From an optimization exercise on the open Yosys and OpenROAD flow, aimed at small area, a short achievable clock period and few clock cycles per item; shortcuts taken in it are not production practice.
RTL that was checked went through simulation tests only; none was proved equivalent to the original.
The series may have gaps, and a smaller design here may also do less where the tests do not look.
Function not checked in runs 9 to 13: the RTL went through the layout flow alone.
Power is estimated from default activity; no workload was simulated.

[flow/constraint.sdc]
create_clock -name core_clock -period 6.0 [get_ports {clk}]
set_input_delay 1.2000 -clock core_clock [delete_from_list [all_inputs] [get_ports {clk}]]
set_output_delay 1.2000 -clock core_clock [all_outputs]
set_load 0.01 [all_outputs]
[flow/config.mk]
export PLATFORM = sky130hd
export DESIGN_NAME = booth_multiplier
export DESIGN_NICKNAME = booth_multiplier
export VERILOG_FILES = /design/flow/design.v
export SDC_FILE = /design/flow/constraint.sdc
export NUM_CORES = 4
export LEC_CHECK = 0
export CAP_MARGIN = 20
export CORE_MARGIN = 2
export CORE_UTILIZATION = 45
export CTS_CLUSTER_DIAMETER = 100
export CTS_CLUSTER_SIZE = 20
export SETUP_SLACK_MARGIN = 3.3
export SLEW_MARGIN = 20
export SYNTH_HIERARCHICAL = 1
[flow/flow/run.sh]
#!/bin/bash
# Standard layout with two changes: the port buffers are plain buffers (buf_2)
# instead of delay buffers, and synthesis leaves adders to abc (no full-adder
# cells). Registers are untouched by either change.
bash standard.sh ADDER_MAP_FILE= "BUFFER_PORTS_ARGS=-buffer_cell sky130_fd_sc_hd__buf_2" finish > standard.log 2>&1
[flow/design.v]
module booth_multiplier(clk, reset_n, multiplier, multiplicand, op_start, op_clear, result, op_done);
	input clk, reset_n, op_start, op_clear;
	input [63:0] multiplier, multiplicand;
	output op_done;
	output [127:0] result;
	reg busy, fin, done;
	reg [2:0] cnt;
	wire idle = ~(busy | fin | done);
	wire last = (cnt == 3'd7);
	always @(posedge clk or negedge reset_n)
		if (!reset_n) begin
			busy <= 1'b0; fin <= 1'b0; done <= 1'b0;
		end else if (op_clear) begin
			busy <= 1'b0; fin <= 1'b0; done <= 1'b0;
		end else begin
			busy <= idle ? op_start : (busy & ~last);
			fin <= busy & last;
			done <= fin | done;
		end
	always @(posedge clk)
		cnt <= busy ? cnt + 1'b1 : 3'd0;
	reg [63:0] B;       
	reg [63:0] lo;      
	reg [63:0] S;       
	reg [62:0] C;       
	reg [7:0] DS, DC;  
	reg cf;             
	wire [8:0] eb = idle ? {multiplier[7:0], 1'b0} : lo[15:7];
	wire [3:0] n_one, n_two, n_neg;
	genvar g;
	generate for (g = 0; g < 4; g = g + 1) begin : enc
		assign n_one[g] = eb[2*g+1] ^ eb[2*g];
		assign n_two[g] = (eb[2*g+2] & ~eb[2*g+1] & ~eb[2*g]) | (~eb[2*g+2] & eb[2*g+1] & eb[2*g]);
		assign n_neg[g] = eb[2*g+2];
	end endgenerate
	reg [3:0] e_one, e_two, e_neg;     
	wire [3:0] n_nz = n_one | n_two;
	always @(posedge clk) begin
		e_one <= n_one; e_two <= n_two; e_neg <= n_neg;
	end
	wire [3:0] negb = e_neg;
	wire [64:0] bx = {B[63], B};
	wire [64:0] bx2 = {B, 1'b0};
	wire [64:0] pp0, px0;
	assign px0[64:0] = {65{e_neg[0]}} ^ (({65{e_one[0]}} & bx[64:0]) | ({65{e_two[0]}} & bx2[64:0]));
	assign pp0 = {~px0[64], px0[63:0]};
	wire [64:0] pp1, px1;
	assign px1[64:0] = {65{e_neg[1]}} ^ (({65{e_one[1]}} & bx[64:0]) | ({65{e_two[1]}} & bx2[64:0]));
	assign pp1 = {~px1[64], px1[63:0]};
	wire [64:0] pp2, px2;
	assign px2[64:0] = {65{e_neg[2]}} ^ (({65{e_one[2]}} & bx[64:0]) | ({65{e_two[2]}} & bx2[64:0]));
	assign pp2 = {~px2[64], px2[63:0]};
	wire [64:0] pp3, px3;
	assign px3[64:0] = {65{e_neg[3]}} ^ (({65{e_one[3]}} & bx[64:0]) | ({65{e_two[3]}} & bx2[64:0]));
	assign pp3 = {~px3[64], px3[63:0]};
	wire fs1 = S[0] ^ C[0] ^ negb[0];
	wire fc1 = (S[0] & C[0]) | (S[0] & negb[0]) | (C[0] & negb[0]);
	wire fs2 = S[1] ^ C[1] ^ fc1;
	wire fc2 = (S[1] & C[1]) | (S[1] & fc1) | (C[1] & fc1);
	wire fs3 = S[2] ^ C[2] ^ negb[1];
	wire fc3 = (S[2] & C[2]) | (S[2] & negb[1]) | (C[2] & negb[1]);
	wire fs4 = pp0[2] ^ pp1[0] ^ fs3;
	wire fc4 = (pp0[2] & pp1[0]) | (pp0[2] & fs3) | (pp1[0] & fs3);
	wire fs5 = S[3] ^ C[3] ^ fc3;
	wire fc5 = (S[3] & C[3]) | (S[3] & fc3) | (C[3] & fc3);
	wire fs6 = pp0[3] ^ pp1[1] ^ fc4;
	wire fc6 = (pp0[3] & pp1[1]) | (pp0[3] & fc4) | (pp1[1] & fc4);
	wire fs7 = S[4] ^ C[4] ^ negb[2];
	wire fc7 = (S[4] & C[4]) | (S[4] & negb[2]) | (C[4] & negb[2]);
	wire fs8 = pp0[4] ^ pp1[2] ^ pp2[0];
	wire fc8 = (pp0[4] & pp1[2]) | (pp0[4] & pp2[0]) | (pp1[2] & pp2[0]);
	wire fs9 = fs7 ^ fc5 ^ fs8;
	wire fc9 = (fs7 & fc5) | (fs7 & fs8) | (fc5 & fs8);
	wire fs10 = S[5] ^ C[5] ^ fc7;
	wire fc10 = (S[5] & C[5]) | (S[5] & fc7) | (C[5] & fc7);
	wire fs11 = pp0[5] ^ pp1[3] ^ pp2[1];
	wire fc11 = (pp0[5] & pp1[3]) | (pp0[5] & pp2[1]) | (pp1[3] & pp2[1]);
	wire fs12 = fc8 ^ fs10 ^ fs11;
	wire fc12 = (fc8 & fs10) | (fc8 & fs11) | (fs10 & fs11);
	wire fs13 = S[6] ^ C[6] ^ negb[3];
	wire fc13 = (S[6] & C[6]) | (S[6] & negb[3]) | (C[6] & negb[3]);
	wire fs14 = pp0[6] ^ pp1[4] ^ pp2[2];
	wire fc14 = (pp0[6] & pp1[4]) | (pp0[6] & pp2[2]) | (pp1[4] & pp2[2]);
	wire fs15 = pp3[0] ^ fs13 ^ fc10;
	wire fc15 = (pp3[0] & fs13) | (pp3[0] & fc10) | (fs13 & fc10);
	wire fs16 = fc11 ^ fs14 ^ fs15;
	wire fc16 = (fc11 & fs14) | (fc11 & fs15) | (fs14 & fs15);
	wire fs17 = S[7] ^ C[7] ^ fc13;
	wire fc17 = (S[7] & C[7]) | (S[7] & fc13) | (C[7] & fc13);
	wire fs18 = pp0[7] ^ pp1[5] ^ pp2[3];
	wire fc18 = (pp0[7] & pp1[5]) | (pp0[7] & pp2[3]) | (pp1[5] & pp2[3]);
	wire fs19 = pp3[1] ^ fc14 ^ fs17;
	wire fc19 = (pp3[1] & fc14) | (pp3[1] & fs17) | (fc14 & fs17);
	wire fs20 = fs18 ^ fc15 ^ fs19;
	wire fc20 = (fs18 & fc15) | (fs18 & fs19) | (fc15 & fs19);
	wire fs21 = S[8] ^ C[8] ^ pp0[8];
	wire fc21 = (S[8] & C[8]) | (S[8] & pp0[8]) | (C[8] & pp0[8]);
	wire fs22 = pp1[6] ^ pp2[4] ^ pp3[2];
	wire fc22 = (pp1[6] & pp2[4]) | (pp1[6] & pp3[2]) | (pp2[4] & pp3[2]);
	wire fs23 = fc17 ^ fc18 ^ fs21;
	wire fc23 = (fc17 & fc18) | (fc17 & fs21) | (fc18 & fs21);
	wire fs24 = fs22 ^ fc19 ^ fs23;
	wire fc24 = (fs22 & fc19) | (fs22 & fs23) | (fc19 & fs23);
	wire fs25 = S[9] ^ C[9] ^ pp0[9];
	wire fc25 = (S[9] & C[9]) | (S[9] & pp0[9]) | (C[9] & pp0[9]);
	wire fs26 = pp1[7] ^ pp2[5] ^ pp3[3];
	wire fc26 = (pp1[7] & pp2[5]) | (pp1[7] & pp3[3]) | (pp2[5] & pp3[3]);
	wire fs27 = fc21 ^ fc22 ^ fs25;
	wire fc27 = (fc21 & fc22) | (fc21 & fs25) | (fc22 & fs25);
	wire fs28 = fs26 ^ fc23 ^ fs27;
	wire fc28 = (fs26 & fc23) | (fs26 & fs27) | (fc23 & fs27);
	wire fs29 = S[10] ^ C[10] ^ pp0[10];
	wire fc29 = (S[10] & C[10]) | (S[10] & pp0[10]) | (C[10] & pp0[10]);
	wire fs30 = pp1[8] ^ pp2[6] ^ pp3[4];
	wire fc30 = (pp1[8] & pp2[6]) | (pp1[8] & pp3[4]) | (pp2[6] & pp3[4]);
	wire fs31 = fc25 ^ fc26 ^ fs29;
	wire fc31 = (fc25 & fc26) | (fc25 & fs29) | (fc26 & fs29);
	wire fs32 = fs30 ^ fc27 ^ fs31;
	wire fc32 = (fs30 & fc27) | (fs30 & fs31) | (fc27 & fs31);
	wire fs33 = S[11] ^ C[11] ^ pp0[11];
	wire fc33 = (S[11] & C[11]) | (S[11] & pp0[11]) | (C[11] & pp0[11]);
	wire fs34 = pp1[9] ^ pp2[7] ^ pp3[5];
	wire fc34 = (pp1[9] & pp2[7]) | (pp1[9] & pp3[5]) | (pp2[7] & pp3[5]);
	wire fs35 = fc29 ^ fc30 ^ fs33;
	wire fc35 = (fc29 & fc30) | (fc29 & fs33) | (fc30 & fs33);
	wire fs36 = fs34 ^ fc31 ^ fs35;
	wire fc36 = (fs34 & fc31) | (fs34 & fs35) | (fc31 & fs35);
	wire fs37 = S[12] ^ C[12] ^ pp0[12];
	wire fc37 = (S[12] & C[12]) | (S[12] & pp0[12]) | (C[12] & pp0[12]);
	wire fs38 = pp1[10] ^ pp2[8] ^ pp3[6];
	wire fc38 = (pp1[10] & pp2[8]) | (pp1[10] & pp3[6]) | (pp2[8] & pp3[6]);
	wire fs39 = fc33 ^ fc34 ^ fs37;
	wire fc39 = (fc33 & fc34) | (fc33 & fs37) | (fc34 & fs37);
	wire fs40 = fs38 ^ fc35 ^ fs39;
	wire fc40 = (fs38 & fc35) | (fs38 & fs39) | (fc35 & fs39);
	wire fs41 = S[13] ^ C[13] ^ pp0[13];
	wire fc41 = (S[13] & C[13]) | (S[13] & pp0[13]) | (C[13] & pp0[13]);
	wire fs42 = pp1[11] ^ pp2[9] ^ pp3[7];
	wire fc42 = (pp1[11] & pp2[9]) | (pp1[11] & pp3[7]) | (pp2[9] & pp3[7]);
	wire fs43 = fc37 ^ fc38 ^ fs41;
	wire fc43 = (fc37 & fc38) | (fc37 & fs41) | (fc38 & fs41);
	wire fs44 = fs42 ^ fc39 ^ fs43;
	wire fc44 = (fs42 & fc39) | (fs42 & fs43) | (fc39 & fs43);
	wire fs45 = S[14] ^ C[14] ^ pp0[14];
	wire fc45 = (S[14] & C[14]) | (S[14] & pp0[14]) | (C[14] & pp0[14]);
	wire fs46 = pp1[12] ^ pp2[10] ^ pp3[8];
	wire fc46 = (pp1[12] & pp2[10]) | (pp1[12] & pp3[8]) | (pp2[10] & pp3[8]);
	wire fs47 = fc41 ^ fc42 ^ fs45;
	wire fc47 = (fc41 & fc42) | (fc41 & fs45) | (fc42 & fs45);
	wire fs48 = fs46 ^ fc43 ^ fs47;
	wire fc48 = (fs46 & fc43) | (fs46 & fs47) | (fc43 & fs47);
	wire fs49 = S[15] ^ C[15] ^ pp0[15];
	wire fc49 = (S[15] & C[15]) | (S[15] & pp0[15]) | (C[15] & pp0[15]);
	wire fs50 = pp1[13] ^ pp2[11] ^ pp3[9];
	wire fc50 = (pp1[13] & pp2[11]) | (pp1[13] & pp3[9]) | (pp2[11] & pp3[9]);
	wire fs51 = fc45 ^ fc46 ^ fs49;
	wire fc51 = (fc45 & fc46) | (fc45 & fs49) | (fc46 & fs49);
	wire fs52 = fs50 ^ fc47 ^ fs51;
	wire fc52 = (fs50 & fc47) | (fs50 & fs51) | (fc47 & fs51);
	wire fs53 = S[16] ^ C[16] ^ pp0[16];
	wire fc53 = (S[16] & C[16]) | (S[16] & pp0[16]) | (C[16] & pp0[16]);
	wire fs54 = pp1[14] ^ pp2[12] ^ pp3[10];
	wire fc54 = (pp1[14] & pp2[12]) | (pp1[14] & pp3[10]) | (pp2[12] & pp3[10]);
	wire fs55 = fc49 ^ fc50 ^ fs53;
	wire fc55 = (fc49 & fc50) | (fc49 & fs53) | (fc50 & fs53);
	wire fs56 = fs54 ^ fc51 ^ fs55;
	wire fc56 = (fs54 & fc51) | (fs54 & fs55) | (fc51 & fs55);
	wire fs57 = S[17] ^ C[17] ^ pp0[17];
	wire fc57 = (S[17] & C[17]) | (S[17] & pp0[17]) | (C[17] & pp0[17]);
	wire fs58 = pp1[15] ^ pp2[13] ^ pp3[11];
	wire fc58 = (pp1[15] & pp2[13]) | (pp1[15] & pp3[11]) | (pp2[13] & pp3[11]);
	wire fs59 = fc53 ^ fc54 ^ fs57;
	wire fc59 = (fc53 & fc54) | (fc53 & fs57) | (fc54 & fs57);
	wire fs60 = fs58 ^ fc55 ^ fs59;
	wire fc60 = (fs58 & fc55) | (fs58 & fs59) | (fc55 & fs59);
	wire fs61 = S[18] ^ C[18] ^ pp0[18];
	wire fc61 = (S[18] & C[18]) | (S[18] & pp0[18]) | (C[18] & pp0[18]);
	wire fs62 = pp1[16] ^ pp2[14] ^ pp3[12];
	wire fc62 = (pp1[16] & pp2[14]) | (pp1[16] & pp3[12]) | (pp2[14] & pp3[12]);
	wire fs63 = fc57 ^ fc58 ^ fs61;
	wire fc63 = (fc57 & fc58) | (fc57 & fs61) | (fc58 & fs61);
	wire fs64 = fs62 ^ fc59 ^ fs63;
	wire fc64 = (fs62 & fc59) | (fs62 & fs63) | (fc59 & fs63);
	wire fs65 = S[19] ^ C[19] ^ pp0[19];
	wire fc65 = (S[19] & C[19]) | (S[19] & pp0[19]) | (C[19] & pp0[19]);
	wire fs66 = pp1[17] ^ pp2[15] ^ pp3[13];
	wire fc66 = (pp1[17] & pp2[15]) | (pp1[17] & pp3[13]) | (pp2[15] & pp3[13]);
	wire fs67 = fc61 ^ fc62 ^ fs65;
	wire fc67 = (fc61 & fc62) | (fc61 & fs65) | (fc62 & fs65);
	wire fs68 = fs66 ^ fc63 ^ fs67;
	wire fc68 = (fs66 & fc63) | (fs66 & fs67) | (fc63 & fs67);
	wire fs69 = S[20] ^ C[20] ^ pp0[20];
	wire fc69 = (S[20] & C[20]) | (S[20] & pp0[20]) | (C[20] & pp0[20]);
	wire fs70 = pp1[18] ^ pp2[16] ^ pp3[14];
	wire fc70 = (pp1[18] & pp2[16]) | (pp1[18] & pp3[14]) | (pp2[16] & pp3[14]);
	wire fs71 = fc65 ^ fc66 ^ fs69;
	wire fc71 = (fc65 & fc66) | (fc65 & fs69) | (fc66 & fs69);
	wire fs72 = fs70 ^ fc67 ^ fs71;
	wire fc72 = (fs70 & fc67) | (fs70 & fs71) | (fc67 & fs71);
	wire fs73 = S[21] ^ C[21] ^ pp0[21];
	wire fc73 = (S[21] & C[21]) | (S[21] & pp0[21]) | (C[21] & pp0[21]);
	wire fs74 = pp1[19] ^ pp2[17] ^ pp3[15];
	wire fc74 = (pp1[19] & pp2[17]) | (pp1[19] & pp3[15]) | (pp2[17] & pp3[15]);
	wire fs75 = fc69 ^ fc70 ^ fs73;
	wire fc75 = (fc69 & fc70) | (fc69 & fs73) | (fc70 & fs73);
	wire fs76 = fs74 ^ fc71 ^ fs75;
	wire fc76 = (fs74 & fc71) | (fs74 & fs75) | (fc71 & fs75);
	wire fs77 = S[22] ^ C[22] ^ pp0[22];
	wire fc77 = (S[22] & C[22]) | (S[22] & pp0[22]) | (C[22] & pp0[22]);
	wire fs78 = pp1[20] ^ pp2[18] ^ pp3[16];
	wire fc78 = (pp1[20] & pp2[18]) | (pp1[20] & pp3[16]) | (pp2[18] & pp3[16]);
	wire fs79 = fc73 ^ fc74 ^ fs77;
	wire fc79 = (fc73 & fc74) | (fc73 & fs77) | (fc74 & fs77);
	wire fs80 = fs78 ^ fc75 ^ fs79;
	wire fc80 = (fs78 & fc75) | (fs78 & fs79) | (fc75 & fs79);
	wire fs81 = S[23] ^ C[23] ^ pp0[23];
	wire fc81 = (S[23] & C[23]) | (S[23] & pp0[23]) | (C[23] & pp0[23]);
	wire fs82 = pp1[21] ^ pp2[19] ^ pp3[17];
	wire fc82 = (pp1[21] & pp2[19]) | (pp1[21] & pp3[17]) | (pp2[19] & pp3[17]);
	wire fs83 = fc77 ^ fc78 ^ fs81;
	wire fc83 = (fc77 & fc78) | (fc77 & fs81) | (fc78 & fs81);
	wire fs84 = fs82 ^ fc79 ^ fs83;
	wire fc84 = (fs82 & fc79) | (fs82 & fs83) | (fc79 & fs83);
	wire fs85 = S[24] ^ C[24] ^ pp0[24];
	wire fc85 = (S[24] & C[24]) | (S[24] & pp0[24]) | (C[24] & pp0[24]);
	wire fs86 = pp1[22] ^ pp2[20] ^ pp3[18];
	wire fc86 = (pp1[22] & pp2[20]) | (pp1[22] & pp3[18]) | (pp2[20] & pp3[18]);
	wire fs87 = fc81 ^ fc82 ^ fs85;
	wire fc87 = (fc81 & fc82) | (fc81 & fs85) | (fc82 & fs85);
	wire fs88 = fs86 ^ fc83 ^ fs87;
	wire fc88 = (fs86 & fc83) | (fs86 & fs87) | (fc83 & fs87);
	wire fs89 = S[25] ^ C[25] ^ pp0[25];
	wire fc89 = (S[25] & C[25]) | (S[25] & pp0[25]) | (C[25] & pp0[25]);
	wire fs90 = pp1[23] ^ pp2[21] ^ pp3[19];
	wire fc90 = (pp1[23] & pp2[21]) | (pp1[23] & pp3[19]) | (pp2[21] & pp3[19]);
	wire fs91 = fc85 ^ fc86 ^ fs89;
	wire fc91 = (fc85 & fc86) | (fc85 & fs89) | (fc86 & fs89);
	wire fs92 = fs90 ^ fc87 ^ fs91;
	wire fc92 = (fs90 & fc87) | (fs90 & fs91) | (fc87 & fs91);
	wire fs93 = S[26] ^ C[26] ^ pp0[26];
	wire fc93 = (S[26] & C[26]) | (S[26] & pp0[26]) | (C[26] & pp0[26]);
	wire fs94 = pp1[24] ^ pp2[22] ^ pp3[20];
	wire fc94 = (pp1[24] & pp2[22]) | (pp1[24] & pp3[20]) | (pp2[22] & pp3[20]);
	wire fs95 = fc89 ^ fc90 ^ fs93;
	wire fc95 = (fc89 & fc90) | (fc89 & fs93) | (fc90 & fs93);
	wire fs96 = fs94 ^ fc91 ^ fs95;
	wire fc96 = (fs94 & fc91) | (fs94 & fs95) | (fc91 & fs95);
	wire fs97 = S[27] ^ C[27] ^ pp0[27];
	wire fc97 = (S[27] & C[27]) | (S[27] & pp0[27]) | (C[27] & pp0[27]);
	wire fs98 = pp1[25] ^ pp2[23] ^ pp3[21];
	wire fc98 = (pp1[25] & pp2[23]) | (pp1[25] & pp3[21]) | (pp2[23] & pp3[21]);
	wire fs99 = fc93 ^ fc94 ^ fs97;
	wire fc99 = (fc93 & fc94) | (fc93 & fs97) | (fc94 & fs97);
	wire fs100 = fs98 ^ fc95 ^ fs99;
	wire fc100 = (fs98 & fc95) | (fs98 & fs99) | (fc95 & fs99);
	wire fs101 = S[28] ^ C[28] ^ pp0[28];
	wire fc101 = (S[28] & C[28]) | (S[28] & pp0[28]) | (C[28] & pp0[28]);
	wire fs102 = pp1[26] ^ pp2[24] ^ pp3[22];
	wire fc102 = (pp1[26] & pp2[24]) | (pp1[26] & pp3[22]) | (pp2[24] & pp3[22]);
	wire fs103 = fc97 ^ fc98 ^ fs101;
	wire fc103 = (fc97 & fc98) | (fc97 & fs101) | (fc98 & fs101);
	wire fs104 = fs102 ^ fc99 ^ fs103;
	wire fc104 = (fs102 & fc99) | (fs102 & fs103) | (fc99 & fs103);
	wire fs105 = S[29] ^ C[29] ^ pp0[29];
	wire fc105 = (S[29] & C[29]) | (S[29] & pp0[29]) | (C[29] & pp0[29]);
	wire fs106 = pp1[27] ^ pp2[25] ^ pp3[23];
	wire fc106 = (pp1[27] & pp2[25]) | (pp1[27] & pp3[23]) | (pp2[25] & pp3[23]);
	wire fs107 = fc101 ^ fc102 ^ fs105;
	wire fc107 = (fc101 & fc102) | (fc101 & fs105) | (fc102 & fs105);
	wire fs108 = fs106 ^ fc103 ^ fs107;
	wire fc108 = (fs106 & fc103) | (fs106 & fs107) | (fc103 & fs107);
	wire fs109 = S[30] ^ C[30] ^ pp0[30];
	wire fc109 = (S[30] & C[30]) | (S[30] & pp0[30]) | (C[30] & pp0[30]);
	wire fs110 = pp1[28] ^ pp2[26] ^ pp3[24];
	wire fc110 = (pp1[28] & pp2[26]) | (pp1[28] & pp3[24]) | (pp2[26] & pp3[24]);
	wire fs111 = fc105 ^ fc106 ^ fs109;
	wire fc111 = (fc105 & fc106) | (fc105 & fs109) | (fc106 & fs109);
	wire fs112 = fs110 ^ fc107 ^ fs111;
	wire fc112 = (fs110 & fc107) | (fs110 & fs111) | (fc107 & fs111);
	wire fs113 = S[31] ^ C[31] ^ pp0[31];
	wire fc113 = (S[31] & C[31]) | (S[31] & pp0[31]) | (C[31] & pp0[31]);
	wire fs114 = pp1[29] ^ pp2[27] ^ pp3[25];
	wire fc114 = (pp1[29] & pp2[27]) | (pp1[29] & pp3[25]) | (pp2[27] & pp3[25]);
	wire fs115 = fc109 ^ fc110 ^ fs113;
	wire fc115 = (fc109 & fc110) | (fc109 & fs113) | (fc110 & fs113);
	wire fs116 = fs114 ^ fc111 ^ fs115;
	wire fc116 = (fs114 & fc111) | (fs114 & fs115) | (fc111 & fs115);
	wire fs117 = S[32] ^ C[32] ^ pp0[32];
	wire fc117 = (S[32] & C[32]) | (S[32] & pp0[32]) | (C[32] & pp0[32]);
	wire fs118 = pp1[30] ^ pp2[28] ^ pp3[26];
	wire fc118 = (pp1[30] & pp2[28]) | (pp1[30] & pp3[26]) | (pp2[28] & pp3[26]);
	wire fs119 = fc113 ^ fc114 ^ fs117;
	wire fc119 = (fc113 & fc114) | (fc113 & fs117) | (fc114 & fs117);
	wire fs120 = fs118 ^ fc115 ^ fs119;
	wire fc120 = (fs118 & fc115) | (fs118 & fs119) | (fc115 & fs119);
	wire fs121 = S[33] ^ C[33] ^ pp0[33];
	wire fc121 = (S[33] & C[33]) | (S[33] & pp0[33]) | (C[33] & pp0[33]);
	wire fs122 = pp1[31] ^ pp2[29] ^ pp3[27];
	wire fc122 = (pp1[31] & pp2[29]) | (pp1[31] & pp3[27]) | (pp2[29] & pp3[27]);
	wire fs123 = fc117 ^ fc118 ^ fs121;
	wire fc123 = (fc117 & fc118) | (fc117 & fs121) | (fc118 & fs121);
	wire fs124 = fs122 ^ fc119 ^ fs123;
	wire fc124 = (fs122 & fc119) | (fs122 & fs123) | (fc119 & fs123);
	wire fs125 = S[34] ^ C[34] ^ pp0[34];
	wire fc125 = (S[34] & C[34]) | (S[34] & pp0[34]) | (C[34] & pp0[34]);
	wire fs126 = pp1[32] ^ pp2[30] ^ pp3[28];
	wire fc126 = (pp1[32] & pp2[30]) | (pp1[32] & pp3[28]) | (pp2[30] & pp3[28]);
	wire fs127 = fc121 ^ fc122 ^ fs125;
	wire fc127 = (fc121 & fc122) | (fc121 & fs125) | (fc122 & fs125);
	wire fs128 = fs126 ^ fc123 ^ fs127;
	wire fc128 = (fs126 & fc123) | (fs126 & fs127) | (fc123 & fs127);
	wire fs129 = S[35] ^ C[35] ^ pp0[35];
	wire fc129 = (S[35] & C[35]) | (S[35] & pp0[35]) | (C[35] & pp0[35]);
	wire fs130 = pp1[33] ^ pp2[31] ^ pp3[29];
	wire fc130 = (pp1[33] & pp2[31]) | (pp1[33] & pp3[29]) | (pp2[31] & pp3[29]);
	wire fs131 = fc125 ^ fc126 ^ fs129;
	wire fc131 = (fc125 & fc126) | (fc125 & fs129) | (fc126 & fs129);
	wire fs132 = fs130 ^ fc127 ^ fs131;
	wire fc132 = (fs130 & fc127) | (fs130 & fs131) | (fc127 & fs131);
	wire fs133 = S[36] ^ C[36] ^ pp0[36];
	wire fc133 = (S[36] & C[36]) | (S[36] & pp0[36]) | (C[36] & pp0[36]);
	wire fs134 = pp1[34] ^ pp2[32] ^ pp3[30];
	wire fc134 = (pp1[34] & pp2[32]) | (pp1[34] & pp3[30]) | (pp2[32] & pp3[30]);
	wire fs135 = fc129 ^ fc130 ^ fs133;
	wire fc135 = (fc129 & fc130) | (fc129 & fs133) | (fc130 & fs133);
	wire fs136 = fs134 ^ fc131 ^ fs135;
	wire fc136 = (fs134 & fc131) | (fs134 & fs135) | (fc131 & fs135);
	wire fs137 = S[37] ^ C[37] ^ pp0[37];
	wire fc137 = (S[37] & C[37]) | (S[37] & pp0[37]) | (C[37] & pp0[37]);
	wire fs138 = pp1[35] ^ pp2[33] ^ pp3[31];
	wire fc138 = (pp1[35] & pp2[33]) | (pp1[35] & pp3[31]) | (pp2[33] & pp3[31]);
	wire fs139 = fc133 ^ fc134 ^ fs137;
	wire fc139 = (fc133 & fc134) | (fc133 & fs137) | (fc134 & fs137);
	wire fs140 = fs138 ^ fc135 ^ fs139;
	wire fc140 = (fs138 & fc135) | (fs138 & fs139) | (fc135 & fs139);
	wire fs141 = S[38] ^ C[38] ^ pp0[38];
	wire fc141 = (S[38] & C[38]) | (S[38] & pp0[38]) | (C[38] & pp0[38]);
	wire fs142 = pp1[36] ^ pp2[34] ^ pp3[32];
	wire fc142 = (pp1[36] & pp2[34]) | (pp1[36] & pp3[32]) | (pp2[34] & pp3[32]);
	wire fs143 = fc137 ^ fc138 ^ fs141;
	wire fc143 = (fc137 & fc138) | (fc137 & fs141) | (fc138 & fs141);
	wire fs144 = fs142 ^ fc139 ^ fs143;
	wire fc144 = (fs142 & fc139) | (fs142 & fs143) | (fc139 & fs143);
	wire fs145 = S[39] ^ C[39] ^ pp0[39];
	wire fc145 = (S[39] & C[39]) | (S[39] & pp0[39]) | (C[39] & pp0[39]);
	wire fs146 = pp1[37] ^ pp2[35] ^ pp3[33];
	wire fc146 = (pp1[37] & pp2[35]) | (pp1[37] & pp3[33]) | (pp2[35] & pp3[33]);
	wire fs147 = fc141 ^ fc142 ^ fs145;
	wire fc147 = (fc141 & fc142) | (fc141 & fs145) | (fc142 & fs145);
	wire fs148 = fs146 ^ fc143 ^ fs147;
	wire fc148 = (fs146 & fc143) | (fs146 & fs147) | (fc143 & fs147);
	wire fs149 = S[40] ^ C[40] ^ pp0[40];
	wire fc149 = (S[40] & C[40]) | (S[40] & pp0[40]) | (C[40] & pp0[40]);
	wire fs150 = pp1[38] ^ pp2[36] ^ pp3[34];
	wire fc150 = (pp1[38] & pp2[36]) | (pp1[38] & pp3[34]) | (pp2[36] & pp3[34]);
	wire fs151 = fc145 ^ fc146 ^ fs149;
	wire fc151 = (fc145 & fc146) | (fc145 & fs149) | (fc146 & fs149);
	wire fs152 = fs150 ^ fc147 ^ fs151;
	wire fc152 = (fs150 & fc147) | (fs150 & fs151) | (fc147 & fs151);
	wire fs153 = S[41] ^ C[41] ^ pp0[41];
	wire fc153 = (S[41] & C[41]) | (S[41] & pp0[41]) | (C[41] & pp0[41]);
	wire fs154 = pp1[39] ^ pp2[37] ^ pp3[35];
	wire fc154 = (pp1[39] & pp2[37]) | (pp1[39] & pp3[35]) | (pp2[37] & pp3[35]);
	wire fs155 = fc149 ^ fc150 ^ fs153;
	wire fc155 = (fc149 & fc150) | (fc149 & fs153) | (fc150 & fs153);
	wire fs156 = fs154 ^ fc151 ^ fs155;
	wire fc156 = (fs154 & fc151) | (fs154 & fs155) | (fc151 & fs155);
	wire fs157 = S[42] ^ C[42] ^ pp0[42];
	wire fc157 = (S[42] & C[42]) | (S[42] & pp0[42]) | (C[42] & pp0[42]);
	wire fs158 = pp1[40] ^ pp2[38] ^ pp3[36];
	wire fc158 = (pp1[40] & pp2[38]) | (pp1[40] & pp3[36]) | (pp2[38] & pp3[36]);
	wire fs159 = fc153 ^ fc154 ^ fs157;
	wire fc159 = (fc153 & fc154) | (fc153 & fs157) | (fc154 & fs157);
	wire fs160 = fs158 ^ fc155 ^ fs159;
	wire fc160 = (fs158 & fc155) | (fs158 & fs159) | (fc155 & fs159);
	wire fs161 = S[43] ^ C[43] ^ pp0[43];
	wire fc161 = (S[43] & C[43]) | (S[43] & pp0[43]) | (C[43] & pp0[43]);
	wire fs162 = pp1[41] ^ pp2[39] ^ pp3[37];
	wire fc162 = (pp1[41] & pp2[39]) | (pp1[41] & pp3[37]) | (pp2[39] & pp3[37]);
	wire fs163 = fc157 ^ fc158 ^ fs161;
	wire fc163 = (fc157 & fc158) | (fc157 & fs161) | (fc158 & fs161);
	wire fs164 = fs162 ^ fc159 ^ fs163;
	wire fc164 = (fs162 & fc159) | (fs162 & fs163) | (fc159 & fs163);
	wire fs165 = S[44] ^ C[44] ^ pp0[44];
	wire fc165 = (S[44] & C[44]) | (S[44] & pp0[44]) | (C[44] & pp0[44]);
	wire fs166 = pp1[42] ^ pp2[40] ^ pp3[38];
	wire fc166 = (pp1[42] & pp2[40]) | (pp1[42] & pp3[38]) | (pp2[40] & pp3[38]);
	wire fs167 = fc161 ^ fc162 ^ fs165;
	wire fc167 = (fc161 & fc162) | (fc161 & fs165) | (fc162 & fs165);
	wire fs168 = fs166 ^ fc163 ^ fs167;
	wire fc168 = (fs166 & fc163) | (fs166 & fs167) | (fc163 & fs167);
	wire fs169 = S[45] ^ C[45] ^ pp0[45];
	wire fc169 = (S[45] & C[45]) | (S[45] & pp0[45]) | (C[45] & pp0[45]);
	wire fs170 = pp1[43] ^ pp2[41] ^ pp3[39];
	wire fc170 = (pp1[43] & pp2[41]) | (pp1[43] & pp3[39]) | (pp2[41] & pp3[39]);
	wire fs171 = fc165 ^ fc166 ^ fs169;
	wire fc171 = (fc165 & fc166) | (fc165 & fs169) | (fc166 & fs169);
	wire fs172 = fs170 ^ fc167 ^ fs171;
	wire fc172 = (fs170 & fc167) | (fs170 & fs171) | (fc167 & fs171);
	wire fs173 = S[46] ^ C[46] ^ pp0[46];
	wire fc173 = (S[46] & C[46]) | (S[46] & pp0[46]) | (C[46] & pp0[46]);
	wire fs174 = pp1[44] ^ pp2[42] ^ pp3[40];
	wire fc174 = (pp1[44] & pp2[42]) | (pp1[44] & pp3[40]) | (pp2[42] & pp3[40]);
	wire fs175 = fc169 ^ fc170 ^ fs173;
	wire fc175 = (fc169 & fc170) | (fc169 & fs173) | (fc170 & fs173);
	wire fs176 = fs174 ^ fc171 ^ fs175;
	wire fc176 = (fs174 & fc171) | (fs174 & fs175) | (fc171 & fs175);
	wire fs177 = S[47] ^ C[47] ^ pp0[47];
	wire fc177 = (S[47] & C[47]) | (S[47] & pp0[47]) | (C[47] & pp0[47]);
	wire fs178 = pp1[45] ^ pp2[43] ^ pp3[41];
	wire fc178 = (pp1[45] & pp2[43]) | (pp1[45] & pp3[41]) | (pp2[43] & pp3[41]);
	wire fs179 = fc173 ^ fc174 ^ fs177;
	wire fc179 = (fc173 & fc174) | (fc173 & fs177) | (fc174 & fs177);
	wire fs180 = fs178 ^ fc175 ^ fs179;
	wire fc180 = (fs178 & fc175) | (fs178 & fs179) | (fc175 & fs179);
	wire fs181 = S[48] ^ C[48] ^ pp0[48];
	wire fc181 = (S[48] & C[48]) | (S[48] & pp0[48]) | (C[48] & pp0[48]);
	wire fs182 = pp1[46] ^ pp2[44] ^ pp3[42];
	wire fc182 = (pp1[46] & pp2[44]) | (pp1[46] & pp3[42]) | (pp2[44] & pp3[42]);
	wire fs183 = fc177 ^ fc178 ^ fs181;
	wire fc183 = (fc177 & fc178) | (fc177 & fs181) | (fc178 & fs181);
	wire fs184 = fs182 ^ fc179 ^ fs183;
	wire fc184 = (fs182 & fc179) | (fs182 & fs183) | (fc179 & fs183);
	wire fs185 = S[49] ^ C[49] ^ pp0[49];
	wire fc185 = (S[49] & C[49]) | (S[49] & pp0[49]) | (C[49] & pp0[49]);
	wire fs186 = pp1[47] ^ pp2[45] ^ pp3[43];
	wire fc186 = (pp1[47] & pp2[45]) | (pp1[47] & pp3[43]) | (pp2[45] & pp3[43]);
	wire fs187 = fc181 ^ fc182 ^ fs185;
	wire fc187 = (fc181 & fc182) | (fc181 & fs185) | (fc182 & fs185);
	wire fs188 = fs186 ^ fc183 ^ fs187;
	wire fc188 = (fs186 & fc183) | (fs186 & fs187) | (fc183 & fs187);
	wire fs189 = S[50] ^ C[50] ^ pp0[50];
	wire fc189 = (S[50] & C[50]) | (S[50] & pp0[50]) | (C[50] & pp0[50]);
	wire fs190 = pp1[48] ^ pp2[46] ^ pp3[44];
	wire fc190 = (pp1[48] & pp2[46]) | (pp1[48] & pp3[44]) | (pp2[46] & pp3[44]);
	wire fs191 = fc185 ^ fc186 ^ fs189;
	wire fc191 = (fc185 & fc186) | (fc185 & fs189) | (fc186 & fs189);
	wire fs192 = fs190 ^ fc187 ^ fs191;
	wire fc192 = (fs190 & fc187) | (fs190 & fs191) | (fc187 & fs191);
	wire fs193 = S[51] ^ C[51] ^ pp0[51];
	wire fc193 = (S[51] & C[51]) | (S[51] & pp0[51]) | (C[51] & pp0[51]);
	wire fs194 = pp1[49] ^ pp2[47] ^ pp3[45];
	wire fc194 = (pp1[49] & pp2[47]) | (pp1[49] & pp3[45]) | (pp2[47] & pp3[45]);
	wire fs195 = fc189 ^ fc190 ^ fs193;
	wire fc195 = (fc189 & fc190) | (fc189 & fs193) | (fc190 & fs193);
	wire fs196 = fs194 ^ fc191 ^ fs195;
	wire fc196 = (fs194 & fc191) | (fs194 & fs195) | (fc191 & fs195);
	wire fs197 = S[52] ^ C[52] ^ pp0[52];
	wire fc197 = (S[52] & C[52]) | (S[52] & pp0[52]) | (C[52] & pp0[52]);
	wire fs198 = pp1[50] ^ pp2[48] ^ pp3[46];
	wire fc198 = (pp1[50] & pp2[48]) | (pp1[50] & pp3[46]) | (pp2[48] & pp3[46]);
	wire fs199 = fc193 ^ fc194 ^ fs197;
	wire fc199 = (fc193 & fc194) | (fc193 & fs197) | (fc194 & fs197);
	wire fs200 = fs198 ^ fc195 ^ fs199;
	wire fc200 = (fs198 & fc195) | (fs198 & fs199) | (fc195 & fs199);
	wire fs201 = S[53] ^ C[53] ^ pp0[53];
	wire fc201 = (S[53] & C[53]) | (S[53] & pp0[53]) | (C[53] & pp0[53]);
	wire fs202 = pp1[51] ^ pp2[49] ^ pp3[47];
	wire fc202 = (pp1[51] & pp2[49]) | (pp1[51] & pp3[47]) | (pp2[49] & pp3[47]);
	wire fs203 = fc197 ^ fc198 ^ fs201;
	wire fc203 = (fc197 & fc198) | (fc197 & fs201) | (fc198 & fs201);
	wire fs204 = fs202 ^ fc199 ^ fs203;
	wire fc204 = (fs202 & fc199) | (fs202 & fs203) | (fc199 & fs203);
	wire fs205 = S[54] ^ C[54] ^ pp0[54];
	wire fc205 = (S[54] & C[54]) | (S[54] & pp0[54]) | (C[54] & pp0[54]);
	wire fs206 = pp1[52] ^ pp2[50] ^ pp3[48];
	wire fc206 = (pp1[52] & pp2[50]) | (pp1[52] & pp3[48]) | (pp2[50] & pp3[48]);
	wire fs207 = fc201 ^ fc202 ^ fs205;
	wire fc207 = (fc201 & fc202) | (fc201 & fs205) | (fc202 & fs205);
	wire fs208 = fs206 ^ fc203 ^ fs207;
	wire fc208 = (fs206 & fc203) | (fs206 & fs207) | (fc203 & fs207);
	wire fs209 = S[55] ^ C[55] ^ pp0[55];
	wire fc209 = (S[55] & C[55]) | (S[55] & pp0[55]) | (C[55] & pp0[55]);
	wire fs210 = pp1[53] ^ pp2[51] ^ pp3[49];
	wire fc210 = (pp1[53] & pp2[51]) | (pp1[53] & pp3[49]) | (pp2[51] & pp3[49]);
	wire fs211 = fc205 ^ fc206 ^ fs209;
	wire fc211 = (fc205 & fc206) | (fc205 & fs209) | (fc206 & fs209);
	wire fs212 = fs210 ^ fc207 ^ fs211;
	wire fc212 = (fs210 & fc207) | (fs210 & fs211) | (fc207 & fs211);
	wire fs213 = S[56] ^ C[56] ^ pp0[56];
	wire fc213 = (S[56] & C[56]) | (S[56] & pp0[56]) | (C[56] & pp0[56]);
	wire fs214 = pp1[54] ^ pp2[52] ^ pp3[50];
	wire fc214 = (pp1[54] & pp2[52]) | (pp1[54] & pp3[50]) | (pp2[52] & pp3[50]);
	wire fs215 = fc209 ^ fc210 ^ fs213;
	wire fc215 = (fc209 & fc210) | (fc209 & fs213) | (fc210 & fs213);
	wire fs216 = fs214 ^ fc211 ^ fs215;
	wire fc216 = (fs214 & fc211) | (fs214 & fs215) | (fc211 & fs215);
	wire fs217 = S[57] ^ C[57] ^ pp0[57];
	wire fc217 = (S[57] & C[57]) | (S[57] & pp0[57]) | (C[57] & pp0[57]);
	wire fs218 = pp1[55] ^ pp2[53] ^ pp3[51];
	wire fc218 = (pp1[55] & pp2[53]) | (pp1[55] & pp3[51]) | (pp2[53] & pp3[51]);
	wire fs219 = fc213 ^ fc214 ^ fs217;
	wire fc219 = (fc213 & fc214) | (fc213 & fs217) | (fc214 & fs217);
	wire fs220 = fs218 ^ fc215 ^ fs219;
	wire fc220 = (fs218 & fc215) | (fs218 & fs219) | (fc215 & fs219);
	wire fs221 = S[58] ^ C[58] ^ pp0[58];
	wire fc221 = (S[58] & C[58]) | (S[58] & pp0[58]) | (C[58] & pp0[58]);
	wire fs222 = pp1[56] ^ pp2[54] ^ pp3[52];
	wire fc222 = (pp1[56] & pp2[54]) | (pp1[56] & pp3[52]) | (pp2[54] & pp3[52]);
	wire fs223 = fc217 ^ fc218 ^ fs221;
	wire fc223 = (fc217 & fc218) | (fc217 & fs221) | (fc218 & fs221);
	wire fs224 = fs222 ^ fc219 ^ fs223;
	wire fc224 = (fs222 & fc219) | (fs222 & fs223) | (fc219 & fs223);
	wire fs225 = S[59] ^ C[59] ^ pp0[59];
	wire fc225 = (S[59] & C[59]) | (S[59] & pp0[59]) | (C[59] & pp0[59]);
	wire fs226 = pp1[57] ^ pp2[55] ^ pp3[53];
	wire fc226 = (pp1[57] & pp2[55]) | (pp1[57] & pp3[53]) | (pp2[55] & pp3[53]);
	wire fs227 = fc221 ^ fc222 ^ fs225;
	wire fc227 = (fc221 & fc222) | (fc221 & fs225) | (fc222 & fs225);
	wire fs228 = fs226 ^ fc223 ^ fs227;
	wire fc228 = (fs226 & fc223) | (fs226 & fs227) | (fc223 & fs227);
	wire fs229 = S[60] ^ C[60] ^ pp0[60];
	wire fc229 = (S[60] & C[60]) | (S[60] & pp0[60]) | (C[60] & pp0[60]);
	wire fs230 = pp1[58] ^ pp2[56] ^ pp3[54];
	wire fc230 = (pp1[58] & pp2[56]) | (pp1[58] & pp3[54]) | (pp2[56] & pp3[54]);
	wire fs231 = fc225 ^ fc226 ^ fs229;
	wire fc231 = (fc225 & fc226) | (fc225 & fs229) | (fc226 & fs229);
	wire fs232 = fs230 ^ fc227 ^ fs231;
	wire fc232 = (fs230 & fc227) | (fs230 & fs231) | (fc227 & fs231);
	wire fs233 = S[61] ^ C[61] ^ pp0[61];
	wire fc233 = (S[61] & C[61]) | (S[61] & pp0[61]) | (C[61] & pp0[61]);
	wire fs234 = pp1[59] ^ pp2[57] ^ pp3[55];
	wire fc234 = (pp1[59] & pp2[57]) | (pp1[59] & pp3[55]) | (pp2[57] & pp3[55]);
	wire fs235 = fc229 ^ fc230 ^ fs233;
	wire fc235 = (fc229 & fc230) | (fc229 & fs233) | (fc230 & fs233);
	wire fs236 = fs234 ^ fc231 ^ fs235;
	wire fc236 = (fs234 & fc231) | (fs234 & fs235) | (fc231 & fs235);
	wire fs237 = S[62] ^ C[62] ^ pp0[62];
	wire fc237 = (S[62] & C[62]) | (S[62] & pp0[62]) | (C[62] & pp0[62]);
	wire fs238 = pp1[60] ^ pp2[58] ^ pp3[56];
	wire fc238 = (pp1[60] & pp2[58]) | (pp1[60] & pp3[56]) | (pp2[58] & pp3[56]);
	wire fs239 = fc233 ^ fc234 ^ fs237;
	wire fc239 = (fc233 & fc234) | (fc233 & fs237) | (fc234 & fs237);
	wire fs240 = fs238 ^ fc235 ^ fs239;
	wire fc240 = (fs238 & fc235) | (fs238 & fs239) | (fc235 & fs239);
	wire fs241 = ~(S[63] ^ pp0[63]);
	wire fc241 = S[63] | pp0[63];
	wire fs242 = pp1[61] ^ pp2[59] ^ pp3[57];
	wire fc242 = (pp1[61] & pp2[59]) | (pp1[61] & pp3[57]) | (pp2[59] & pp3[57]);
	wire fs243 = fc237 ^ fc238 ^ fs241;
	wire fc243 = (fc237 & fc238) | (fc237 & fs241) | (fc238 & fs241);
	wire fs244 = fs242 ^ fc239 ^ fs243;
	wire fc244 = (fs242 & fc239) | (fs242 & fs243) | (fc239 & fs243);
	wire fs245 = pp0[64] ^ pp1[62] ^ pp2[60];
	wire fc245 = (pp0[64] & pp1[62]) | (pp0[64] & pp2[60]) | (pp1[62] & pp2[60]);
	wire fs246 = pp3[58] ^ fc241 ^ fc242;
	wire fc246 = (pp3[58] & fc241) | (pp3[58] & fc242) | (fc241 & fc242);
	wire fs247 = fs245 ^ fc243 ^ fs246;
	wire fc247 = (fs245 & fc243) | (fs245 & fs246) | (fc243 & fs246);
	wire fs248 = ~(pp1[63] ^ pp2[61]);
	wire fc248 = pp1[63] | pp2[61];
	wire fs249 = pp3[59] ^ fc245 ^ fs248;
	wire fc249 = (pp3[59] & fc245) | (pp3[59] & fs248) | (fc245 & fs248);
	wire fs250 = fc246 ^ fs249;
	wire fc250 = fc246 & fs249;
	wire fs251 = pp1[64] ^ pp2[62] ^ pp3[60];
	wire fc251 = (pp1[64] & pp2[62]) | (pp1[64] & pp3[60]) | (pp2[62] & pp3[60]);
	wire fs252 = fc248 ^ fs251 ^ fc249;
	wire fc252 = (fc248 & fs251) | (fc248 & fc249) | (fs251 & fc249);
	wire fs253 = ~(pp2[63] ^ pp3[61]);
	wire fc253 = pp2[63] | pp3[61];
	wire fs254 = fc251 ^ fs253;
	wire fc254 = fc251 & fs253;
	wire fs255 = pp2[64] ^ pp3[62] ^ fc253;
	wire fc255 = (pp2[64] & pp3[62]) | (pp2[64] & fc253) | (pp3[62] & fc253);
	wire fs256 = ~(pp3[63] ^ fc255);
	wire fc256 = pp3[63] | fc255;
	wire [71:0] sp = {1'b0, pp3[64], fs256, fc254, fs254, fc250, fs250, fc244, fc240, fc236, fc232, fc228, fc224, fc220, fc216, fc212, fc208, fc204, fc200, fc196, fc192, fc188, fc184, fc180, fc176, fc172, fc168, fc164, fc160, fc156, fc152, fc148, fc144, fc140, fc136, fc132, fc128, fc124, fc120, fc116, fc112, fc108, fc104, fc100, fc96, fc92, fc88, fc84, fc80, fc76, fc72, fc68, fc64, fc60, fc56, fc52, fc48, fc44, fc40, fc36, fc32, fc28, fc24, fc20, fc16, fc12, fc9, fc6, fs5, fc2, pp0[1], pp0[0]};
	wire [71:0] cp = {1'b0, fc256, 1'b0, fs255, fc252, fs252, fc247, fs247, fs244, fs240, fs236, fs232, fs228, fs224, fs220, fs216, fs212, fs208, fs204, fs200, fs196, fs192, fs188, fs184, fs180, fs176, fs172, fs168, fs164, fs160, fs156, fs152, fs148, fs144, fs140, fs136, fs132, fs128, fs124, fs120, fs116, fs112, fs108, fs104, fs100, fs96, fs92, fs88, fs84, fs80, fs76, fs72, fs68, fs64, fs60, fs56, fs52, fs48, fs44, fs40, fs36, fs32, fs28, fs24, fs20, fs16, fs12, fs9, fs6, fs4, fs2, fs1};
	wire [63:0] s_next = {(sp[71] | cp[71]) ^ last, sp[70:8]};
	wire [62:0] c_next = cp[70:8];
	wire [71:0] asum;
	wire acarry;
	booth_final_adder u_add(.S(S), .C(C), .DS(DS), .DC(DC), .cf(cf), .asum(asum), .acarry(acarry));
	wire [63:0] hi = asum[71:8];
	wire first = busy & (cnt == 3'd0);
	always @(posedge clk) begin
		DS <= busy ? sp[7:0] : 8'b0;
		DC <= busy ? cp[7:0] : 8'b0;
		cf <= busy & ~first & acarry;
		B <= idle ? multiplicand : B;
		lo <= (busy | fin) ? {asum[7:0], lo[63:8]} : (done ? lo : multiplier);
		S <= busy ? s_next : (idle ? {1'b1, 63'b0} : hi);
		C <= busy ? c_next : 63'b0;
	end
	assign result = {S, lo};
	assign op_done = done;
endmodule
module booth_final_adder(S, C, DS, DC, cf, asum, acarry);
	input [63:0] S;
	input [62:0] C;
	input [7:0] DS, DC;
	input cf;
	output [71:0] asum;
	output acarry;
	wire [71:0] aa = {S, DS};
	wire [71:0] ab = {1'b0, C, DC};
	wire [71:0] ap = aa ^ ab;
	wire [72:0] g0 = {aa & ab, cf};
	wire [72:0] p0 = {ap, 1'b0};
	wire [72:0] g1, p1;
	assign g1[0] = g0[0];
	assign p1[0] = p0[0];
	assign g1[2] = g0[2];
	assign p1[2] = p0[2];
	assign g1[4] = g0[4];
	assign p1[4] = p0[4];
	assign g1[6] = g0[6];
	assign p1[6] = p0[6];
	assign g1[8] = g0[8];
	assign p1[8] = p0[8];
	assign g1[10] = g0[10];
	assign p1[10] = p0[10];
	assign g1[12] = g0[12];
	assign p1[12] = p0[12];
	assign g1[14] = g0[14];
	assign p1[14] = p0[14];
	assign g1[16] = g0[16];
	assign p1[16] = p0[16];
	assign g1[18] = g0[18];
	assign p1[18] = p0[18];
	assign g1[20] = g0[20];
	assign p1[20] = p0[20];
	assign g1[22] = g0[22];
	assign p1[22] = p0[22];
	assign g1[24] = g0[24];
	assign p1[24] = p0[24];
	assign g1[26] = g0[26];
	assign p1[26] = p0[26];
	assign g1[28] = g0[28];
	assign p1[28] = p0[28];
	assign g1[30] = g0[30];
	assign p1[30] = p0[30];
	assign g1[32] = g0[32];
	assign p1[32] = p0[32];
	assign g1[34] = g0[34];
	assign p1[34] = p0[34];
	assign g1[36] = g0[36];
	assign p1[36] = p0[36];
	assign g1[38] = g0[38];
	assign p1[38] = p0[38];
	assign g1[40] = g0[40];
	assign p1[40] = p0[40];
	assign g1[42] = g0[42];
	assign p1[42] = p0[42];
	assign g1[44] = g0[44];
	assign p1[44] = p0[44];
	assign g1[46] = g0[46];
	assign p1[46] = p0[46];
	assign g1[48] = g0[48];
	assign p1[48] = p0[48];
	assign g1[50] = g0[50];
	assign p1[50] = p0[50];
	assign g1[52] = g0[52];
	assign p1[52] = p0[52];
	assign g1[54] = g0[54];
	assign p1[54] = p0[54];
	assign g1[56] = g0[56];
	assign p1[56] = p0[56];
	assign g1[58] = g0[58];
	assign p1[58] = p0[58];
	assign g1[60] = g0[60];
	assign p1[60] = p0[60];
	assign g1[62] = g0[62];
	assign p1[62] = p0[62];
	assign g1[64] = g0[64];
	assign p1[64] = p0[64];
	assign g1[66] = g0[66];
	assign p1[66] = p0[66];
	assign g1[68] = g0[68];
	assign p1[68] = p0[68];
	assign g1[70] = g0[70];
	assign p1[70] = p0[70];
	assign g1[72] = g0[72];
	assign p1[72] = p0[72];
	booth_pfx1p u_p1(.gh({g0[71], g0[69], g0[67], g0[65], g0[63], g0[61], g0[59], g0[57], g0[55], g0[53], g0[51], g0[49], g0[47], g0[45], g0[43], g0[41], g0[39], g0[37], g0[35], g0[33], g0[31], g0[29], g0[27], g0[25], g0[23], g0[21], g0[19], g0[17], g0[15], g0[13], g0[11], g0[9], g0[7], g0[5], g0[3]}), .ph({p0[71], p0[69], p0[67], p0[65], p0[63], p0[61], p0[59], p0[57], p0[55], p0[53], p0[51], p0[49], p0[47], p0[45], p0[43], p0[41], p0[39], p0[37], p0[35], p0[33], p0[31], p0[29], p0[27], p0[25], p0[23], p0[21], p0[19], p0[17], p0[15], p0[13], p0[11], p0[9], p0[7], p0[5], p0[3]}), .gl({g0[70], g0[68], g0[66], g0[64], g0[62], g0[60], g0[58], g0[56], g0[54], g0[52], g0[50], g0[48], g0[46], g0[44], g0[42], g0[40], g0[38], g0[36], g0[34], g0[32], g0[30], g0[28], g0[26], g0[24], g0[22], g0[20], g0[18], g0[16], g0[14], g0[12], g0[10], g0[8], g0[6], g0[4], g0[2]}), .pl({p0[70], p0[68], p0[66], p0[64], p0[62], p0[60], p0[58], p0[56], p0[54], p0[52], p0[50], p0[48], p0[46], p0[44], p0[42], p0[40], p0[38], p0[36], p0[34], p0[32], p0[30], p0[28], p0[26], p0[24], p0[22], p0[20], p0[18], p0[16], p0[14], p0[12], p0[10], p0[8], p0[6], p0[4], p0[2]}), .g({g1[71], g1[69], g1[67], g1[65], g1[63], g1[61], g1[59], g1[57], g1[55], g1[53], g1[51], g1[49], g1[47], g1[45], g1[43], g1[41], g1[39], g1[37], g1[35], g1[33], g1[31], g1[29], g1[27], g1[25], g1[23], g1[21], g1[19], g1[17], g1[15], g1[13], g1[11], g1[9], g1[7], g1[5], g1[3]}), .p({p1[71], p1[69], p1[67], p1[65], p1[63], p1[61], p1[59], p1[57], p1[55], p1[53], p1[51], p1[49], p1[47], p1[45], p1[43], p1[41], p1[39], p1[37], p1[35], p1[33], p1[31], p1[29], p1[27], p1[25], p1[23], p1[21], p1[19], p1[17], p1[15], p1[13], p1[11], p1[9], p1[7], p1[5], p1[3]}));
	booth_pfx1g u_g1(.gh({g0[1]}), .ph({p0[1]}), .gl({g0[0]}), .g({g1[1]}));
	assign p1[1] = 1'b0;
	wire [72:0] g2, p2;
	assign g2[0] = g1[0];
	assign p2[0] = p1[0];
	assign g2[1] = g1[1];
	assign p2[1] = p1[1];
	assign g2[4] = g1[4];
	assign p2[4] = p1[4];
	assign g2[5] = g1[5];
	assign p2[5] = p1[5];
	assign g2[8] = g1[8];
	assign p2[8] = p1[8];
	assign g2[9] = g1[9];
	assign p2[9] = p1[9];
	assign g2[12] = g1[12];
	assign p2[12] = p1[12];
	assign g2[13] = g1[13];
	assign p2[13] = p1[13];
	assign g2[16] = g1[16];
	assign p2[16] = p1[16];
	assign g2[17] = g1[17];
	assign p2[17] = p1[17];
	assign g2[20] = g1[20];
	assign p2[20] = p1[20];
	assign g2[21] = g1[21];
	assign p2[21] = p1[21];
	assign g2[24] = g1[24];
	assign p2[24] = p1[24];
	assign g2[25] = g1[25];
	assign p2[25] = p1[25];
	assign g2[28] = g1[28];
	assign p2[28] = p1[28];
	assign g2[29] = g1[29];
	assign p2[29] = p1[29];
	assign g2[32] = g1[32];
	assign p2[32] = p1[32];
	assign g2[33] = g1[33];
	assign p2[33] = p1[33];
	assign g2[36] = g1[36];
	assign p2[36] = p1[36];
	assign g2[37] = g1[37];
	assign p2[37] = p1[37];
	assign g2[40] = g1[40];
	assign p2[40] = p1[40];
	assign g2[41] = g1[41];
	assign p2[41] = p1[41];
	assign g2[44] = g1[44];
	assign p2[44] = p1[44];
	assign g2[45] = g1[45];
	assign p2[45] = p1[45];
	assign g2[48] = g1[48];
	assign p2[48] = p1[48];
	assign g2[49] = g1[49];
	assign p2[49] = p1[49];
	assign g2[52] = g1[52];
	assign p2[52] = p1[52];
	assign g2[53] = g1[53];
	assign p2[53] = p1[53];
	assign g2[56] = g1[56];
	assign p2[56] = p1[56];
	assign g2[57] = g1[57];
	assign p2[57] = p1[57];
	assign g2[60] = g1[60];
	assign p2[60] = p1[60];
	assign g2[61] = g1[61];
	assign p2[61] = p1[61];
	assign g2[64] = g1[64];
	assign p2[64] = p1[64];
	assign g2[65] = g1[65];
	assign p2[65] = p1[65];
	assign g2[68] = g1[68];
	assign p2[68] = p1[68];
	assign g2[69] = g1[69];
	assign p2[69] = p1[69];
	assign g2[72] = g1[72];
	assign p2[72] = p1[72];
	booth_pfx2p u_p2(.gh({g1[71], g1[70], g1[67], g1[66], g1[63], g1[62], g1[59], g1[58], g1[55], g1[54], g1[51], g1[50], g1[47], g1[46], g1[43], g1[42], g1[39], g1[38], g1[35], g1[34], g1[31], g1[30], g1[27], g1[26], g1[23], g1[22], g1[19], g1[18], g1[15], g1[14], g1[11], g1[10], g1[7], g1[6]}), .ph({p1[71], p1[70], p1[67], p1[66], p1[63], p1[62], p1[59], p1[58], p1[55], p1[54], p1[51], p1[50], p1[47], p1[46], p1[43], p1[42], p1[39], p1[38], p1[35], p1[34], p1[31], p1[30], p1[27], p1[26], p1[23], p1[22], p1[19], p1[18], p1[15], p1[14], p1[11], p1[10], p1[7], p1[6]}), .gl({g1[69], g1[69], g1[65], g1[65], g1[61], g1[61], g1[57], g1[57], g1[53], g1[53], g1[49], g1[49], g1[45], g1[45], g1[41], g1[41], g1[37], g1[37], g1[33], g1[33], g1[29], g1[29], g1[25], g1[25], g1[21], g1[21], g1[17], g1[17], g1[13], g1[13], g1[9], g1[9], g1[5], g1[5]}), .pl({p1[69], p1[69], p1[65], p1[65], p1[61], p1[61], p1[57], p1[57], p1[53], p1[53], p1[49], p1[49], p1[45], p1[45], p1[41], p1[41], p1[37], p1[37], p1[33], p1[33], p1[29], p1[29], p1[25], p1[25], p1[21], p1[21], p1[17], p1[17], p1[13], p1[13], p1[9], p1[9], p1[5], p1[5]}), .g({g2[71], g2[70], g2[67], g2[66], g2[63], g2[62], g2[59], g2[58], g2[55], g2[54], g2[51], g2[50], g2[47], g2[46], g2[43], g2[42], g2[39], g2[38], g2[35], g2[34], g2[31], g2[30], g2[27], g2[26], g2[23], g2[22], g2[19], g2[18], g2[15], g2[14], g2[11], g2[10], g2[7], g2[6]}), .p({p2[71], p2[70], p2[67], p2[66], p2[63], p2[62], p2[59], p2[58], p2[55], p2[54], p2[51], p2[50], p2[47], p2[46], p2[43], p2[42], p2[39], p2[38], p2[35], p2[34], p2[31], p2[30], p2[27], p2[26], p2[23], p2[22], p2[19], p2[18], p2[15], p2[14], p2[11], p2[10], p2[7], p2[6]}));
	booth_pfx2g u_g2(.gh({g1[3], g1[2]}), .ph({p1[3], p1[2]}), .gl({g1[1], g1[1]}), .g({g2[3], g2[2]}));
	assign p2[2] = 1'b0;
	assign p2[3] = 1'b0;
	wire [72:0] g3, p3;
	assign g3[0] = g2[0];
	assign p3[0] = p2[0];
	assign g3[1] = g2[1];
	assign p3[1] = p2[1];
	assign g3[2] = g2[2];
	assign p3[2] = p2[2];
	assign g3[3] = g2[3];
	assign p3[3] = p2[3];
	assign g3[8] = g2[8];
	assign p3[8] = p2[8];
	assign g3[9] = g2[9];
	assign p3[9] = p2[9];
	assign g3[10] = g2[10];
	assign p3[10] = p2[10];
	assign g3[11] = g2[11];
	assign p3[11] = p2[11];
	assign g3[16] = g2[16];
	assign p3[16] = p2[16];
	assign g3[17] = g2[17];
	assign p3[17] = p2[17];
	assign g3[18] = g2[18];
	assign p3[18] = p2[18];
	assign g3[19] = g2[19];
	assign p3[19] = p2[19];
	assign g3[24] = g2[24];
	assign p3[24] = p2[24];
	assign g3[25] = g2[25];
	assign p3[25] = p2[25];
	assign g3[26] = g2[26];
	assign p3[26] = p2[26];
	assign g3[27] = g2[27];
	assign p3[27] = p2[27];
	assign g3[32] = g2[32];
	assign p3[32] = p2[32];
	assign g3[33] = g2[33];
	assign p3[33] = p2[33];
	assign g3[34] = g2[34];
	assign p3[34] = p2[34];
	assign g3[35] = g2[35];
	assign p3[35] = p2[35];
	assign g3[40] = g2[40];
	assign p3[40] = p2[40];
	assign g3[41] = g2[41];
	assign p3[41] = p2[41];
	assign g3[42] = g2[42];
	assign p3[42] = p2[42];
	assign g3[43] = g2[43];
	assign p3[43] = p2[43];
	assign g3[48] = g2[48];
	assign p3[48] = p2[48];
	assign g3[49] = g2[49];
	assign p3[49] = p2[49];
	assign g3[50] = g2[50];
	assign p3[50] = p2[50];
	assign g3[51] = g2[51];
	assign p3[51] = p2[51];
	assign g3[56] = g2[56];
	assign p3[56] = p2[56];
	assign g3[57] = g2[57];
	assign p3[57] = p2[57];
	assign g3[58] = g2[58];
	assign p3[58] = p2[58];
	assign g3[59] = g2[59];
	assign p3[59] = p2[59];
	assign g3[64] = g2[64];
	assign p3[64] = p2[64];
	assign g3[65] = g2[65];
	assign p3[65] = p2[65];
	assign g3[66] = g2[66];
	assign p3[66] = p2[66];
	assign g3[67] = g2[67];
	assign p3[67] = p2[67];
	assign g3[72] = g2[72];
	assign p3[72] = p2[72];
	booth_pfx3p u_p3(.gh({g2[71], g2[70], g2[69], g2[68], g2[63], g2[62], g2[61], g2[60], g2[55], g2[54], g2[53], g2[52], g2[47], g2[46], g2[45], g2[44], g2[39], g2[38], g2[37], g2[36], g2[31], g2[30], g2[29], g2[28], g2[23], g2[22], g2[21], g2[20], g2[15], g2[14], g2[13], g2[12]}), .ph({p2[71], p2[70], p2[69], p2[68], p2[63], p2[62], p2[61], p2[60], p2[55], p2[54], p2[53], p2[52], p2[47], p2[46], p2[45], p2[44], p2[39], p2[38], p2[37], p2[36], p2[31], p2[30], p2[29], p2[28], p2[23], p2[22], p2[21], p2[20], p2[15], p2[14], p2[13], p2[12]}), .gl({g2[67], g2[67], g2[67], g2[67], g2[59], g2[59], g2[59], g2[59], g2[51], g2[51], g2[51], g2[51], g2[43], g2[43], g2[43], g2[43], g2[35], g2[35], g2[35], g2[35], g2[27], g2[27], g2[27], g2[27], g2[19], g2[19], g2[19], g2[19], g2[11], g2[11], g2[11], g2[11]}), .pl({p2[67], p2[67], p2[67], p2[67], p2[59], p2[59], p2[59], p2[59], p2[51], p2[51], p2[51], p2[51], p2[43], p2[43], p2[43], p2[43], p2[35], p2[35], p2[35], p2[35], p2[27], p2[27], p2[27], p2[27], p2[19], p2[19], p2[19], p2[19], p2[11], p2[11], p2[11], p2[11]}), .g({g3[71], g3[70], g3[69], g3[68], g3[63], g3[62], g3[61], g3[60], g3[55], g3[54], g3[53], g3[52], g3[47], g3[46], g3[45], g3[44], g3[39], g3[38], g3[37], g3[36], g3[31], g3[30], g3[29], g3[28], g3[23], g3[22], g3[21], g3[20], g3[15], g3[14], g3[13], g3[12]}), .p({p3[71], p3[70], p3[69], p3[68], p3[63], p3[62], p3[61], p3[60], p3[55], p3[54], p3[53], p3[52], p3[47], p3[46], p3[45], p3[44], p3[39], p3[38], p3[37], p3[36], p3[31], p3[30], p3[29], p3[28], p3[23], p3[22], p3[21], p3[20], p3[15], p3[14], p3[13], p3[12]}));
	booth_pfx3g u_g3(.gh({g2[7], g2[6], g2[5], g2[4]}), .ph({p2[7], p2[6], p2[5], p2[4]}), .gl({g2[3], g2[3], g2[3], g2[3]}), .g({g3[7], g3[6], g3[5], g3[4]}));
	assign p3[4] = 1'b0;
	assign p3[5] = 1'b0;
	assign p3[6] = 1'b0;
	assign p3[7] = 1'b0;
	wire [72:0] g4, p4;
	assign g4[0] = g3[0];
	assign p4[0] = p3[0];
	assign g4[1] = g3[1];
	assign p4[1] = p3[1];
	assign g4[2] = g3[2];
	assign p4[2] = p3[2];
	assign g4[3] = g3[3];
	assign p4[3] = p3[3];
	assign g4[4] = g3[4];
	assign p4[4] = p3[4];
	assign g4[5] = g3[5];
	assign p4[5] = p3[5];
	assign g4[6] = g3[6];
	assign p4[6] = p3[6];
	assign g4[7] = g3[7];
	assign p4[7] = p3[7];
	assign g4[16] = g3[16];
	assign p4[16] = p3[16];
	assign g4[17] = g3[17];
	assign p4[17] = p3[17];
	assign g4[18] = g3[18];
	assign p4[18] = p3[18];
	assign g4[19] = g3[19];
	assign p4[19] = p3[19];
	assign g4[20] = g3[20];
	assign p4[20] = p3[20];
	assign g4[21] = g3[21];
	assign p4[21] = p3[21];
	assign g4[22] = g3[22];
	assign p4[22] = p3[22];
	assign g4[23] = g3[23];
	assign p4[23] = p3[23];
	assign g4[32] = g3[32];
	assign p4[32] = p3[32];
	assign g4[33] = g3[33];
	assign p4[33] = p3[33];
	assign g4[34] = g3[34];
	assign p4[34] = p3[34];
	assign g4[35] = g3[35];
	assign p4[35] = p3[35];
	assign g4[36] = g3[36];
	assign p4[36] = p3[36];
	assign g4[37] = g3[37];
	assign p4[37] = p3[37];
	assign g4[38] = g3[38];
	assign p4[38] = p3[38];
	assign g4[39] = g3[39];
	assign p4[39] = p3[39];
	assign g4[48] = g3[48];
	assign p4[48] = p3[48];
	assign g4[49] = g3[49];
	assign p4[49] = p3[49];
	assign g4[50] = g3[50];
	assign p4[50] = p3[50];
	assign g4[51] = g3[51];
	assign p4[51] = p3[51];
	assign g4[52] = g3[52];
	assign p4[52] = p3[52];
	assign g4[53] = g3[53];
	assign p4[53] = p3[53];
	assign g4[54] = g3[54];
	assign p4[54] = p3[54];
	assign g4[55] = g3[55];
	assign p4[55] = p3[55];
	assign g4[64] = g3[64];
	assign p4[64] = p3[64];
	assign g4[65] = g3[65];
	assign p4[65] = p3[65];
	assign g4[66] = g3[66];
	assign p4[66] = p3[66];
	assign g4[67] = g3[67];
	assign p4[67] = p3[67];
	assign g4[68] = g3[68];
	assign p4[68] = p3[68];
	assign g4[69] = g3[69];
	assign p4[69] = p3[69];
	assign g4[70] = g3[70];
	assign p4[70] = p3[70];
	assign g4[71] = g3[71];
	assign p4[71] = p3[71];
	booth_pfx4p u_p4(.gh({g3[72], g3[63], g3[62], g3[61], g3[60], g3[59], g3[58], g3[57], g3[56], g3[47], g3[46], g3[45], g3[44], g3[43], g3[42], g3[41], g3[40], g3[31], g3[30], g3[29], g3[28], g3[27], g3[26], g3[25], g3[24]}), .ph({p3[72], p3[63], p3[62], p3[61], p3[60], p3[59], p3[58], p3[57], p3[56], p3[47], p3[46], p3[45], p3[44], p3[43], p3[42], p3[41], p3[40], p3[31], p3[30], p3[29], p3[28], p3[27], p3[26], p3[25], p3[24]}), .gl({g3[71], g3[55], g3[55], g3[55], g3[55], g3[55], g3[55], g3[55], g3[55], g3[39], g3[39], g3[39], g3[39], g3[39], g3[39], g3[39], g3[39], g3[23], g3[23], g3[23], g3[23], g3[23], g3[23], g3[23], g3[23]}), .pl({p3[71], p3[55], p3[55], p3[55], p3[55], p3[55], p3[55], p3[55], p3[55], p3[39], p3[39], p3[39], p3[39], p3[39], p3[39], p3[39], p3[39], p3[23], p3[23], p3[23], p3[23], p3[23], p3[23], p3[23], p3[23]}), .g({g4[72], g4[63], g4[62], g4[61], g4[60], g4[59], g4[58], g4[57], g4[56], g4[47], g4[46], g4[45], g4[44], g4[43], g4[42], g4[41], g4[40], g4[31], g4[30], g4[29], g4[28], g4[27], g4[26], g4[25], g4[24]}), .p({p4[72], p4[63], p4[62], p4[61], p4[60], p4[59], p4[58], p4[57], p4[56], p4[47], p4[46], p4[45], p4[44], p4[43], p4[42], p4[41], p4[40], p4[31], p4[30], p4[29], p4[28], p4[27], p4[26], p4[25], p4[24]}));
	booth_pfx4g u_g4(.gh({g3[15], g3[14], g3[13], g3[12], g3[11], g3[10], g3[9], g3[8]}), .ph({p3[15], p3[14], p3[13], p3[12], p3[11], p3[10], p3[9], p3[8]}), .gl({g3[7], g3[7], g3[7], g3[7], g3[7], g3[7], g3[7], g3[7]}), .g({g4[15], g4[14], g4[13], g4[12], g4[11], g4[10], g4[9], g4[8]}));
	assign p4[8] = 1'b0;
	assign p4[9] = 1'b0;
	assign p4[10] = 1'b0;
	assign p4[11] = 1'b0;
	assign p4[12] = 1'b0;
	assign p4[13] = 1'b0;
	assign p4[14] = 1'b0;
	assign p4[15] = 1'b0;
	wire [72:0] g5, p5;
	assign g5[0] = g4[0];
	assign p5[0] = p4[0];
	assign g5[1] = g4[1];
	assign p5[1] = p4[1];
	assign g5[2] = g4[2];
	assign p5[2] = p4[2];
	assign g5[3] = g4[3];
	assign p5[3] = p4[3];
	assign g5[4] = g4[4];
	assign p5[4] = p4[4];
	assign g5[5] = g4[5];
	assign p5[5] = p4[5];
	assign g5[6] = g4[6];
	assign p5[6] = p4[6];
	assign g5[7] = g4[7];
	assign p5[7] = p4[7];
	assign g5[8] = g4[8];
	assign p5[8] = p4[8];
	assign g5[9] = g4[9];
	assign p5[9] = p4[9];
	assign g5[10] = g4[10];
	assign p5[10] = p4[10];
	assign g5[11] = g4[11];
	assign p5[11] = p4[11];
	assign g5[12] = g4[12];
	assign p5[12] = p4[12];
	assign g5[13] = g4[13];
	assign p5[13] = p4[13];
	assign g5[14] = g4[14];
	assign p5[14] = p4[14];
	assign g5[15] = g4[15];
	assign p5[15] = p4[15];
	assign g5[32] = g4[32];
	assign p5[32] = p4[32];
	assign g5[33] = g4[33];
	assign p5[33] = p4[33];
	assign g5[34] = g4[34];
	assign p5[34] = p4[34];
	assign g5[35] = g4[35];
	assign p5[35] = p4[35];
	assign g5[36] = g4[36];
	assign p5[36] = p4[36];
	assign g5[37] = g4[37];
	assign p5[37] = p4[37];
	assign g5[38] = g4[38];
	assign p5[38] = p4[38];
	assign g5[39] = g4[39];
	assign p5[39] = p4[39];
	assign g5[40] = g4[40];
	assign p5[40] = p4[40];
	assign g5[41] = g4[41];
	assign p5[41] = p4[41];
	assign g5[42] = g4[42];
	assign p5[42] = p4[42];
	assign g5[43] = g4[43];
	assign p5[43] = p4[43];
	assign g5[44] = g4[44];
	assign p5[44] = p4[44];
	assign g5[45] = g4[45];
	assign p5[45] = p4[45];
	assign g5[46] = g4[46];
	assign p5[46] = p4[46];
	assign g5[47] = g4[47];
	assign p5[47] = p4[47];
	assign g5[64] = g4[64];
	assign p5[64] = p4[64];
	assign g5[65] = g4[65];
	assign p5[65] = p4[65];
	assign g5[66] = g4[66];
	assign p5[66] = p4[66];
	assign g5[67] = g4[67];
	assign p5[67] = p4[67];
	assign g5[68] = g4[68];
	assign p5[68] = p4[68];
	assign g5[69] = g4[69];
	assign p5[69] = p4[69];
	assign g5[70] = g4[70];
	assign p5[70] = p4[70];
	assign g5[71] = g4[71];
	assign p5[71] = p4[71];
	assign g5[72] = g4[72];
	assign p5[72] = p4[72];
	booth_pfx5p u_p5(.gh({g4[63], g4[62], g4[61], g4[60], g4[59], g4[58], g4[57], g4[56], g4[55], g4[54], g4[53], g4[52], g4[51], g4[50], g4[49], g4[48]}), .ph({p4[63], p4[62], p4[61], p4[60], p4[59], p4[58], p4[57], p4[56], p4[55], p4[54], p4[53], p4[52], p4[51], p4[50], p4[49], p4[48]}), .gl({g4[47], g4[47], g4[47], g4[47], g4[47], g4[47], g4[47], g4[47], g4[47], g4[47], g4[47], g4[47], g4[47], g4[47], g4[47], g4[47]}), .pl({p4[47], p4[47], p4[47], p4[47], p4[47], p4[47], p4[47], p4[47], p4[47], p4[47], p4[47], p4[47], p4[47], p4[47], p4[47], p4[47]}), .g({g5[63], g5[62], g5[61], g5[60], g5[59], g5[58], g5[57], g5[56], g5[55], g5[54], g5[53], g5[52], g5[51], g5[50], g5[49], g5[48]}), .p({p5[63], p5[62], p5[61], p5[60], p5[59], p5[58], p5[57], p5[56], p5[55], p5[54], p5[53], p5[52], p5[51], p5[50], p5[49], p5[48]}));
	booth_pfx5g u_g5(.gh({g4[31], g4[30], g4[29], g4[28], g4[27], g4[26], g4[25], g4[24], g4[23], g4[22], g4[21], g4[20], g4[19], g4[18], g4[17], g4[16]}), .ph({p4[31], p4[30], p4[29], p4[28], p4[27], p4[26], p4[25], p4[24], p4[23], p4[22], p4[21], p4[20], p4[19], p4[18], p4[17], p4[16]}), .gl({g4[15], g4[15], g4[15], g4[15], g4[15], g4[15], g4[15], g4[15], g4[15], g4[15], g4[15], g4[15], g4[15], g4[15], g4[15], g4[15]}), .g({g5[31], g5[30], g5[29], g5[28], g5[27], g5[26], g5[25], g5[24], g5[23], g5[22], g5[21], g5[20], g5[19], g5[18], g5[17], g5[16]}));
	assign p5[16] = 1'b0;
	assign p5[17] = 1'b0;
	assign p5[18] = 1'b0;
	assign p5[19] = 1'b0;
	assign p5[20] = 1'b0;
	assign p5[21] = 1'b0;
	assign p5[22] = 1'b0;
	assign p5[23] = 1'b0;
	assign p5[24] = 1'b0;
	assign p5[25] = 1'b0;
	assign p5[26] = 1'b0;
	assign p5[27] = 1'b0;
	assign p5[28] = 1'b0;
	assign p5[29] = 1'b0;
	assign p5[30] = 1'b0;
	assign p5[31] = 1'b0;
	wire [72:0] g6, p6;
	assign g6[0] = g5[0];
	assign p6[0] = p5[0];
	assign g6[1] = g5[1];
	assign p6[1] = p5[1];
	assign g6[2] = g5[2];
	assign p6[2] = p5[2];
	assign g6[3] = g5[3];
	assign p6[3] = p5[3];
	assign g6[4] = g5[4];
	assign p6[4] = p5[4];
	assign g6[5] = g5[5];
	assign p6[5] = p5[5];
	assign g6[6] = g5[6];
	assign p6[6] = p5[6];
	assign g6[7] = g5[7];
	assign p6[7] = p5[7];
	assign g6[8] = g5[8];
	assign p6[8] = p5[8];
	assign g6[9] = g5[9];
	assign p6[9] = p5[9];
	assign g6[10] = g5[10];
	assign p6[10] = p5[10];
	assign g6[11] = g5[11];
	assign p6[11] = p5[11];
	assign g6[12] = g5[12];
	assign p6[12] = p5[12];
	assign g6[13] = g5[13];
	assign p6[13] = p5[13];
	assign g6[14] = g5[14];
	assign p6[14] = p5[14];
	assign g6[15] = g5[15];
	assign p6[15] = p5[15];
	assign g6[16] = g5[16];
	assign p6[16] = p5[16];
	assign g6[17] = g5[17];
	assign p6[17] = p5[17];
	assign g6[18] = g5[18];
	assign p6[18] = p5[18];
	assign g6[19] = g5[19];
	assign p6[19] = p5[19];
	assign g6[20] = g5[20];
	assign p6[20] = p5[20];
	assign g6[21] = g5[21];
	assign p6[21] = p5[21];
	assign g6[22] = g5[22];
	assign p6[22] = p5[22];
	assign g6[23] = g5[23];
	assign p6[23] = p5[23];
	assign g6[24] = g5[24];
	assign p6[24] = p5[24];
	assign g6[25] = g5[25];
	assign p6[25] = p5[25];
	assign g6[26] = g5[26];
	assign p6[26] = p5[26];
	assign g6[27] = g5[27];
	assign p6[27] = p5[27];
	assign g6[28] = g5[28];
	assign p6[28] = p5[28];
	assign g6[29] = g5[29];
	assign p6[29] = p5[29];
	assign g6[30] = g5[30];
	assign p6[30] = p5[30];
	assign g6[31] = g5[31];
	assign p6[31] = p5[31];
	assign g6[64] = g5[64];
	assign p6[64] = p5[64];
	assign g6[65] = g5[65];
	assign p6[65] = p5[65];
	assign g6[66] = g5[66];
	assign p6[66] = p5[66];
	assign g6[67] = g5[67];
	assign p6[67] = p5[67];
	assign g6[68] = g5[68];
	assign p6[68] = p5[68];
	assign g6[69] = g5[69];
	assign p6[69] = p5[69];
	assign g6[70] = g5[70];
	assign p6[70] = p5[70];
	assign g6[71] = g5[71];
	assign p6[71] = p5[71];
	assign g6[72] = g5[72];
	assign p6[72] = p5[72];
	booth_pfx6g u_g6(.gh({g5[63], g5[62], g5[61], g5[60], g5[59], g5[58], g5[57], g5[56], g5[55], g5[54], g5[53], g5[52], g5[51], g5[50], g5[49], g5[48], g5[47], g5[46], g5[45], g5[44], g5[43], g5[42], g5[41], g5[40], g5[39], g5[38], g5[37], g5[36], g5[35], g5[34], g5[33], g5[32]}), .ph({p5[63], p5[62], p5[61], p5[60], p5[59], p5[58], p5[57], p5[56], p5[55], p5[54], p5[53], p5[52], p5[51], p5[50], p5[49], p5[48], p5[47], p5[46], p5[45], p5[44], p5[43], p5[42], p5[41], p5[40], p5[39], p5[38], p5[37], p5[36], p5[35], p5[34], p5[33], p5[32]}), .gl({g5[31], g5[31], g5[31], g5[31], g5[31], g5[31], g5[31], g5[31], g5[31], g5[31], g5[31], g5[31], g5[31], g5[31], g5[31], g5[31], g5[31], g5[31], g5[31], g5[31], g5[31], g5[31], g5[31], g5[31], g5[31], g5[31], g5[31], g5[31], g5[31], g5[31], g5[31], g5[31]}), .g({g6[63], g6[62], g6[61], g6[60], g6[59], g6[58], g6[57], g6[56], g6[55], g6[54], g6[53], g6[52], g6[51], g6[50], g6[49], g6[48], g6[47], g6[46], g6[45], g6[44], g6[43], g6[42], g6[41], g6[40], g6[39], g6[38], g6[37], g6[36], g6[35], g6[34], g6[33], g6[32]}));
	assign p6[32] = 1'b0;
	assign p6[33] = 1'b0;
	assign p6[34] = 1'b0;
	assign p6[35] = 1'b0;
	assign p6[36] = 1'b0;
	assign p6[37] = 1'b0;
	assign p6[38] = 1'b0;
	assign p6[39] = 1'b0;
	assign p6[40] = 1'b0;
	assign p6[41] = 1'b0;
	assign p6[42] = 1'b0;
	assign p6[43] = 1'b0;
	assign p6[44] = 1'b0;
	assign p6[45] = 1'b0;
	assign p6[46] = 1'b0;
	assign p6[47] = 1'b0;
	assign p6[48] = 1'b0;
	assign p6[49] = 1'b0;
	assign p6[50] = 1'b0;
	assign p6[51] = 1'b0;
	assign p6[52] = 1'b0;
	assign p6[53] = 1'b0;
	assign p6[54] = 1'b0;
	assign p6[55] = 1'b0;
	assign p6[56] = 1'b0;
	assign p6[57] = 1'b0;
	assign p6[58] = 1'b0;
	assign p6[59] = 1'b0;
	assign p6[60] = 1'b0;
	assign p6[61] = 1'b0;
	assign p6[62] = 1'b0;
	assign p6[63] = 1'b0;
	wire [72:0] g7, p7;
	assign g7[0] = g6[0];
	assign p7[0] = p6[0];
	assign g7[1] = g6[1];
	assign p7[1] = p6[1];
	assign g7[2] = g6[2];
	assign p7[2] = p6[2];
	assign g7[3] = g6[3];
	assign p7[3] = p6[3];
	assign g7[4] = g6[4];
	assign p7[4] = p6[4];
	assign g7[5] = g6[5];
	assign p7[5] = p6[5];
	assign g7[6] = g6[6];
	assign p7[6] = p6[6];
	assign g7[7] = g6[7];
	assign p7[7] = p6[7];
	assign g7[8] = g6[8];
	assign p7[8] = p6[8];
	assign g7[9] = g6[9];
	assign p7[9] = p6[9];
	assign g7[10] = g6[10];
	assign p7[10] = p6[10];
	assign g7[11] = g6[11];
	assign p7[11] = p6[11];
	assign g7[12] = g6[12];
	assign p7[12] = p6[12];
	assign g7[13] = g6[13];
	assign p7[13] = p6[13];
	assign g7[14] = g6[14];
	assign p7[14] = p6[14];
	assign g7[15] = g6[15];
	assign p7[15] = p6[15];
	assign g7[16] = g6[16];
	assign p7[16] = p6[16];
	assign g7[17] = g6[17];
	assign p7[17] = p6[17];
	assign g7[18] = g6[18];
	assign p7[18] = p6[18];
	assign g7[19] = g6[19];
	assign p7[19] = p6[19];
	assign g7[20] = g6[20];
	assign p7[20] = p6[20];
	assign g7[21] = g6[21];
	assign p7[21] = p6[21];
	assign g7[22] = g6[22];
	assign p7[22] = p6[22];
	assign g7[23] = g6[23];
	assign p7[23] = p6[23];
	assign g7[24] = g6[24];
	assign p7[24] = p6[24];
	assign g7[25] = g6[25];
	assign p7[25] = p6[25];
	assign g7[26] = g6[26];
	assign p7[26] = p6[26];
	assign g7[27] = g6[27];
	assign p7[27] = p6[27];
	assign g7[28] = g6[28];
	assign p7[28] = p6[28];
	assign g7[29] = g6[29];
	assign p7[29] = p6[29];
	assign g7[30] = g6[30];
	assign p7[30] = p6[30];
	assign g7[31] = g6[31];
	assign p7[31] = p6[31];
	assign g7[32] = g6[32];
	assign p7[32] = p6[32];
	assign g7[33] = g6[33];
	assign p7[33] = p6[33];
	assign g7[34] = g6[34];
	assign p7[34] = p6[34];
	assign g7[35] = g6[35];
	assign p7[35] = p6[35];
	assign g7[36] = g6[36];
	assign p7[36] = p6[36];
	assign g7[37] = g6[37];
	assign p7[37] = p6[37];
	assign g7[38] = g6[38];
	assign p7[38] = p6[38];
	assign g7[39] = g6[39];
	assign p7[39] = p6[39];
	assign g7[40] = g6[40];
	assign p7[40] = p6[40];
	assign g7[41] = g6[41];
	assign p7[41] = p6[41];
	assign g7[42] = g6[42];
	assign p7[42] = p6[42];
	assign g7[43] = g6[43];
	assign p7[43] = p6[43];
	assign g7[44] = g6[44];
	assign p7[44] = p6[44];
	assign g7[45] = g6[45];
	assign p7[45] = p6[45];
	assign g7[46] = g6[46];
	assign p7[46] = p6[46];
	assign g7[47] = g6[47];
	assign p7[47] = p6[47];
	assign g7[48] = g6[48];
	assign p7[48] = p6[48];
	assign g7[49] = g6[49];
	assign p7[49] = p6[49];
	assign g7[50] = g6[50];
	assign p7[50] = p6[50];
	assign g7[51] = g6[51];
	assign p7[51] = p6[51];
	assign g7[52] = g6[52];
	assign p7[52] = p6[52];
	assign g7[53] = g6[53];
	assign p7[53] = p6[53];
	assign g7[54] = g6[54];
	assign p7[54] = p6[54];
	assign g7[55] = g6[55];
	assign p7[55] = p6[55];
	assign g7[56] = g6[56];
	assign p7[56] = p6[56];
	assign g7[57] = g6[57];
	assign p7[57] = p6[57];
	assign g7[58] = g6[58];
	assign p7[58] = p6[58];
	assign g7[59] = g6[59];
	assign p7[59] = p6[59];
	assign g7[60] = g6[60];
	assign p7[60] = p6[60];
	assign g7[61] = g6[61];
	assign p7[61] = p6[61];
	assign g7[62] = g6[62];
	assign p7[62] = p6[62];
	assign g7[63] = g6[63];
	assign p7[63] = p6[63];
	booth_pfx7g u_g7(.gh({g6[72], g6[71], g6[70], g6[69], g6[68], g6[67], g6[66], g6[65], g6[64]}), .ph({p6[72], p6[71], p6[70], p6[69], p6[68], p6[67], p6[66], p6[65], p6[64]}), .gl({g6[63], g6[63], g6[63], g6[63], g6[63], g6[63], g6[63], g6[63], g6[63]}), .g({g7[72], g7[71], g7[70], g7[69], g7[68], g7[67], g7[66], g7[65], g7[64]}));
	assign p7[64] = 1'b0;
	assign p7[65] = 1'b0;
	assign p7[66] = 1'b0;
	assign p7[67] = 1'b0;
	assign p7[68] = 1'b0;
	assign p7[69] = 1'b0;
	assign p7[70] = 1'b0;
	assign p7[71] = 1'b0;
	assign p7[72] = 1'b0;
	assign asum = ap ^ g7[71:0];
	assign acarry = g7[8];
endmodule
module booth_pfx1p(gh, ph, gl, pl, g, p);
	input [34:0] gh, ph, gl, pl;
	output [34:0] g, p;
	assign g = gh | (ph & gl);
	assign p = ph & pl;
endmodule
module booth_pfx1g(gh, ph, gl, g);
	input [0:0] gh, ph, gl;
	output [0:0] g;
	assign g = gh | (ph & gl);
endmodule
module booth_pfx2p(gh, ph, gl, pl, g, p);
	input [33:0] gh, ph, gl, pl;
	output [33:0] g, p;
	assign g = gh | (ph & gl);
	assign p = ph & pl;
endmodule
module booth_pfx2g(gh, ph, gl, g);
	input [1:0] gh, ph, gl;
	output [1:0] g;
	assign g = gh | (ph & gl);
endmodule
module booth_pfx3p(gh, ph, gl, pl, g, p);
	input [31:0] gh, ph, gl, pl;
	output [31:0] g, p;
	assign g = gh | (ph & gl);
	assign p = ph & pl;
endmodule
module booth_pfx3g(gh, ph, gl, g);
	input [3:0] gh, ph, gl;
	output [3:0] g;
	assign g = gh | (ph & gl);
endmodule
module booth_pfx4p(gh, ph, gl, pl, g, p);
	input [24:0] gh, ph, gl, pl;
	output [24:0] g, p;
	assign g = gh | (ph & gl);
	assign p = ph & pl;
endmodule
module booth_pfx4g(gh, ph, gl, g);
	input [7:0] gh, ph, gl;
	output [7:0] g;
	assign g = gh | (ph & gl);
endmodule
module booth_pfx5p(gh, ph, gl, pl, g, p);
	input [15:0] gh, ph, gl, pl;
	output [15:0] g, p;
	assign g = gh | (ph & gl);
	assign p = ph & pl;
endmodule
module booth_pfx5g(gh, ph, gl, g);
	input [15:0] gh, ph, gl;
	output [15:0] g;
	assign g = gh | (ph & gl);
endmodule
module booth_pfx6g(gh, ph, gl, g);
	input [31:0] gh, ph, gl;
	output [31:0] g;
	assign g = gh | (ph & gl);
endmodule
module booth_pfx7g(gh, ph, gl, g);
	input [8:0] gh, ph, gl;
	output [8:0] g;
	assign g = gh | (ph & gl);
endmodule
[flow/standard.sh]
#!/bin/bash
# synth_recipe.tcl (not shown) runs the flow's synth.tcl, then flattens the netlist and writes it again
# the make line also repeats each setting of config.mk as NAME=value (left out here)
make -C /OpenROAD-flow-scripts/flow DESIGN_CONFIG=/design/flow/config.mk WORK_HOME=/design/flow/orfs CLKGATE_MAP_FILE= SYNTH_SCRIPT=/design/flow/synth_recipe.tcl "${@:-finish}"
==> flow_summary_export.csv, run 1 <==
group,metric,value,unit
run_status,status,"timing/DRC/antenna clean",
setup_path,critical_path_arrival,3.22,ns
final_layout,multi_input_area,19300,µm²
sta,maxSlewViolCount,0,
setup_path,r2r_slack,3.28,ns
sta,worst_pin_slew,0.933,ns
setup_path,worstSetupPathType,"flip-flop to flip-flop",
sta,post-route-min-period,2.72,ns
grt,grt_pass1_vias,20400,
sta,finalCritPeriodShare,45.4,%
setup_path,crit_path_end_kind,"flip-flop",
final_layout,areaGrowthSynthToFinish,12.8,%
sta,rsz0062_at_grt,"yes",
grt,antenna_found_initial,7,
setup_path,r2r-end,"S[62]",
setup_path,required,6.49,ns
route,postRouteAntennaNets,0,
clock_tree,clock_path_buffers,3,
power_and_ir_drop,max-vdd-ir-drop,0.000280,V
logic_synthesis,syn_inst,2549,
place,dp.cells,3421,
sta,tns,0,ns
place,gp_congestion,0.843,
sta,finalSetupViolCount,0,
clock_tree,h-tree-depth,1,
setup_path,critPathLaunchType,"flip-flop",
floorplan,die_area,62200,µm²
clock_tree,cts_root_buf,"clkbuf_16",
sta,fmax,0.367,GHz
route,drc,0,
power_and_ir_drop,powerDensity,531,nW/µm²
job,maxCapViolations,0,
setup_path,reg2reg_depth,11,
setup_path,crit_fanout,6,
clock_tree,clock-sinks,289,
logic_synthesis,ys_warn_count,7,
grt,grt_max_degree,83,
final_layout,n_fill_cell,5316,
route,wire_per_inst,22.1,µm
clock_tree,cts_inserted_buffers,22,
route,vias_per_cell,5.61,
final_layout,ff_latch_area,7300,µm²
final_layout,stdcell_count,3537,
clock_tree,clock_latency,0.60,ns
clock_tree,cts_hold_buf,0,
grt,grt.total_usage,24.3,%
sta,relSlewSlack,37.8,%
grt,overflow,0,
grt,grt_pass1_wl,120,mm
sta,clock_skew,0.0292,ns
route,drt_first_pass_iters,5,
floorplan,initial_core_util,45.7,%
min_path,hp-class,"input pin to asynchronous set/reset pin",
logic_synthesis,syn_area,27100,µm²
floorplan,die_w,249,µm
route,drt_iter0_drc,1057,
final_layout,fin_nets,2878,
floorplan,die_y,249,µm
setup_path,reg2reg_from,"S[9]",
final_layout,drive_gt1_share,28.2,%
power_and_ir_drop,p_leak,13.6,nW
clock_tree,cts_tree,"done",
logic_synthesis,syn_avg_cell_area,10.6,µm²
place,detailed_place_hpwl,52.7,mm
clock_tree,clk_pin_slew_worst_paths,0.09,ns
sta,hold_viol,0,
Testbench counts for the RTL of run 1, summed over its fixed seeds: cycles 5,760, items 480.
-- run 1: layer usage --
metal	vias up	track usage (%)	wire length [µm]
met5	-	0	56
met4	10	6.25	2410
met3	127	3.49	3930
met2	515	43.4	38600
met1	9785	30.7	33100
li1	9412	-	-
-- run 1: per-stage QoR --
step / setup WS (ns) / hold WS (ns) / area (µm²) / power (W)
5_1_grt: 3.22 / 0.349 / 30600 / 0.0173
4_1_cts: 3.26 / 0.338 / 30000 / 0.0162
3_5_place_dp: 2.66 / 0.476 / 28600 / 0.0143
2_1_floorplan: 3.30 / 0.454 / 27100 / 0.0124
3_3_place_gp: 2.75 / 0.469 / 28600 / 0.0142
6_report: 3.28 / 0.377 / 30600 / 0.0162
-- run 1: final cells by class --
| type | instances | share of cell area [%] |
|---|---|---|
| multi-input cells | 2083 | 63.1 |
| flip-flops and latches | 289 | 23.9 |
| repair buffers | 348 | 7.37 |
| well taps | 773 | 3.16 |
| clock buffers | 27 | 1.86 |
| clock inverters | 13 | 0.557 |
| inverters | 2 | 0.0246 |
| diodes | 2 | 0.0164 |
-- run 1: report_power, final --
part	switching (W)	internal (W)	total, W
logic	0.00466	0.00652	0.0112
registers	0.000875	0.00258	0.00345
clock network	0.000845	0.000758	0.00160
total	0.00638	0.00986	0.0162
-- run 1: worst max-delay path by stage --
stage	start	endpoint	slack [ns]	cells past startpoint
after floorplan	S[23]	S[63]	3.30	10
after global routing	C[8]	S[62]	3.22	11
after detailed placement	DS[2]	S[57]	2.66	10
final	S[9]	S[62]	3.28	11
after CTS	DC[0]	S[62]	3.26	11
after global placement	S[23]	S[63]	2.75	10
-- run 1: layout by cell type (no fill, tap or decap), drive strengths merged, types with 2 or more instances in the layout --
cell      n
a21oi     6
xnor3    47
nand2b    2
inv       7
o21ai    23
edfxtp  128
nand3     3
conb      3
a21boi    4
nor2     19
a21o    217
o21a      3
clkinv    6
maj3    232
diode     2
and2    237
a22oi   252
mux2     66
a22o     61
xnor2   625
or2       2
xor3     78
clkbuf   28
nor2b    50
nand2    30
dfxtp   158
dfrtp     3
mux2i     6
buf     347
xor2    107
-- run 1: worst max-delay path: stages (launching register included) --
cell and delay (ns):
dfxtp_4 0.39, and2_2 0.21, a21o_1 0.17, a21o_1 0.19, a21o_4 0.26, a21o_4 0.21, a21o_4 0.26, a21o_4 0.25
buf_4 0.13, a21o_1 0.15, xor3_1 0.18, a22o_1 0.20
-- run 1: state kept, by name, indices dropped and copies added (netlist names) --
register  count
B            64
C            62
DC            8
DS            8
S            64
busy          1
cf            1
cnt           3
done          1
e_neg         4
e_one         4
e_two         4
fin           1
lo           64
-- run 1: what timing repair did --
item / in CTS / in global routing
pin swaps: 16 / 18
gates resized for setup: 101 / 92
gates cloned: 3 / 2
setup endpoints to repair: 128 / 87
setup buffers: 35 / 34
### Port wiring, run 1

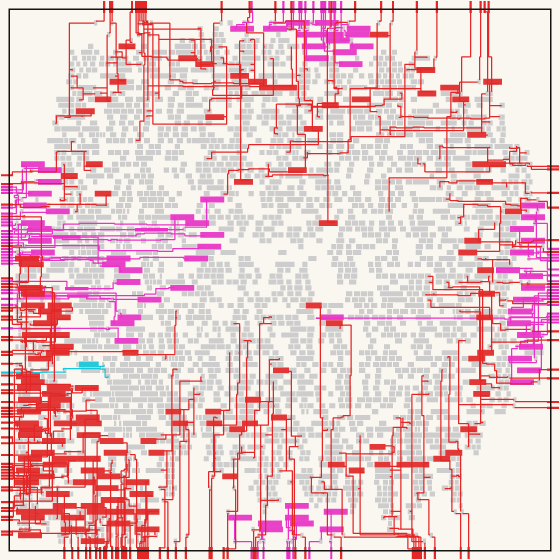
legend:
  result:
    colour: red
    bits: 128
    direction: output
    edge: 46 left, 44 bottom, 24 top, 14 right
    end_cells: 128
    buffers: 130
    wire: 8970 µm
  multiplicand:
    colour: magenta
    bits: 64
    direction: input
    edge: 25 left, 17 right, 14 top, 8 bottom
    end_cells: 64
    buffers: 64
    wire: 2260 µm
  op_done:
    colour: cyan
    bits: 1
    direction: output
    edge: left
    end_cells: 1
    buffers: 1
    wire: 55.5 µm
# port buffers: 260
Top Ports: 261

### Cell classes on the final placement, run 1

The bar under the picture is 50 µm long. Fill, decap, tap and diode cells in grey.
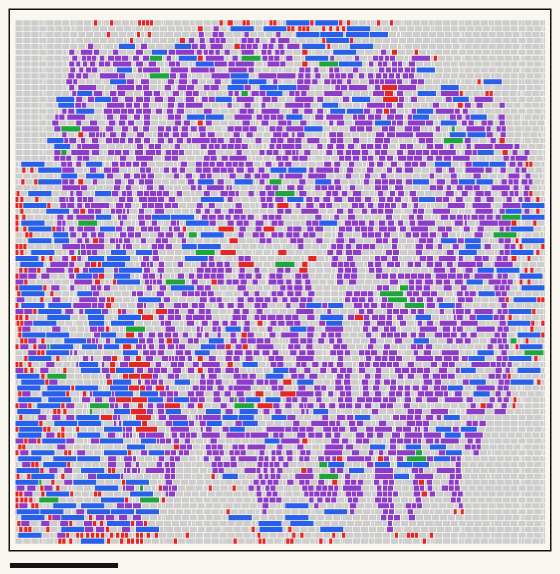
legend:
  remaining logic cells:
    colour: purple
    cells: 2085
  registers:
    colour: blue
    cells: 289
  clock drivers and dummy loads:
    colour: green
    cells: 40
  remaining buffers and delay cells:
    colour: red
    cells: 348
post-route cell area: 30600 µm²
flip-flop and latch share of the layout cell area: 23.9%
Core Area: 59200 µm²
# rows: 89
final core occ: 51.6%

### M3 wires, run 1

The bar under the picture is 50 µm long. Cells faint in the background.
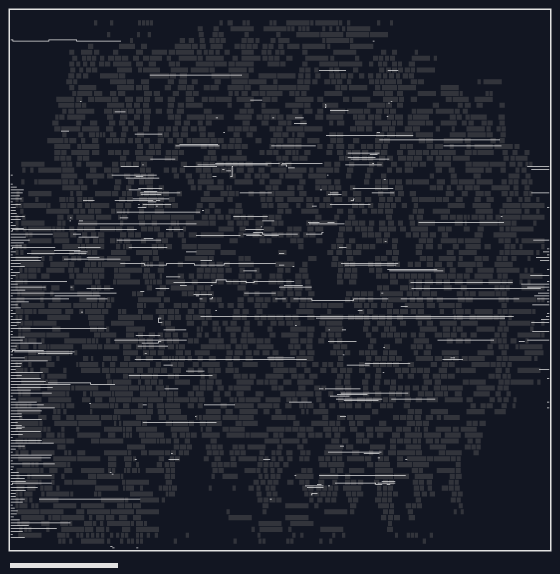
wire length on this layer: 3930 µm
main direction: horizontal
nets with wire on the layer: 270
longest straight run: 144 µm
vias post-DR: 19800
GRT met3 Usage: 3.49%
final wirelength: 78.1 mm

### Signal routing as the flow saved it, run 1

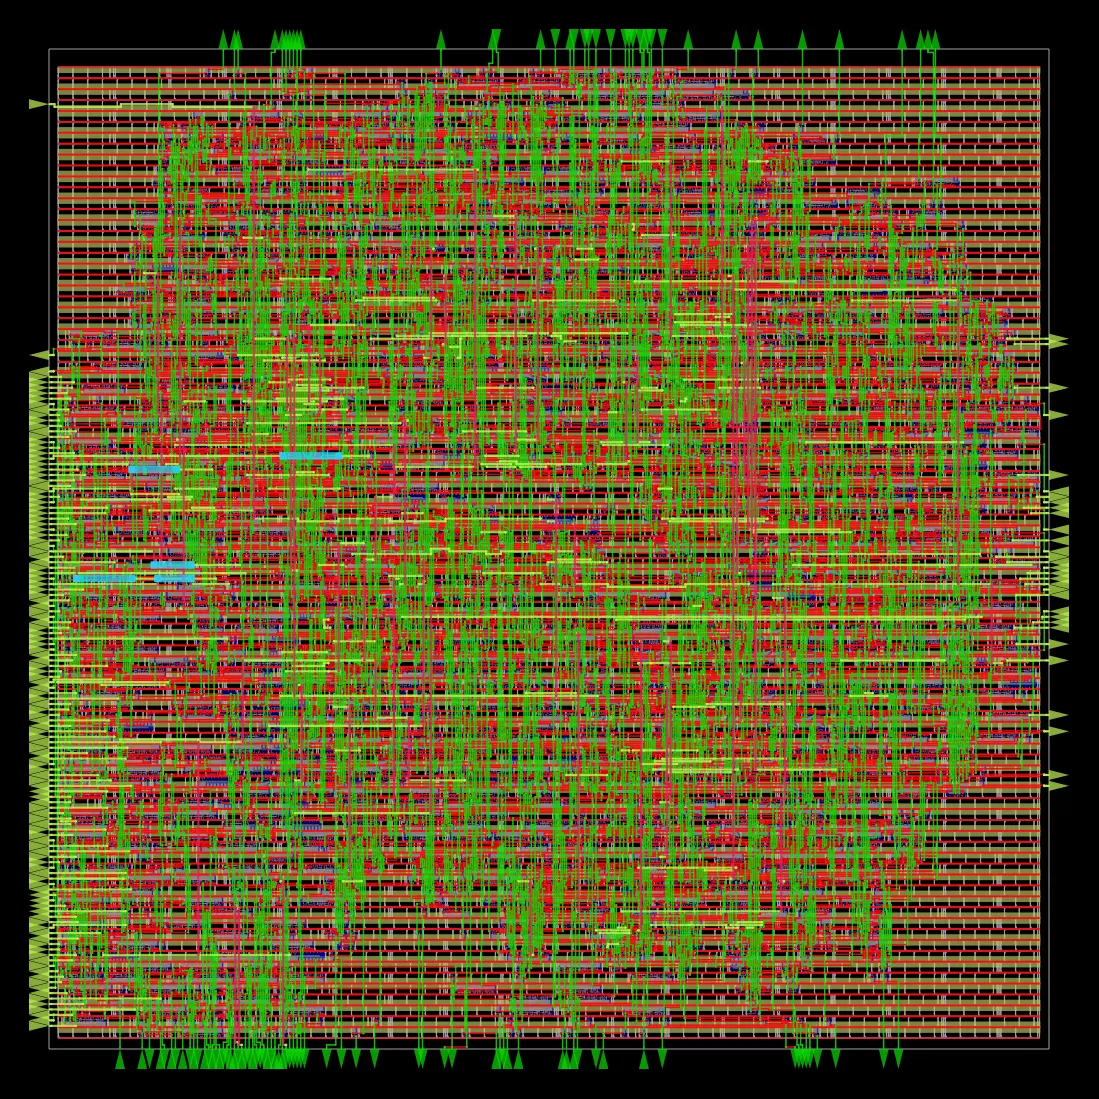

==> inputs of run 2 (changes only) <==
--- a/flow/config.mk
+++ b/flow/config.mk
@@ -9,3 +9,3 @@
 export CORE_MARGIN = 2
-export CORE_UTILIZATION = 45
+export CORE_UTILIZATION = 40
 export CTS_CLUSTER_DIAMETER = 100
### Signal routing as the flow saved it, run 2

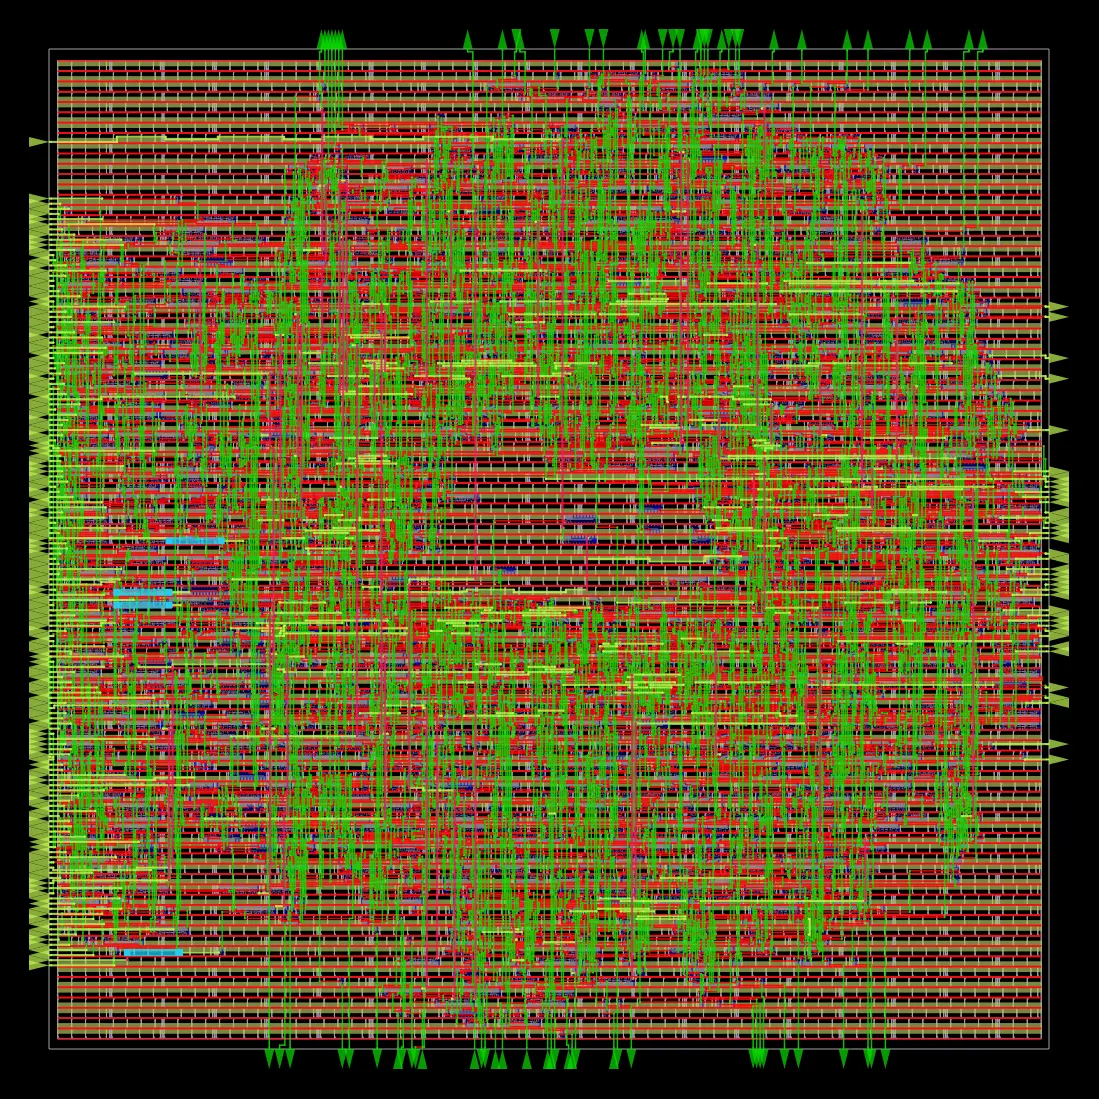
DRT met1 WL: 33.2 mm
met3 wire length: 4.62 mm

### M3 wires, run 2

The bar under the picture is 100 µm long. Cells faint in the background.
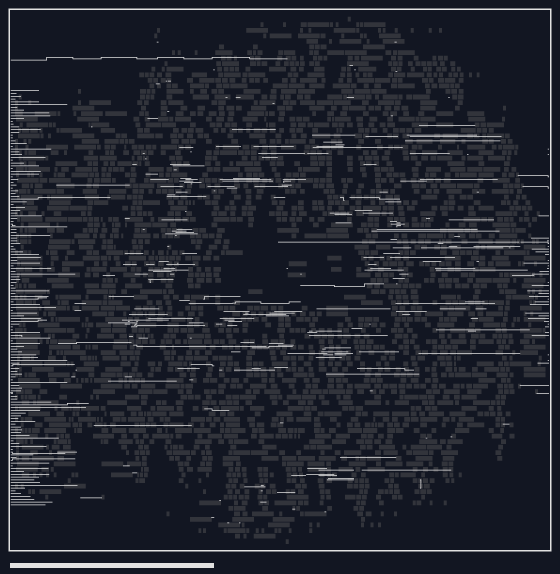
wire length on this layer: 4620 µm
nets with wire on the layer: 312
share of all routed wire: 5.9%
longest straight run: 118 µm
main direction: horizontal
final wirelength: 78.7 mm
vias post-DR: 20000
GRT met3 Usage: 3.66%

==> run 2 against run 1 <==
  * Area after synthesis did not move
  * Power fell by 0.18%
  * Hold slack improved by 0.022 ns
  * Clock skew fell by 0.0015 ns
  * Critical path type unchanged
  * Largest power group unchanged
  * Clock power barely moved
  * Utilization fell by 6.0 points
  * Largest cell class unchanged
  * Still clean
  * Flip-flop and latch count did not move
==> flow_summary_export.csv, run 2 <==
group,metric,value,unit
run_status,status,"timing/DRC/antenna clean",
floorplan,rows,95,
floorplan,die_w,264,µm
clock_tree,cts_tree,"done",
floorplan,core,67200,µm²
power_and_ir_drop,powerDensity,530,nW/µm²
logic_synthesis,ys_warn_count,7,
power_and_ir_drop,switching_share,39.2,%
sta,maxSlewViolCount,0,
place,dpl_worst_slack,2.57,ns
power_and_ir_drop,power.clock.fraction,10.0,%
setup_path,reg2reg_depth,10,
sta,clock_skew,0.0277,ns
route,postRouteAntennaNets,0,
sta,fmax,0.377,GHz
power_and_ir_drop,max-vdd-ir-drop,0.000199,V
sta,worst_pin_slew,0.885,ns
grt,grt_pass1_wl,120,mm
final_layout,mostFrequentLayoutCell,"xnor2_1",
route,wire_per_inst,21.6,µm
setup_path,r2r-end,"S[63]",
place,dp.cells,3520,
floorplan,initial_core_util,40.3,%
power_and_ir_drop,p_leak,13.5,nW
setup_path,crit_fanout,5,
floorplan,die_y,264,µm
setup_path,required,6.47,ns
clock_tree,h-tree-depth,1,
sta,relSlewSlack,41.0,%
sta,finalCritPeriodShare,44.2,%
final_layout,drive_gt1_share,27.9,%
final_layout,multi_input_area,19200,µm²
setup_path,crit_path_end_kind,"flip-flop",
route,drt_first_pass_iters,7,
power_and_ir_drop,combPwrFrac,68.9,%
clock_tree,clock_path_buffers,3,
sta,rsz0062_at_grt,"yes",
final_layout,fin_nets,2876,
final_layout,reg_top3,"B x64, S x64, lo x64",
sta,hold_viol,0,
route,drc,0,
route,drt_iter0_drc,1297,
clock_tree,cts_hold_buf,0,
power_and_ir_drop,p_int,0.00986,W
setup_path,critical_path_arrival,3.12,ns
clock_tree,clock-sinks,289,
place,numPortBuffers,260,
sta,finalSetupViolCount,0,
grt,grt_pass1_vias,20600,
grt,overflow,0,
final_layout,final_cell_mix,"624 x xnor2_1, 260 x buf_2, 248 x a22oi_1",
clock_tree,clk_pin_slew_worst_paths,0.10,ns
logic_synthesis,syn_area,27100,µm²
setup_path,r2r_slack,3.35,ns
job,maxCapViolations,0,
final_layout,ff_latch_area,7280,µm²
floorplan,ios,261,
floorplan,die_area,69800,µm²
final_layout,stdcell_count,3637,
clock_tree,clock_latency,0.58,ns
place,detailed_place_hpwl,54.1,mm
min_path,hp-class,"input pin to asynchronous set/reset pin",
grt,grt.total_usage,21.6,%
final_layout,areaGrowthSynthToFinish,12.9,%
power_and_ir_drop,seq_power_share,21.1,%
clock_tree,cts_inserted_buffers,23,
final_layout,post-route-util,45.6,%
sta,post-route-min-period,2.65,ns
route,vias_per_cell,5.50,
logic_synthesis,syn_inst,2549,
logic_synthesis,syn_avg_cell_area,10.6,µm²
power_and_ir_drop,p_sw,0.00635,W
grt,antenna_found_initial,7,
grt,grt_max_degree,75,
place,gp_congestion,0.815,
clock_tree,cts_root_buf,"clkbuf_16",
run 2: changes by cell type in the layout (fill, tap and decap cells not counted), moves of 3 or more:
cell / previous run / this run
buf_6: 11 / 6
dfxtp_2: 66 / 69
inv_8: 3 / 0
buf_8: 7 / 3
dfxtp_4: 35 / 30
buf_4: 55 / 60
run 2: repair_timing:
item	in CTS	in global routing
pin swaps	8	21
setup endpoints to repair	191	71
gates cloned	2	3
gates resized for setup	107	87
setup buffers	35	32
run 2: power groups by stage:
stage / sequential (W) / combinational, W / clock (W)
finish: 0.00342 / 0.0112 / 0.00161
global route: 0.00350 / 0.0120 / 0.00172
global placement: 0.00345 / 0.0107 / 0
CTS: 0.00341 / 0.0111 / 0.00166
detailed placement: 0.00346 / 0.0108 / 0
floorplan: 0.00310 / 0.00926 / 0
run 2: cell type report:
cell class                 instances  area share [%]
clock buffer                      31            2.04
inverter                           2          0.0245
clock inverter                    10           0.360
timing repair buffer             346            7.27
tap                              873            3.57
multi-input combinational       2082            62.9
antenna                            4          0.0327
sequential                       289            23.8
run 2: routing by layer:
metal	up-vias	part of all wire [%]	global-route usage, %	wire length, µm
met5	-	0.070	0	55
met4	8	3.2	7.23	2520
met3	127	5.9	3.66	4620
met2	620	49	38.0	38400
met1	9832	42	26.8	33200
li1	9411	-	-	-
run 2: through the flow:
stage | hold WS, ns | instance area, µm² | power [W]
CTS | 0.373 | 30100 | 0.0162
global route | 0.382 | 30600 | 0.0172
detailed placement | 0.482 | 28700 | 0.0143
finish | 0.399 | 30600 | 0.0162
global placement | 0.466 | 28700 | 0.0141
floorplan | 0.454 | 27100 | 0.0124
run 2: worst max-delay path by stage:
stage | to | depth (start not counted) | from | slack, ns
CTS | S[63] | 10 | DS[0] | 3.30
global placement | S[60] | 10 | DS[0] | 2.72
finish | S[63] | 10 | DS[0] | 3.35
floorplan | S[63] | 10 | S[23] | 3.30
global route | S[63] | 10 | DS[0] | 3.27
detailed placement | S[58] | 11 | DS[0] | 2.57
run 2: critical path, cell delays in order, from the launching register on:
cell and delay, ns:
dfxtp_4 0.37, xor2_1 0.14, a21o_1 0.18, a21o_1 0.20, a21o_4 0.24, a21o_4 0.24
a21o_4 0.28, a21o_4 0.27, a21o_1 0.19, xor2_1 0.16, o31a_1 0.24
==> inputs of run 3 (changes only) <==
--- a/flow/config.mk
+++ b/flow/config.mk
@@ -9,3 +9,3 @@
 export CORE_MARGIN = 2
-export CORE_UTILIZATION = 40
+export CORE_UTILIZATION = 50
 export CTS_CLUSTER_DIAMETER = 100
### Register map, names as in the netlist, run 3

The bar under the picture is 50 µm long. Other sequential cells in the stronger grey, the rest of the logic in the fainter grey.
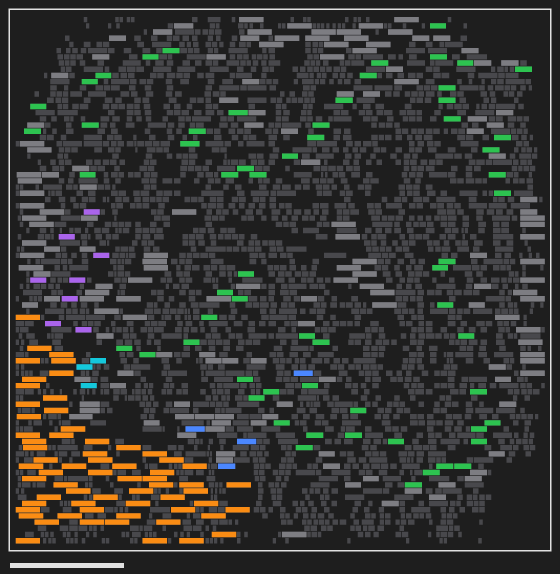
legend:
  C:
    colour: green
    flops: 62
    where: all over the die
  cnt:
    colour: cyan
    flops: 3
  lo:
    colour: orange
    flops: 64
    where: lower left
  DC:
    colour: purple
    flops: 8
    where: middle left
  e_one:
    colour: blue
    flops: 4
    where: bottom centre
not coloured: 148
flip-flop and latch share of the layout cell area: 24.0%
final core occ: 56.3%
Seq. cell area: 7250 µm²
sequential power: 0.00337 W

### Port wiring, run 3

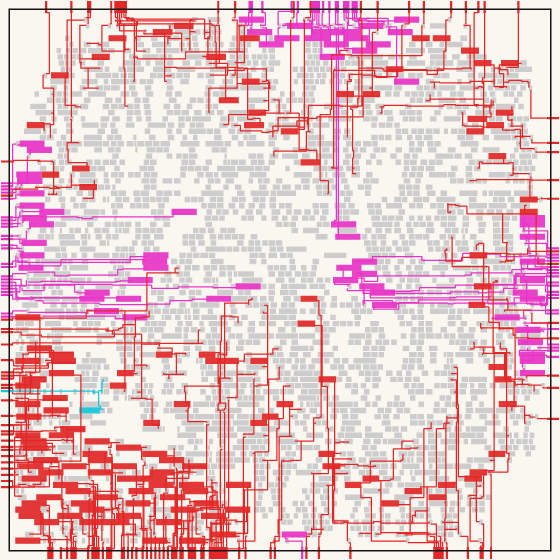

==> run 3 against run 2 <==
  * Flip-flop and latch count unchanged
  * Register-to-register slack hardly changed
  * Critical path type unchanged
  * First-iteration DRC count rose by 7.3%
  * Non-clock buffer count is 5 lower
  * Sequential share of layout area rose by 0.16 points
  * Hold slack improved by 0.0026 ns
  * Design area fell by 1.1%
  * Global-route usage is 4.7 points higher
  * Synthesized cell count is the same
==> flow_summary_export.csv, run 3 <==
group,metric,value,unit
run_status,status,"timing/DRC/antenna clean",
final_layout,reg_top3,"B x64, S x64, lo x64",
clock_tree,cts_root_buf,"clkbuf_16",
grt,overflow,0,
sta,clock_skew,0.0419,ns
setup_path,r2r_slack,3.35,ns
final_layout,drive_gt1_share,27.3,%
final_layout,final_cell_mix,"624 x xnor2_1, 260 x buf_2, 248 x a22oi_1",
grt,antenna_found_initial,1,
setup_path,crit_path_end_kind,"flip-flop",
sta,post-route-min-period,2.65,ns
floorplan,die_y,237,µm
route,vias_per_cell,5.79,
sta,hold_viol,0,
grt,grt_pass1_vias,19900,
power_and_ir_drop,max-vdd-ir-drop,0.000218,V
setup_path,reg2reg_depth,10,
grt,grt.total_usage,26.3,%
final_layout,mostFrequentLayoutCell,"xnor2_1",
setup_path,critical_path_arrival,3.09,ns
setup_path,required,6.44,ns
route,drt_iter0_drc,1392,
floorplan,die_w,237,µm
sta,hold_slack,0.402,ns
setup_path,worst-path-buf-inv,1,
sta,finalCritPeriodShare,44.1,%
floorplan,initial_core_util,50.4,%
logic_synthesis,syn_inst,2549,
power_and_ir_drop,p_leak,13.5,nW
floorplan,die_area,56100,µm²
place,detailed_place_hpwl,51.4,mm
logic_synthesis,ys_warn_count,7,
clock_tree,clk_pin_slew_worst_paths,0.10,ns
route,wire_per_inst,22.4,µm
sta,tns,0,ns
setup_path,crit_fanout,5,
sta,rsz0062_at_grt,"yes",
clock_tree,h-tree-depth,1,
place,gp_congestion,0.820,
sta,relSlewSlack,28.1,%
route,postRouteAntennaNets,0,
clock_tree,cts_inserted_buffers,20,
floorplan,core,53700,µm²
grt,grt_pass1_wl,117,mm
route,drc,0,
setup_path,reg2reg_from,"DS[1]",
setup_path,critPathLaunchType,"flip-flop",
route,wl,77.0,mm
final_layout,areaGrowthSynthToFinish,11.7,%
setup_path,r2r-end,"S[51]",
route,drt_first_pass_iters,6,
floorplan,rows,85,
setup_path,slowest_delay,0.35,ns
setup_path,crit_chain,"and2_2, a21o_1, a21o_1, a21o_4, a21o_4, a21o_4, buf_4, a21o_1, xor3_2, a22o_1",
route,num_vias,20000,
logic_synthesis,syn_avg_cell_area,10.6,µm²
final_layout,fin_nets,2867,
clock_tree,clock_path_buffers,3,
setup_path,worstSetupPathType,"flip-flop to flip-flop",
min_path,hp-class,"input pin to asynchronous set/reset pin",
sta,maxSlewViolCount,0,
logic_synthesis,syn_area,27100,µm²
clock_tree,clock_latency,0.58,ns
floorplan,ios,261,
sta,worst_pin_slew,1.08,ns
power_and_ir_drop,powerDensity,531,nW/µm²
place,numPortBuffers,260,
clock_tree,cts_tree,"done",
setup_path,critPathSlowestCell,"dfxtp_2",
sta,finalSetupViolCount,0,
setup_path,path_delay_family,"compound AO/OA/AOI/OAI gates",
grt,grt_max_degree,70,
power_and_ir_drop,total_power,0.0161,W
job,maxCapViolations,0,
clock_tree,clock-sinks,289,
sta,fmax,0.378,GHz
[run 3: report_power, final]
part | switching, W | leakage, nW | internal [W]
registers | 0.000801 | 2.71 | 0.00256
logic | 0.00474 | 10.5 | 0.00653
clock network | 0.000783 | 0.291 | 0.000645
total | 0.00633 | 13.5 | 0.00974
[run 3: repair_timing]
item,4_1_cts,5_1_grt
hold buffers,0,0
gates cloned,2,4
pin swaps,7,18
setup buffers,26,34
endpoints found under the setup margin,189,73
gates resized for setup,81,90
[run 3: per-stage QoR]
step	utilization (%)	std cells	setup slack, ns	instance area (µm²)
finish	56.3	3447	3.35	30300
global route	56.3	3446	3.28	30300
CTS	55.2	3407	3.29	29700
detailed placement	53.0	3343	2.66	28500
global placement	53.0	3343	2.70	28500
floorplan	-	2551	3.30	27100
[run 3: worst reg2reg max path: stages, from the launching register on]
cell     delay [ns]
dfxtp_2        0.35
and2_2         0.19
a21o_1         0.17
a21o_1         0.19
a21o_4         0.24
a21o_4         0.25
a21o_4         0.27
buf_4          0.18
a21o_1         0.17
xor3_2         0.27
a22o_1         0.22
[run 3: worst max path at each step]
stage / from / endpoint / slack (ns) / cells past startpoint
after floorplan: S[23] / S[63] / 3.30 / 10
after global placement: DS[1] / S[57] / 2.70 / 10
after detailed placement: S[25] / S[61] / 2.66 / 10
after CTS: S[40] / S[63] / 3.29 / 10
after global routing: C[0] / S[63] / 3.28 / 10
final: DS[1] / S[51] / 3.35 / 10
[run 3: final cells by class]
type,count,area (µm²)
clock buffer,26,533
sequential,289,7250
multi-input combinational,2081,19200
clock inverter,10,78.8
timing repair buffer,341,2310
inverter,2,7.51
tap,696,871
antenna,2,5.00
fill,4667,23400
[run 3: metal layers]
layer	wire [µm]	track usage (%)	vias to the layer above
li1	-	-	9387
met1	33100	33.9	9967
met2	38500	46.7	511
met3	3290	2.73	103
met4	2170	7.52	0
met5	0	0	-
==> inputs of run 4 (changes only) <==
--- a/flow/config.mk
+++ b/flow/config.mk
@@ -7,2 +7,3 @@
 export LEC_CHECK = 0
+export ABC_AREA = 1
 export CAP_MARGIN = 20
### Cell classes on the final placement, run 4

The bar under the picture is 100 µm long. Fill, decap, tap and diode cells in grey.
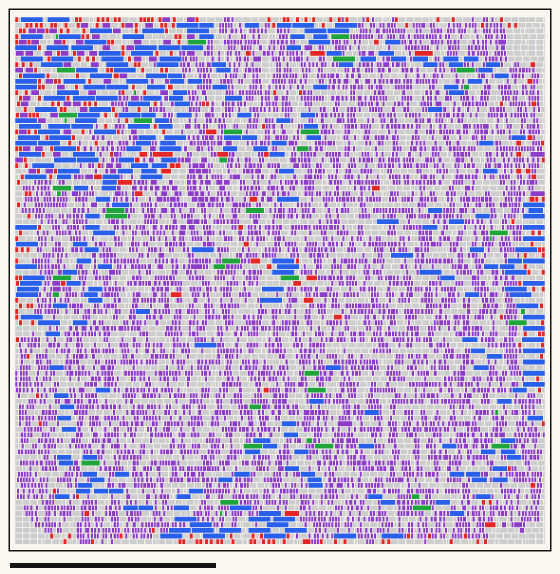
legend:
  clock drivers and dummy loads:
    colour: green
    cells: 42
  remaining buffers and delay cells:
    colour: red
    cells: 306
  remaining logic cells:
    colour: purple
    cells: 6022
  registers:
    colour: blue
    cells: 289
flip-flop and latch share of the layout cell area: 19.8%
post-route cell area: 36200 µm²
final core occ: 55.1%

### Signal routing as the flow saved it, run 4

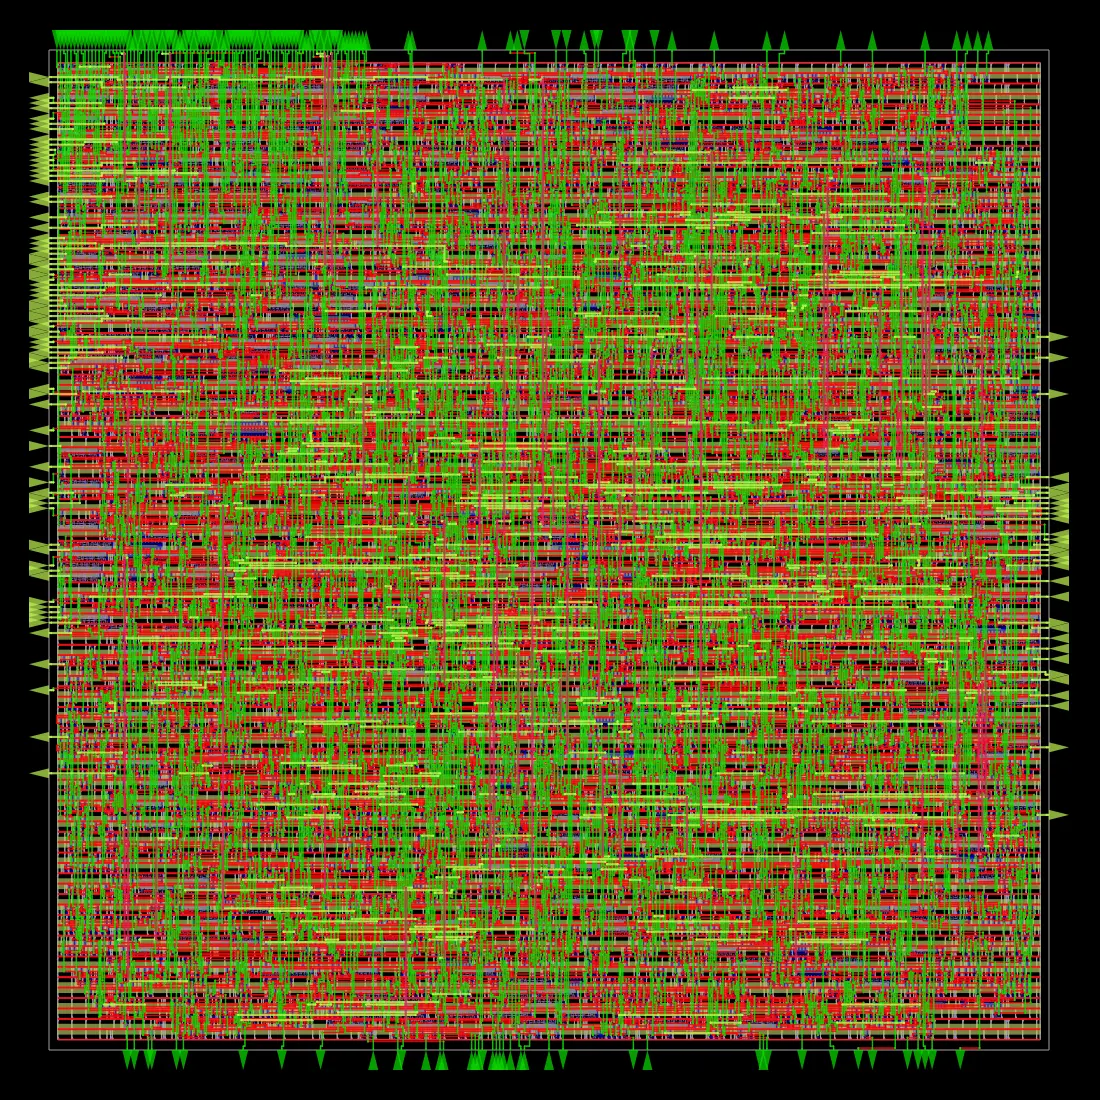
Total Routing Usage GR: 30.0%
WL/cell: 14.1 µm
final wirelength: 106 mm

==> run 4 against run 3 <==
  * Still clean on timing, DRC and antenna
  * Global-route usage increased by 3.7 points
  * Clock skew fell by 0.0049 ns
  * Non-clock buffer count is 35 lower
  * Flip-flop and latch count stayed put
  * Fmax increased by 5.3%
  * Hold slack got worse by 0.036 ns
  * Area after synthesis increased by 23%
  * Cell count increased by 120%
  * Design area rose by 20%
  * Setup slack better by 0.13 ns
  * Critical endpoint is now S[41]
  * Largest power group unchanged
==> flow_summary_export.csv, run 4 <==
group,metric,value,unit
run_status,status,"timing/DRC/antenna clean",
power_and_ir_drop,switching_share,54.9,%
sta,post-route-min-period,2.51,ns
logic_synthesis,syn_avg_cell_area,5.11,µm²
place,dpl_worst_slack,2.82,ns
final_layout,fin_nets,6774,
place,numPortBuffers,260,
sta,hold_viol,0,
final_layout,final_cell_mix,"3635 x nand2_1, 929 x inv_1, 844 x nand3_1",
setup_path,path_delay_family,"buffers and inverters",
floorplan,die_w,262,µm
floorplan,die_y,262,µm
logic_synthesis,syn_inst,6502,
logic_synthesis,syn_area,33200,µm²
grt,antenna_found_initial,4,
sta,worst_pin_slew,0.902,ns
route,drt_iter0_drc,2976,
place,gp_congestion,0.874,
clock_tree,clock-sinks,289,
min_path,hp-class,"input pin to asynchronous set/reset pin",
setup_path,crit_fanout,42,
setup_path,critPathSlowestCell,"dfrtp_4",
grt,overflow,0,
setup_path,worst-path-buf-inv,2,
final_layout,areaGrowthSynthToFinish,9.03,%
power_and_ir_drop,powerDensity,427,nW/µm²
grt,grt_pass1_wl,167,mm
grt,grt_max_degree,73,
clock_tree,cts_inserted_buffers,23,
floorplan,core,65700,µm²
final_layout,n_fill_cell,7001,
setup_path,required,6.52,ns
grt,grt_pass1_vias,33200,
clock_tree,cts_root_buf,"clkbuf_16",
setup_path,worstSetupPathType,"flip-flop to flip-flop",
power_and_ir_drop,p_sw,0.00847,W
logic_synthesis,ys_warn_count,7,
route,drc,0,
sta,hold_slack,0.366,ns
clock_tree,h-tree-depth,1,
sta,maxSlewViolCount,0,
route,vias_per_cell,5.08,
route,num_vias,38200,
power_and_ir_drop,max-vdd-ir-drop,0.000233,V
power_and_ir_drop,power.clock.fraction,11.1,%
final_layout,drive_gt1_share,8.17,%
power_and_ir_drop,p_int,0.00697,W
clock_tree,clock_path_buffers,3,
setup_path,crit_chain,"buf_6, nor2_4, buf_4, nand2_1, nand2_1",
sta,tns,0,ns
sta,fmax,0.398,GHz
final_layout,ff_latch_area,7160,µm²
sta,finalCritPeriodShare,41.9,%
place,detailed_place_hpwl,77.4,mm
floorplan,ios,261,
setup_path,crit_path_end_kind,"flip-flop",
floorplan,die_area,68500,µm²
job,maxCapViolations,0,
setup_path,r2r_slack,3.49,ns
sta,rsz0062_at_grt,"yes",
floorplan,initial_core_util,50.5,%
route,postRouteAntennaNets,0,
power_and_ir_drop,p_leak,22.8,nW
final_layout,multi_input_area,21800,µm²
final_layout,reg_top3,"B x64, S x64, lo x64",
clock_tree,cts_tree,"done",
place,postPlaceCellArea,34900,µm²
route,drt_first_pass_iters,6,
floorplan,rows,94,
setup_path,critical_path_arrival,3.03,ns
power_and_ir_drop,seq_power_share,21.8,%
sta,finalSetupViolCount,0,
power_and_ir_drop,total_power,0.0154,W
sta,clock_skew,0.0370,ns
clock_tree,clk_pin_slew_worst_paths,0.09,ns
setup_path,slowest_delay,0.71,ns
setup_path,critPathLaunchType,"flip-flop",
sta,relSlewSlack,39.8,%
power_and_ir_drop,combPwrFrac,67.1,%
run 4: per-stage QoR:
step	instances	util [%]
6_report	7527	55.1
5_1_grt	7526	55.1
2_1_floorplan	6504	-
3_3_place_gp	7460	53.1
3_5_place_dp	7460	53.1
4_1_cts	7506	54.5
run 4: routing by layer:
layer  share of wire (%)  global-route usage [%]
met5                   0                       0
met4                 2.7                    7.34
met3                 7.5                    3.41
met2                  46                    51.5
met1                  44                    40.2
run 4: final timing paths:
kind | startpoint | end | cells after the start
worst max-delay path | busy | S[41] | 5
worst min-delay path | reset_n | busy | 1
worst max register to register | busy | S[41] | 5
worst min register to register | cnt[0] | cnt[0] | 1
max in group asynchronous | reset_n | busy | 1
min in group core_clock | cnt[0] | cnt[0] | 1
run 4: cell type report:
cell class                 instances  area share, %
tap                              864           2.98
clock buffer                      28           1.64
timing repair buffer             306           4.99
multi-input combinational       5078           60.2
inverter                         944           9.87
sequential                       289           19.8
antenna                            4         0.0276
clock inverter                    14          0.535
run 4: repair_timing:
action,in CTS,in global routing
setup endpoints to repair,129,173
setup buffers,2,15
cloned,2,2
endpoints found under the hold margin,0,0
pin swaps,2,6
gates resized for setup,26,92
hold buffers,0,0
run 4: power by group through the flow:
| stage | combinational [W] | clock [W] | sequential (W) |
|---|---|---|---|
| after global routing | 0.0120 | 0.00182 | 0.00347 |
| after detailed placement | 0.0101 | 0 | 0.00339 |
| after global placement | 0.00999 | 0 | 0.00339 |
| after floorplan | 0.00810 | 0 | 0.00311 |
| after CTS | 0.0102 | 0.00176 | 0.00336 |
| final | 0.0104 | 0.00172 | 0.00337 |
### M3 wires, run 4

The bar under the picture is 100 µm long. Cells faint in the background.
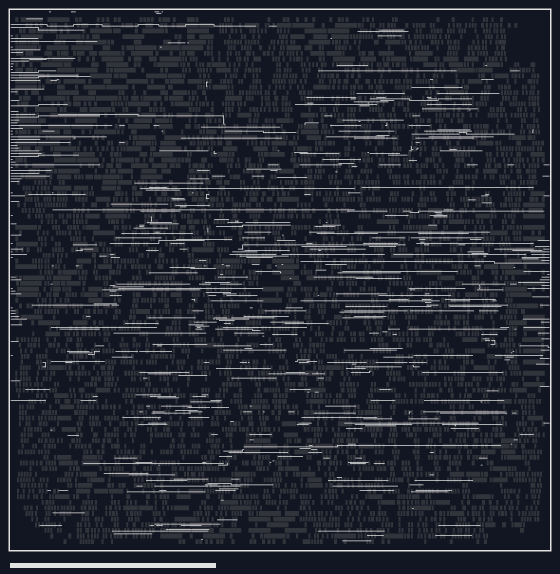

==> inputs of run 5 (changes only) <==
--- a/flow/config.mk
+++ b/flow/config.mk
@@ -7,3 +7,2 @@
 export LEC_CHECK = 0
-export ABC_AREA = 1
 export CAP_MARGIN = 20
@@ -13,3 +12,3 @@
 export CTS_CLUSTER_SIZE = 20
-export SETUP_SLACK_MARGIN = 3.3
+export SETUP_SLACK_MARGIN = 3.4
 export SLEW_MARGIN = 20
### M3 wires, run 5

The bar under the picture is 50 µm long. Cells faint in the background.
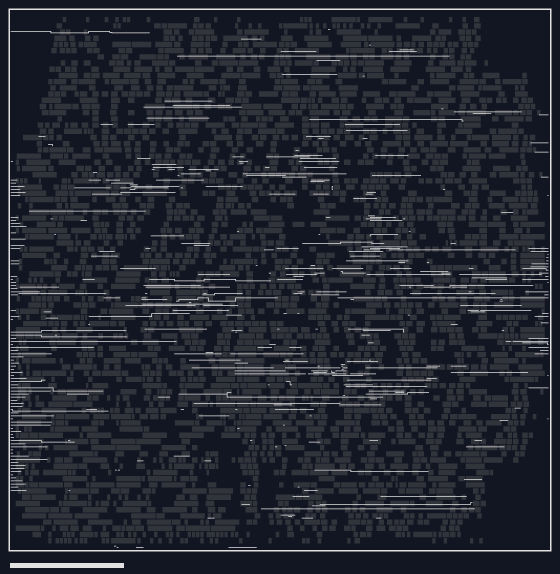
nets with wire on the layer: 272
longest straight run: 119 µm
share of all routed wire: 5.6%
main direction: horizontal
wire length on this layer: 4400 µm
final wirelength: 78.1 mm
GRT met3 Usage: 3.96%

==> run 5 against run 4 <==
  * Utilization grew 2.1 points
  * First-iteration DRC count shrank 56%
  * Still clean
  * Register-to-register slack lost 0.22 ns
  * Highest routed layer unchanged
  * Largest cell class unchanged
  * Combinational power grew 9%
  * Count of clock-buffer cells in the layout is the same
  * Critical path depth grew 5
==> flow_summary_export.csv, run 5 <==
group,metric,value,unit
min_path,hp-class,"input pin to asynchronous set/reset pin",
grt,overflow,0,
clock_tree,h-tree-depth,1,
floorplan,die_w,237,µm
final_layout,reg_top3,"B x64, S x64, lo x64",
floorplan,rows,85,
sta,fin_ws,3.26,ns
clock_tree,clk_pin_slew_worst_paths,0.10,ns
route,drt_first_pass_iters,6,
sta,clock_skew,0.0211,ns
final_layout,fin_nets,2896,
power_and_ir_drop,max-vdd-ir-drop,0.000328,V
place,gp_congestion,0.819,
clock_tree,clock_path_buffers,3,
run_status,status,"timing/DRC/antenna clean",
setup_path,critPathSlowestCell,"dfxtp_4",
route,vias_per_cell,5.75,
sta,rsz0062_at_grt,"yes",
power_and_ir_drop,total_power,0.0162,W
logic_synthesis,syn_inst,2549,
sta,finalSetupViolCount,0,
final_layout,final_cell_mix,"623 x xnor2_1, 261 x buf_2, 248 x a22oi_1",
setup_path,path_delay_family,"compound AO/OA/AOI/OAI gates",
route,postRouteAntennaNets,0,
route,wire_per_inst,22.5,µm
power_and_ir_drop,powerDensity,528,nW/µm²
sta,finalCritPeriodShare,45.6,%
logic_synthesis,syn_area,27100,µm²
grt,grt_max_degree,91,
place,numPortBuffers,260,
floorplan,core,53700,µm²
place,detailed_place_hpwl,51.6,mm
place,dpl_worst_slack,2.71,ns
sta,tns,0,ns
floorplan,initial_core_util,50.4,%
route,drc,0,
job,maxCapViolations,0,
power_and_ir_drop,p_leak,13.7,nW
clock_tree,cts_inserted_buffers,21,
final_layout,areaGrowthSynthToFinish,13.3,%
setup_path,crit_path_end_kind,"flip-flop",
route,num_vias,20000,
logic_synthesis,ys_warn_count,7,
setup_path,slowest_delay,0.40,ns
grt,antenna_found_initial,6,
setup_path,crit_chain,"and2_2, a21o_1, a21o_1, a21o_1, a21o_4, a21o_4, a21o_4, a21o_1, xor2_1, o31a_1",
sta,maxSlewViolCount,0,
final_layout,drive_gt1_share,28.8,%
grt,grt_pass1_wl,118,mm
sta,worst_pin_slew,0.864,ns
route,drt_iter0_drc,1306,
clock_tree,cts_root_buf,"clkbuf_16",
clock_tree,cts_tree,"done",
final_layout,design_area,30700,µm²
setup_path,required,6.44,ns
sta,relSlewSlack,42.4,%
floorplan,ios,261,
logic_synthesis,syn_avg_cell_area,10.6,µm²
floorplan,die_y,237,µm
grt,grt_pass1_vias,19900,
setup_path,critPathLaunchType,"flip-flop",
floorplan,die_area,56100,µm²
grt,grt.total_usage,27.3,%
sta,post-route-min-period,2.74,ns
sta,fmax,0.366,GHz
setup_path,worstSetupPathType,"flip-flop to flip-flop",
place,postPlaceCellArea,28500,µm²
setup_path,crit_fanout,7,
sta,hold_viol,0,
setup_path,worst-path-buf-inv,0,
sta,hold_slack,0.423,ns
clock_tree,clock-sinks,289,
setup_path,critical_path_arrival,3.18,ns
### Port wiring, run 5

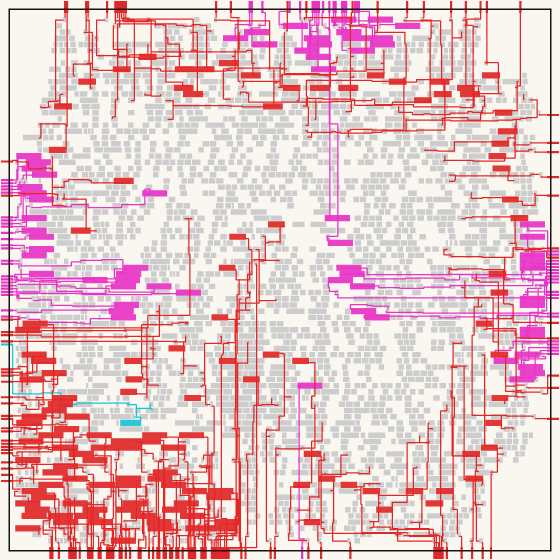

[run 5: worst register-to-register path, stage by stage, from the launching register on]
cell and delay (ns):
dfxtp_4 0.40, and2_2 0.21, a21o_1 0.18, a21o_1 0.19
a21o_1 0.19, a21o_4 0.23, a21o_4 0.33, a21o_4 0.31
a21o_1 0.18, xor2_1 0.16, o31a_1 0.25
[run 5: final timing paths]
check | startpoint | to | slack [ns] | depth (start not counted)
max | S[1] | S[63] | 3.26 | 10
min | reset_n | fin | 0.42 | 1
max reg2reg | S[1] | S[63] | 3.26 | 10
min reg2reg | cnt[0] | cnt[0] | 0.51 | 1
max in group asynchronous | reset_n | busy | 5.45 | 1
min in group core_clock | cnt[0] | cnt[0] | 0.51 | 1
[run 5: routing by layer]
layer,wire length [µm],global-route usage (%)
met1,32400,34.6
met2,38400,47.3
met3,4400,3.96
met4,2890,9.86
met5,0,0
[run 5: area by class of cell]
class                      count  area [µm²]
inverter                       2        7.51
sequential                   289        7280
antenna                        4        10.0
tap                          696         871
clock inverter                10         108
clock buffer                  28         594
timing repair buffer         369        2500
fill                        4736       23000
multi-input combinational   2081       19300
[run 5: repair_timing]
action                                  CTS  global route
buffers inserted                         53            38
hold buffers                              0             0
pin swaps                                16             9
endpoints found under the hold margin     0             0
endpoints found under the setup margin  187           101
gates resized for setup                 126            65
gates cloned                              3             0
[run 5: through the flow]
stage                     instances  utilization (%)
after detailed placement       3343             53.1
after global routing           3476             57.1
after global placement         3343             53.1
after floorplan                2551                -
final                          3479             57.1
after CTS                      3437             56.1
[run 5: where the power goes]
| group | switching, W | leakage [nW] | internal [W] | total [W] |
|---|---|---|---|---|
| Sequential | 0.000836 | 2.71 | 0.00257 | 0.00341 |
| Combinational | 0.00469 | 10.6 | 0.00657 | 0.0113 |
| Clock | 0.000801 | 0.343 | 0.000748 | 0.00155 |
| Total | 0.00633 | 13.7 | 0.00989 | 0.0162 |
==> inputs of run 6 (changes only) <==
--- a/flow/config.mk
+++ b/flow/config.mk
@@ -7,2 +7,3 @@
 export LEC_CHECK = 0
+export ABC_AREA = 1
 export CAP_MARGIN = 20
@@ -12,3 +13,3 @@
 export CTS_CLUSTER_SIZE = 20
-export SETUP_SLACK_MARGIN = 3.4
+export SETUP_SLACK_MARGIN = 3.45
 export SLEW_MARGIN = 20
### Port wiring, run 6

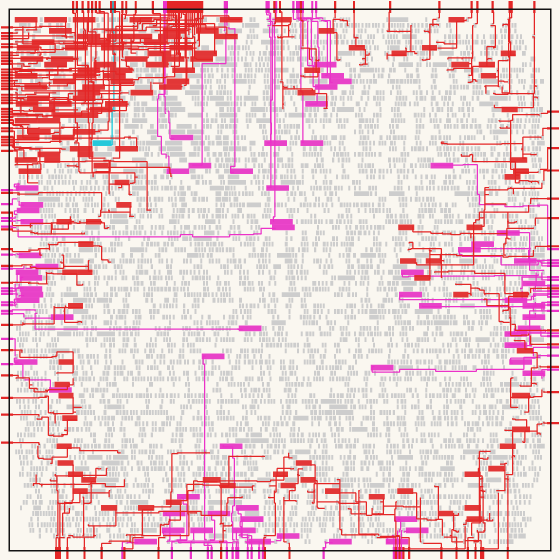

### Signal routing as the flow saved it, run 6

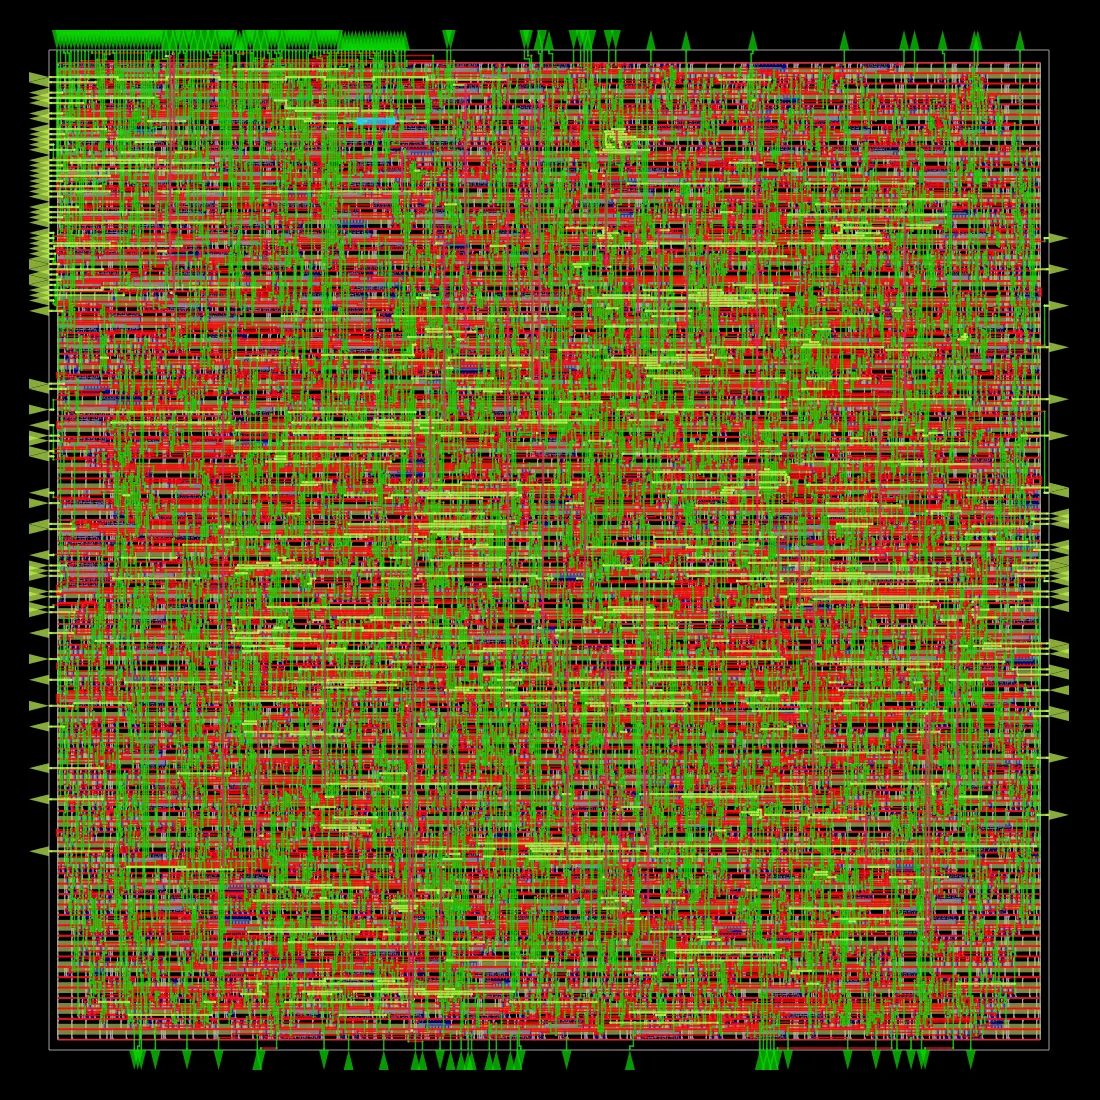
final wirelength: 108 mm
DRT met1 WL: 49.9 mm
Total Routing Usage GR: 30.1%
met3 wire length: 7.69 mm

==> run 6 against run 5 <==
  * Still clean
  * Clock power grew 21%
  * Synthesized cell count rose to 2.6 times the previous value
  * Global-route usage up 2.8 points
  * Critical path type unchanged
  * Critical endpoint is now S[17]
==> flow_summary_export.csv, run 6 <==
group,metric,value,unit
power_and_ir_drop,powerDensity,430,nW/µm²
place,numPortBuffers,260,
final_layout,drive_gt1_share,9.27,%
final_layout,areaGrowthSynthToFinish,9.98,%
route,drt_first_pass_iters,7,
setup_path,critical_path_arrival,3.08,ns
sta,worst_pin_slew,1.03,ns
clock_tree,cts_tree,"done",
place,detailed_place_hpwl,78.5,mm
final_layout,design_area,36500,µm²
final_layout,reg_top3,"B x64, S x64, lo x64",
sta,maxSlewViolCount,0,
sta,tns,0,ns
sta,rsz0062_at_grt,"yes",
setup_path,required,6.55,ns
setup_path,r2r_slack,3.47,ns
job,maxCapViolations,0,
final_layout,n_fill_cell,7041,
setup_path,critPathSlowestCell,"nor2_4",
logic_synthesis,ys_warn_count,7,
route,drc,0,
grt,overflow,0,
route,wire_per_inst,14.3,µm
floorplan,die_y,262,µm
power_and_ir_drop,power.clock.fraction,11.9,%
logic_synthesis,syn_area,33200,µm²
place,postPlaceCellArea,34900,µm²
sta,fmax,0.395,GHz
power_and_ir_drop,switching_share,54.6,%
clock_tree,clk_pin_slew_worst_paths,0.09,ns
setup_path,crit_chain,"nor2_4, buf_4, nand2_1, nand2_1",
grt,antenna_found_initial,5,
clock_tree,cts_root_buf,"clkbuf_16",
floorplan,initial_core_util,50.5,%
route,drt_iter0_drc,3230,
setup_path,crit_path_end_kind,"flip-flop",
floorplan,rows,94,
final_layout,final_cell_mix,"3622 x nand2_1, 919 x inv_1, 844 x nand3_1",
grt,grt_pass1_wl,167,mm
setup_path,path_common_cell,"nand2_1",
sta,finalSetupViolCount,0,
power_and_ir_drop,total_power,0.0157,W
sta,relSlewSlack,31.3,%
clock_tree,clock_path_buffers,3,
floorplan,die_w,262,µm
route,num_vias,38500,
power_and_ir_drop,p_leak,22.9,nW
setup_path,crit_fanout,48,
clock_tree,clock_latency,0.63,ns
sta,finalCritPeriodShare,42.1,%
clock_tree,clock-sinks,289,
power_and_ir_drop,p_sw,0.00858,W
place,gp_congestion,0.895,
clock_tree,cts_inserted_buffers,25,
clock_tree,h-tree-depth,1,
logic_synthesis,syn_avg_cell_area,5.11,µm²
final_layout,fin_nets,6783,
clock_tree,cts_hold_buf,0,
final_layout,mostFrequentLayoutCell,"nand2_1",
power_and_ir_drop,p_int,0.00714,W
floorplan,die_area,68500,µm²
floorplan,ios,261,
logic_synthesis,syn_inst,6502,
route,vias_per_cell,5.11,
min_path,hp-class,"input pin to asynchronous set/reset pin",
route,postRouteAntennaNets,0,
setup_path,worstSetupPathType,"flip-flop to flip-flop",
power_and_ir_drop,seq_power_share,21.8,%
grt,grt_pass1_vias,32700,
run_status,status,"timing/DRC/antenna clean",
power_and_ir_drop,combPwrFrac,66.3,%
grt,grt_max_degree,85,
setup_path,slowest_delay,0.79,ns
floorplan,core,65700,µm²
sta,post-route-min-period,2.53,ns
sta,hold_viol,0,
power_and_ir_drop,max-vdd-ir-drop,0.000286,V
sta,clock_skew,0.0397,ns
setup_path,critPathLaunchType,"flip-flop",
-- run 6: layout make-up --
class | instances | area [µm²] | share of cell area (%)
multi-input combinational | 5078 | 21800 | 59.8
tap | 864 | 1080 | 2.96
timing repair inverter | 1 | 7.51 | 0.0206
clock buffer | 33 | 706 | 1.93
inverter | 944 | 3570 | 9.77
clock inverter | 12 | 180 | 0.493
sequential | 289 | 7220 | 19.8
timing repair buffer | 312 | 1910 | 5.23
antenna | 4 | 10.0 | 0.0274
-- run 6: power by group through the flow --
stage,clock (W),combinational [W],sequential [W]
floorplan,0,0.00810,0.00311
global placement,0,0.0100,0.00339
detailed placement,0,0.0102,0.00340
CTS,0.00191,0.0103,0.00337
global route,0.00196,0.0121,0.00351
finish,0.00187,0.0104,0.00342
-- run 6: what timing repair did --
item / 4_1_cts / 5_1_grt
gates resized for setup: 57 / 146
endpoints found under the setup margin: 172 / 127
gates cloned: 3 / 2
pin swaps: 4 / 8
buffers inserted: 5 / 17
-- run 6: layer usage --
metal	global-route usage, %	share of wire [%]	vias to the layer above
met5	0	0.0074	-
met4	6.41	2.0	2
met3	3.55	7.1	118
met2	49.5	45	1084
met1	42.4	46	17000
li1	-	-	20300
-- run 6: stage by stage --
| step | utilization [%] | setup WS (ns) | cells | hold slack (ns) |
|---|---|---|---|---|
| floorplan | - | 3.35 | 6504 | 0.414 |
| global placement | 53.1 | 2.80 | 7461 | 0.436 |
| detailed placement | 53.1 | 2.75 | 7461 | 0.450 |
| CTS | 54.8 | 3.45 | 7514 | 0.326 |
| global route | 55.6 | 3.35 | 7537 | 0.339 |
| finish | 55.6 | 3.47 | 7537 | 0.352 |
-- run 6: worst paths after layout --
check                             start  endpoint  cells past startpoint
worst min-delay path            reset_n      done                      1
worst max-delay path               busy     S[17]                      4
worst max register to register     busy     S[17]                      4
max in group asynchronous       reset_n      busy                      1
worst min register to register   cnt[0]    cnt[0]                      1
min in group core_clock          cnt[0]    cnt[0]                      1
-- run 6: critical path: cells and delay by family, from the launching register on --
family | cells | cell delay, ns
flip-flops | 1 | 0.75
AND/OR/NAND/NOR | 3 | 1.10
buffers and inverters | 1 | 0.52
==> inputs of run 7 (changes only) <==
--- a/flow/config.mk
+++ b/flow/config.mk
@@ -7,3 +7,2 @@
 export LEC_CHECK = 0
-export ABC_AREA = 1
 export CAP_MARGIN = 20
@@ -11,5 +10,6 @@
 export CORE_UTILIZATION = 50
+export CTS_BUF_LIST = sky130_fd_sc_hd__clkbuf_4 sky130_fd_sc_hd__clkbuf_8 sky130_fd_sc_hd__clkbuf_16
 export CTS_CLUSTER_DIAMETER = 100
 export CTS_CLUSTER_SIZE = 20
-export SETUP_SLACK_MARGIN = 3.45
+export SETUP_SLACK_MARGIN = 3.3
 export SLEW_MARGIN = 20
==> run 7 against run 6 <==
  * Flip-flop and latch count did not move
  * Die area fell by 18%
  * Synthesized cell count is 61% lower
  * Critical path depth is 6 higher
  * First-iteration DRC count shrank 56%
  * Via count is 48% lower
  * Cell count fell by 54%
  * Register-to-register slack lost 0.12 ns
  * Routed wire length decreased by 28%
  * Design area shrank 17%
  * Fmax shrank 4.4%
  * Utilization increased by 0.81 points
  * Highest routed layer is now met4
==> flow_summary_export.csv, run 7 <==
group,metric,value,unit
setup_path,worstSetupPathType,"flip-flop to flip-flop",
final_layout,fin_nets,2867,
sta,rsz0062_at_grt,"yes",
route,wl,77.0,mm
route,drt_first_pass_iters,6,
setup_path,crit_fanout,5,
route,drt_iter0_drc,1436,
grt,grt_pass1_wl,117,mm
min_path,hp-class,"input pin to asynchronous set/reset pin",
power_and_ir_drop,switching_share,39.4,%
power_and_ir_drop,powerDensity,532,nW/µm²
grt,met2_usage,46.7,%
final_layout,areaGrowthSynthToFinish,11.8,%
logic_synthesis,syn_inst,2549,
floorplan,die_area,56100,µm²
power_and_ir_drop,p_leak,13.5,nW
grt,grt.total_usage,26.3,%
floorplan,die_w,237,µm
final_layout,final_cell_mix,"624 x xnor2_1, 260 x buf_2, 248 x a22oi_1",
power_and_ir_drop,seq_power_share,20.9,%
logic_synthesis,ys_warn_count,7,
setup_path,critical_path_arrival,3.09,ns
floorplan,ios,261,
sta,finalCritPeriodShare,44.1,%
power_and_ir_drop,p_int,0.00977,W
sta,finalSetupViolCount,0,
final_layout,ff_latch_area,7250,µm²
clock_tree,cts_inserted_buffers,20,
floorplan,initial_core_util,50.4,%
sta,fmax,0.378,GHz
setup_path,r2r_slack,3.36,ns
final_layout,n_fill_cell,4666,
clock_tree,clock_latency,0.58,ns
run_status,status,"timing/DRC/antenna clean",
floorplan,die_y,237,µm
logic_synthesis,syn_avg_cell_area,10.6,µm²
grt,grt_pass1_vias,19900,
setup_path,crit_path_end_kind,"flip-flop",
sta,post-route-min-period,2.64,ns
clock_tree,cts_tree,"done",
setup_path,critPathLaunchType,"flip-flop",
sta,clock_skew,0.0367,ns
sta,tns,0,ns
grt,grtUsageMet1,33.9,%
final_layout,multi_input_area,19200,µm²
clock_tree,clk_pin_slew_worst_paths,0.09,ns
place,numPortBuffers,260,
final_layout,mostFrequentLayoutCell,"xnor2_1",
sta,relSlewSlack,28.1,%
grt,grtUsageMet3,2.73,%
place,gp_congestion,0.820,
grt,antenna_found_initial,1,
setup_path,required,6.45,ns
place,detailed_place_hpwl,51.4,mm
grt,overflow,0,
sta,worst_pin_slew,1.08,ns
floorplan,core,53700,µm²
clock_tree,cts_root_buf,"clkbuf_16",
grt,top_usage_layer,"met2",
power_and_ir_drop,power.clock.fraction,9.0,%
route,drc,0,
route,postRouteAntennaNets,0,
power_and_ir_drop,max-vdd-ir-drop,0.000216,V
power_and_ir_drop,combPwrFrac,70.1,%
grt,grt_max_degree,70,
final_layout,reg_top3,"B x64, S x64, lo x64",
final_layout,drive_gt1_share,27.5,%
clock_tree,clock-sinks,289,
route,wire_per_inst,22.4,µm
logic_synthesis,syn_area,27100,µm²
clock_tree,cts_hold_buf,0,
job,maxCapViolations,0,
sta,hold_viol,0,
sta,maxSlewViolCount,0,
route,vias_per_cell,5.79,
clock_tree,h-tree-depth,1,
setup_path,reg2reg_depth,10,
clock_tree,clock_path_buffers,3,
power_and_ir_drop,p_sw,0.00634,W
route,num_vias,20000,
[run 7: cell count changes in the layout (fill, tap and decap cells not counted), moves of 77 or more]
cell	delta
xnor2_1	+622
nand3_1	-841
inv_1	-916
maj3_2	+103
maj3_1	+129
nand2_1	-3593
a22oi_1	+248
nand4_1	-110
xor3_1	+77
nor2_1	-79
and2_1	+150
and2_2	+80
a21o_1	+203
[run 7: layout make-up]
class,instances,share of cell area (%)
Antenna cell,2,0.0165
Clock buffer,26,1.82
Clock inverter,10,0.260
Inverter,2,0.0248
Multi-Input combinational cell,2081,63.4
Sequential cell,289,24.0
Tap cell,696,2.88
Timing Repair Buffer,341,7.62
[run 7: metrics by stage]
stage               total power [W]  hold slack [ns]  instance area (µm²)  setup WS (ns)  cells
finish                       0.0161            0.401                30300           3.36   3447
global route                 0.0171            0.385                30300           3.28   3446
CTS                          0.0160            0.372                29700           3.29   3407
detailed placement           0.0143            0.487                28500           2.66   3343
global placement             0.0142            0.467                28500           2.70   3343
floorplan                    0.0124            0.454                27100           3.30   2551
[run 7: worst paths after layout]
| path | from | endpoint |
|---|---|---|
| max in group asynchronous | reset_n | busy |
| worst min register to register | cnt[0] | cnt[0] |
| worst min-delay path | reset_n | done |
| worst max-delay path | DS[7] | S[51] |
| min in group core_clock | cnt[0] | cnt[0] |
| worst max register to register | DS[7] | S[51] |
[run 7: critical path: stages, from the launching register on]
cell and delay, ns:
dfxtp_2 0.35, and2_2 0.20, a21o_1 0.21, a21o_1 0.22, a21o_1 0.21, a21o_4 0.23
a21o_4 0.27, buf_4 0.17, a21o_1 0.17, xor3_2 0.27, a22o_1 0.22
[run 7: power groups by stage]
stage | logic [W] | clock network, W | registers (W)
after floorplan | 0.00926 | 0 | 0.00310
after global placement | 0.0108 | 0 | 0.00342
after detailed placement | 0.0109 | 0 | 0.00343
after CTS | 0.0111 | 0.00150 | 0.00336
after global routing | 0.0121 | 0.00156 | 0.00344
final | 0.0113 | 0.00146 | 0.00336
[run 7: what timing repair did]
| item | CTS | global route |
|---|---|---|
| setup buffers | 26 | 34 |
| pin swaps | 7 | 18 |
| gates resized for setup | 81 | 90 |
| endpoints found under the setup margin | 189 | 73 |
| cloned | 2 | 4 |
[run 7: routing by layer]
metal	vias up	part of all wire, %
met1	9962	43
met4	0	2.7
li1	9385	-
met3	109	4.6
met2	508	50
met5	-	0
### Register map, names as in the netlist, run 7

The bar under the picture is 50 µm long. Other sequential cells in the stronger grey, the rest of the logic in the fainter grey.
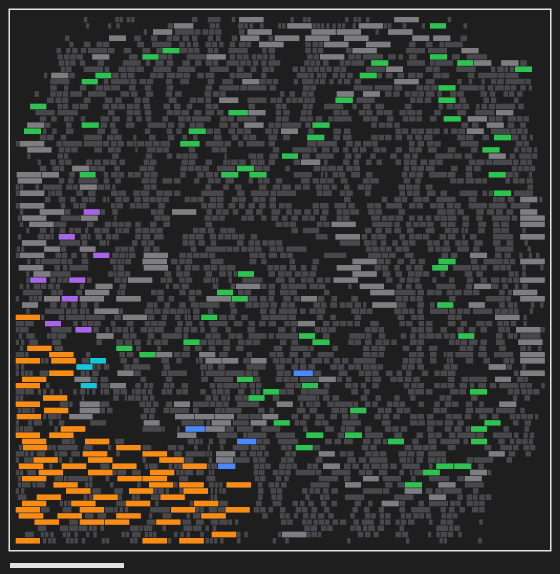
final core occ: 56.4%
sequential power: 0.00336 W
flip-flop and latch share of the layout cell area: 24.0%

### Cell classes on the final placement, run 7

The bar under the picture is 50 µm long. Fill, decap, tap and diode cells in grey.
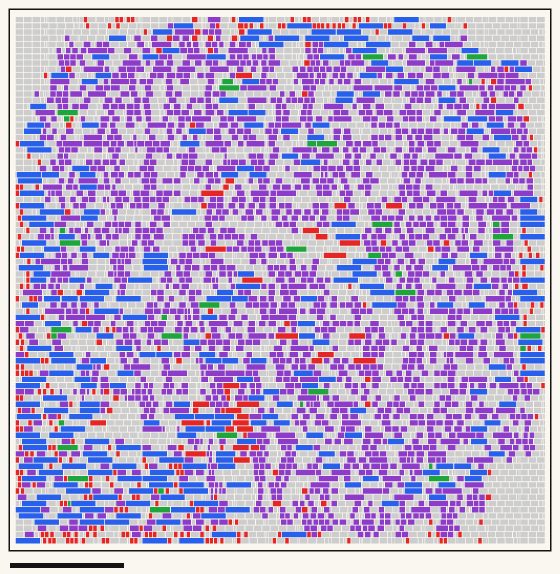
legend:
  registers:
    colour: blue
    cells: 289
  remaining logic cells:
    colour: purple
    cells: 2083
  remaining buffers and delay cells:
    colour: red
    cells: 341
  clock drivers and dummy loads:
    colour: green
    cells: 36
post-route cell area: 30300 µm²
# rows: 85

==> inputs of run 8 (changes only) <==
==> flow/flow/run.sh (replaced) <==
#!/bin/bash
# Standard layout with two changes: the port buffers are plain buffers (buf_1)
# instead of delay buffers, and synthesis leaves adders to abc (no full-adder
# cells). Registers are untouched by either change.
bash standard.sh ADDER_MAP_FILE= "BUFFER_PORTS_ARGS=-buffer_cell sky130_fd_sc_hd__buf_1" finish > standard.log 2>&1
--- a/flow/config.mk
+++ b/flow/config.mk
@@ -10,3 +10,2 @@
 export CORE_UTILIZATION = 50
-export CTS_BUF_LIST = sky130_fd_sc_hd__clkbuf_4 sky130_fd_sc_hd__clkbuf_8 sky130_fd_sc_hd__clkbuf_16
 export CTS_CLUSTER_DIAMETER = 100
==> run 8 against run 7 <==
  * Still clean on timing, DRC and antenna
  * Design area fell by 0.32%
  * Sequential power barely moved
  * Clock power about the same
  * Sequential share of layout area grew 0.11 points
  * Area after synthesis unchanged
  * Critical path type unchanged
  * Highest routed layer unchanged
==> flow_summary_export.csv, run 8 <==
group,metric,value,unit
run_status,status,"timing/DRC/antenna clean",
power_and_ir_drop,seq_power_share,20.8,%
power_and_ir_drop,p_sw,0.00643,W
setup_path,r2r_slack,3.33,ns
route,vias_per_cell,5.82,
sta,clock_skew,0.0276,ns
logic_synthesis,syn_area,27100,µm²
setup_path,slowest_delay,0.38,ns
sta,fmax,0.374,GHz
logic_synthesis,ys_warn_count,7,
setup_path,crit_path_end_kind,"flip-flop",
grt,antenna_found_initial,0,
power_and_ir_drop,switching_share,39.7,%
route,wl,78.6,mm
sta,hold_slack,0.432,ns
clock_tree,clock_path_buffers,3,
floorplan,die_y,237,µm
sta,tns,0,ns
sta,finalSetupViolCount,0,
floorplan,die_area,56100,µm²
clock_tree,cts_tree,"done",
min_path,hp-class,"input pin to asynchronous set/reset pin",
sta,rsz0062_at_grt,"yes",
floorplan,die_w,237,µm
floorplan,rows,85,
clock_tree,cts_root_buf,"clkbuf_16",
setup_path,critPathSlowestCell,"dfxtp_4",
setup_path,reg2reg_depth,11,
power_and_ir_drop,total_power,0.0162,W
grt,grt_pass1_wl,118,mm
final_layout,reg_top3,"B x64, S x64, lo x64",
floorplan,initial_core_util,50.4,%
setup_path,required,6.46,ns
clock_tree,cts_inserted_buffers,20,
sta,worst_pin_slew,0.940,ns
setup_path,worstSetupPathType,"flip-flop to flip-flop",
route,drc,0,
setup_path,cp-startpoint,"C[8]",
route,drt_iter0_drc,1328,
setup_path,critPathLaunchType,"flip-flop",
clock_tree,h-tree-depth,1,
grt,grt_max_degree,69,
power_and_ir_drop,combPwrFrac,70.0,%
clock_tree,clk_pin_slew_worst_paths,0.09,ns
grt,grt_pass1_vias,20300,
logic_synthesis,syn_inst,2549,
setup_path,critPathCapture,"S[63]",
power_and_ir_drop,power.clock.fraction,9.2,%
place,numPortBuffers,260,
clock_tree,clock_latency,0.57,ns
floorplan,core,53700,µm²
sta,maxSlewViolCount,0,
final_layout,areaGrowthSynthToFinish,11.4,%
final_layout,multi_input_area,19300,µm²
-- run 8: cell type report --
cell class	count	area share (%)
multi-input cells	2081	63.8
inverters	2	0.0249
clock inverters	9	0.336
flip-flops and latches	289	24.1
clock buffers	27	1.82
repair buffers	355	7.07
well taps	696	2.89
-- run 8: critical path, delay by kind of cell, from the launching register on --
kind | cells | cell delay, ns
AO/OA/AOI/OAI | 8 | 1.72
XOR/XNOR | 2 | 0.32
buffers and inverters | 1 | 0.14
flip-flops | 1 | 0.38
-- run 8: per-layer routing --
layer	vias up	wire length [µm]	global-route usage (%)	part of all wire (%)
li1	9408	-	-	-
met1	10100	33400	34.2	43
met2	516	39100	47.5	50
met3	131	3460	3.18	4.4
met4	0	2570	8.04	3.3
met5	-	0	0	0
-- run 8: worst min path at each step --
stage	end	depth (start not counted)
global placement	cnt[0]	1
global route	busy	1
CTS	busy	1
detailed placement	cnt[0]	1
floorplan	cnt[0]	1
finish	busy	1
-- run 8: power groups by stage --
stage	sequential (W)	clock, W	combinational, W
6_report	0.00338	0.00149	0.0114
5_1_grt	0.00346	0.00159	0.0122
4_1_cts	0.00338	0.00152	0.0112
3_5_place_dp	0.00344	0	0.0109
3_3_place_gp	0.00342	0	0.0108
2_1_floorplan	0.00310	0	0.00926
-- run 8: stage by stage --
stage | setup slack (ns) | utilization (%) | area [µm²] | std cells
after floorplan | 3.30 | - | 27100 | 2551
after global placement | 2.68 | 52.4 | 28200 | 3343
after detailed placement | 2.64 | 52.4 | 28200 | 3343
after CTS | 3.30 | 54.9 | 29500 | 3410
after global routing | 3.28 | 56.2 | 30200 | 3459
final | 3.33 | 56.2 | 30200 | 3459
-- run 8: repair_timing --
| action | CTS | global route |
|---|---|---|
| hold buffers | 0 | 0 |
| endpoints found under the setup margin | 192 | 65 |
| pin swaps | 15 | 13 |
| cloned | 3 | 5 |
| resized for setup | 93 | 88 |
| setup buffers | 28 | 44 |
### Cell classes on the final placement, run 8

The bar under the picture is 50 µm long. Fill, decap, tap and diode cells in grey.
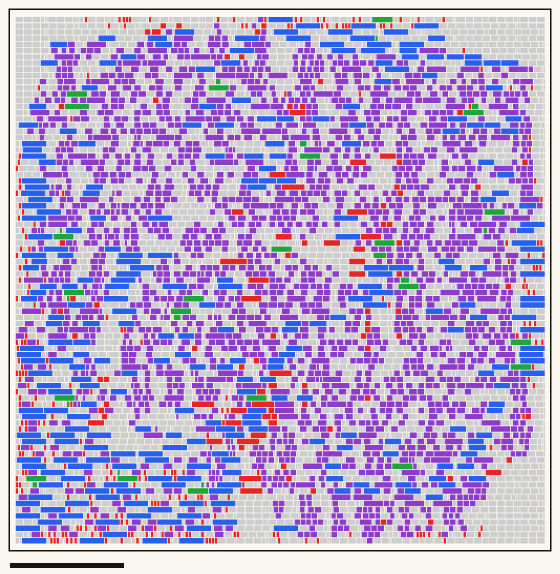
legend:
  remaining buffers and delay cells:
    colour: red
    cells: 355
  clock drivers and dummy loads:
    colour: green
    cells: 36
  registers:
    colour: blue
    cells: 289
  remaining logic cells:
    colour: purple
    cells: 2083
post-route cell area: 30200 µm²
flip-flop and latch share of the layout cell area: 24.1%

### Signal routing as the flow saved it, run 8

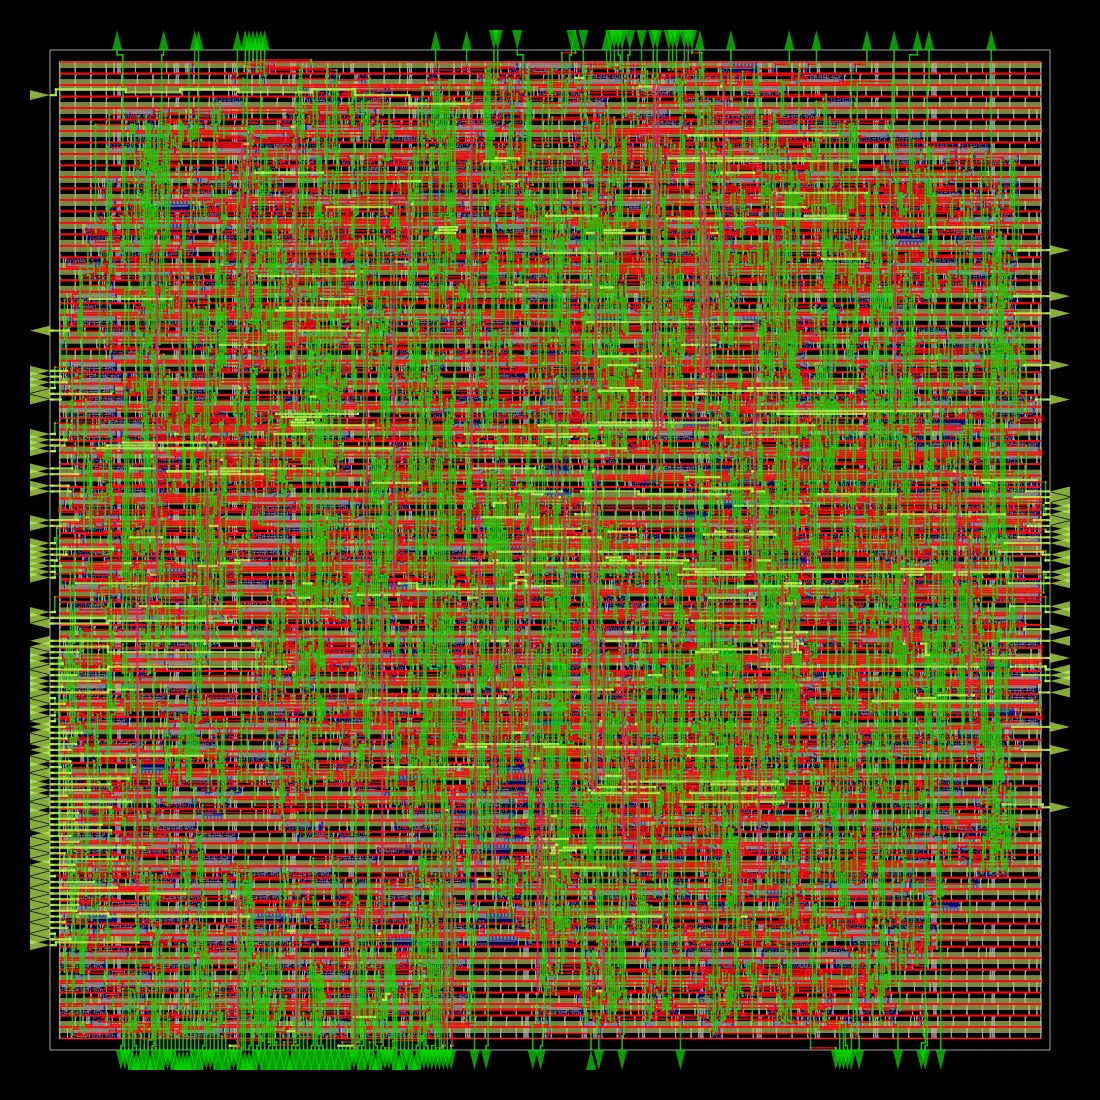
vias post-DR: 20100
met2 routed WL: 39.1 mm
met3 wire length: 3.46 mm
Total Routing Usage GR: 26.8%

### Register map, names as in the netlist, run 8

The bar under the picture is 50 µm long. Other sequential cells in the stronger grey, the rest of the logic in the fainter grey.
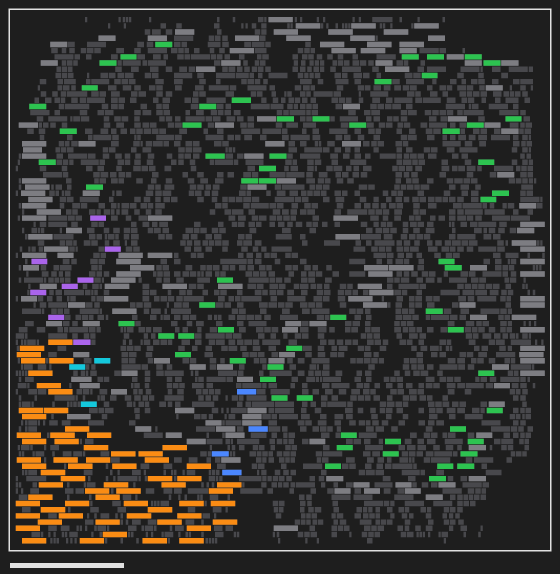

==> inputs of run 9 (changes only) <==
--- a/flow/design.v
+++ b/flow/design.v
@@ -553,4 +553,4 @@
 	wire fc249 = (pp3[59] & fc245) | (pp3[59] & fs248) | (fc245 & fs248);
-	wire fs250 = fc246 ^ fs249;
-	wire fc250 = fc246 & fs249;
+	wire fs250 = fc246 ^ fs249 ^ fc247;
+	wire fc250 = (fc246 & fs249) | (fc246 & fc247) | (fs249 & fc247);
 	wire fs251 = pp1[64] ^ pp2[62] ^ pp3[60];
@@ -561,4 +561,4 @@
 	wire fc253 = pp2[63] | pp3[61];
-	wire fs254 = fc251 ^ fs253;
-	wire fc254 = fc251 & fs253;
+	wire fs254 = fc251 ^ fs253 ^ fc252;
+	wire fc254 = (fc251 & fs253) | (fc251 & fc252) | (fs253 & fc252);
 	wire fs255 = pp2[64] ^ pp3[62] ^ fc253;
@@ -567,4 +567,4 @@
 	wire fc256 = pp3[63] | fc255;
-	wire [71:0] sp = {1'b0, pp3[64], fs256, fc254, fs254, fc250, fs250, fc244, fc240, fc236, fc232, fc228, fc224, fc220, fc216, fc212, fc208, fc204, fc200, fc196, fc192, fc188, fc184, fc180, fc176, fc172, fc168, fc164, fc160, fc156, fc152, fc148, fc144, fc140, fc136, fc132, fc128, fc124, fc120, fc116, fc112, fc108, fc104, fc100, fc96, fc92, fc88, fc84, fc80, fc76, fc72, fc68, fc64, fc60, fc56, fc52, fc48, fc44, fc40, fc36, fc32, fc28, fc24, fc20, fc16, fc12, fc9, fc6, fs5, fc2, pp0[1], pp0[0]};
-	wire [71:0] cp = {1'b0, fc256, 1'b0, fs255, fc252, fs252, fc247, fs247, fs244, fs240, fs236, fs232, fs228, fs224, fs220, fs216, fs212, fs208, fs204, fs200, fs196, fs192, fs188, fs184, fs180, fs176, fs172, fs168, fs164, fs160, fs156, fs152, fs148, fs144, fs140, fs136, fs132, fs128, fs124, fs120, fs116, fs112, fs108, fs104, fs100, fs96, fs92, fs88, fs84, fs80, fs76, fs72, fs68, fs64, fs60, fs56, fs52, fs48, fs44, fs40, fs36, fs32, fs28, fs24, fs20, fs16, fs12, fs9, fs6, fs4, fs2, fs1};
+	wire [71:0] sp = {1'b0, pp3[64], fs256, fs255, fs254, fs252, fs250, fc244, fc240, fc236, fc232, fc228, fc224, fc220, fc216, fc212, fc208, fc204, fc200, fc196, fc192, fc188, fc184, fc180, fc176, fc172, fc168, fc164, fc160, fc156, fc152, fc148, fc144, fc140, fc136, fc132, fc128, fc124, fc120, fc116, fc112, fc108, fc104, fc100, fc96, fc92, fc88, fc84, fc80, fc76, fc72, fc68, fc64, fc60, fc56, fc52, fc48, fc44, fc40, fc36, fc32, fc28, fc24, fc20, fc16, fc12, fc9, fc6, fs5, fc2, pp0[1], pp0[0]};
+	wire [71:0] cp = {1'b0, fc256, 1'b0, fc254, 1'b0, fc250, 1'b0, fs247, fs244, fs240, fs236, fs232, fs228, fs224, fs220, fs216, fs212, fs208, fs204, fs200, fs196, fs192, fs188, fs184, fs180, fs176, fs172, fs168, fs164, fs160, fs156, fs152, fs148, fs144, fs140, fs136, fs132, fs128, fs124, fs120, fs116, fs112, fs108, fs104, fs100, fs96, fs92, fs88, fs84, fs80, fs76, fs72, fs68, fs64, fs60, fs56, fs52, fs48, fs44, fs40, fs36, fs32, fs28, fs24, fs20, fs16, fs12, fs9, fs6, fs4, fs2, fs1};
 	wire [63:0] s_next = {(sp[71] | cp[71]) ^ last, sp[70:8]};
==> flow/flow/run.sh (replaced) <==
#!/bin/bash
# Standard layout with two changes: the port buffers are plain buffers (buf_2)
# instead of delay buffers, and synthesis leaves adders to abc (no full-adder
# cells). Registers are untouched by either change.
bash standard.sh ADDER_MAP_FILE= "BUFFER_PORTS_ARGS=-buffer_cell sky130_fd_sc_hd__buf_2" finish > standard.log 2>&1
### Register map, names as in the netlist, run 9

The bar under the picture is 50 µm long. Other sequential cells in the stronger grey, the rest of the logic in the fainter grey.
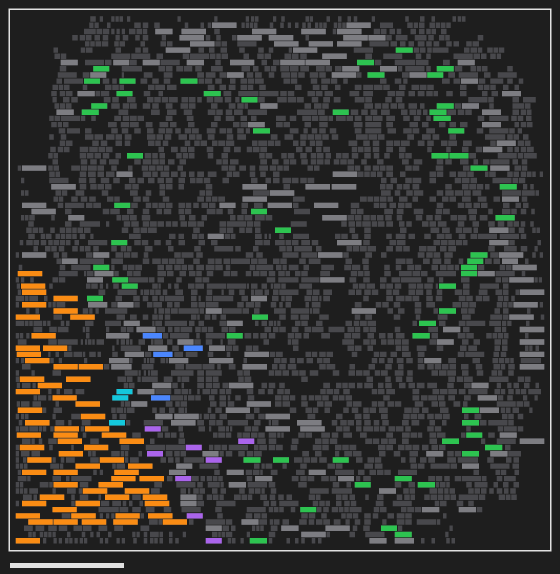
legend:
  C:
    colour: green
    flops: 60
    where: all over the die
  DC:
    colour: purple
    flops: 8
  cnt:
    colour: cyan
    flops: 3
  e_one:
    colour: blue
    flops: 4
  lo:
    colour: orange
    flops: 64
    where: lower left
not coloured: 148
Seq. cell area: 7220 µm²
final core occ: 56.5%
flip-flop and latch share of the layout cell area: 23.8%

==> run 9 against run 8 <==
  * Still clean
  * Via count fell by 0.88%
  * Flip-flop and latch count fell by 2
  * Global-route usage rose by 0.43 points
  * Hold slack got worse by 0.012 ns
  * Die area fell by 0.21%
  * Non-clock buffer count fell by 14
==> flow_summary_export.csv, run 9 <==
group,metric,value,unit
final_layout,reg_top3,"B x64, S x64, lo x64",
setup_path,worstSetupPathType,"flip-flop to flip-flop",
clock_tree,clock-sinks,287,
floorplan,rows,85,
logic_synthesis,syn_area,27000,µm²
clock_tree,h-tree-depth,1,
logic_synthesis,syn_inst,2584,
clock_tree,cts_tree,"done",
clock_tree,clock_path_buffers,3,
sta,fmax,0.369,GHz
setup_path,crit_fanout,6,
setup_path,critPathLaunchType,"flip-flop",
sta,finalSetupViolCount,0,
logic_synthesis,ys_warn_count,7,
place,detailed_place_hpwl,52.1,mm
power_and_ir_drop,max-vdd-ir-drop,0.000287,V
final_layout,drive_gt1_share,30.0,%
route,drt_first_pass_iters,6,
floorplan,die_area,55900,µm²
setup_path,crit_path_end_kind,"flip-flop",
place,gp_congestion,0.834,
route,drt_iter0_drc,1341,
route,drc,0,
grt,grt_pass1_wl,119,mm
grt,grt_max_degree,89,
grt,antenna_found_initial,1,
power_and_ir_drop,powerDensity,524,nW/µm²
setup_path,required,6.46,ns
route,postRouteAntennaNets,0,
place,dpl_worst_slack,2.55,ns
sta,rsz0062_at_grt,"yes",
sta,maxSlewViolCount,0,
place,postPlaceCellArea,28400,µm²
clock_tree,clock_latency,0.57,ns
job,maxCapViolations,0,
grt,overflow,0,
final_layout,final_cell_mix,"727 x xnor2_1, 260 x buf_2, 221 x a22oi_1",
route,wire_per_inst,22.3,µm
sta,hold_viol,0,
sta,fin_ws,3.29,ns
sta,clock_skew,0.0252,ns
floorplan,core,53600,µm²
sta,post-route-min-period,2.71,ns
final_layout,n_fill_cell,4700,
sta,finalCritPeriodShare,45.2,%
final_layout,design_area,30300,µm²
power_and_ir_drop,p_leak,13.0,nW
route,vias_per_cell,5.72,
sta,worst_pin_slew,0.980,ns
place,numPortBuffers,260,
final_layout,fin_nets,2907,
logic_synthesis,syn_avg_cell_area,10.5,µm²
final_layout,mostFrequentLayoutCell,"xnor2_1",
clock_tree,cts_root_buf,"clkbuf_16",
clock_tree,clk_pin_slew_worst_paths,0.09,ns
final_layout,multi_input_area,19300,µm²
setup_path,critical_path_arrival,3.17,ns
clock_tree,cts_inserted_buffers,20,
floorplan,die_y,237,µm
run_status,status,"timing/DRC/antenna clean",
grt,grt_pass1_vias,20000,
floorplan,ios,261,
floorplan,initial_core_util,50.4,%
floorplan,die_w,237,µm
grt,grt.total_usage,27.2,%
final_layout,areaGrowthSynthToFinish,12.1,%
sta,relSlewSlack,34.7,%
min_path,hp-class,"input pin to asynchronous set/reset pin",
sta,tns,0,ns
### M3 wires, run 9

The bar under the picture is 50 µm long. Cells faint in the background.
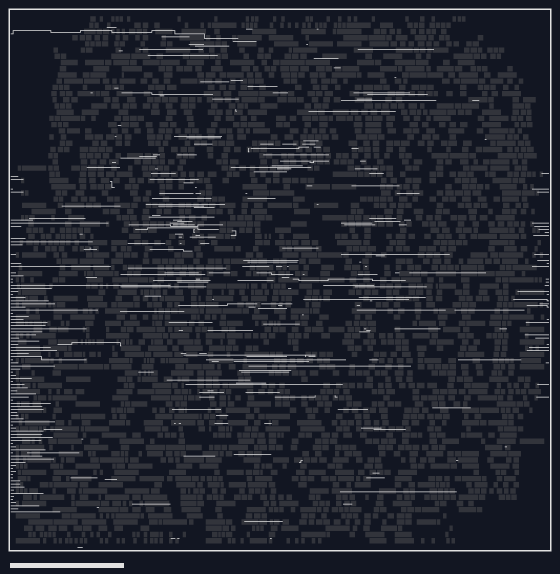
final wirelength: 77.9 mm
vias post-DR: 20000
GRT met3 Usage: 3.30%

-- run 9: repair_timing --
| action | 4_1_cts | 5_1_grt |
|---|---|---|
| hold buffers | 0 | 0 |
| setup buffers | 42 | 20 |
| resized for setup | 103 | 73 |
| cloned | 2 | 0 |
| pin swaps | 16 | 14 |
| endpoints found under the setup margin | 131 | 51 |
| endpoints found under the hold margin | 0 | 0 |
-- run 9: layout make-up --
class	count	share of cell area, %
repair buffers	341	7.52
inverters	3	0.0372
clock buffers	26	1.73
clock inverters	10	0.359
well taps	696	2.87
multi-input cells	2122	63.6
flip-flops and latches	287	23.8
diodes	2	0.0165
-- run 9: path summary, 6_finish.rpt --
kind                              start      to  slack, ns  depth (start not counted)
min in group core_clock          cnt[0]  cnt[0]       0.50                          1
worst min register to register   cnt[0]  cnt[0]       0.50                          1
worst min-delay path            reset_n    busy       0.42                          1
max in group asynchronous       reset_n    busy       5.46                          1
worst max-delay path               S[0]   S[63]       3.29                         10
worst max register to register     S[0]   S[63]       3.29                         10
-- run 9: critical path: stages (launching register included) --
cell and delay, ns:
dfxtp_2 0.37, and2_2 0.20, a21o_1 0.18, a21o_1 0.26
a21o_1 0.21, a21o_4 0.22, a21o_4 0.29, a21o_4 0.26
a21o_1 0.19, xor2_1 0.15, o31a_1 0.24
-- run 9: stage by stage --
step,total power (W),std cells,hold WS (ns)
finish,0.0159,3487,0.420
global route,0.0169,3486,0.401
CTS,0.0158,3465,0.401
detailed placement,0.0141,3385,0.476
global placement,0.0139,3385,0.470
floorplan,0.0119,2592,0.454
-- run 9: power by group --
group,switching [W],internal (W),total (W)
sequential,0.000817,0.00255,0.00336
clock,0.000791,0.000682,0.00147
combinational,0.00518,0.00586,0.0110
total,0.00679,0.00908,0.0159
-- run 9: metal layers --
metal / global-route usage (%) / part of all wire (%) / vias up
li1: - / - / 9460
met1: 37.9 / 45 / 9893
met2: 45.4 / 47 / 522
met3: 3.30 / 5.1 / 81
met4: 6.18 / 2.3 / 0
met5: 0 / 0 / -
==> inputs of run 10 (changes only) <==
--- a/flow/design.v
+++ b/flow/design.v
@@ -61,14 +61,14 @@
 	wire fc3 = (S[2] & C[2]) | (S[2] & negb[1]) | (C[2] & negb[1]);
-	wire fs4 = pp0[2] ^ pp1[0] ^ fs3;
-	wire fc4 = (pp0[2] & pp1[0]) | (pp0[2] & fs3) | (pp1[0] & fs3);
+	wire fs4 = fs3 ^ pp0[2] ^ pp1[0];
+	wire fc4 = (fs3 & pp0[2]) | (fs3 & pp1[0]) | (pp0[2] & pp1[0]);
 	wire fs5 = S[3] ^ C[3] ^ fc3;
 	wire fc5 = (S[3] & C[3]) | (S[3] & fc3) | (C[3] & fc3);
-	wire fs6 = pp0[3] ^ pp1[1] ^ fc4;
-	wire fc6 = (pp0[3] & pp1[1]) | (pp0[3] & fc4) | (pp1[1] & fc4);
+	wire fs6 = pp0[3] ^ pp1[1] ^ fs5;
+	wire fc6 = (pp0[3] & pp1[1]) | (pp0[3] & fs5) | (pp1[1] & fs5);
 	wire fs7 = S[4] ^ C[4] ^ negb[2];
 	wire fc7 = (S[4] & C[4]) | (S[4] & negb[2]) | (C[4] & negb[2]);
-	wire fs8 = pp0[4] ^ pp1[2] ^ pp2[0];
-	wire fc8 = (pp0[4] & pp1[2]) | (pp0[4] & pp2[0]) | (pp1[2] & pp2[0]);
-	wire fs9 = fs7 ^ fc5 ^ fs8;
-	wire fc9 = (fs7 & fc5) | (fs7 & fs8) | (fc5 & fs8);
+	wire fs8 = fs7 ^ pp0[4] ^ pp1[2];
+	wire fc8 = (fs7 & pp0[4]) | (fs7 & pp1[2]) | (pp0[4] & pp1[2]);
+	wire fs9 = pp2[0] ^ fc5 ^ fs8;
+	wire fc9 = (pp2[0] & fc5) | (pp2[0] & fs8) | (fc5 & fs8);
 	wire fs10 = S[5] ^ C[5] ^ fc7;
@@ -77,10 +77,10 @@
 	wire fc11 = (pp0[5] & pp1[3]) | (pp0[5] & pp2[1]) | (pp1[3] & pp2[1]);
-	wire fs12 = fc8 ^ fs10 ^ fs11;
-	wire fc12 = (fc8 & fs10) | (fc8 & fs11) | (fs10 & fs11);
+	wire fs12 = fs10 ^ fc8 ^ fs11;
+	wire fc12 = (fs10 & fc8) | (fs10 & fs11) | (fc8 & fs11);
 	wire fs13 = S[6] ^ C[6] ^ negb[3];
 	wire fc13 = (S[6] & C[6]) | (S[6] & negb[3]) | (C[6] & negb[3]);
-	wire fs14 = pp0[6] ^ pp1[4] ^ pp2[2];
-	wire fc14 = (pp0[6] & pp1[4]) | (pp0[6] & pp2[2]) | (pp1[4] & pp2[2]);
-	wire fs15 = pp3[0] ^ fs13 ^ fc10;
-	wire fc15 = (pp3[0] & fs13) | (pp3[0] & fc10) | (fs13 & fc10);
+	wire fs14 = fs13 ^ pp0[6] ^ pp1[4];
+	wire fc14 = (fs13 & pp0[6]) | (fs13 & pp1[4]) | (pp0[6] & pp1[4]);
+	wire fs15 = pp2[2] ^ pp3[0] ^ fc10;
+	wire fc15 = (pp2[2] & pp3[0]) | (pp2[2] & fc10) | (pp3[0] & fc10);
 	wire fs16 = fc11 ^ fs14 ^ fs15;
@@ -91,4 +91,4 @@
 	wire fc18 = (pp0[7] & pp1[5]) | (pp0[7] & pp2[3]) | (pp1[5] & pp2[3]);
-	wire fs19 = pp3[1] ^ fc14 ^ fs17;
-	wire fc19 = (pp3[1] & fc14) | (pp3[1] & fs17) | (fc14 & fs17);
+	wire fs19 = pp3[1] ^ fs17 ^ fc14;
+	wire fc19 = (pp3[1] & fs17) | (pp3[1] & fc14) | (fs17 & fc14);
 	wire fs20 = fs18 ^ fc15 ^ fs19;
@@ -553,4 +553,4 @@
 	wire fc249 = (pp3[59] & fc245) | (pp3[59] & fs248) | (fc245 & fs248);
-	wire fs250 = fc246 ^ fs249 ^ fc247;
-	wire fc250 = (fc246 & fs249) | (fc246 & fc247) | (fs249 & fc247);
+	wire fs250 = fc246 ^ fs249;
+	wire fc250 = fc246 & fs249;
 	wire fs251 = pp1[64] ^ pp2[62] ^ pp3[60];
@@ -561,4 +561,4 @@
 	wire fc253 = pp2[63] | pp3[61];
-	wire fs254 = fc251 ^ fs253 ^ fc252;
-	wire fc254 = (fc251 & fs253) | (fc251 & fc252) | (fs253 & fc252);
+	wire fs254 = fc251 ^ fs253;
+	wire fc254 = fc251 & fs253;
 	wire fs255 = pp2[64] ^ pp3[62] ^ fc253;
@@ -567,4 +567,4 @@
 	wire fc256 = pp3[63] | fc255;
-	wire [71:0] sp = {1'b0, pp3[64], fs256, fs255, fs254, fs252, fs250, fc244, fc240, fc236, fc232, fc228, fc224, fc220, fc216, fc212, fc208, fc204, fc200, fc196, fc192, fc188, fc184, fc180, fc176, fc172, fc168, fc164, fc160, fc156, fc152, fc148, fc144, fc140, fc136, fc132, fc128, fc124, fc120, fc116, fc112, fc108, fc104, fc100, fc96, fc92, fc88, fc84, fc80, fc76, fc72, fc68, fc64, fc60, fc56, fc52, fc48, fc44, fc40, fc36, fc32, fc28, fc24, fc20, fc16, fc12, fc9, fc6, fs5, fc2, pp0[1], pp0[0]};
-	wire [71:0] cp = {1'b0, fc256, 1'b0, fc254, 1'b0, fc250, 1'b0, fs247, fs244, fs240, fs236, fs232, fs228, fs224, fs220, fs216, fs212, fs208, fs204, fs200, fs196, fs192, fs188, fs184, fs180, fs176, fs172, fs168, fs164, fs160, fs156, fs152, fs148, fs144, fs140, fs136, fs132, fs128, fs124, fs120, fs116, fs112, fs108, fs104, fs100, fs96, fs92, fs88, fs84, fs80, fs76, fs72, fs68, fs64, fs60, fs56, fs52, fs48, fs44, fs40, fs36, fs32, fs28, fs24, fs20, fs16, fs12, fs9, fs6, fs4, fs2, fs1};
+	wire [71:0] sp = {1'b0, pp3[64], fs256, fc254, fs254, fc250, fs250, fs247, fc240, fc236, fc232, fc228, fc224, fc220, fc216, fc212, fc208, fc204, fc200, fc196, fc192, fc188, fc184, fc180, fc176, fc172, fc168, fc164, fc160, fc156, fc152, fc148, fc144, fc140, fc136, fc132, fc128, fc124, fc120, fc116, fc112, fc108, fc104, fc100, fc96, fc92, fc88, fc84, fc80, fc76, fc72, fc68, fc64, fc60, fc56, fc52, fc48, fc44, fc40, fc36, fc32, fc28, fc24, fc20, fc16, fc12, fc9, fc6, fc4, fc2, pp0[1], fs1};
+	wire [71:0] cp = {1'b0, fc256, 1'b0, fs255, fc252, fs252, fc247, fc244, fs244, fs240, fs236, fs232, fs228, fs224, fs220, fs216, fs212, fs208, fs204, fs200, fs196, fs192, fs188, fs184, fs180, fs176, fs172, fs168, fs164, fs160, fs156, fs152, fs148, fs144, fs140, fs136, fs132, fs128, fs124, fs120, fs116, fs112, fs108, fs104, fs100, fs96, fs92, fs88, fs84, fs80, fs76, fs72, fs68, fs64, fs60, fs56, fs52, fs48, fs44, fs40, fs36, fs32, fs28, fs24, fs20, fs16, fs12, fs9, fs6, fs4, fs2, pp0[0]};
 	wire [63:0] s_next = {(sp[71] | cp[71]) ^ last, sp[70:8]};
### Signal routing as the flow saved it, run 10

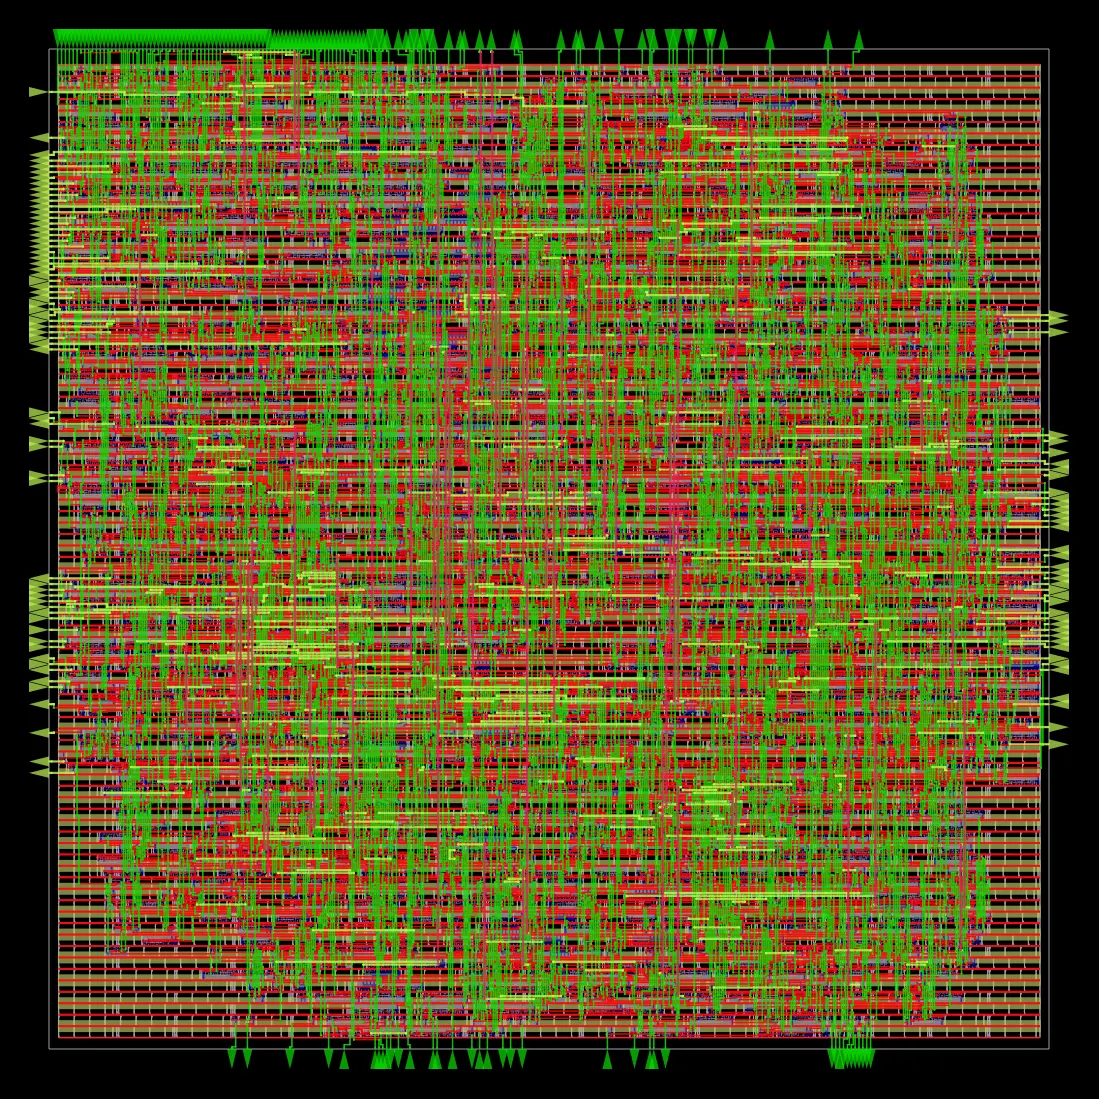
met2 routed WL: 41.1 mm
DRT met1 WL: 36.5 mm
top routing layer in use: met4
Total Routing Usage GR: 29.1%

### Port wiring, run 10

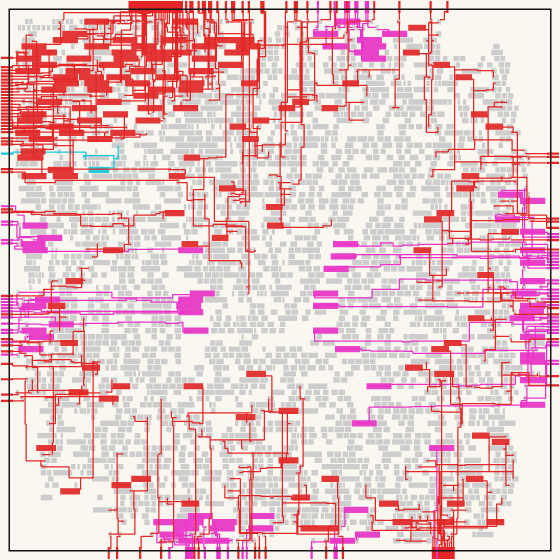
legend:
  op_done:
    colour: cyan
    bits: 1
    direction: output
    edge: left
    end_cells: 1
    buffers: 1
    wire: 67.0 µm
  multiplicand:
    colour: magenta
    bits: 64
    direction: input
    edge: 25 right, 16 left, 15 bottom, 8 top
    end_cells: 64
    buffers: 64
    wire: 2450 µm
  result:
    colour: red
    bits: 128
    direction: output
    edge: 53 top, 39 left, 22 bottom, 14 right
    end_cells: 128
    buffers: 131
    wire: 8530 µm

==> run 10 against run 9 <==
  * Routed wire length increased by 9.8%
  * Flip-flop and latch count up 2
  * Sequential power shrank 4%
  * Hold slack worse by 0.014 ns
  * Area after synthesis rose by 0.98%
  * Register-to-register slack worse by 0.02 ns
  * Fmax is 0.85% lower
  * Combinational power decreased by about 10%
  * Highest routed layer unchanged
  * Die area grew 0.96%
  * Via count is 6.7% higher
  * Synthesized cell count increased by 2.6%
  * Still clean
  * Clock power grew 9%
==> flow_summary_export.csv, run 10 <==
group,metric,value,unit
final_layout,reg_top3,"B x64, S x64, lo x64",
floorplan,initial_core_util,50.6,%
clock_tree,cts_hold_buf,0,
logic_synthesis,ys_warn_count,7,
route,wl,85.5,mm
power_and_ir_drop,switching_share,43.9,%
route,wire_per_inst,24.0,µm
route,drc,0,
sta,maxSlewViolCount,0,
setup_path,reg2reg_depth,11,
setup_path,reg2reg_from,"S[15]",
final_layout,final_cell_mix,"533 x xnor2_1, 260 x buf_2, 201 x a21o_1",
floorplan,core,53900,µm²
route,drt_first_pass_iters,6,
clock_tree,clock-sinks,289,
clock_tree,clock_latency,0.58,ns
clock_tree,cts_root_buf,"clkbuf_16",
power_and_ir_drop,p_leak,13.5,nW
setup_path,r2r-end,"S[63]",
power_and_ir_drop,p_int,0.00825,W
sta,rsz0062_at_grt,"yes",
floorplan,rows,85,
logic_synthesis,syn_avg_cell_area,10.3,µm²
run_status,status,"timing/DRC/antenna clean",
power_and_ir_drop,seq_power_share,22.0,%
grt,overflow,0,
route,postRouteAntennaNets,0,
final_layout,drive_gt1_share,27.8,%
sta,worst_pin_slew,0.860,ns
final_layout,areaGrowthSynthToFinish,13.3,%
grt,grt_max_degree,65,
floorplan,die_y,238,µm
floorplan,ios,261,
grt,antenna_found_initial,3,
final_layout,post-route-util,57.4,%
setup_path,required,6.47,ns
sta,finalSetupViolCount,0,
sta,finalCritPeriodShare,45.6,%
sta,hold_viol,0,
job,maxCapViolations,0,
setup_path,r2r_slack,3.27,ns
final_layout,n_fill_cell,4690,
route,vias_per_cell,5.96,
sta,post-route-min-period,2.73,ns
clock_tree,h-tree-depth,1,
final_layout,stdcell_count,3570,
route,num_vias,21300,
floorplan,die_area,56500,µm²
setup_path,crit_fanout,6,
route,drt_iter0_drc,1496,
place,gp_congestion,0.855,
sta,fmax,0.366,GHz
power_and_ir_drop,p_sw,0.00645,W
setup_path,critPathLaunchType,"flip-flop",
clock_tree,cts_tree,"done",
logic_synthesis,syn_area,27300,µm²
power_and_ir_drop,combPwrFrac,67.1,%
floorplan,die_w,238,µm
place,detailed_place_hpwl,55.4,mm
sta,relSlewSlack,42.6,%
power_and_ir_drop,powerDensity,475,nW/µm²
place,numPortBuffers,260,
logic_synthesis,syn_inst,2652,
sta,clock_skew,0.0301,ns
setup_path,critical_path_arrival,3.20,ns
clock_tree,cts_inserted_buffers,21,
grt,grt_pass1_wl,128,mm
setup_path,cp-startpoint,"S[15]",
setup_path,critPathCapture,"S[63]",
clock_tree,clk_pin_slew_worst_paths,0.08,ns
power_and_ir_drop,max-vdd-ir-drop,0.000249,V
final_layout,fin_nets,2989,
[run 10: changes by cell type in the layout (fill, tap and decap cells not counted), moves of 59 or more]
cell     change
and2_1      -62
xnor2_1    -194
nor2_1      +77
maj3_2     -108
o21ai_0     +92
xor2_1      +64
a22o_1      -59
[run 10: critical path, stage by stage (launching register included)]
cell and delay (ns):
dfxtp_4 0.39, and2_2 0.21, a21o_1 0.22, a21o_1 0.26
a21o_1 0.21, a21o_4 0.20, a21o_4 0.21, buf_12 0.14
a21o_4 0.23, a21o_1 0.19, xor2_1 0.15, o31a_1 0.24
[run 10: power by group through the flow]
stage | Sequential, W | Combinational, W | Clock, W
2_1_floorplan | 0.00295 | 0.00784 | 0
3_3_place_gp | 0.00336 | 0.00901 | 0
3_5_place_dp | 0.00337 | 0.00916 | 0
4_1_cts | 0.00322 | 0.00962 | 0.00163
5_1_grt | 0.00329 | 0.0107 | 0.00169
6_report | 0.00323 | 0.00986 | 0.00160
[run 10: worst min-delay path by stage]
stage            start     end  slack [ns]  depth (start not counted)
4_1_cts        reset_n    busy        0.39                          1
2_1_floorplan   cnt[0]  cnt[0]        0.43                          1
3_3_place_gp    cnt[0]  cnt[0]        0.45                          1
6_report       reset_n    busy        0.41                          1
3_5_place_dp    cnt[0]  cnt[0]        0.46                          1
5_1_grt        reset_n    busy        0.39                          1
[run 10: metrics by stage]
stage	hold slack (ns)	setup slack, ns	instance area, µm²	power (W)
5_1_grt	0.386	3.21	30900	0.0157
2_1_floorplan	0.433	3.30	27300	0.0108
3_5_place_dp	0.460	2.53	28600	0.0125
3_3_place_gp	0.446	2.64	28600	0.0124
6_report	0.407	3.27	30900	0.0147
4_1_cts	0.388	3.24	30300	0.0145
[run 10: area by class of cell]
cell class	count	area (µm²)	share of cell area [%]
well taps	696	871	2.81
repair buffers	364	2570	8.32
clock inverters	8	111	0.360
inverters	4	17.5	0.0566
diodes	2	5.00	0.0162
clock buffers	30	601	1.94
multi-input cells	2177	19500	62.9
flip-flops and latches	289	7290	23.6
[run 10: what timing repair did]
action / CTS / global route
pin swaps: 12 / 22
setup endpoints to repair: 185 / 105
gates resized for setup: 94 / 118
gates cloned: 2 / 3
buffers inserted: 39 / 43
[run 10: per-layer routing]
| layer | vias to the layer above | routed length (µm) | global-route usage [%] |
|---|---|---|---|
| met3 | 146 | 4830 | 4.10 |
| met1 | 10600 | 36500 | 37.8 |
| met4 | 0 | 3070 | 10.0 |
| met2 | 666 | 41100 | 49.6 |
| met5 | - | 0 | 0 |
| li1 | 9879 | - | - |
## Run 11: large edit since run 10, in outline
flow/design.v: 1353 -> 1353 lines; modules unchanged: 13
  booth_multiplier: edited, 588 -> 588 lines
==> run 11 against run 10 <==
  * Critical path depth decreased by 1
  * Hold slack worse by 0.0050 ns
  * Sequential share of layout area fell by 0.58 points
  * Fmax increased by 2.5%
  * Largest power group unchanged
  * Count of clock-buffer cells in the layout shrank 1
  * Cell count is 2.6% higher
  * Area after synthesis up 2.6%
  * Synthesized cell count is 1.4% higher
  * Setup slack better by 0.068 ns
  * Power up 16%
  * Non-clock buffer count is 1 higher
==> flow_summary_export.csv, run 11 <==
group,metric,value,unit
run_status,status,"timing/DRC/antenna clean",
floorplan,die_y,241,µm
job,maxCapViolations,0,
setup_path,crit_chain,"and2_2, a21o_1, a21o_1, a21o_4, a21o_1, a21o_4, a21o_4, a21o_1, xor3_1, a32o_1",
final_layout,areaGrowthSynthToFinish,13.4,%
clock_tree,clock_path_buffers,3,
power_and_ir_drop,p_leak,14.4,nW
floorplan,core,55200,µm²
power_and_ir_drop,powerDensity,536,nW/µm²
place,numPortBuffers,260,
grt,antenna_found_initial,0,
final_layout,drive_gt1_share,30.1,%
setup_path,slowest_delay,0.38,ns
route,wire_per_inst,21.9,µm
setup_path,critPathCapture,"S[60]",
min_path,hp-class,"input pin to asynchronous set/reset pin",
grt,grt_pass1_vias,20800,
floorplan,initial_core_util,50.7,%
sta,hold_viol,0,
setup_path,reg2reg_from,"S[39]",
clock_tree,cts_root_buf,"clkbuf_16",
grt,grt_pass1_wl,121,mm
logic_synthesis,syn_avg_cell_area,10.4,µm²
setup_path,critPathLaunchType,"flip-flop",
route,drc,0,
route,num_vias,21000,
sta,clock_skew,0.0315,ns
floorplan,die_w,241,µm
setup_path,crit_path_end_kind,"flip-flop",
clock_tree,clk_pin_slew_worst_paths,0.08,ns
logic_synthesis,syn_inst,2689,
setup_path,critPathSlowestCell,"dfxtp_2",
sta,maxSlewViolCount,0,
clock_tree,h-tree-depth,1,
clock_tree,clock_latency,0.58,ns
sta,finalCritPeriodShare,44.4,%
clock_tree,cts_tree,"done",
setup_path,crit_fanout,9,
setup_path,r2r_slack,3.33,ns
setup_path,cp-startpoint,"S[39]",
setup_path,worstSetupPathType,"flip-flop to flip-flop",
sta,fmax,0.375,GHz
route,postRouteAntennaNets,0,
final_layout,final_cell_mix,"483 x xnor2_1, 260 x buf_2, 202 x a21o_1",
place,detailed_place_hpwl,53.6,mm
final_layout,antenna_cells,0,
setup_path,critical_path_arrival,3.14,ns
sta,relSlewSlack,32.3,%
setup_path,reg2reg_depth,10,
power_and_ir_drop,max-vdd-ir-drop,0.000335,V
route,drt_first_pass_iters,5,
final_layout,reg_top3,"B x64, S x64, lo x64",
sta,rsz0062_at_grt,"yes",
final_layout,mostFrequentLayoutCell,"xnor2_1",
clock_tree,clock-sinks,289,
sta,finalSetupViolCount,0,
floorplan,die_area,57900,µm²
setup_path,r2r-end,"S[60]",
power_and_ir_drop,total_power,0.0170,W
grt,grt_max_degree,79,
place,gp_congestion,0.826,
sta,post-route-min-period,2.67,ns
sta,worst_pin_slew,1.01,ns
grt,grt.total_usage,26.9,%
final_layout,fin_nets,3032,
route,vias_per_cell,5.73,
setup_path,required,6.47,ns
grt,overflow,0,
route,drt_iter0_drc,1374,
setup_path,path_common_cell,"a21o_1",
floorplan,ios,261,
logic_synthesis,ys_warn_count,7,
logic_synthesis,syn_area,28000,µm²
clock_tree,cts_hold_buf,0,
clock_tree,cts_inserted_buffers,22,
sta,tns,0,ns
==> run 11: power by group <==
group | internal [W] | leakage, nW | switching [W]
Sequential | 0.00257 | 2.72 | 0.000828
Clock | 0.000743 | 0.353 | 0.000845
Combinational | 0.00633 | 11.3 | 0.00569
Total | 0.00964 | 14.4 | 0.00736
==> run 11: worst max-delay path: cells and delay by family, from the launching register on <==
family,cells,cell delay [ns]
AND/OR/NAND/NOR,1,0.22
XOR/XNOR,1,0.19
flip-flops,1,0.38
AO/OA/AOI/OAI,8,1.76
==> run 11: worst min-delay path by stage <==
stage / endpoint / slack (ns) / start / cells past startpoint
floorplan: cnt[0] / 0.45 / cnt[0] / 1
global placement: cnt[0] / 0.47 / cnt[0] / 1
detailed placement: cnt[0] / 0.49 / cnt[0] / 1
CTS: busy / 0.38 / reset_n / 1
global route: busy / 0.38 / reset_n / 1
finish: busy / 0.40 / reset_n / 1
==> run 11: layer usage <==
layer	global-route usage [%]	part of all wire, %
met1	35.6	43
met4	7.36	2.7
met5	0	0
met3	4.56	6.1
met2	45.6	48
==> run 11: repair_timing <==
item | in CTS | in global routing
gates resized for setup | 108 | 106
setup buffers | 34 | 53
cloned | 2 | 1
endpoints found under the hold margin | 0 | 0
pin swaps | 11 | 22
endpoints found under the setup margin | 139 | 131
==> run 11: final cells by class <==
cell class / instances / area [µm²]
clock inverters: 11 / 129
repair buffers: 365 / 2520
clock buffers: 29 / 598
inverters: 5 / 18.8
multi-input cells: 2217 / 20300
well taps: 748 / 936
fillers: 4740 / 23500
flip-flops and latches: 289 / 7300
==> run 11: per-stage QoR <==
| stage | cell area (µm²) | util (%) | hold slack (ns) | worst slack (ns) | instances |
|---|---|---|---|---|---|
| floorplan | 28000 | - | 0.454 | 3.30 | 2691 |
| global placement | 29500 | 53.4 | 0.471 | 2.66 | 3534 |
| detailed placement | 29500 | 53.4 | 0.488 | 2.59 | 3534 |
| CTS | 31000 | 56.1 | 0.375 | 3.27 | 3610 |
| global route | 31700 | 57.5 | 0.377 | 3.27 | 3664 |
| finish | 31700 | 57.5 | 0.402 | 3.33 | 3664 |
### M3 wires, run 11

The bar under the picture is 50 µm long. Cells faint in the background.
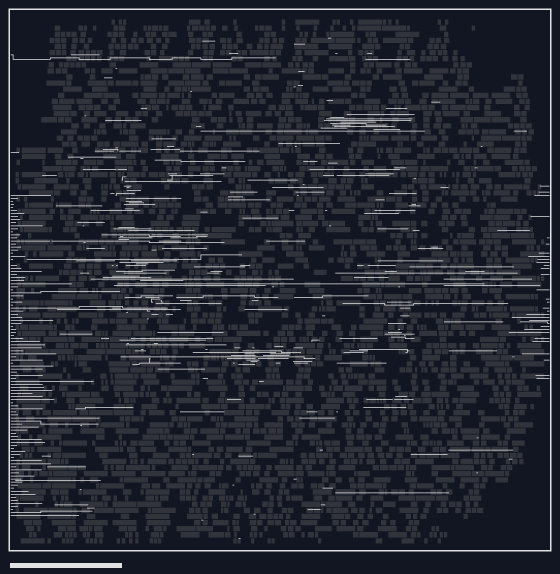
GRT met3 Usage: 4.56%
final wirelength: 80.1 mm

### Cell classes on the final placement, run 11

The bar under the picture is 50 µm long. Fill, decap, tap and diode cells in grey.
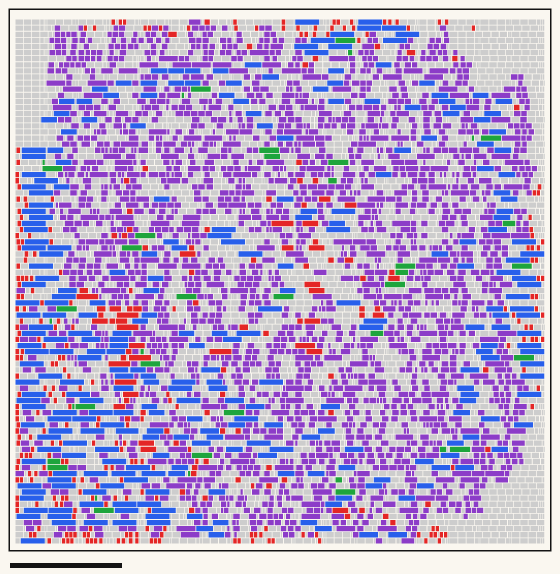
legend:
  remaining logic cells:
    colour: purple
    cells: 2222
  registers:
    colour: blue
    cells: 289
  remaining buffers and delay cells:
    colour: red
    cells: 365
  clock drivers and dummy loads:
    colour: green
    cells: 40
post-route cell area: 31700 µm²
# rows: 86

--- run 12: outline of the changes from run 11 ---
flow/design.v: 1353 -> 890 lines; modules unchanged: 0
  booth_multiplier: edited, 588 -> 588 lines
  booth_final_adder: edited, 700 -> 228 lines
  booth_ks1: new, 11 lines
  booth_ks2: new, 11 lines
  booth_ks3: new, 11 lines
  booth_ks4: new, 11 lines
  booth_ks5: new, 11 lines
  booth_ks6: new, 11 lines
  booth_ks7: new, 8 lines
  removed: booth_pfx1p, booth_pfx1g, booth_pfx2p, booth_pfx2g, booth_pfx3p, booth_pfx3g, booth_pfx4p, booth_pfx4g, booth_pfx5p, booth_pfx5g, booth_pfx6g, booth_pfx7g
==> module booth_ks7 as of run 12 <==
module booth_ks7(gh, ph, gl, gf, go, gfo);
	input [8:0] gh, ph, gl;
	input [63:0] gf;
	output [8:0] go;
	output [63:0] gfo;
	assign gfo = ~gf;
	assign go = ~(gh | (ph & gl));
endmodule
==> module booth_ks1 as of run 12 <==
module booth_ks1(gh, ph, gl, pl, gf, go, po, gfo);
	input [71:0] gh, ph, gl;
	input [70:0] pl;
	input [0:0] gf;
	output [71:0] go;
	output [70:0] po;
	output [0:0] gfo;
	assign gfo = ~gf;
	assign go = ~(gh | (ph & gl));
	assign po = ~(ph[71:1] & pl);
endmodule
==> module booth_ks4 as of run 12 <==
module booth_ks4(gh, ph, gl, pl, gf, go, po, gfo);
	input [64:0] gh, ph, gl;
	input [56:0] pl;
	input [7:0] gf;
	output [64:0] go;
	output [56:0] po;
	output [7:0] gfo;
	assign gfo = ~gf;
	assign go = ~(gh & (ph | gl));
	assign po = ~(ph[64:8] | pl);
endmodule
==> module booth_ks2 as of run 12 <==
module booth_ks2(gh, ph, gl, pl, gf, go, po, gfo);
	input [70:0] gh, ph, gl;
	input [68:0] pl;
	input [1:0] gf;
	output [70:0] go;
	output [68:0] po;
	output [1:0] gfo;
	assign gfo = ~gf;
	assign go = ~(gh & (ph | gl));
	assign po = ~(ph[70:2] | pl);
endmodule
==> module booth_ks6 as of run 12 <==
module booth_ks6(gh, ph, gl, pl, gf, go, po, gfo);
	input [40:0] gh, ph, gl;
	input [8:0] pl;
	input [31:0] gf;
	output [40:0] go;
	output [8:0] po;
	output [31:0] gfo;
	assign gfo = ~gf;
	assign go = ~(gh & (ph | gl));
	assign po = ~(ph[40:32] | pl);
endmodule
==> module booth_ks5 as of run 12 <==
module booth_ks5(gh, ph, gl, pl, gf, go, po, gfo);
	input [56:0] gh, ph, gl;
	input [40:0] pl;
	input [15:0] gf;
	output [56:0] go;
	output [40:0] po;
	output [15:0] gfo;
	assign gfo = ~gf;
	assign go = ~(gh | (ph & gl));
	assign po = ~(ph[56:16] & pl);
endmodule
==> module booth_ks3 as of run 12 <==
module booth_ks3(gh, ph, gl, pl, gf, go, po, gfo);
	input [68:0] gh, ph, gl;
	input [64:0] pl;
	input [3:0] gf;
	output [68:0] go;
	output [64:0] po;
	output [3:0] gfo;
	assign gfo = ~gf;
	assign go = ~(gh | (ph & gl));
	assign po = ~(ph[68:4] & pl);
endmodule
--- a/flow/config.mk
+++ b/flow/config.mk
@@ -8,5 +8,5 @@
 export CAP_MARGIN = 20
 export CORE_MARGIN = 2
-export CORE_UTILIZATION = 50
+export CORE_UTILIZATION = 40
 export CTS_CLUSTER_DIAMETER = 100
 export CTS_CLUSTER_SIZE = 20
### Register map, names as in the netlist, run 12

The bar under the picture is 100 µm long. Other sequential cells in the stronger grey, the rest of the logic in the fainter grey.
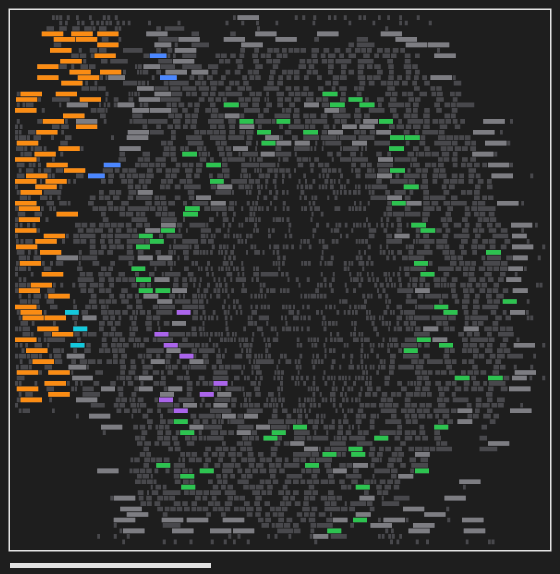
legend:
  cnt:
    colour: cyan
    flops: 3
  DC:
    colour: purple
    flops: 8
  lo:
    colour: orange
    flops: 64
  e_one:
    colour: blue
    flops: 4
    where: upper left
  C:
    colour: green
    flops: 62
not coloured: 148
Seq. cell area: 7220 µm²
flip-flop and latch share of the layout cell area: 22.8%
final core occ: 45.4%
sequential power: 0.00348 W

==> run 12 against run 11 <==
  * Non-clock buffer count is 49 lower
  * Still clean on timing, DRC and antenna
  * Setup slack improved by 0.0073 ns
  * Global-route usage fell by 0.61 points
==> flow_summary_export.csv, run 12 <==
group,metric,value,unit
run_status,status,"timing/DRC/antenna clean",
place,gp_congestion,0.998,
min_path,hp-class,"input pin to asynchronous set/reset pin",
sta,hold_slack,0.391,ns
route,postRouteAntennaNets,0,
final_layout,drive_gt1_share,24.0,%
sta,maxSlewViolCount,0,
setup_path,reg2reg_depth,8,
sta,relSlewSlack,25.1,%
final_layout,antenna_cells,0,
clock_tree,clock_latency,0.59,ns
grt,grt.total_usage,26.3,%
setup_path,crit_fanout,18,
setup_path,worstSetupPathType,"flip-flop to flip-flop",
setup_path,required,6.49,ns
floorplan,initial_core_util,40.2,%
sta,clock_skew,0.0231,ns
final_layout,mostFrequentLayoutCell,"xnor2_1",
sta,tns,0,ns
sta,fmax,0.376,GHz
power_and_ir_drop,powerDensity,529,nW/µm²
final_layout,fin_nets,3300,
route,vias_per_cell,5.54,
setup_path,critical_path_arrival,3.14,ns
logic_synthesis,syn_inst,3007,
sta,finalSetupViolCount,0,
sta,rsz0062_at_grt,"yes",
clock_tree,cts_root_buf,"clkbuf_16",
final_layout,design_area,31700,µm²
route,drc,0,
setup_path,critPathLaunchType,"flip-flop",
power_and_ir_drop,total_power,0.0168,W
final_layout,n_fill_cell,6940,
power_and_ir_drop,max-vdd-ir-drop,0.000235,V
clock_tree,clock-sinks,289,
final_layout,multi_input_area,19800,µm²
clock_tree,h-tree-depth,1,
place,detailed_place_hpwl,69.0,mm
floorplan,core,69800,µm²
clock_tree,clk_pin_slew_worst_paths,0.09,ns
floorplan,die_area,72300,µm²
floorplan,die_y,269,µm
grt,overflow,0,
floorplan,ios,261,
floorplan,die_w,269,µm
sta,hold_viol,0,
logic_synthesis,syn_avg_cell_area,9.34,µm²
grt,grt_pass1_wl,143,mm
setup_path,reg2reg_from,"e_two[1]",
final_layout,reg_top3,"B x64, S x64, lo x64",
grt,grt_pass1_vias,22500,
clock_tree,clock_path_buffers,3,
setup_path,r2r_slack,3.34,ns
sta,worst_pin_slew,1.12,ns
setup_path,crit_path_end_kind,"flip-flop",
floorplan,rows,97,
clock_tree,cts_inserted_buffers,23,
clock_tree,cts_hold_buf,0,
grt,antenna_found_initial,0,
grt,grt_max_degree,69,
final_layout,final_cell_mix,"618 x xnor2_1, 260 x buf_2, 248 x a22oi_1",
power_and_ir_drop,p_leak,11.8,nW
route,drt_first_pass_iters,5,
job,maxCapViolations,0,
route,drt_iter0_drc,1817,
sta,finalCritPeriodShare,44.3,%
place,numPortBuffers,260,
logic_synthesis,syn_area,28100,µm²
setup_path,r2r-end,"S[30]",
place,postPlaceCellArea,29800,µm²
sta,post-route-min-period,2.66,ns
logic_synthesis,ys_warn_count,7,
clock_tree,cts_tree,"done",
final_layout,areaGrowthSynthToFinish,12.8,%
### Signal routing as the flow saved it, run 12

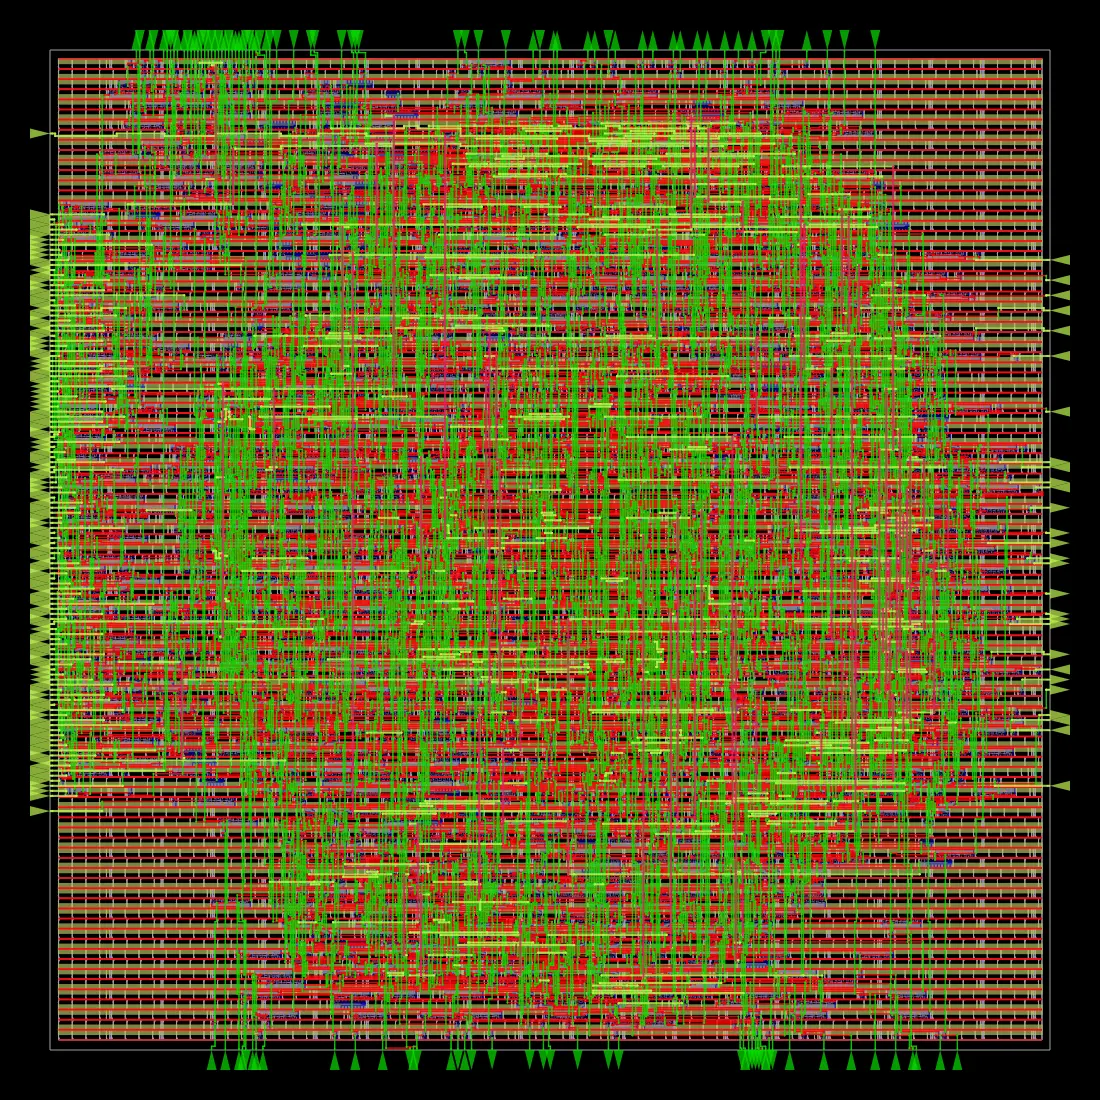
final wirelength: 97.4 mm
met3 wire length: 6.78 mm
vias post-DR: 22900
met2 routed WL: 46.2 mm
WL/cell: 23.6 µm

-- run 12: where the power goes --
part           internal (W)  switching [W]
Combinational       0.00650        0.00501
Clock              0.000883       0.000892
Sequential          0.00255       0.000924
-- run 12: layout make-up --
cell class / count / area share [%]
tap: 940 / 3.71
multi-input combinational: 2408 / 62.6
clock inverter: 13 / 0.596
timing repair buffer: 316 / 6.72
inverter: 130 / 1.54
sequential: 289 / 22.8
clock buffer: 29 / 2.02
-- run 12: metrics by stage --
step | instances | util, % | worst slack [ns]
after floorplan | 3009 | - | 3.50
after global placement | 4045 | 42.7 | 2.64
after detailed placement | 4045 | 42.7 | 2.64
after CTS | 4111 | 44.8 | 3.30
after global routing | 4125 | 45.4 | 3.26
final | 4125 | 45.4 | 3.34
-- run 12: per-layer routing --
metal	up-vias	GRT usage, %	wire, µm
li1	10800	-	-
met1	11100	34.6	41500
met2	808	44.6	46200
met3	150	4.12	6780
met4	0	7.46	2960
met5	-	0	0
-- run 12: worst max-delay path, stage by stage, from the launching register on --
cell,delay [ns]
dfxtp_4,0.57
buf_4,0.20
buf_16,0.17
a22oi_1,0.10
xnor2_1,0.18
maj3_2,0.35
maj3_1,0.39
maj3_1,0.40
a22o_1,0.18
-- run 12: repair_timing --
item                                    in CTS  in global routing
endpoints found under the hold margin        0                  0
setup buffers                               24                 14
resized for setup                           64                110
endpoints found under the setup margin     194                 96
-- run 12: how the worst max path moves through the flow --
stage	start	to	cells past startpoint
final	e_two[1]	S[30]	8
after global routing	e_two[1]	S[47]	9
after CTS	e_one[1]	S[31]	7
after detailed placement	e_one[3]	S[45]	7
after global placement	e_one[3]	S[45]	7
after floorplan	busy	lo[0]	5
==> inputs of run 13 (changes only) <==
--- a/flow/config.mk
+++ b/flow/config.mk
@@ -12,3 +12,3 @@
 export CTS_CLUSTER_SIZE = 20
-export SETUP_SLACK_MARGIN = 3.3
+export SETUP_SLACK_MARGIN = 3.5
 export SLEW_MARGIN = 20
### M3 wires, run 13

The bar under the picture is 100 µm long. Cells faint in the background.
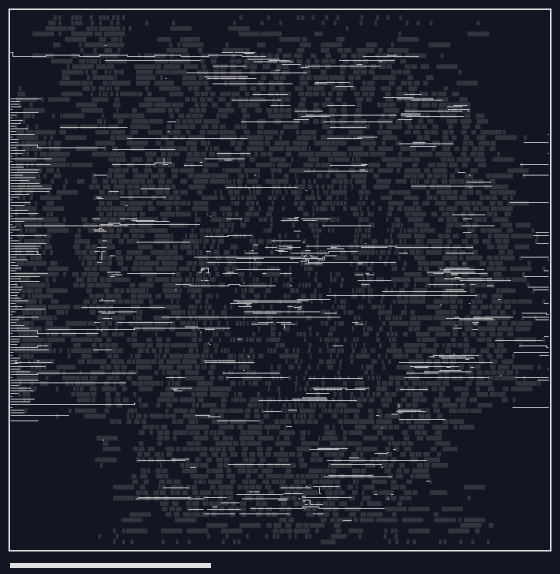
longest straight run: 88.8 µm
nets with wire on the layer: 348
share of all routed wire: 5.9%
vias post-DR: 23400
final wirelength: 100 mm
GRT met3 Usage: 3.22%

==> run 13 against run 12 <==
  * Register-to-register slack improved by 0.11 ns
  * Largest power group unchanged
  * Critical endpoint is now S[25]
  * Via count rose by 2.4%
  * Non-clock buffer count rose by 46
  * Critical path type unchanged
  * Largest cell class unchanged
  * Clock skew rose by 0.0077 ns
  * Flip-flop and latch count did not move
  * Fmax rose by 4.3%
  * Clock power fell by 4%
  * Critical path depth fell by 1
  * Still clean on timing, DRC and antenna
  * Utilization rose by 3.2 points
  * Setup slack improved by 0.11 ns
==> flow_summary_export.csv, run 13 <==
group,metric,value,unit
setup_path,critPathSlowestCell,"dfxtp_4",
floorplan,die_y,269,µm
route,drc,0,
place,gp_congestion,0.988,
place,detailed_place_hpwl,69.1,mm
clock_tree,cts_root_buf,"clkbuf_16",
clock_tree,cts_inserted_buffers,22,
sta,hold_viol,0,
route,wire_per_inst,24.1,µm
setup_path,crit_fanout,36,
final_layout,areaGrowthSynthToFinish,20.7,%
grt,grt_pass1_vias,22700,
route,drt_first_pass_iters,6,
sta,post-route-min-period,2.55,ns
setup_path,critPathLaunchType,"flip-flop",
place,dp.cells,4044,
setup_path,worst-path-buf-inv,1,
sta,clock_skew,0.0308,ns
floorplan,ios,261,
place,numPortBuffers,260,
setup_path,r2r-end,"S[25]",
clock_tree,clock_path_buffers,3,
sta,finalSetupViolCount,0,
setup_path,crit_chain,"buf_16, a22oi_1, xnor2_1, maj3_2, maj3_1, maj3_1, a22o_1",
grt,antenna_found_initial,0,
route,drt_iter0_drc,1898,
final_layout,antenna_cells,0,
floorplan,rows,97,
final_layout,mostFrequentLayoutCell,"xnor2_1",
setup_path,reg2reg_depth,7,
logic_synthesis,syn_inst,3007,
setup_path,critical_path_arrival,3.02,ns
logic_synthesis,syn_avg_cell_area,9.34,µm²
sta,tns,0,ns
grt,grt_pass1_wl,144,mm
job,maxCapViolations,0,
clock_tree,clock_latency,0.60,ns
final_layout,post-route-util,48.6,%
logic_synthesis,ys_warn_count,7,
setup_path,r2r_slack,3.45,ns
floorplan,die_area,72300,µm²
sta,fmax,0.392,GHz
sta,hold_slack,0.387,ns
route,postRouteAntennaNets,0,
setup_path,crit_path_end_kind,"flip-flop",
sta,worst_pin_slew,0.912,ns
grt,grt.total_usage,26.3,%
setup_path,required,6.47,ns
setup_path,path_delay_family,"adder cells",
clock_tree,h-tree-depth,1,
final_layout,final_cell_mix,"571 x xnor2_1, 260 x buf_2, 199 x nand2_1",
setup_path,worstSetupPathType,"flip-flop to flip-flop",
power_and_ir_drop,p_leak,12.6,nW
min_path,hp-class,"input pin to asynchronous set/reset pin",
final_layout,fin_nets,3345,
sta,rsz0062_at_grt,"yes",
power_and_ir_drop,powerDensity,513,nW/µm²
clock_tree,cts_hold_buf,0,
final_layout,reg_top3,"B x64, S x64, lo x64",
power_and_ir_drop,max-vdd-ir-drop,0.000331,V
floorplan,initial_core_util,40.2,%
route,vias_per_cell,5.62,
sta,maxSlewViolCount,0,
logic_synthesis,syn_area,28100,µm²
clock_tree,cts_tree,"done",
clock_tree,clock-sinks,289,
setup_path,path_common_cell,"maj3_1",
sta,relSlewSlack,39.2,%
setup_path,reg2reg_from,"e_two[1]",
final_layout,drive_gt1_share,36.4,%
floorplan,die_w,269,µm
final_layout,stdcell_count,4169,
clock_tree,clk_pin_slew_worst_paths,0.09,ns
setup_path,slowest_delay,0.44,ns
grt,overflow,0,
run_status,status,"timing/DRC/antenna clean",
grt,grt_max_degree,78,
place,postPlaceCellArea,29800,µm²
sta,finalCritPeriodShare,42.5,%
### Cell classes on the final placement, run 13

The bar under the picture is 100 µm long. Fill, decap, tap and diode cells in grey.
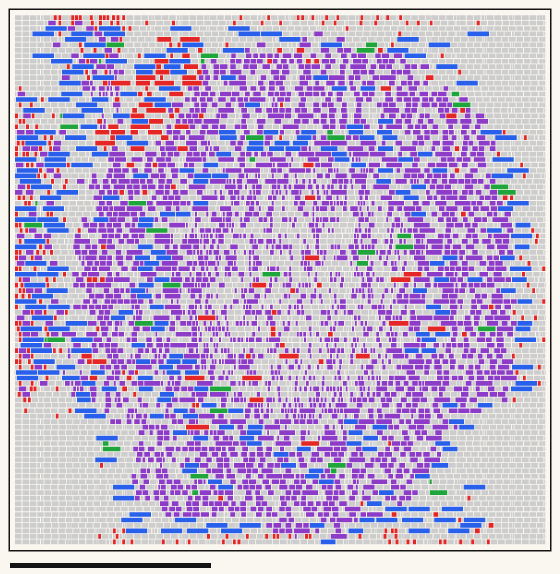
legend:
  remaining logic cells:
    colour: purple
    cells: 2538
  registers:
    colour: blue
    cells: 289
  remaining buffers and delay cells:
    colour: red
    cells: 362
  clock drivers and dummy loads:
    colour: green
    cells: 40
Core Area: 69800 µm²
post-route cell area: 33900 µm²
flip-flop and latch share of the layout cell area: 21.5%

[run 13: routing by layer]
metal	vias up	part of all wire, %	GRT usage (%)
li1	10800	-	-
met1	11600	43	35.0
met2	810	49	45.7
met3	131	5.9	3.22
met4	0	2.7	5.60
met5	-	0	0
[run 13: report_power, final]
group          total [W]  switching, W  internal [W]
combinational     0.0122       0.00532       0.00683
clock            0.00171      0.000891      0.000824
sequential       0.00353      0.000949       0.00258
[run 13: final cells by class]
class | instances | area [µm²]
Clock buffer | 28 | 594
Clock inverter | 12 | 174
Fill cell | 6666 | 35900
Inverter | 130 | 488
Multi-Input combinational cell | 2408 | 21400
Sequential cell | 289 | 7300
Tap cell | 940 | 1180
Timing Repair Buffer | 362 | 2750
[run 13: worst max-delay path by stage]
stage          startpoint  endpoint  slack (ns)  cells past startpoint
2_1_floorplan        busy  e_two[2]        3.63                      7
3_3_place_gp     e_two[1]     S[24]        2.72                      7
3_5_place_dp     e_two[1]     S[22]        2.68                      7
6_report         e_two[1]     S[25]        3.45                      7
4_1_cts          e_one[1]     S[30]        3.42                      9
5_1_grt          e_one[1]     S[42]        3.38                      8
[run 13: metrics by stage]
step	total power [W]	setup WS, ns
floorplan	0.0125	3.63
global placement	0.0145	2.72
detailed placement	0.0145	2.68
CTS	0.0168	3.42
global route	0.0184	3.38
finish	0.0174	3.45
[run 13: worst reg2reg max path: stages, from the launching register on]
cell and delay, ns:
dfxtp_4 0.44, buf_16 0.24, a22oi_1 0.20, xnor2_1 0.19, maj3_2 0.36, maj3_1 0.41, maj3_1 0.40, a22o_1 0.19
[run 13: what timing repair did]
action                                  4_1_cts  5_1_grt
pin swaps                                     5       68
gates resized for setup                     222      364
endpoints found under the setup margin      267      119
setup buffers                                57       21
gates cloned                                  3        4

[static timing again, ports no longer ideal]
In the flow no input, the clock included, has a driving cell. The finished layouts below were timed again as built, in two steps.
Step 1 assumes that a clkbuf_16 drives the clock port and a buf_2 every other input.
Step 2 moves the port delays by t, midway between the first and last clock arrival at a register: inputs arrive t later, outputs are due t later. That takes back most of the time a late clock gives input paths.
Slacks: no drivers / after step 1 / after step 2; pairs: no drivers / after step 1.
| run | t (ns) | setup WS [ns] | hold WS [ns] | worst setup path at the end | worst data-port slew with drivers (ns) |
|---|---|---|---|---|---|
| run 1 | 0.647 | 3.278 / 3.278 / 3.278 | 0.377 / 0.350 / 0.498 | register to register | 0.08 |
| run 2 | 0.623 | 3.348 / 3.348 / 3.348 | 0.399 / 0.389 / 0.510 | register to register | 0.09 |
| run 3 | 0.616 | 3.355 / 3.355 / 3.355 | 0.402 / 0.387 / 0.497 | register to register | 0.10 |
| run 4 | 0.663 | 3.487 / 3.447 / 3.487 | 0.366 / 0.343 / 0.442 | register to register | 0.12 |
| run 5 | 0.617 | 3.265 / 3.265 / 3.265 | 0.423 / 0.419 / 0.506 | register to register | 0.10 |
| run 6 | 0.676 | 3.471 / 3.448 / 3.471 | 0.352 / 0.340 / 0.466 | register to register | 0.08 |
| run 7 | 0.619 | 3.355 / 3.355 / 3.355 | 0.401 / 0.387 / 0.498 | register to register | 0.11 |
| run 8 | 0.609 | 3.328 / 3.328 / 3.328 | 0.432 / 0.418 / 0.535 | register to register | 0.09 |
| run 9 | 0.620 | 3.289 / 3.289 / 3.289 | 0.420 / 0.408 / 0.500 | register to register | 0.08 |
| run 10 | 0.629 | 3.266 / 3.266 / 3.266 | 0.407 / 0.375 / 0.482 | register to register | 0.07 |
| run 11 | 0.632 | 3.334 / 3.334 / 3.334 | 0.402 / 0.392 / 0.503 | register to register | 0.06 |
| run 12 | 0.643 | 3.341 / 3.341 / 3.341 | 0.391 / 0.358 / 0.514 | register to register | 0.06 |
| run 13 | 0.648 | 3.451 / 3.451 / 3.451 | 0.387 / 0.361 / 0.499 | register to register | 0.05 |
After both steps every run listed still meets setup and hold.
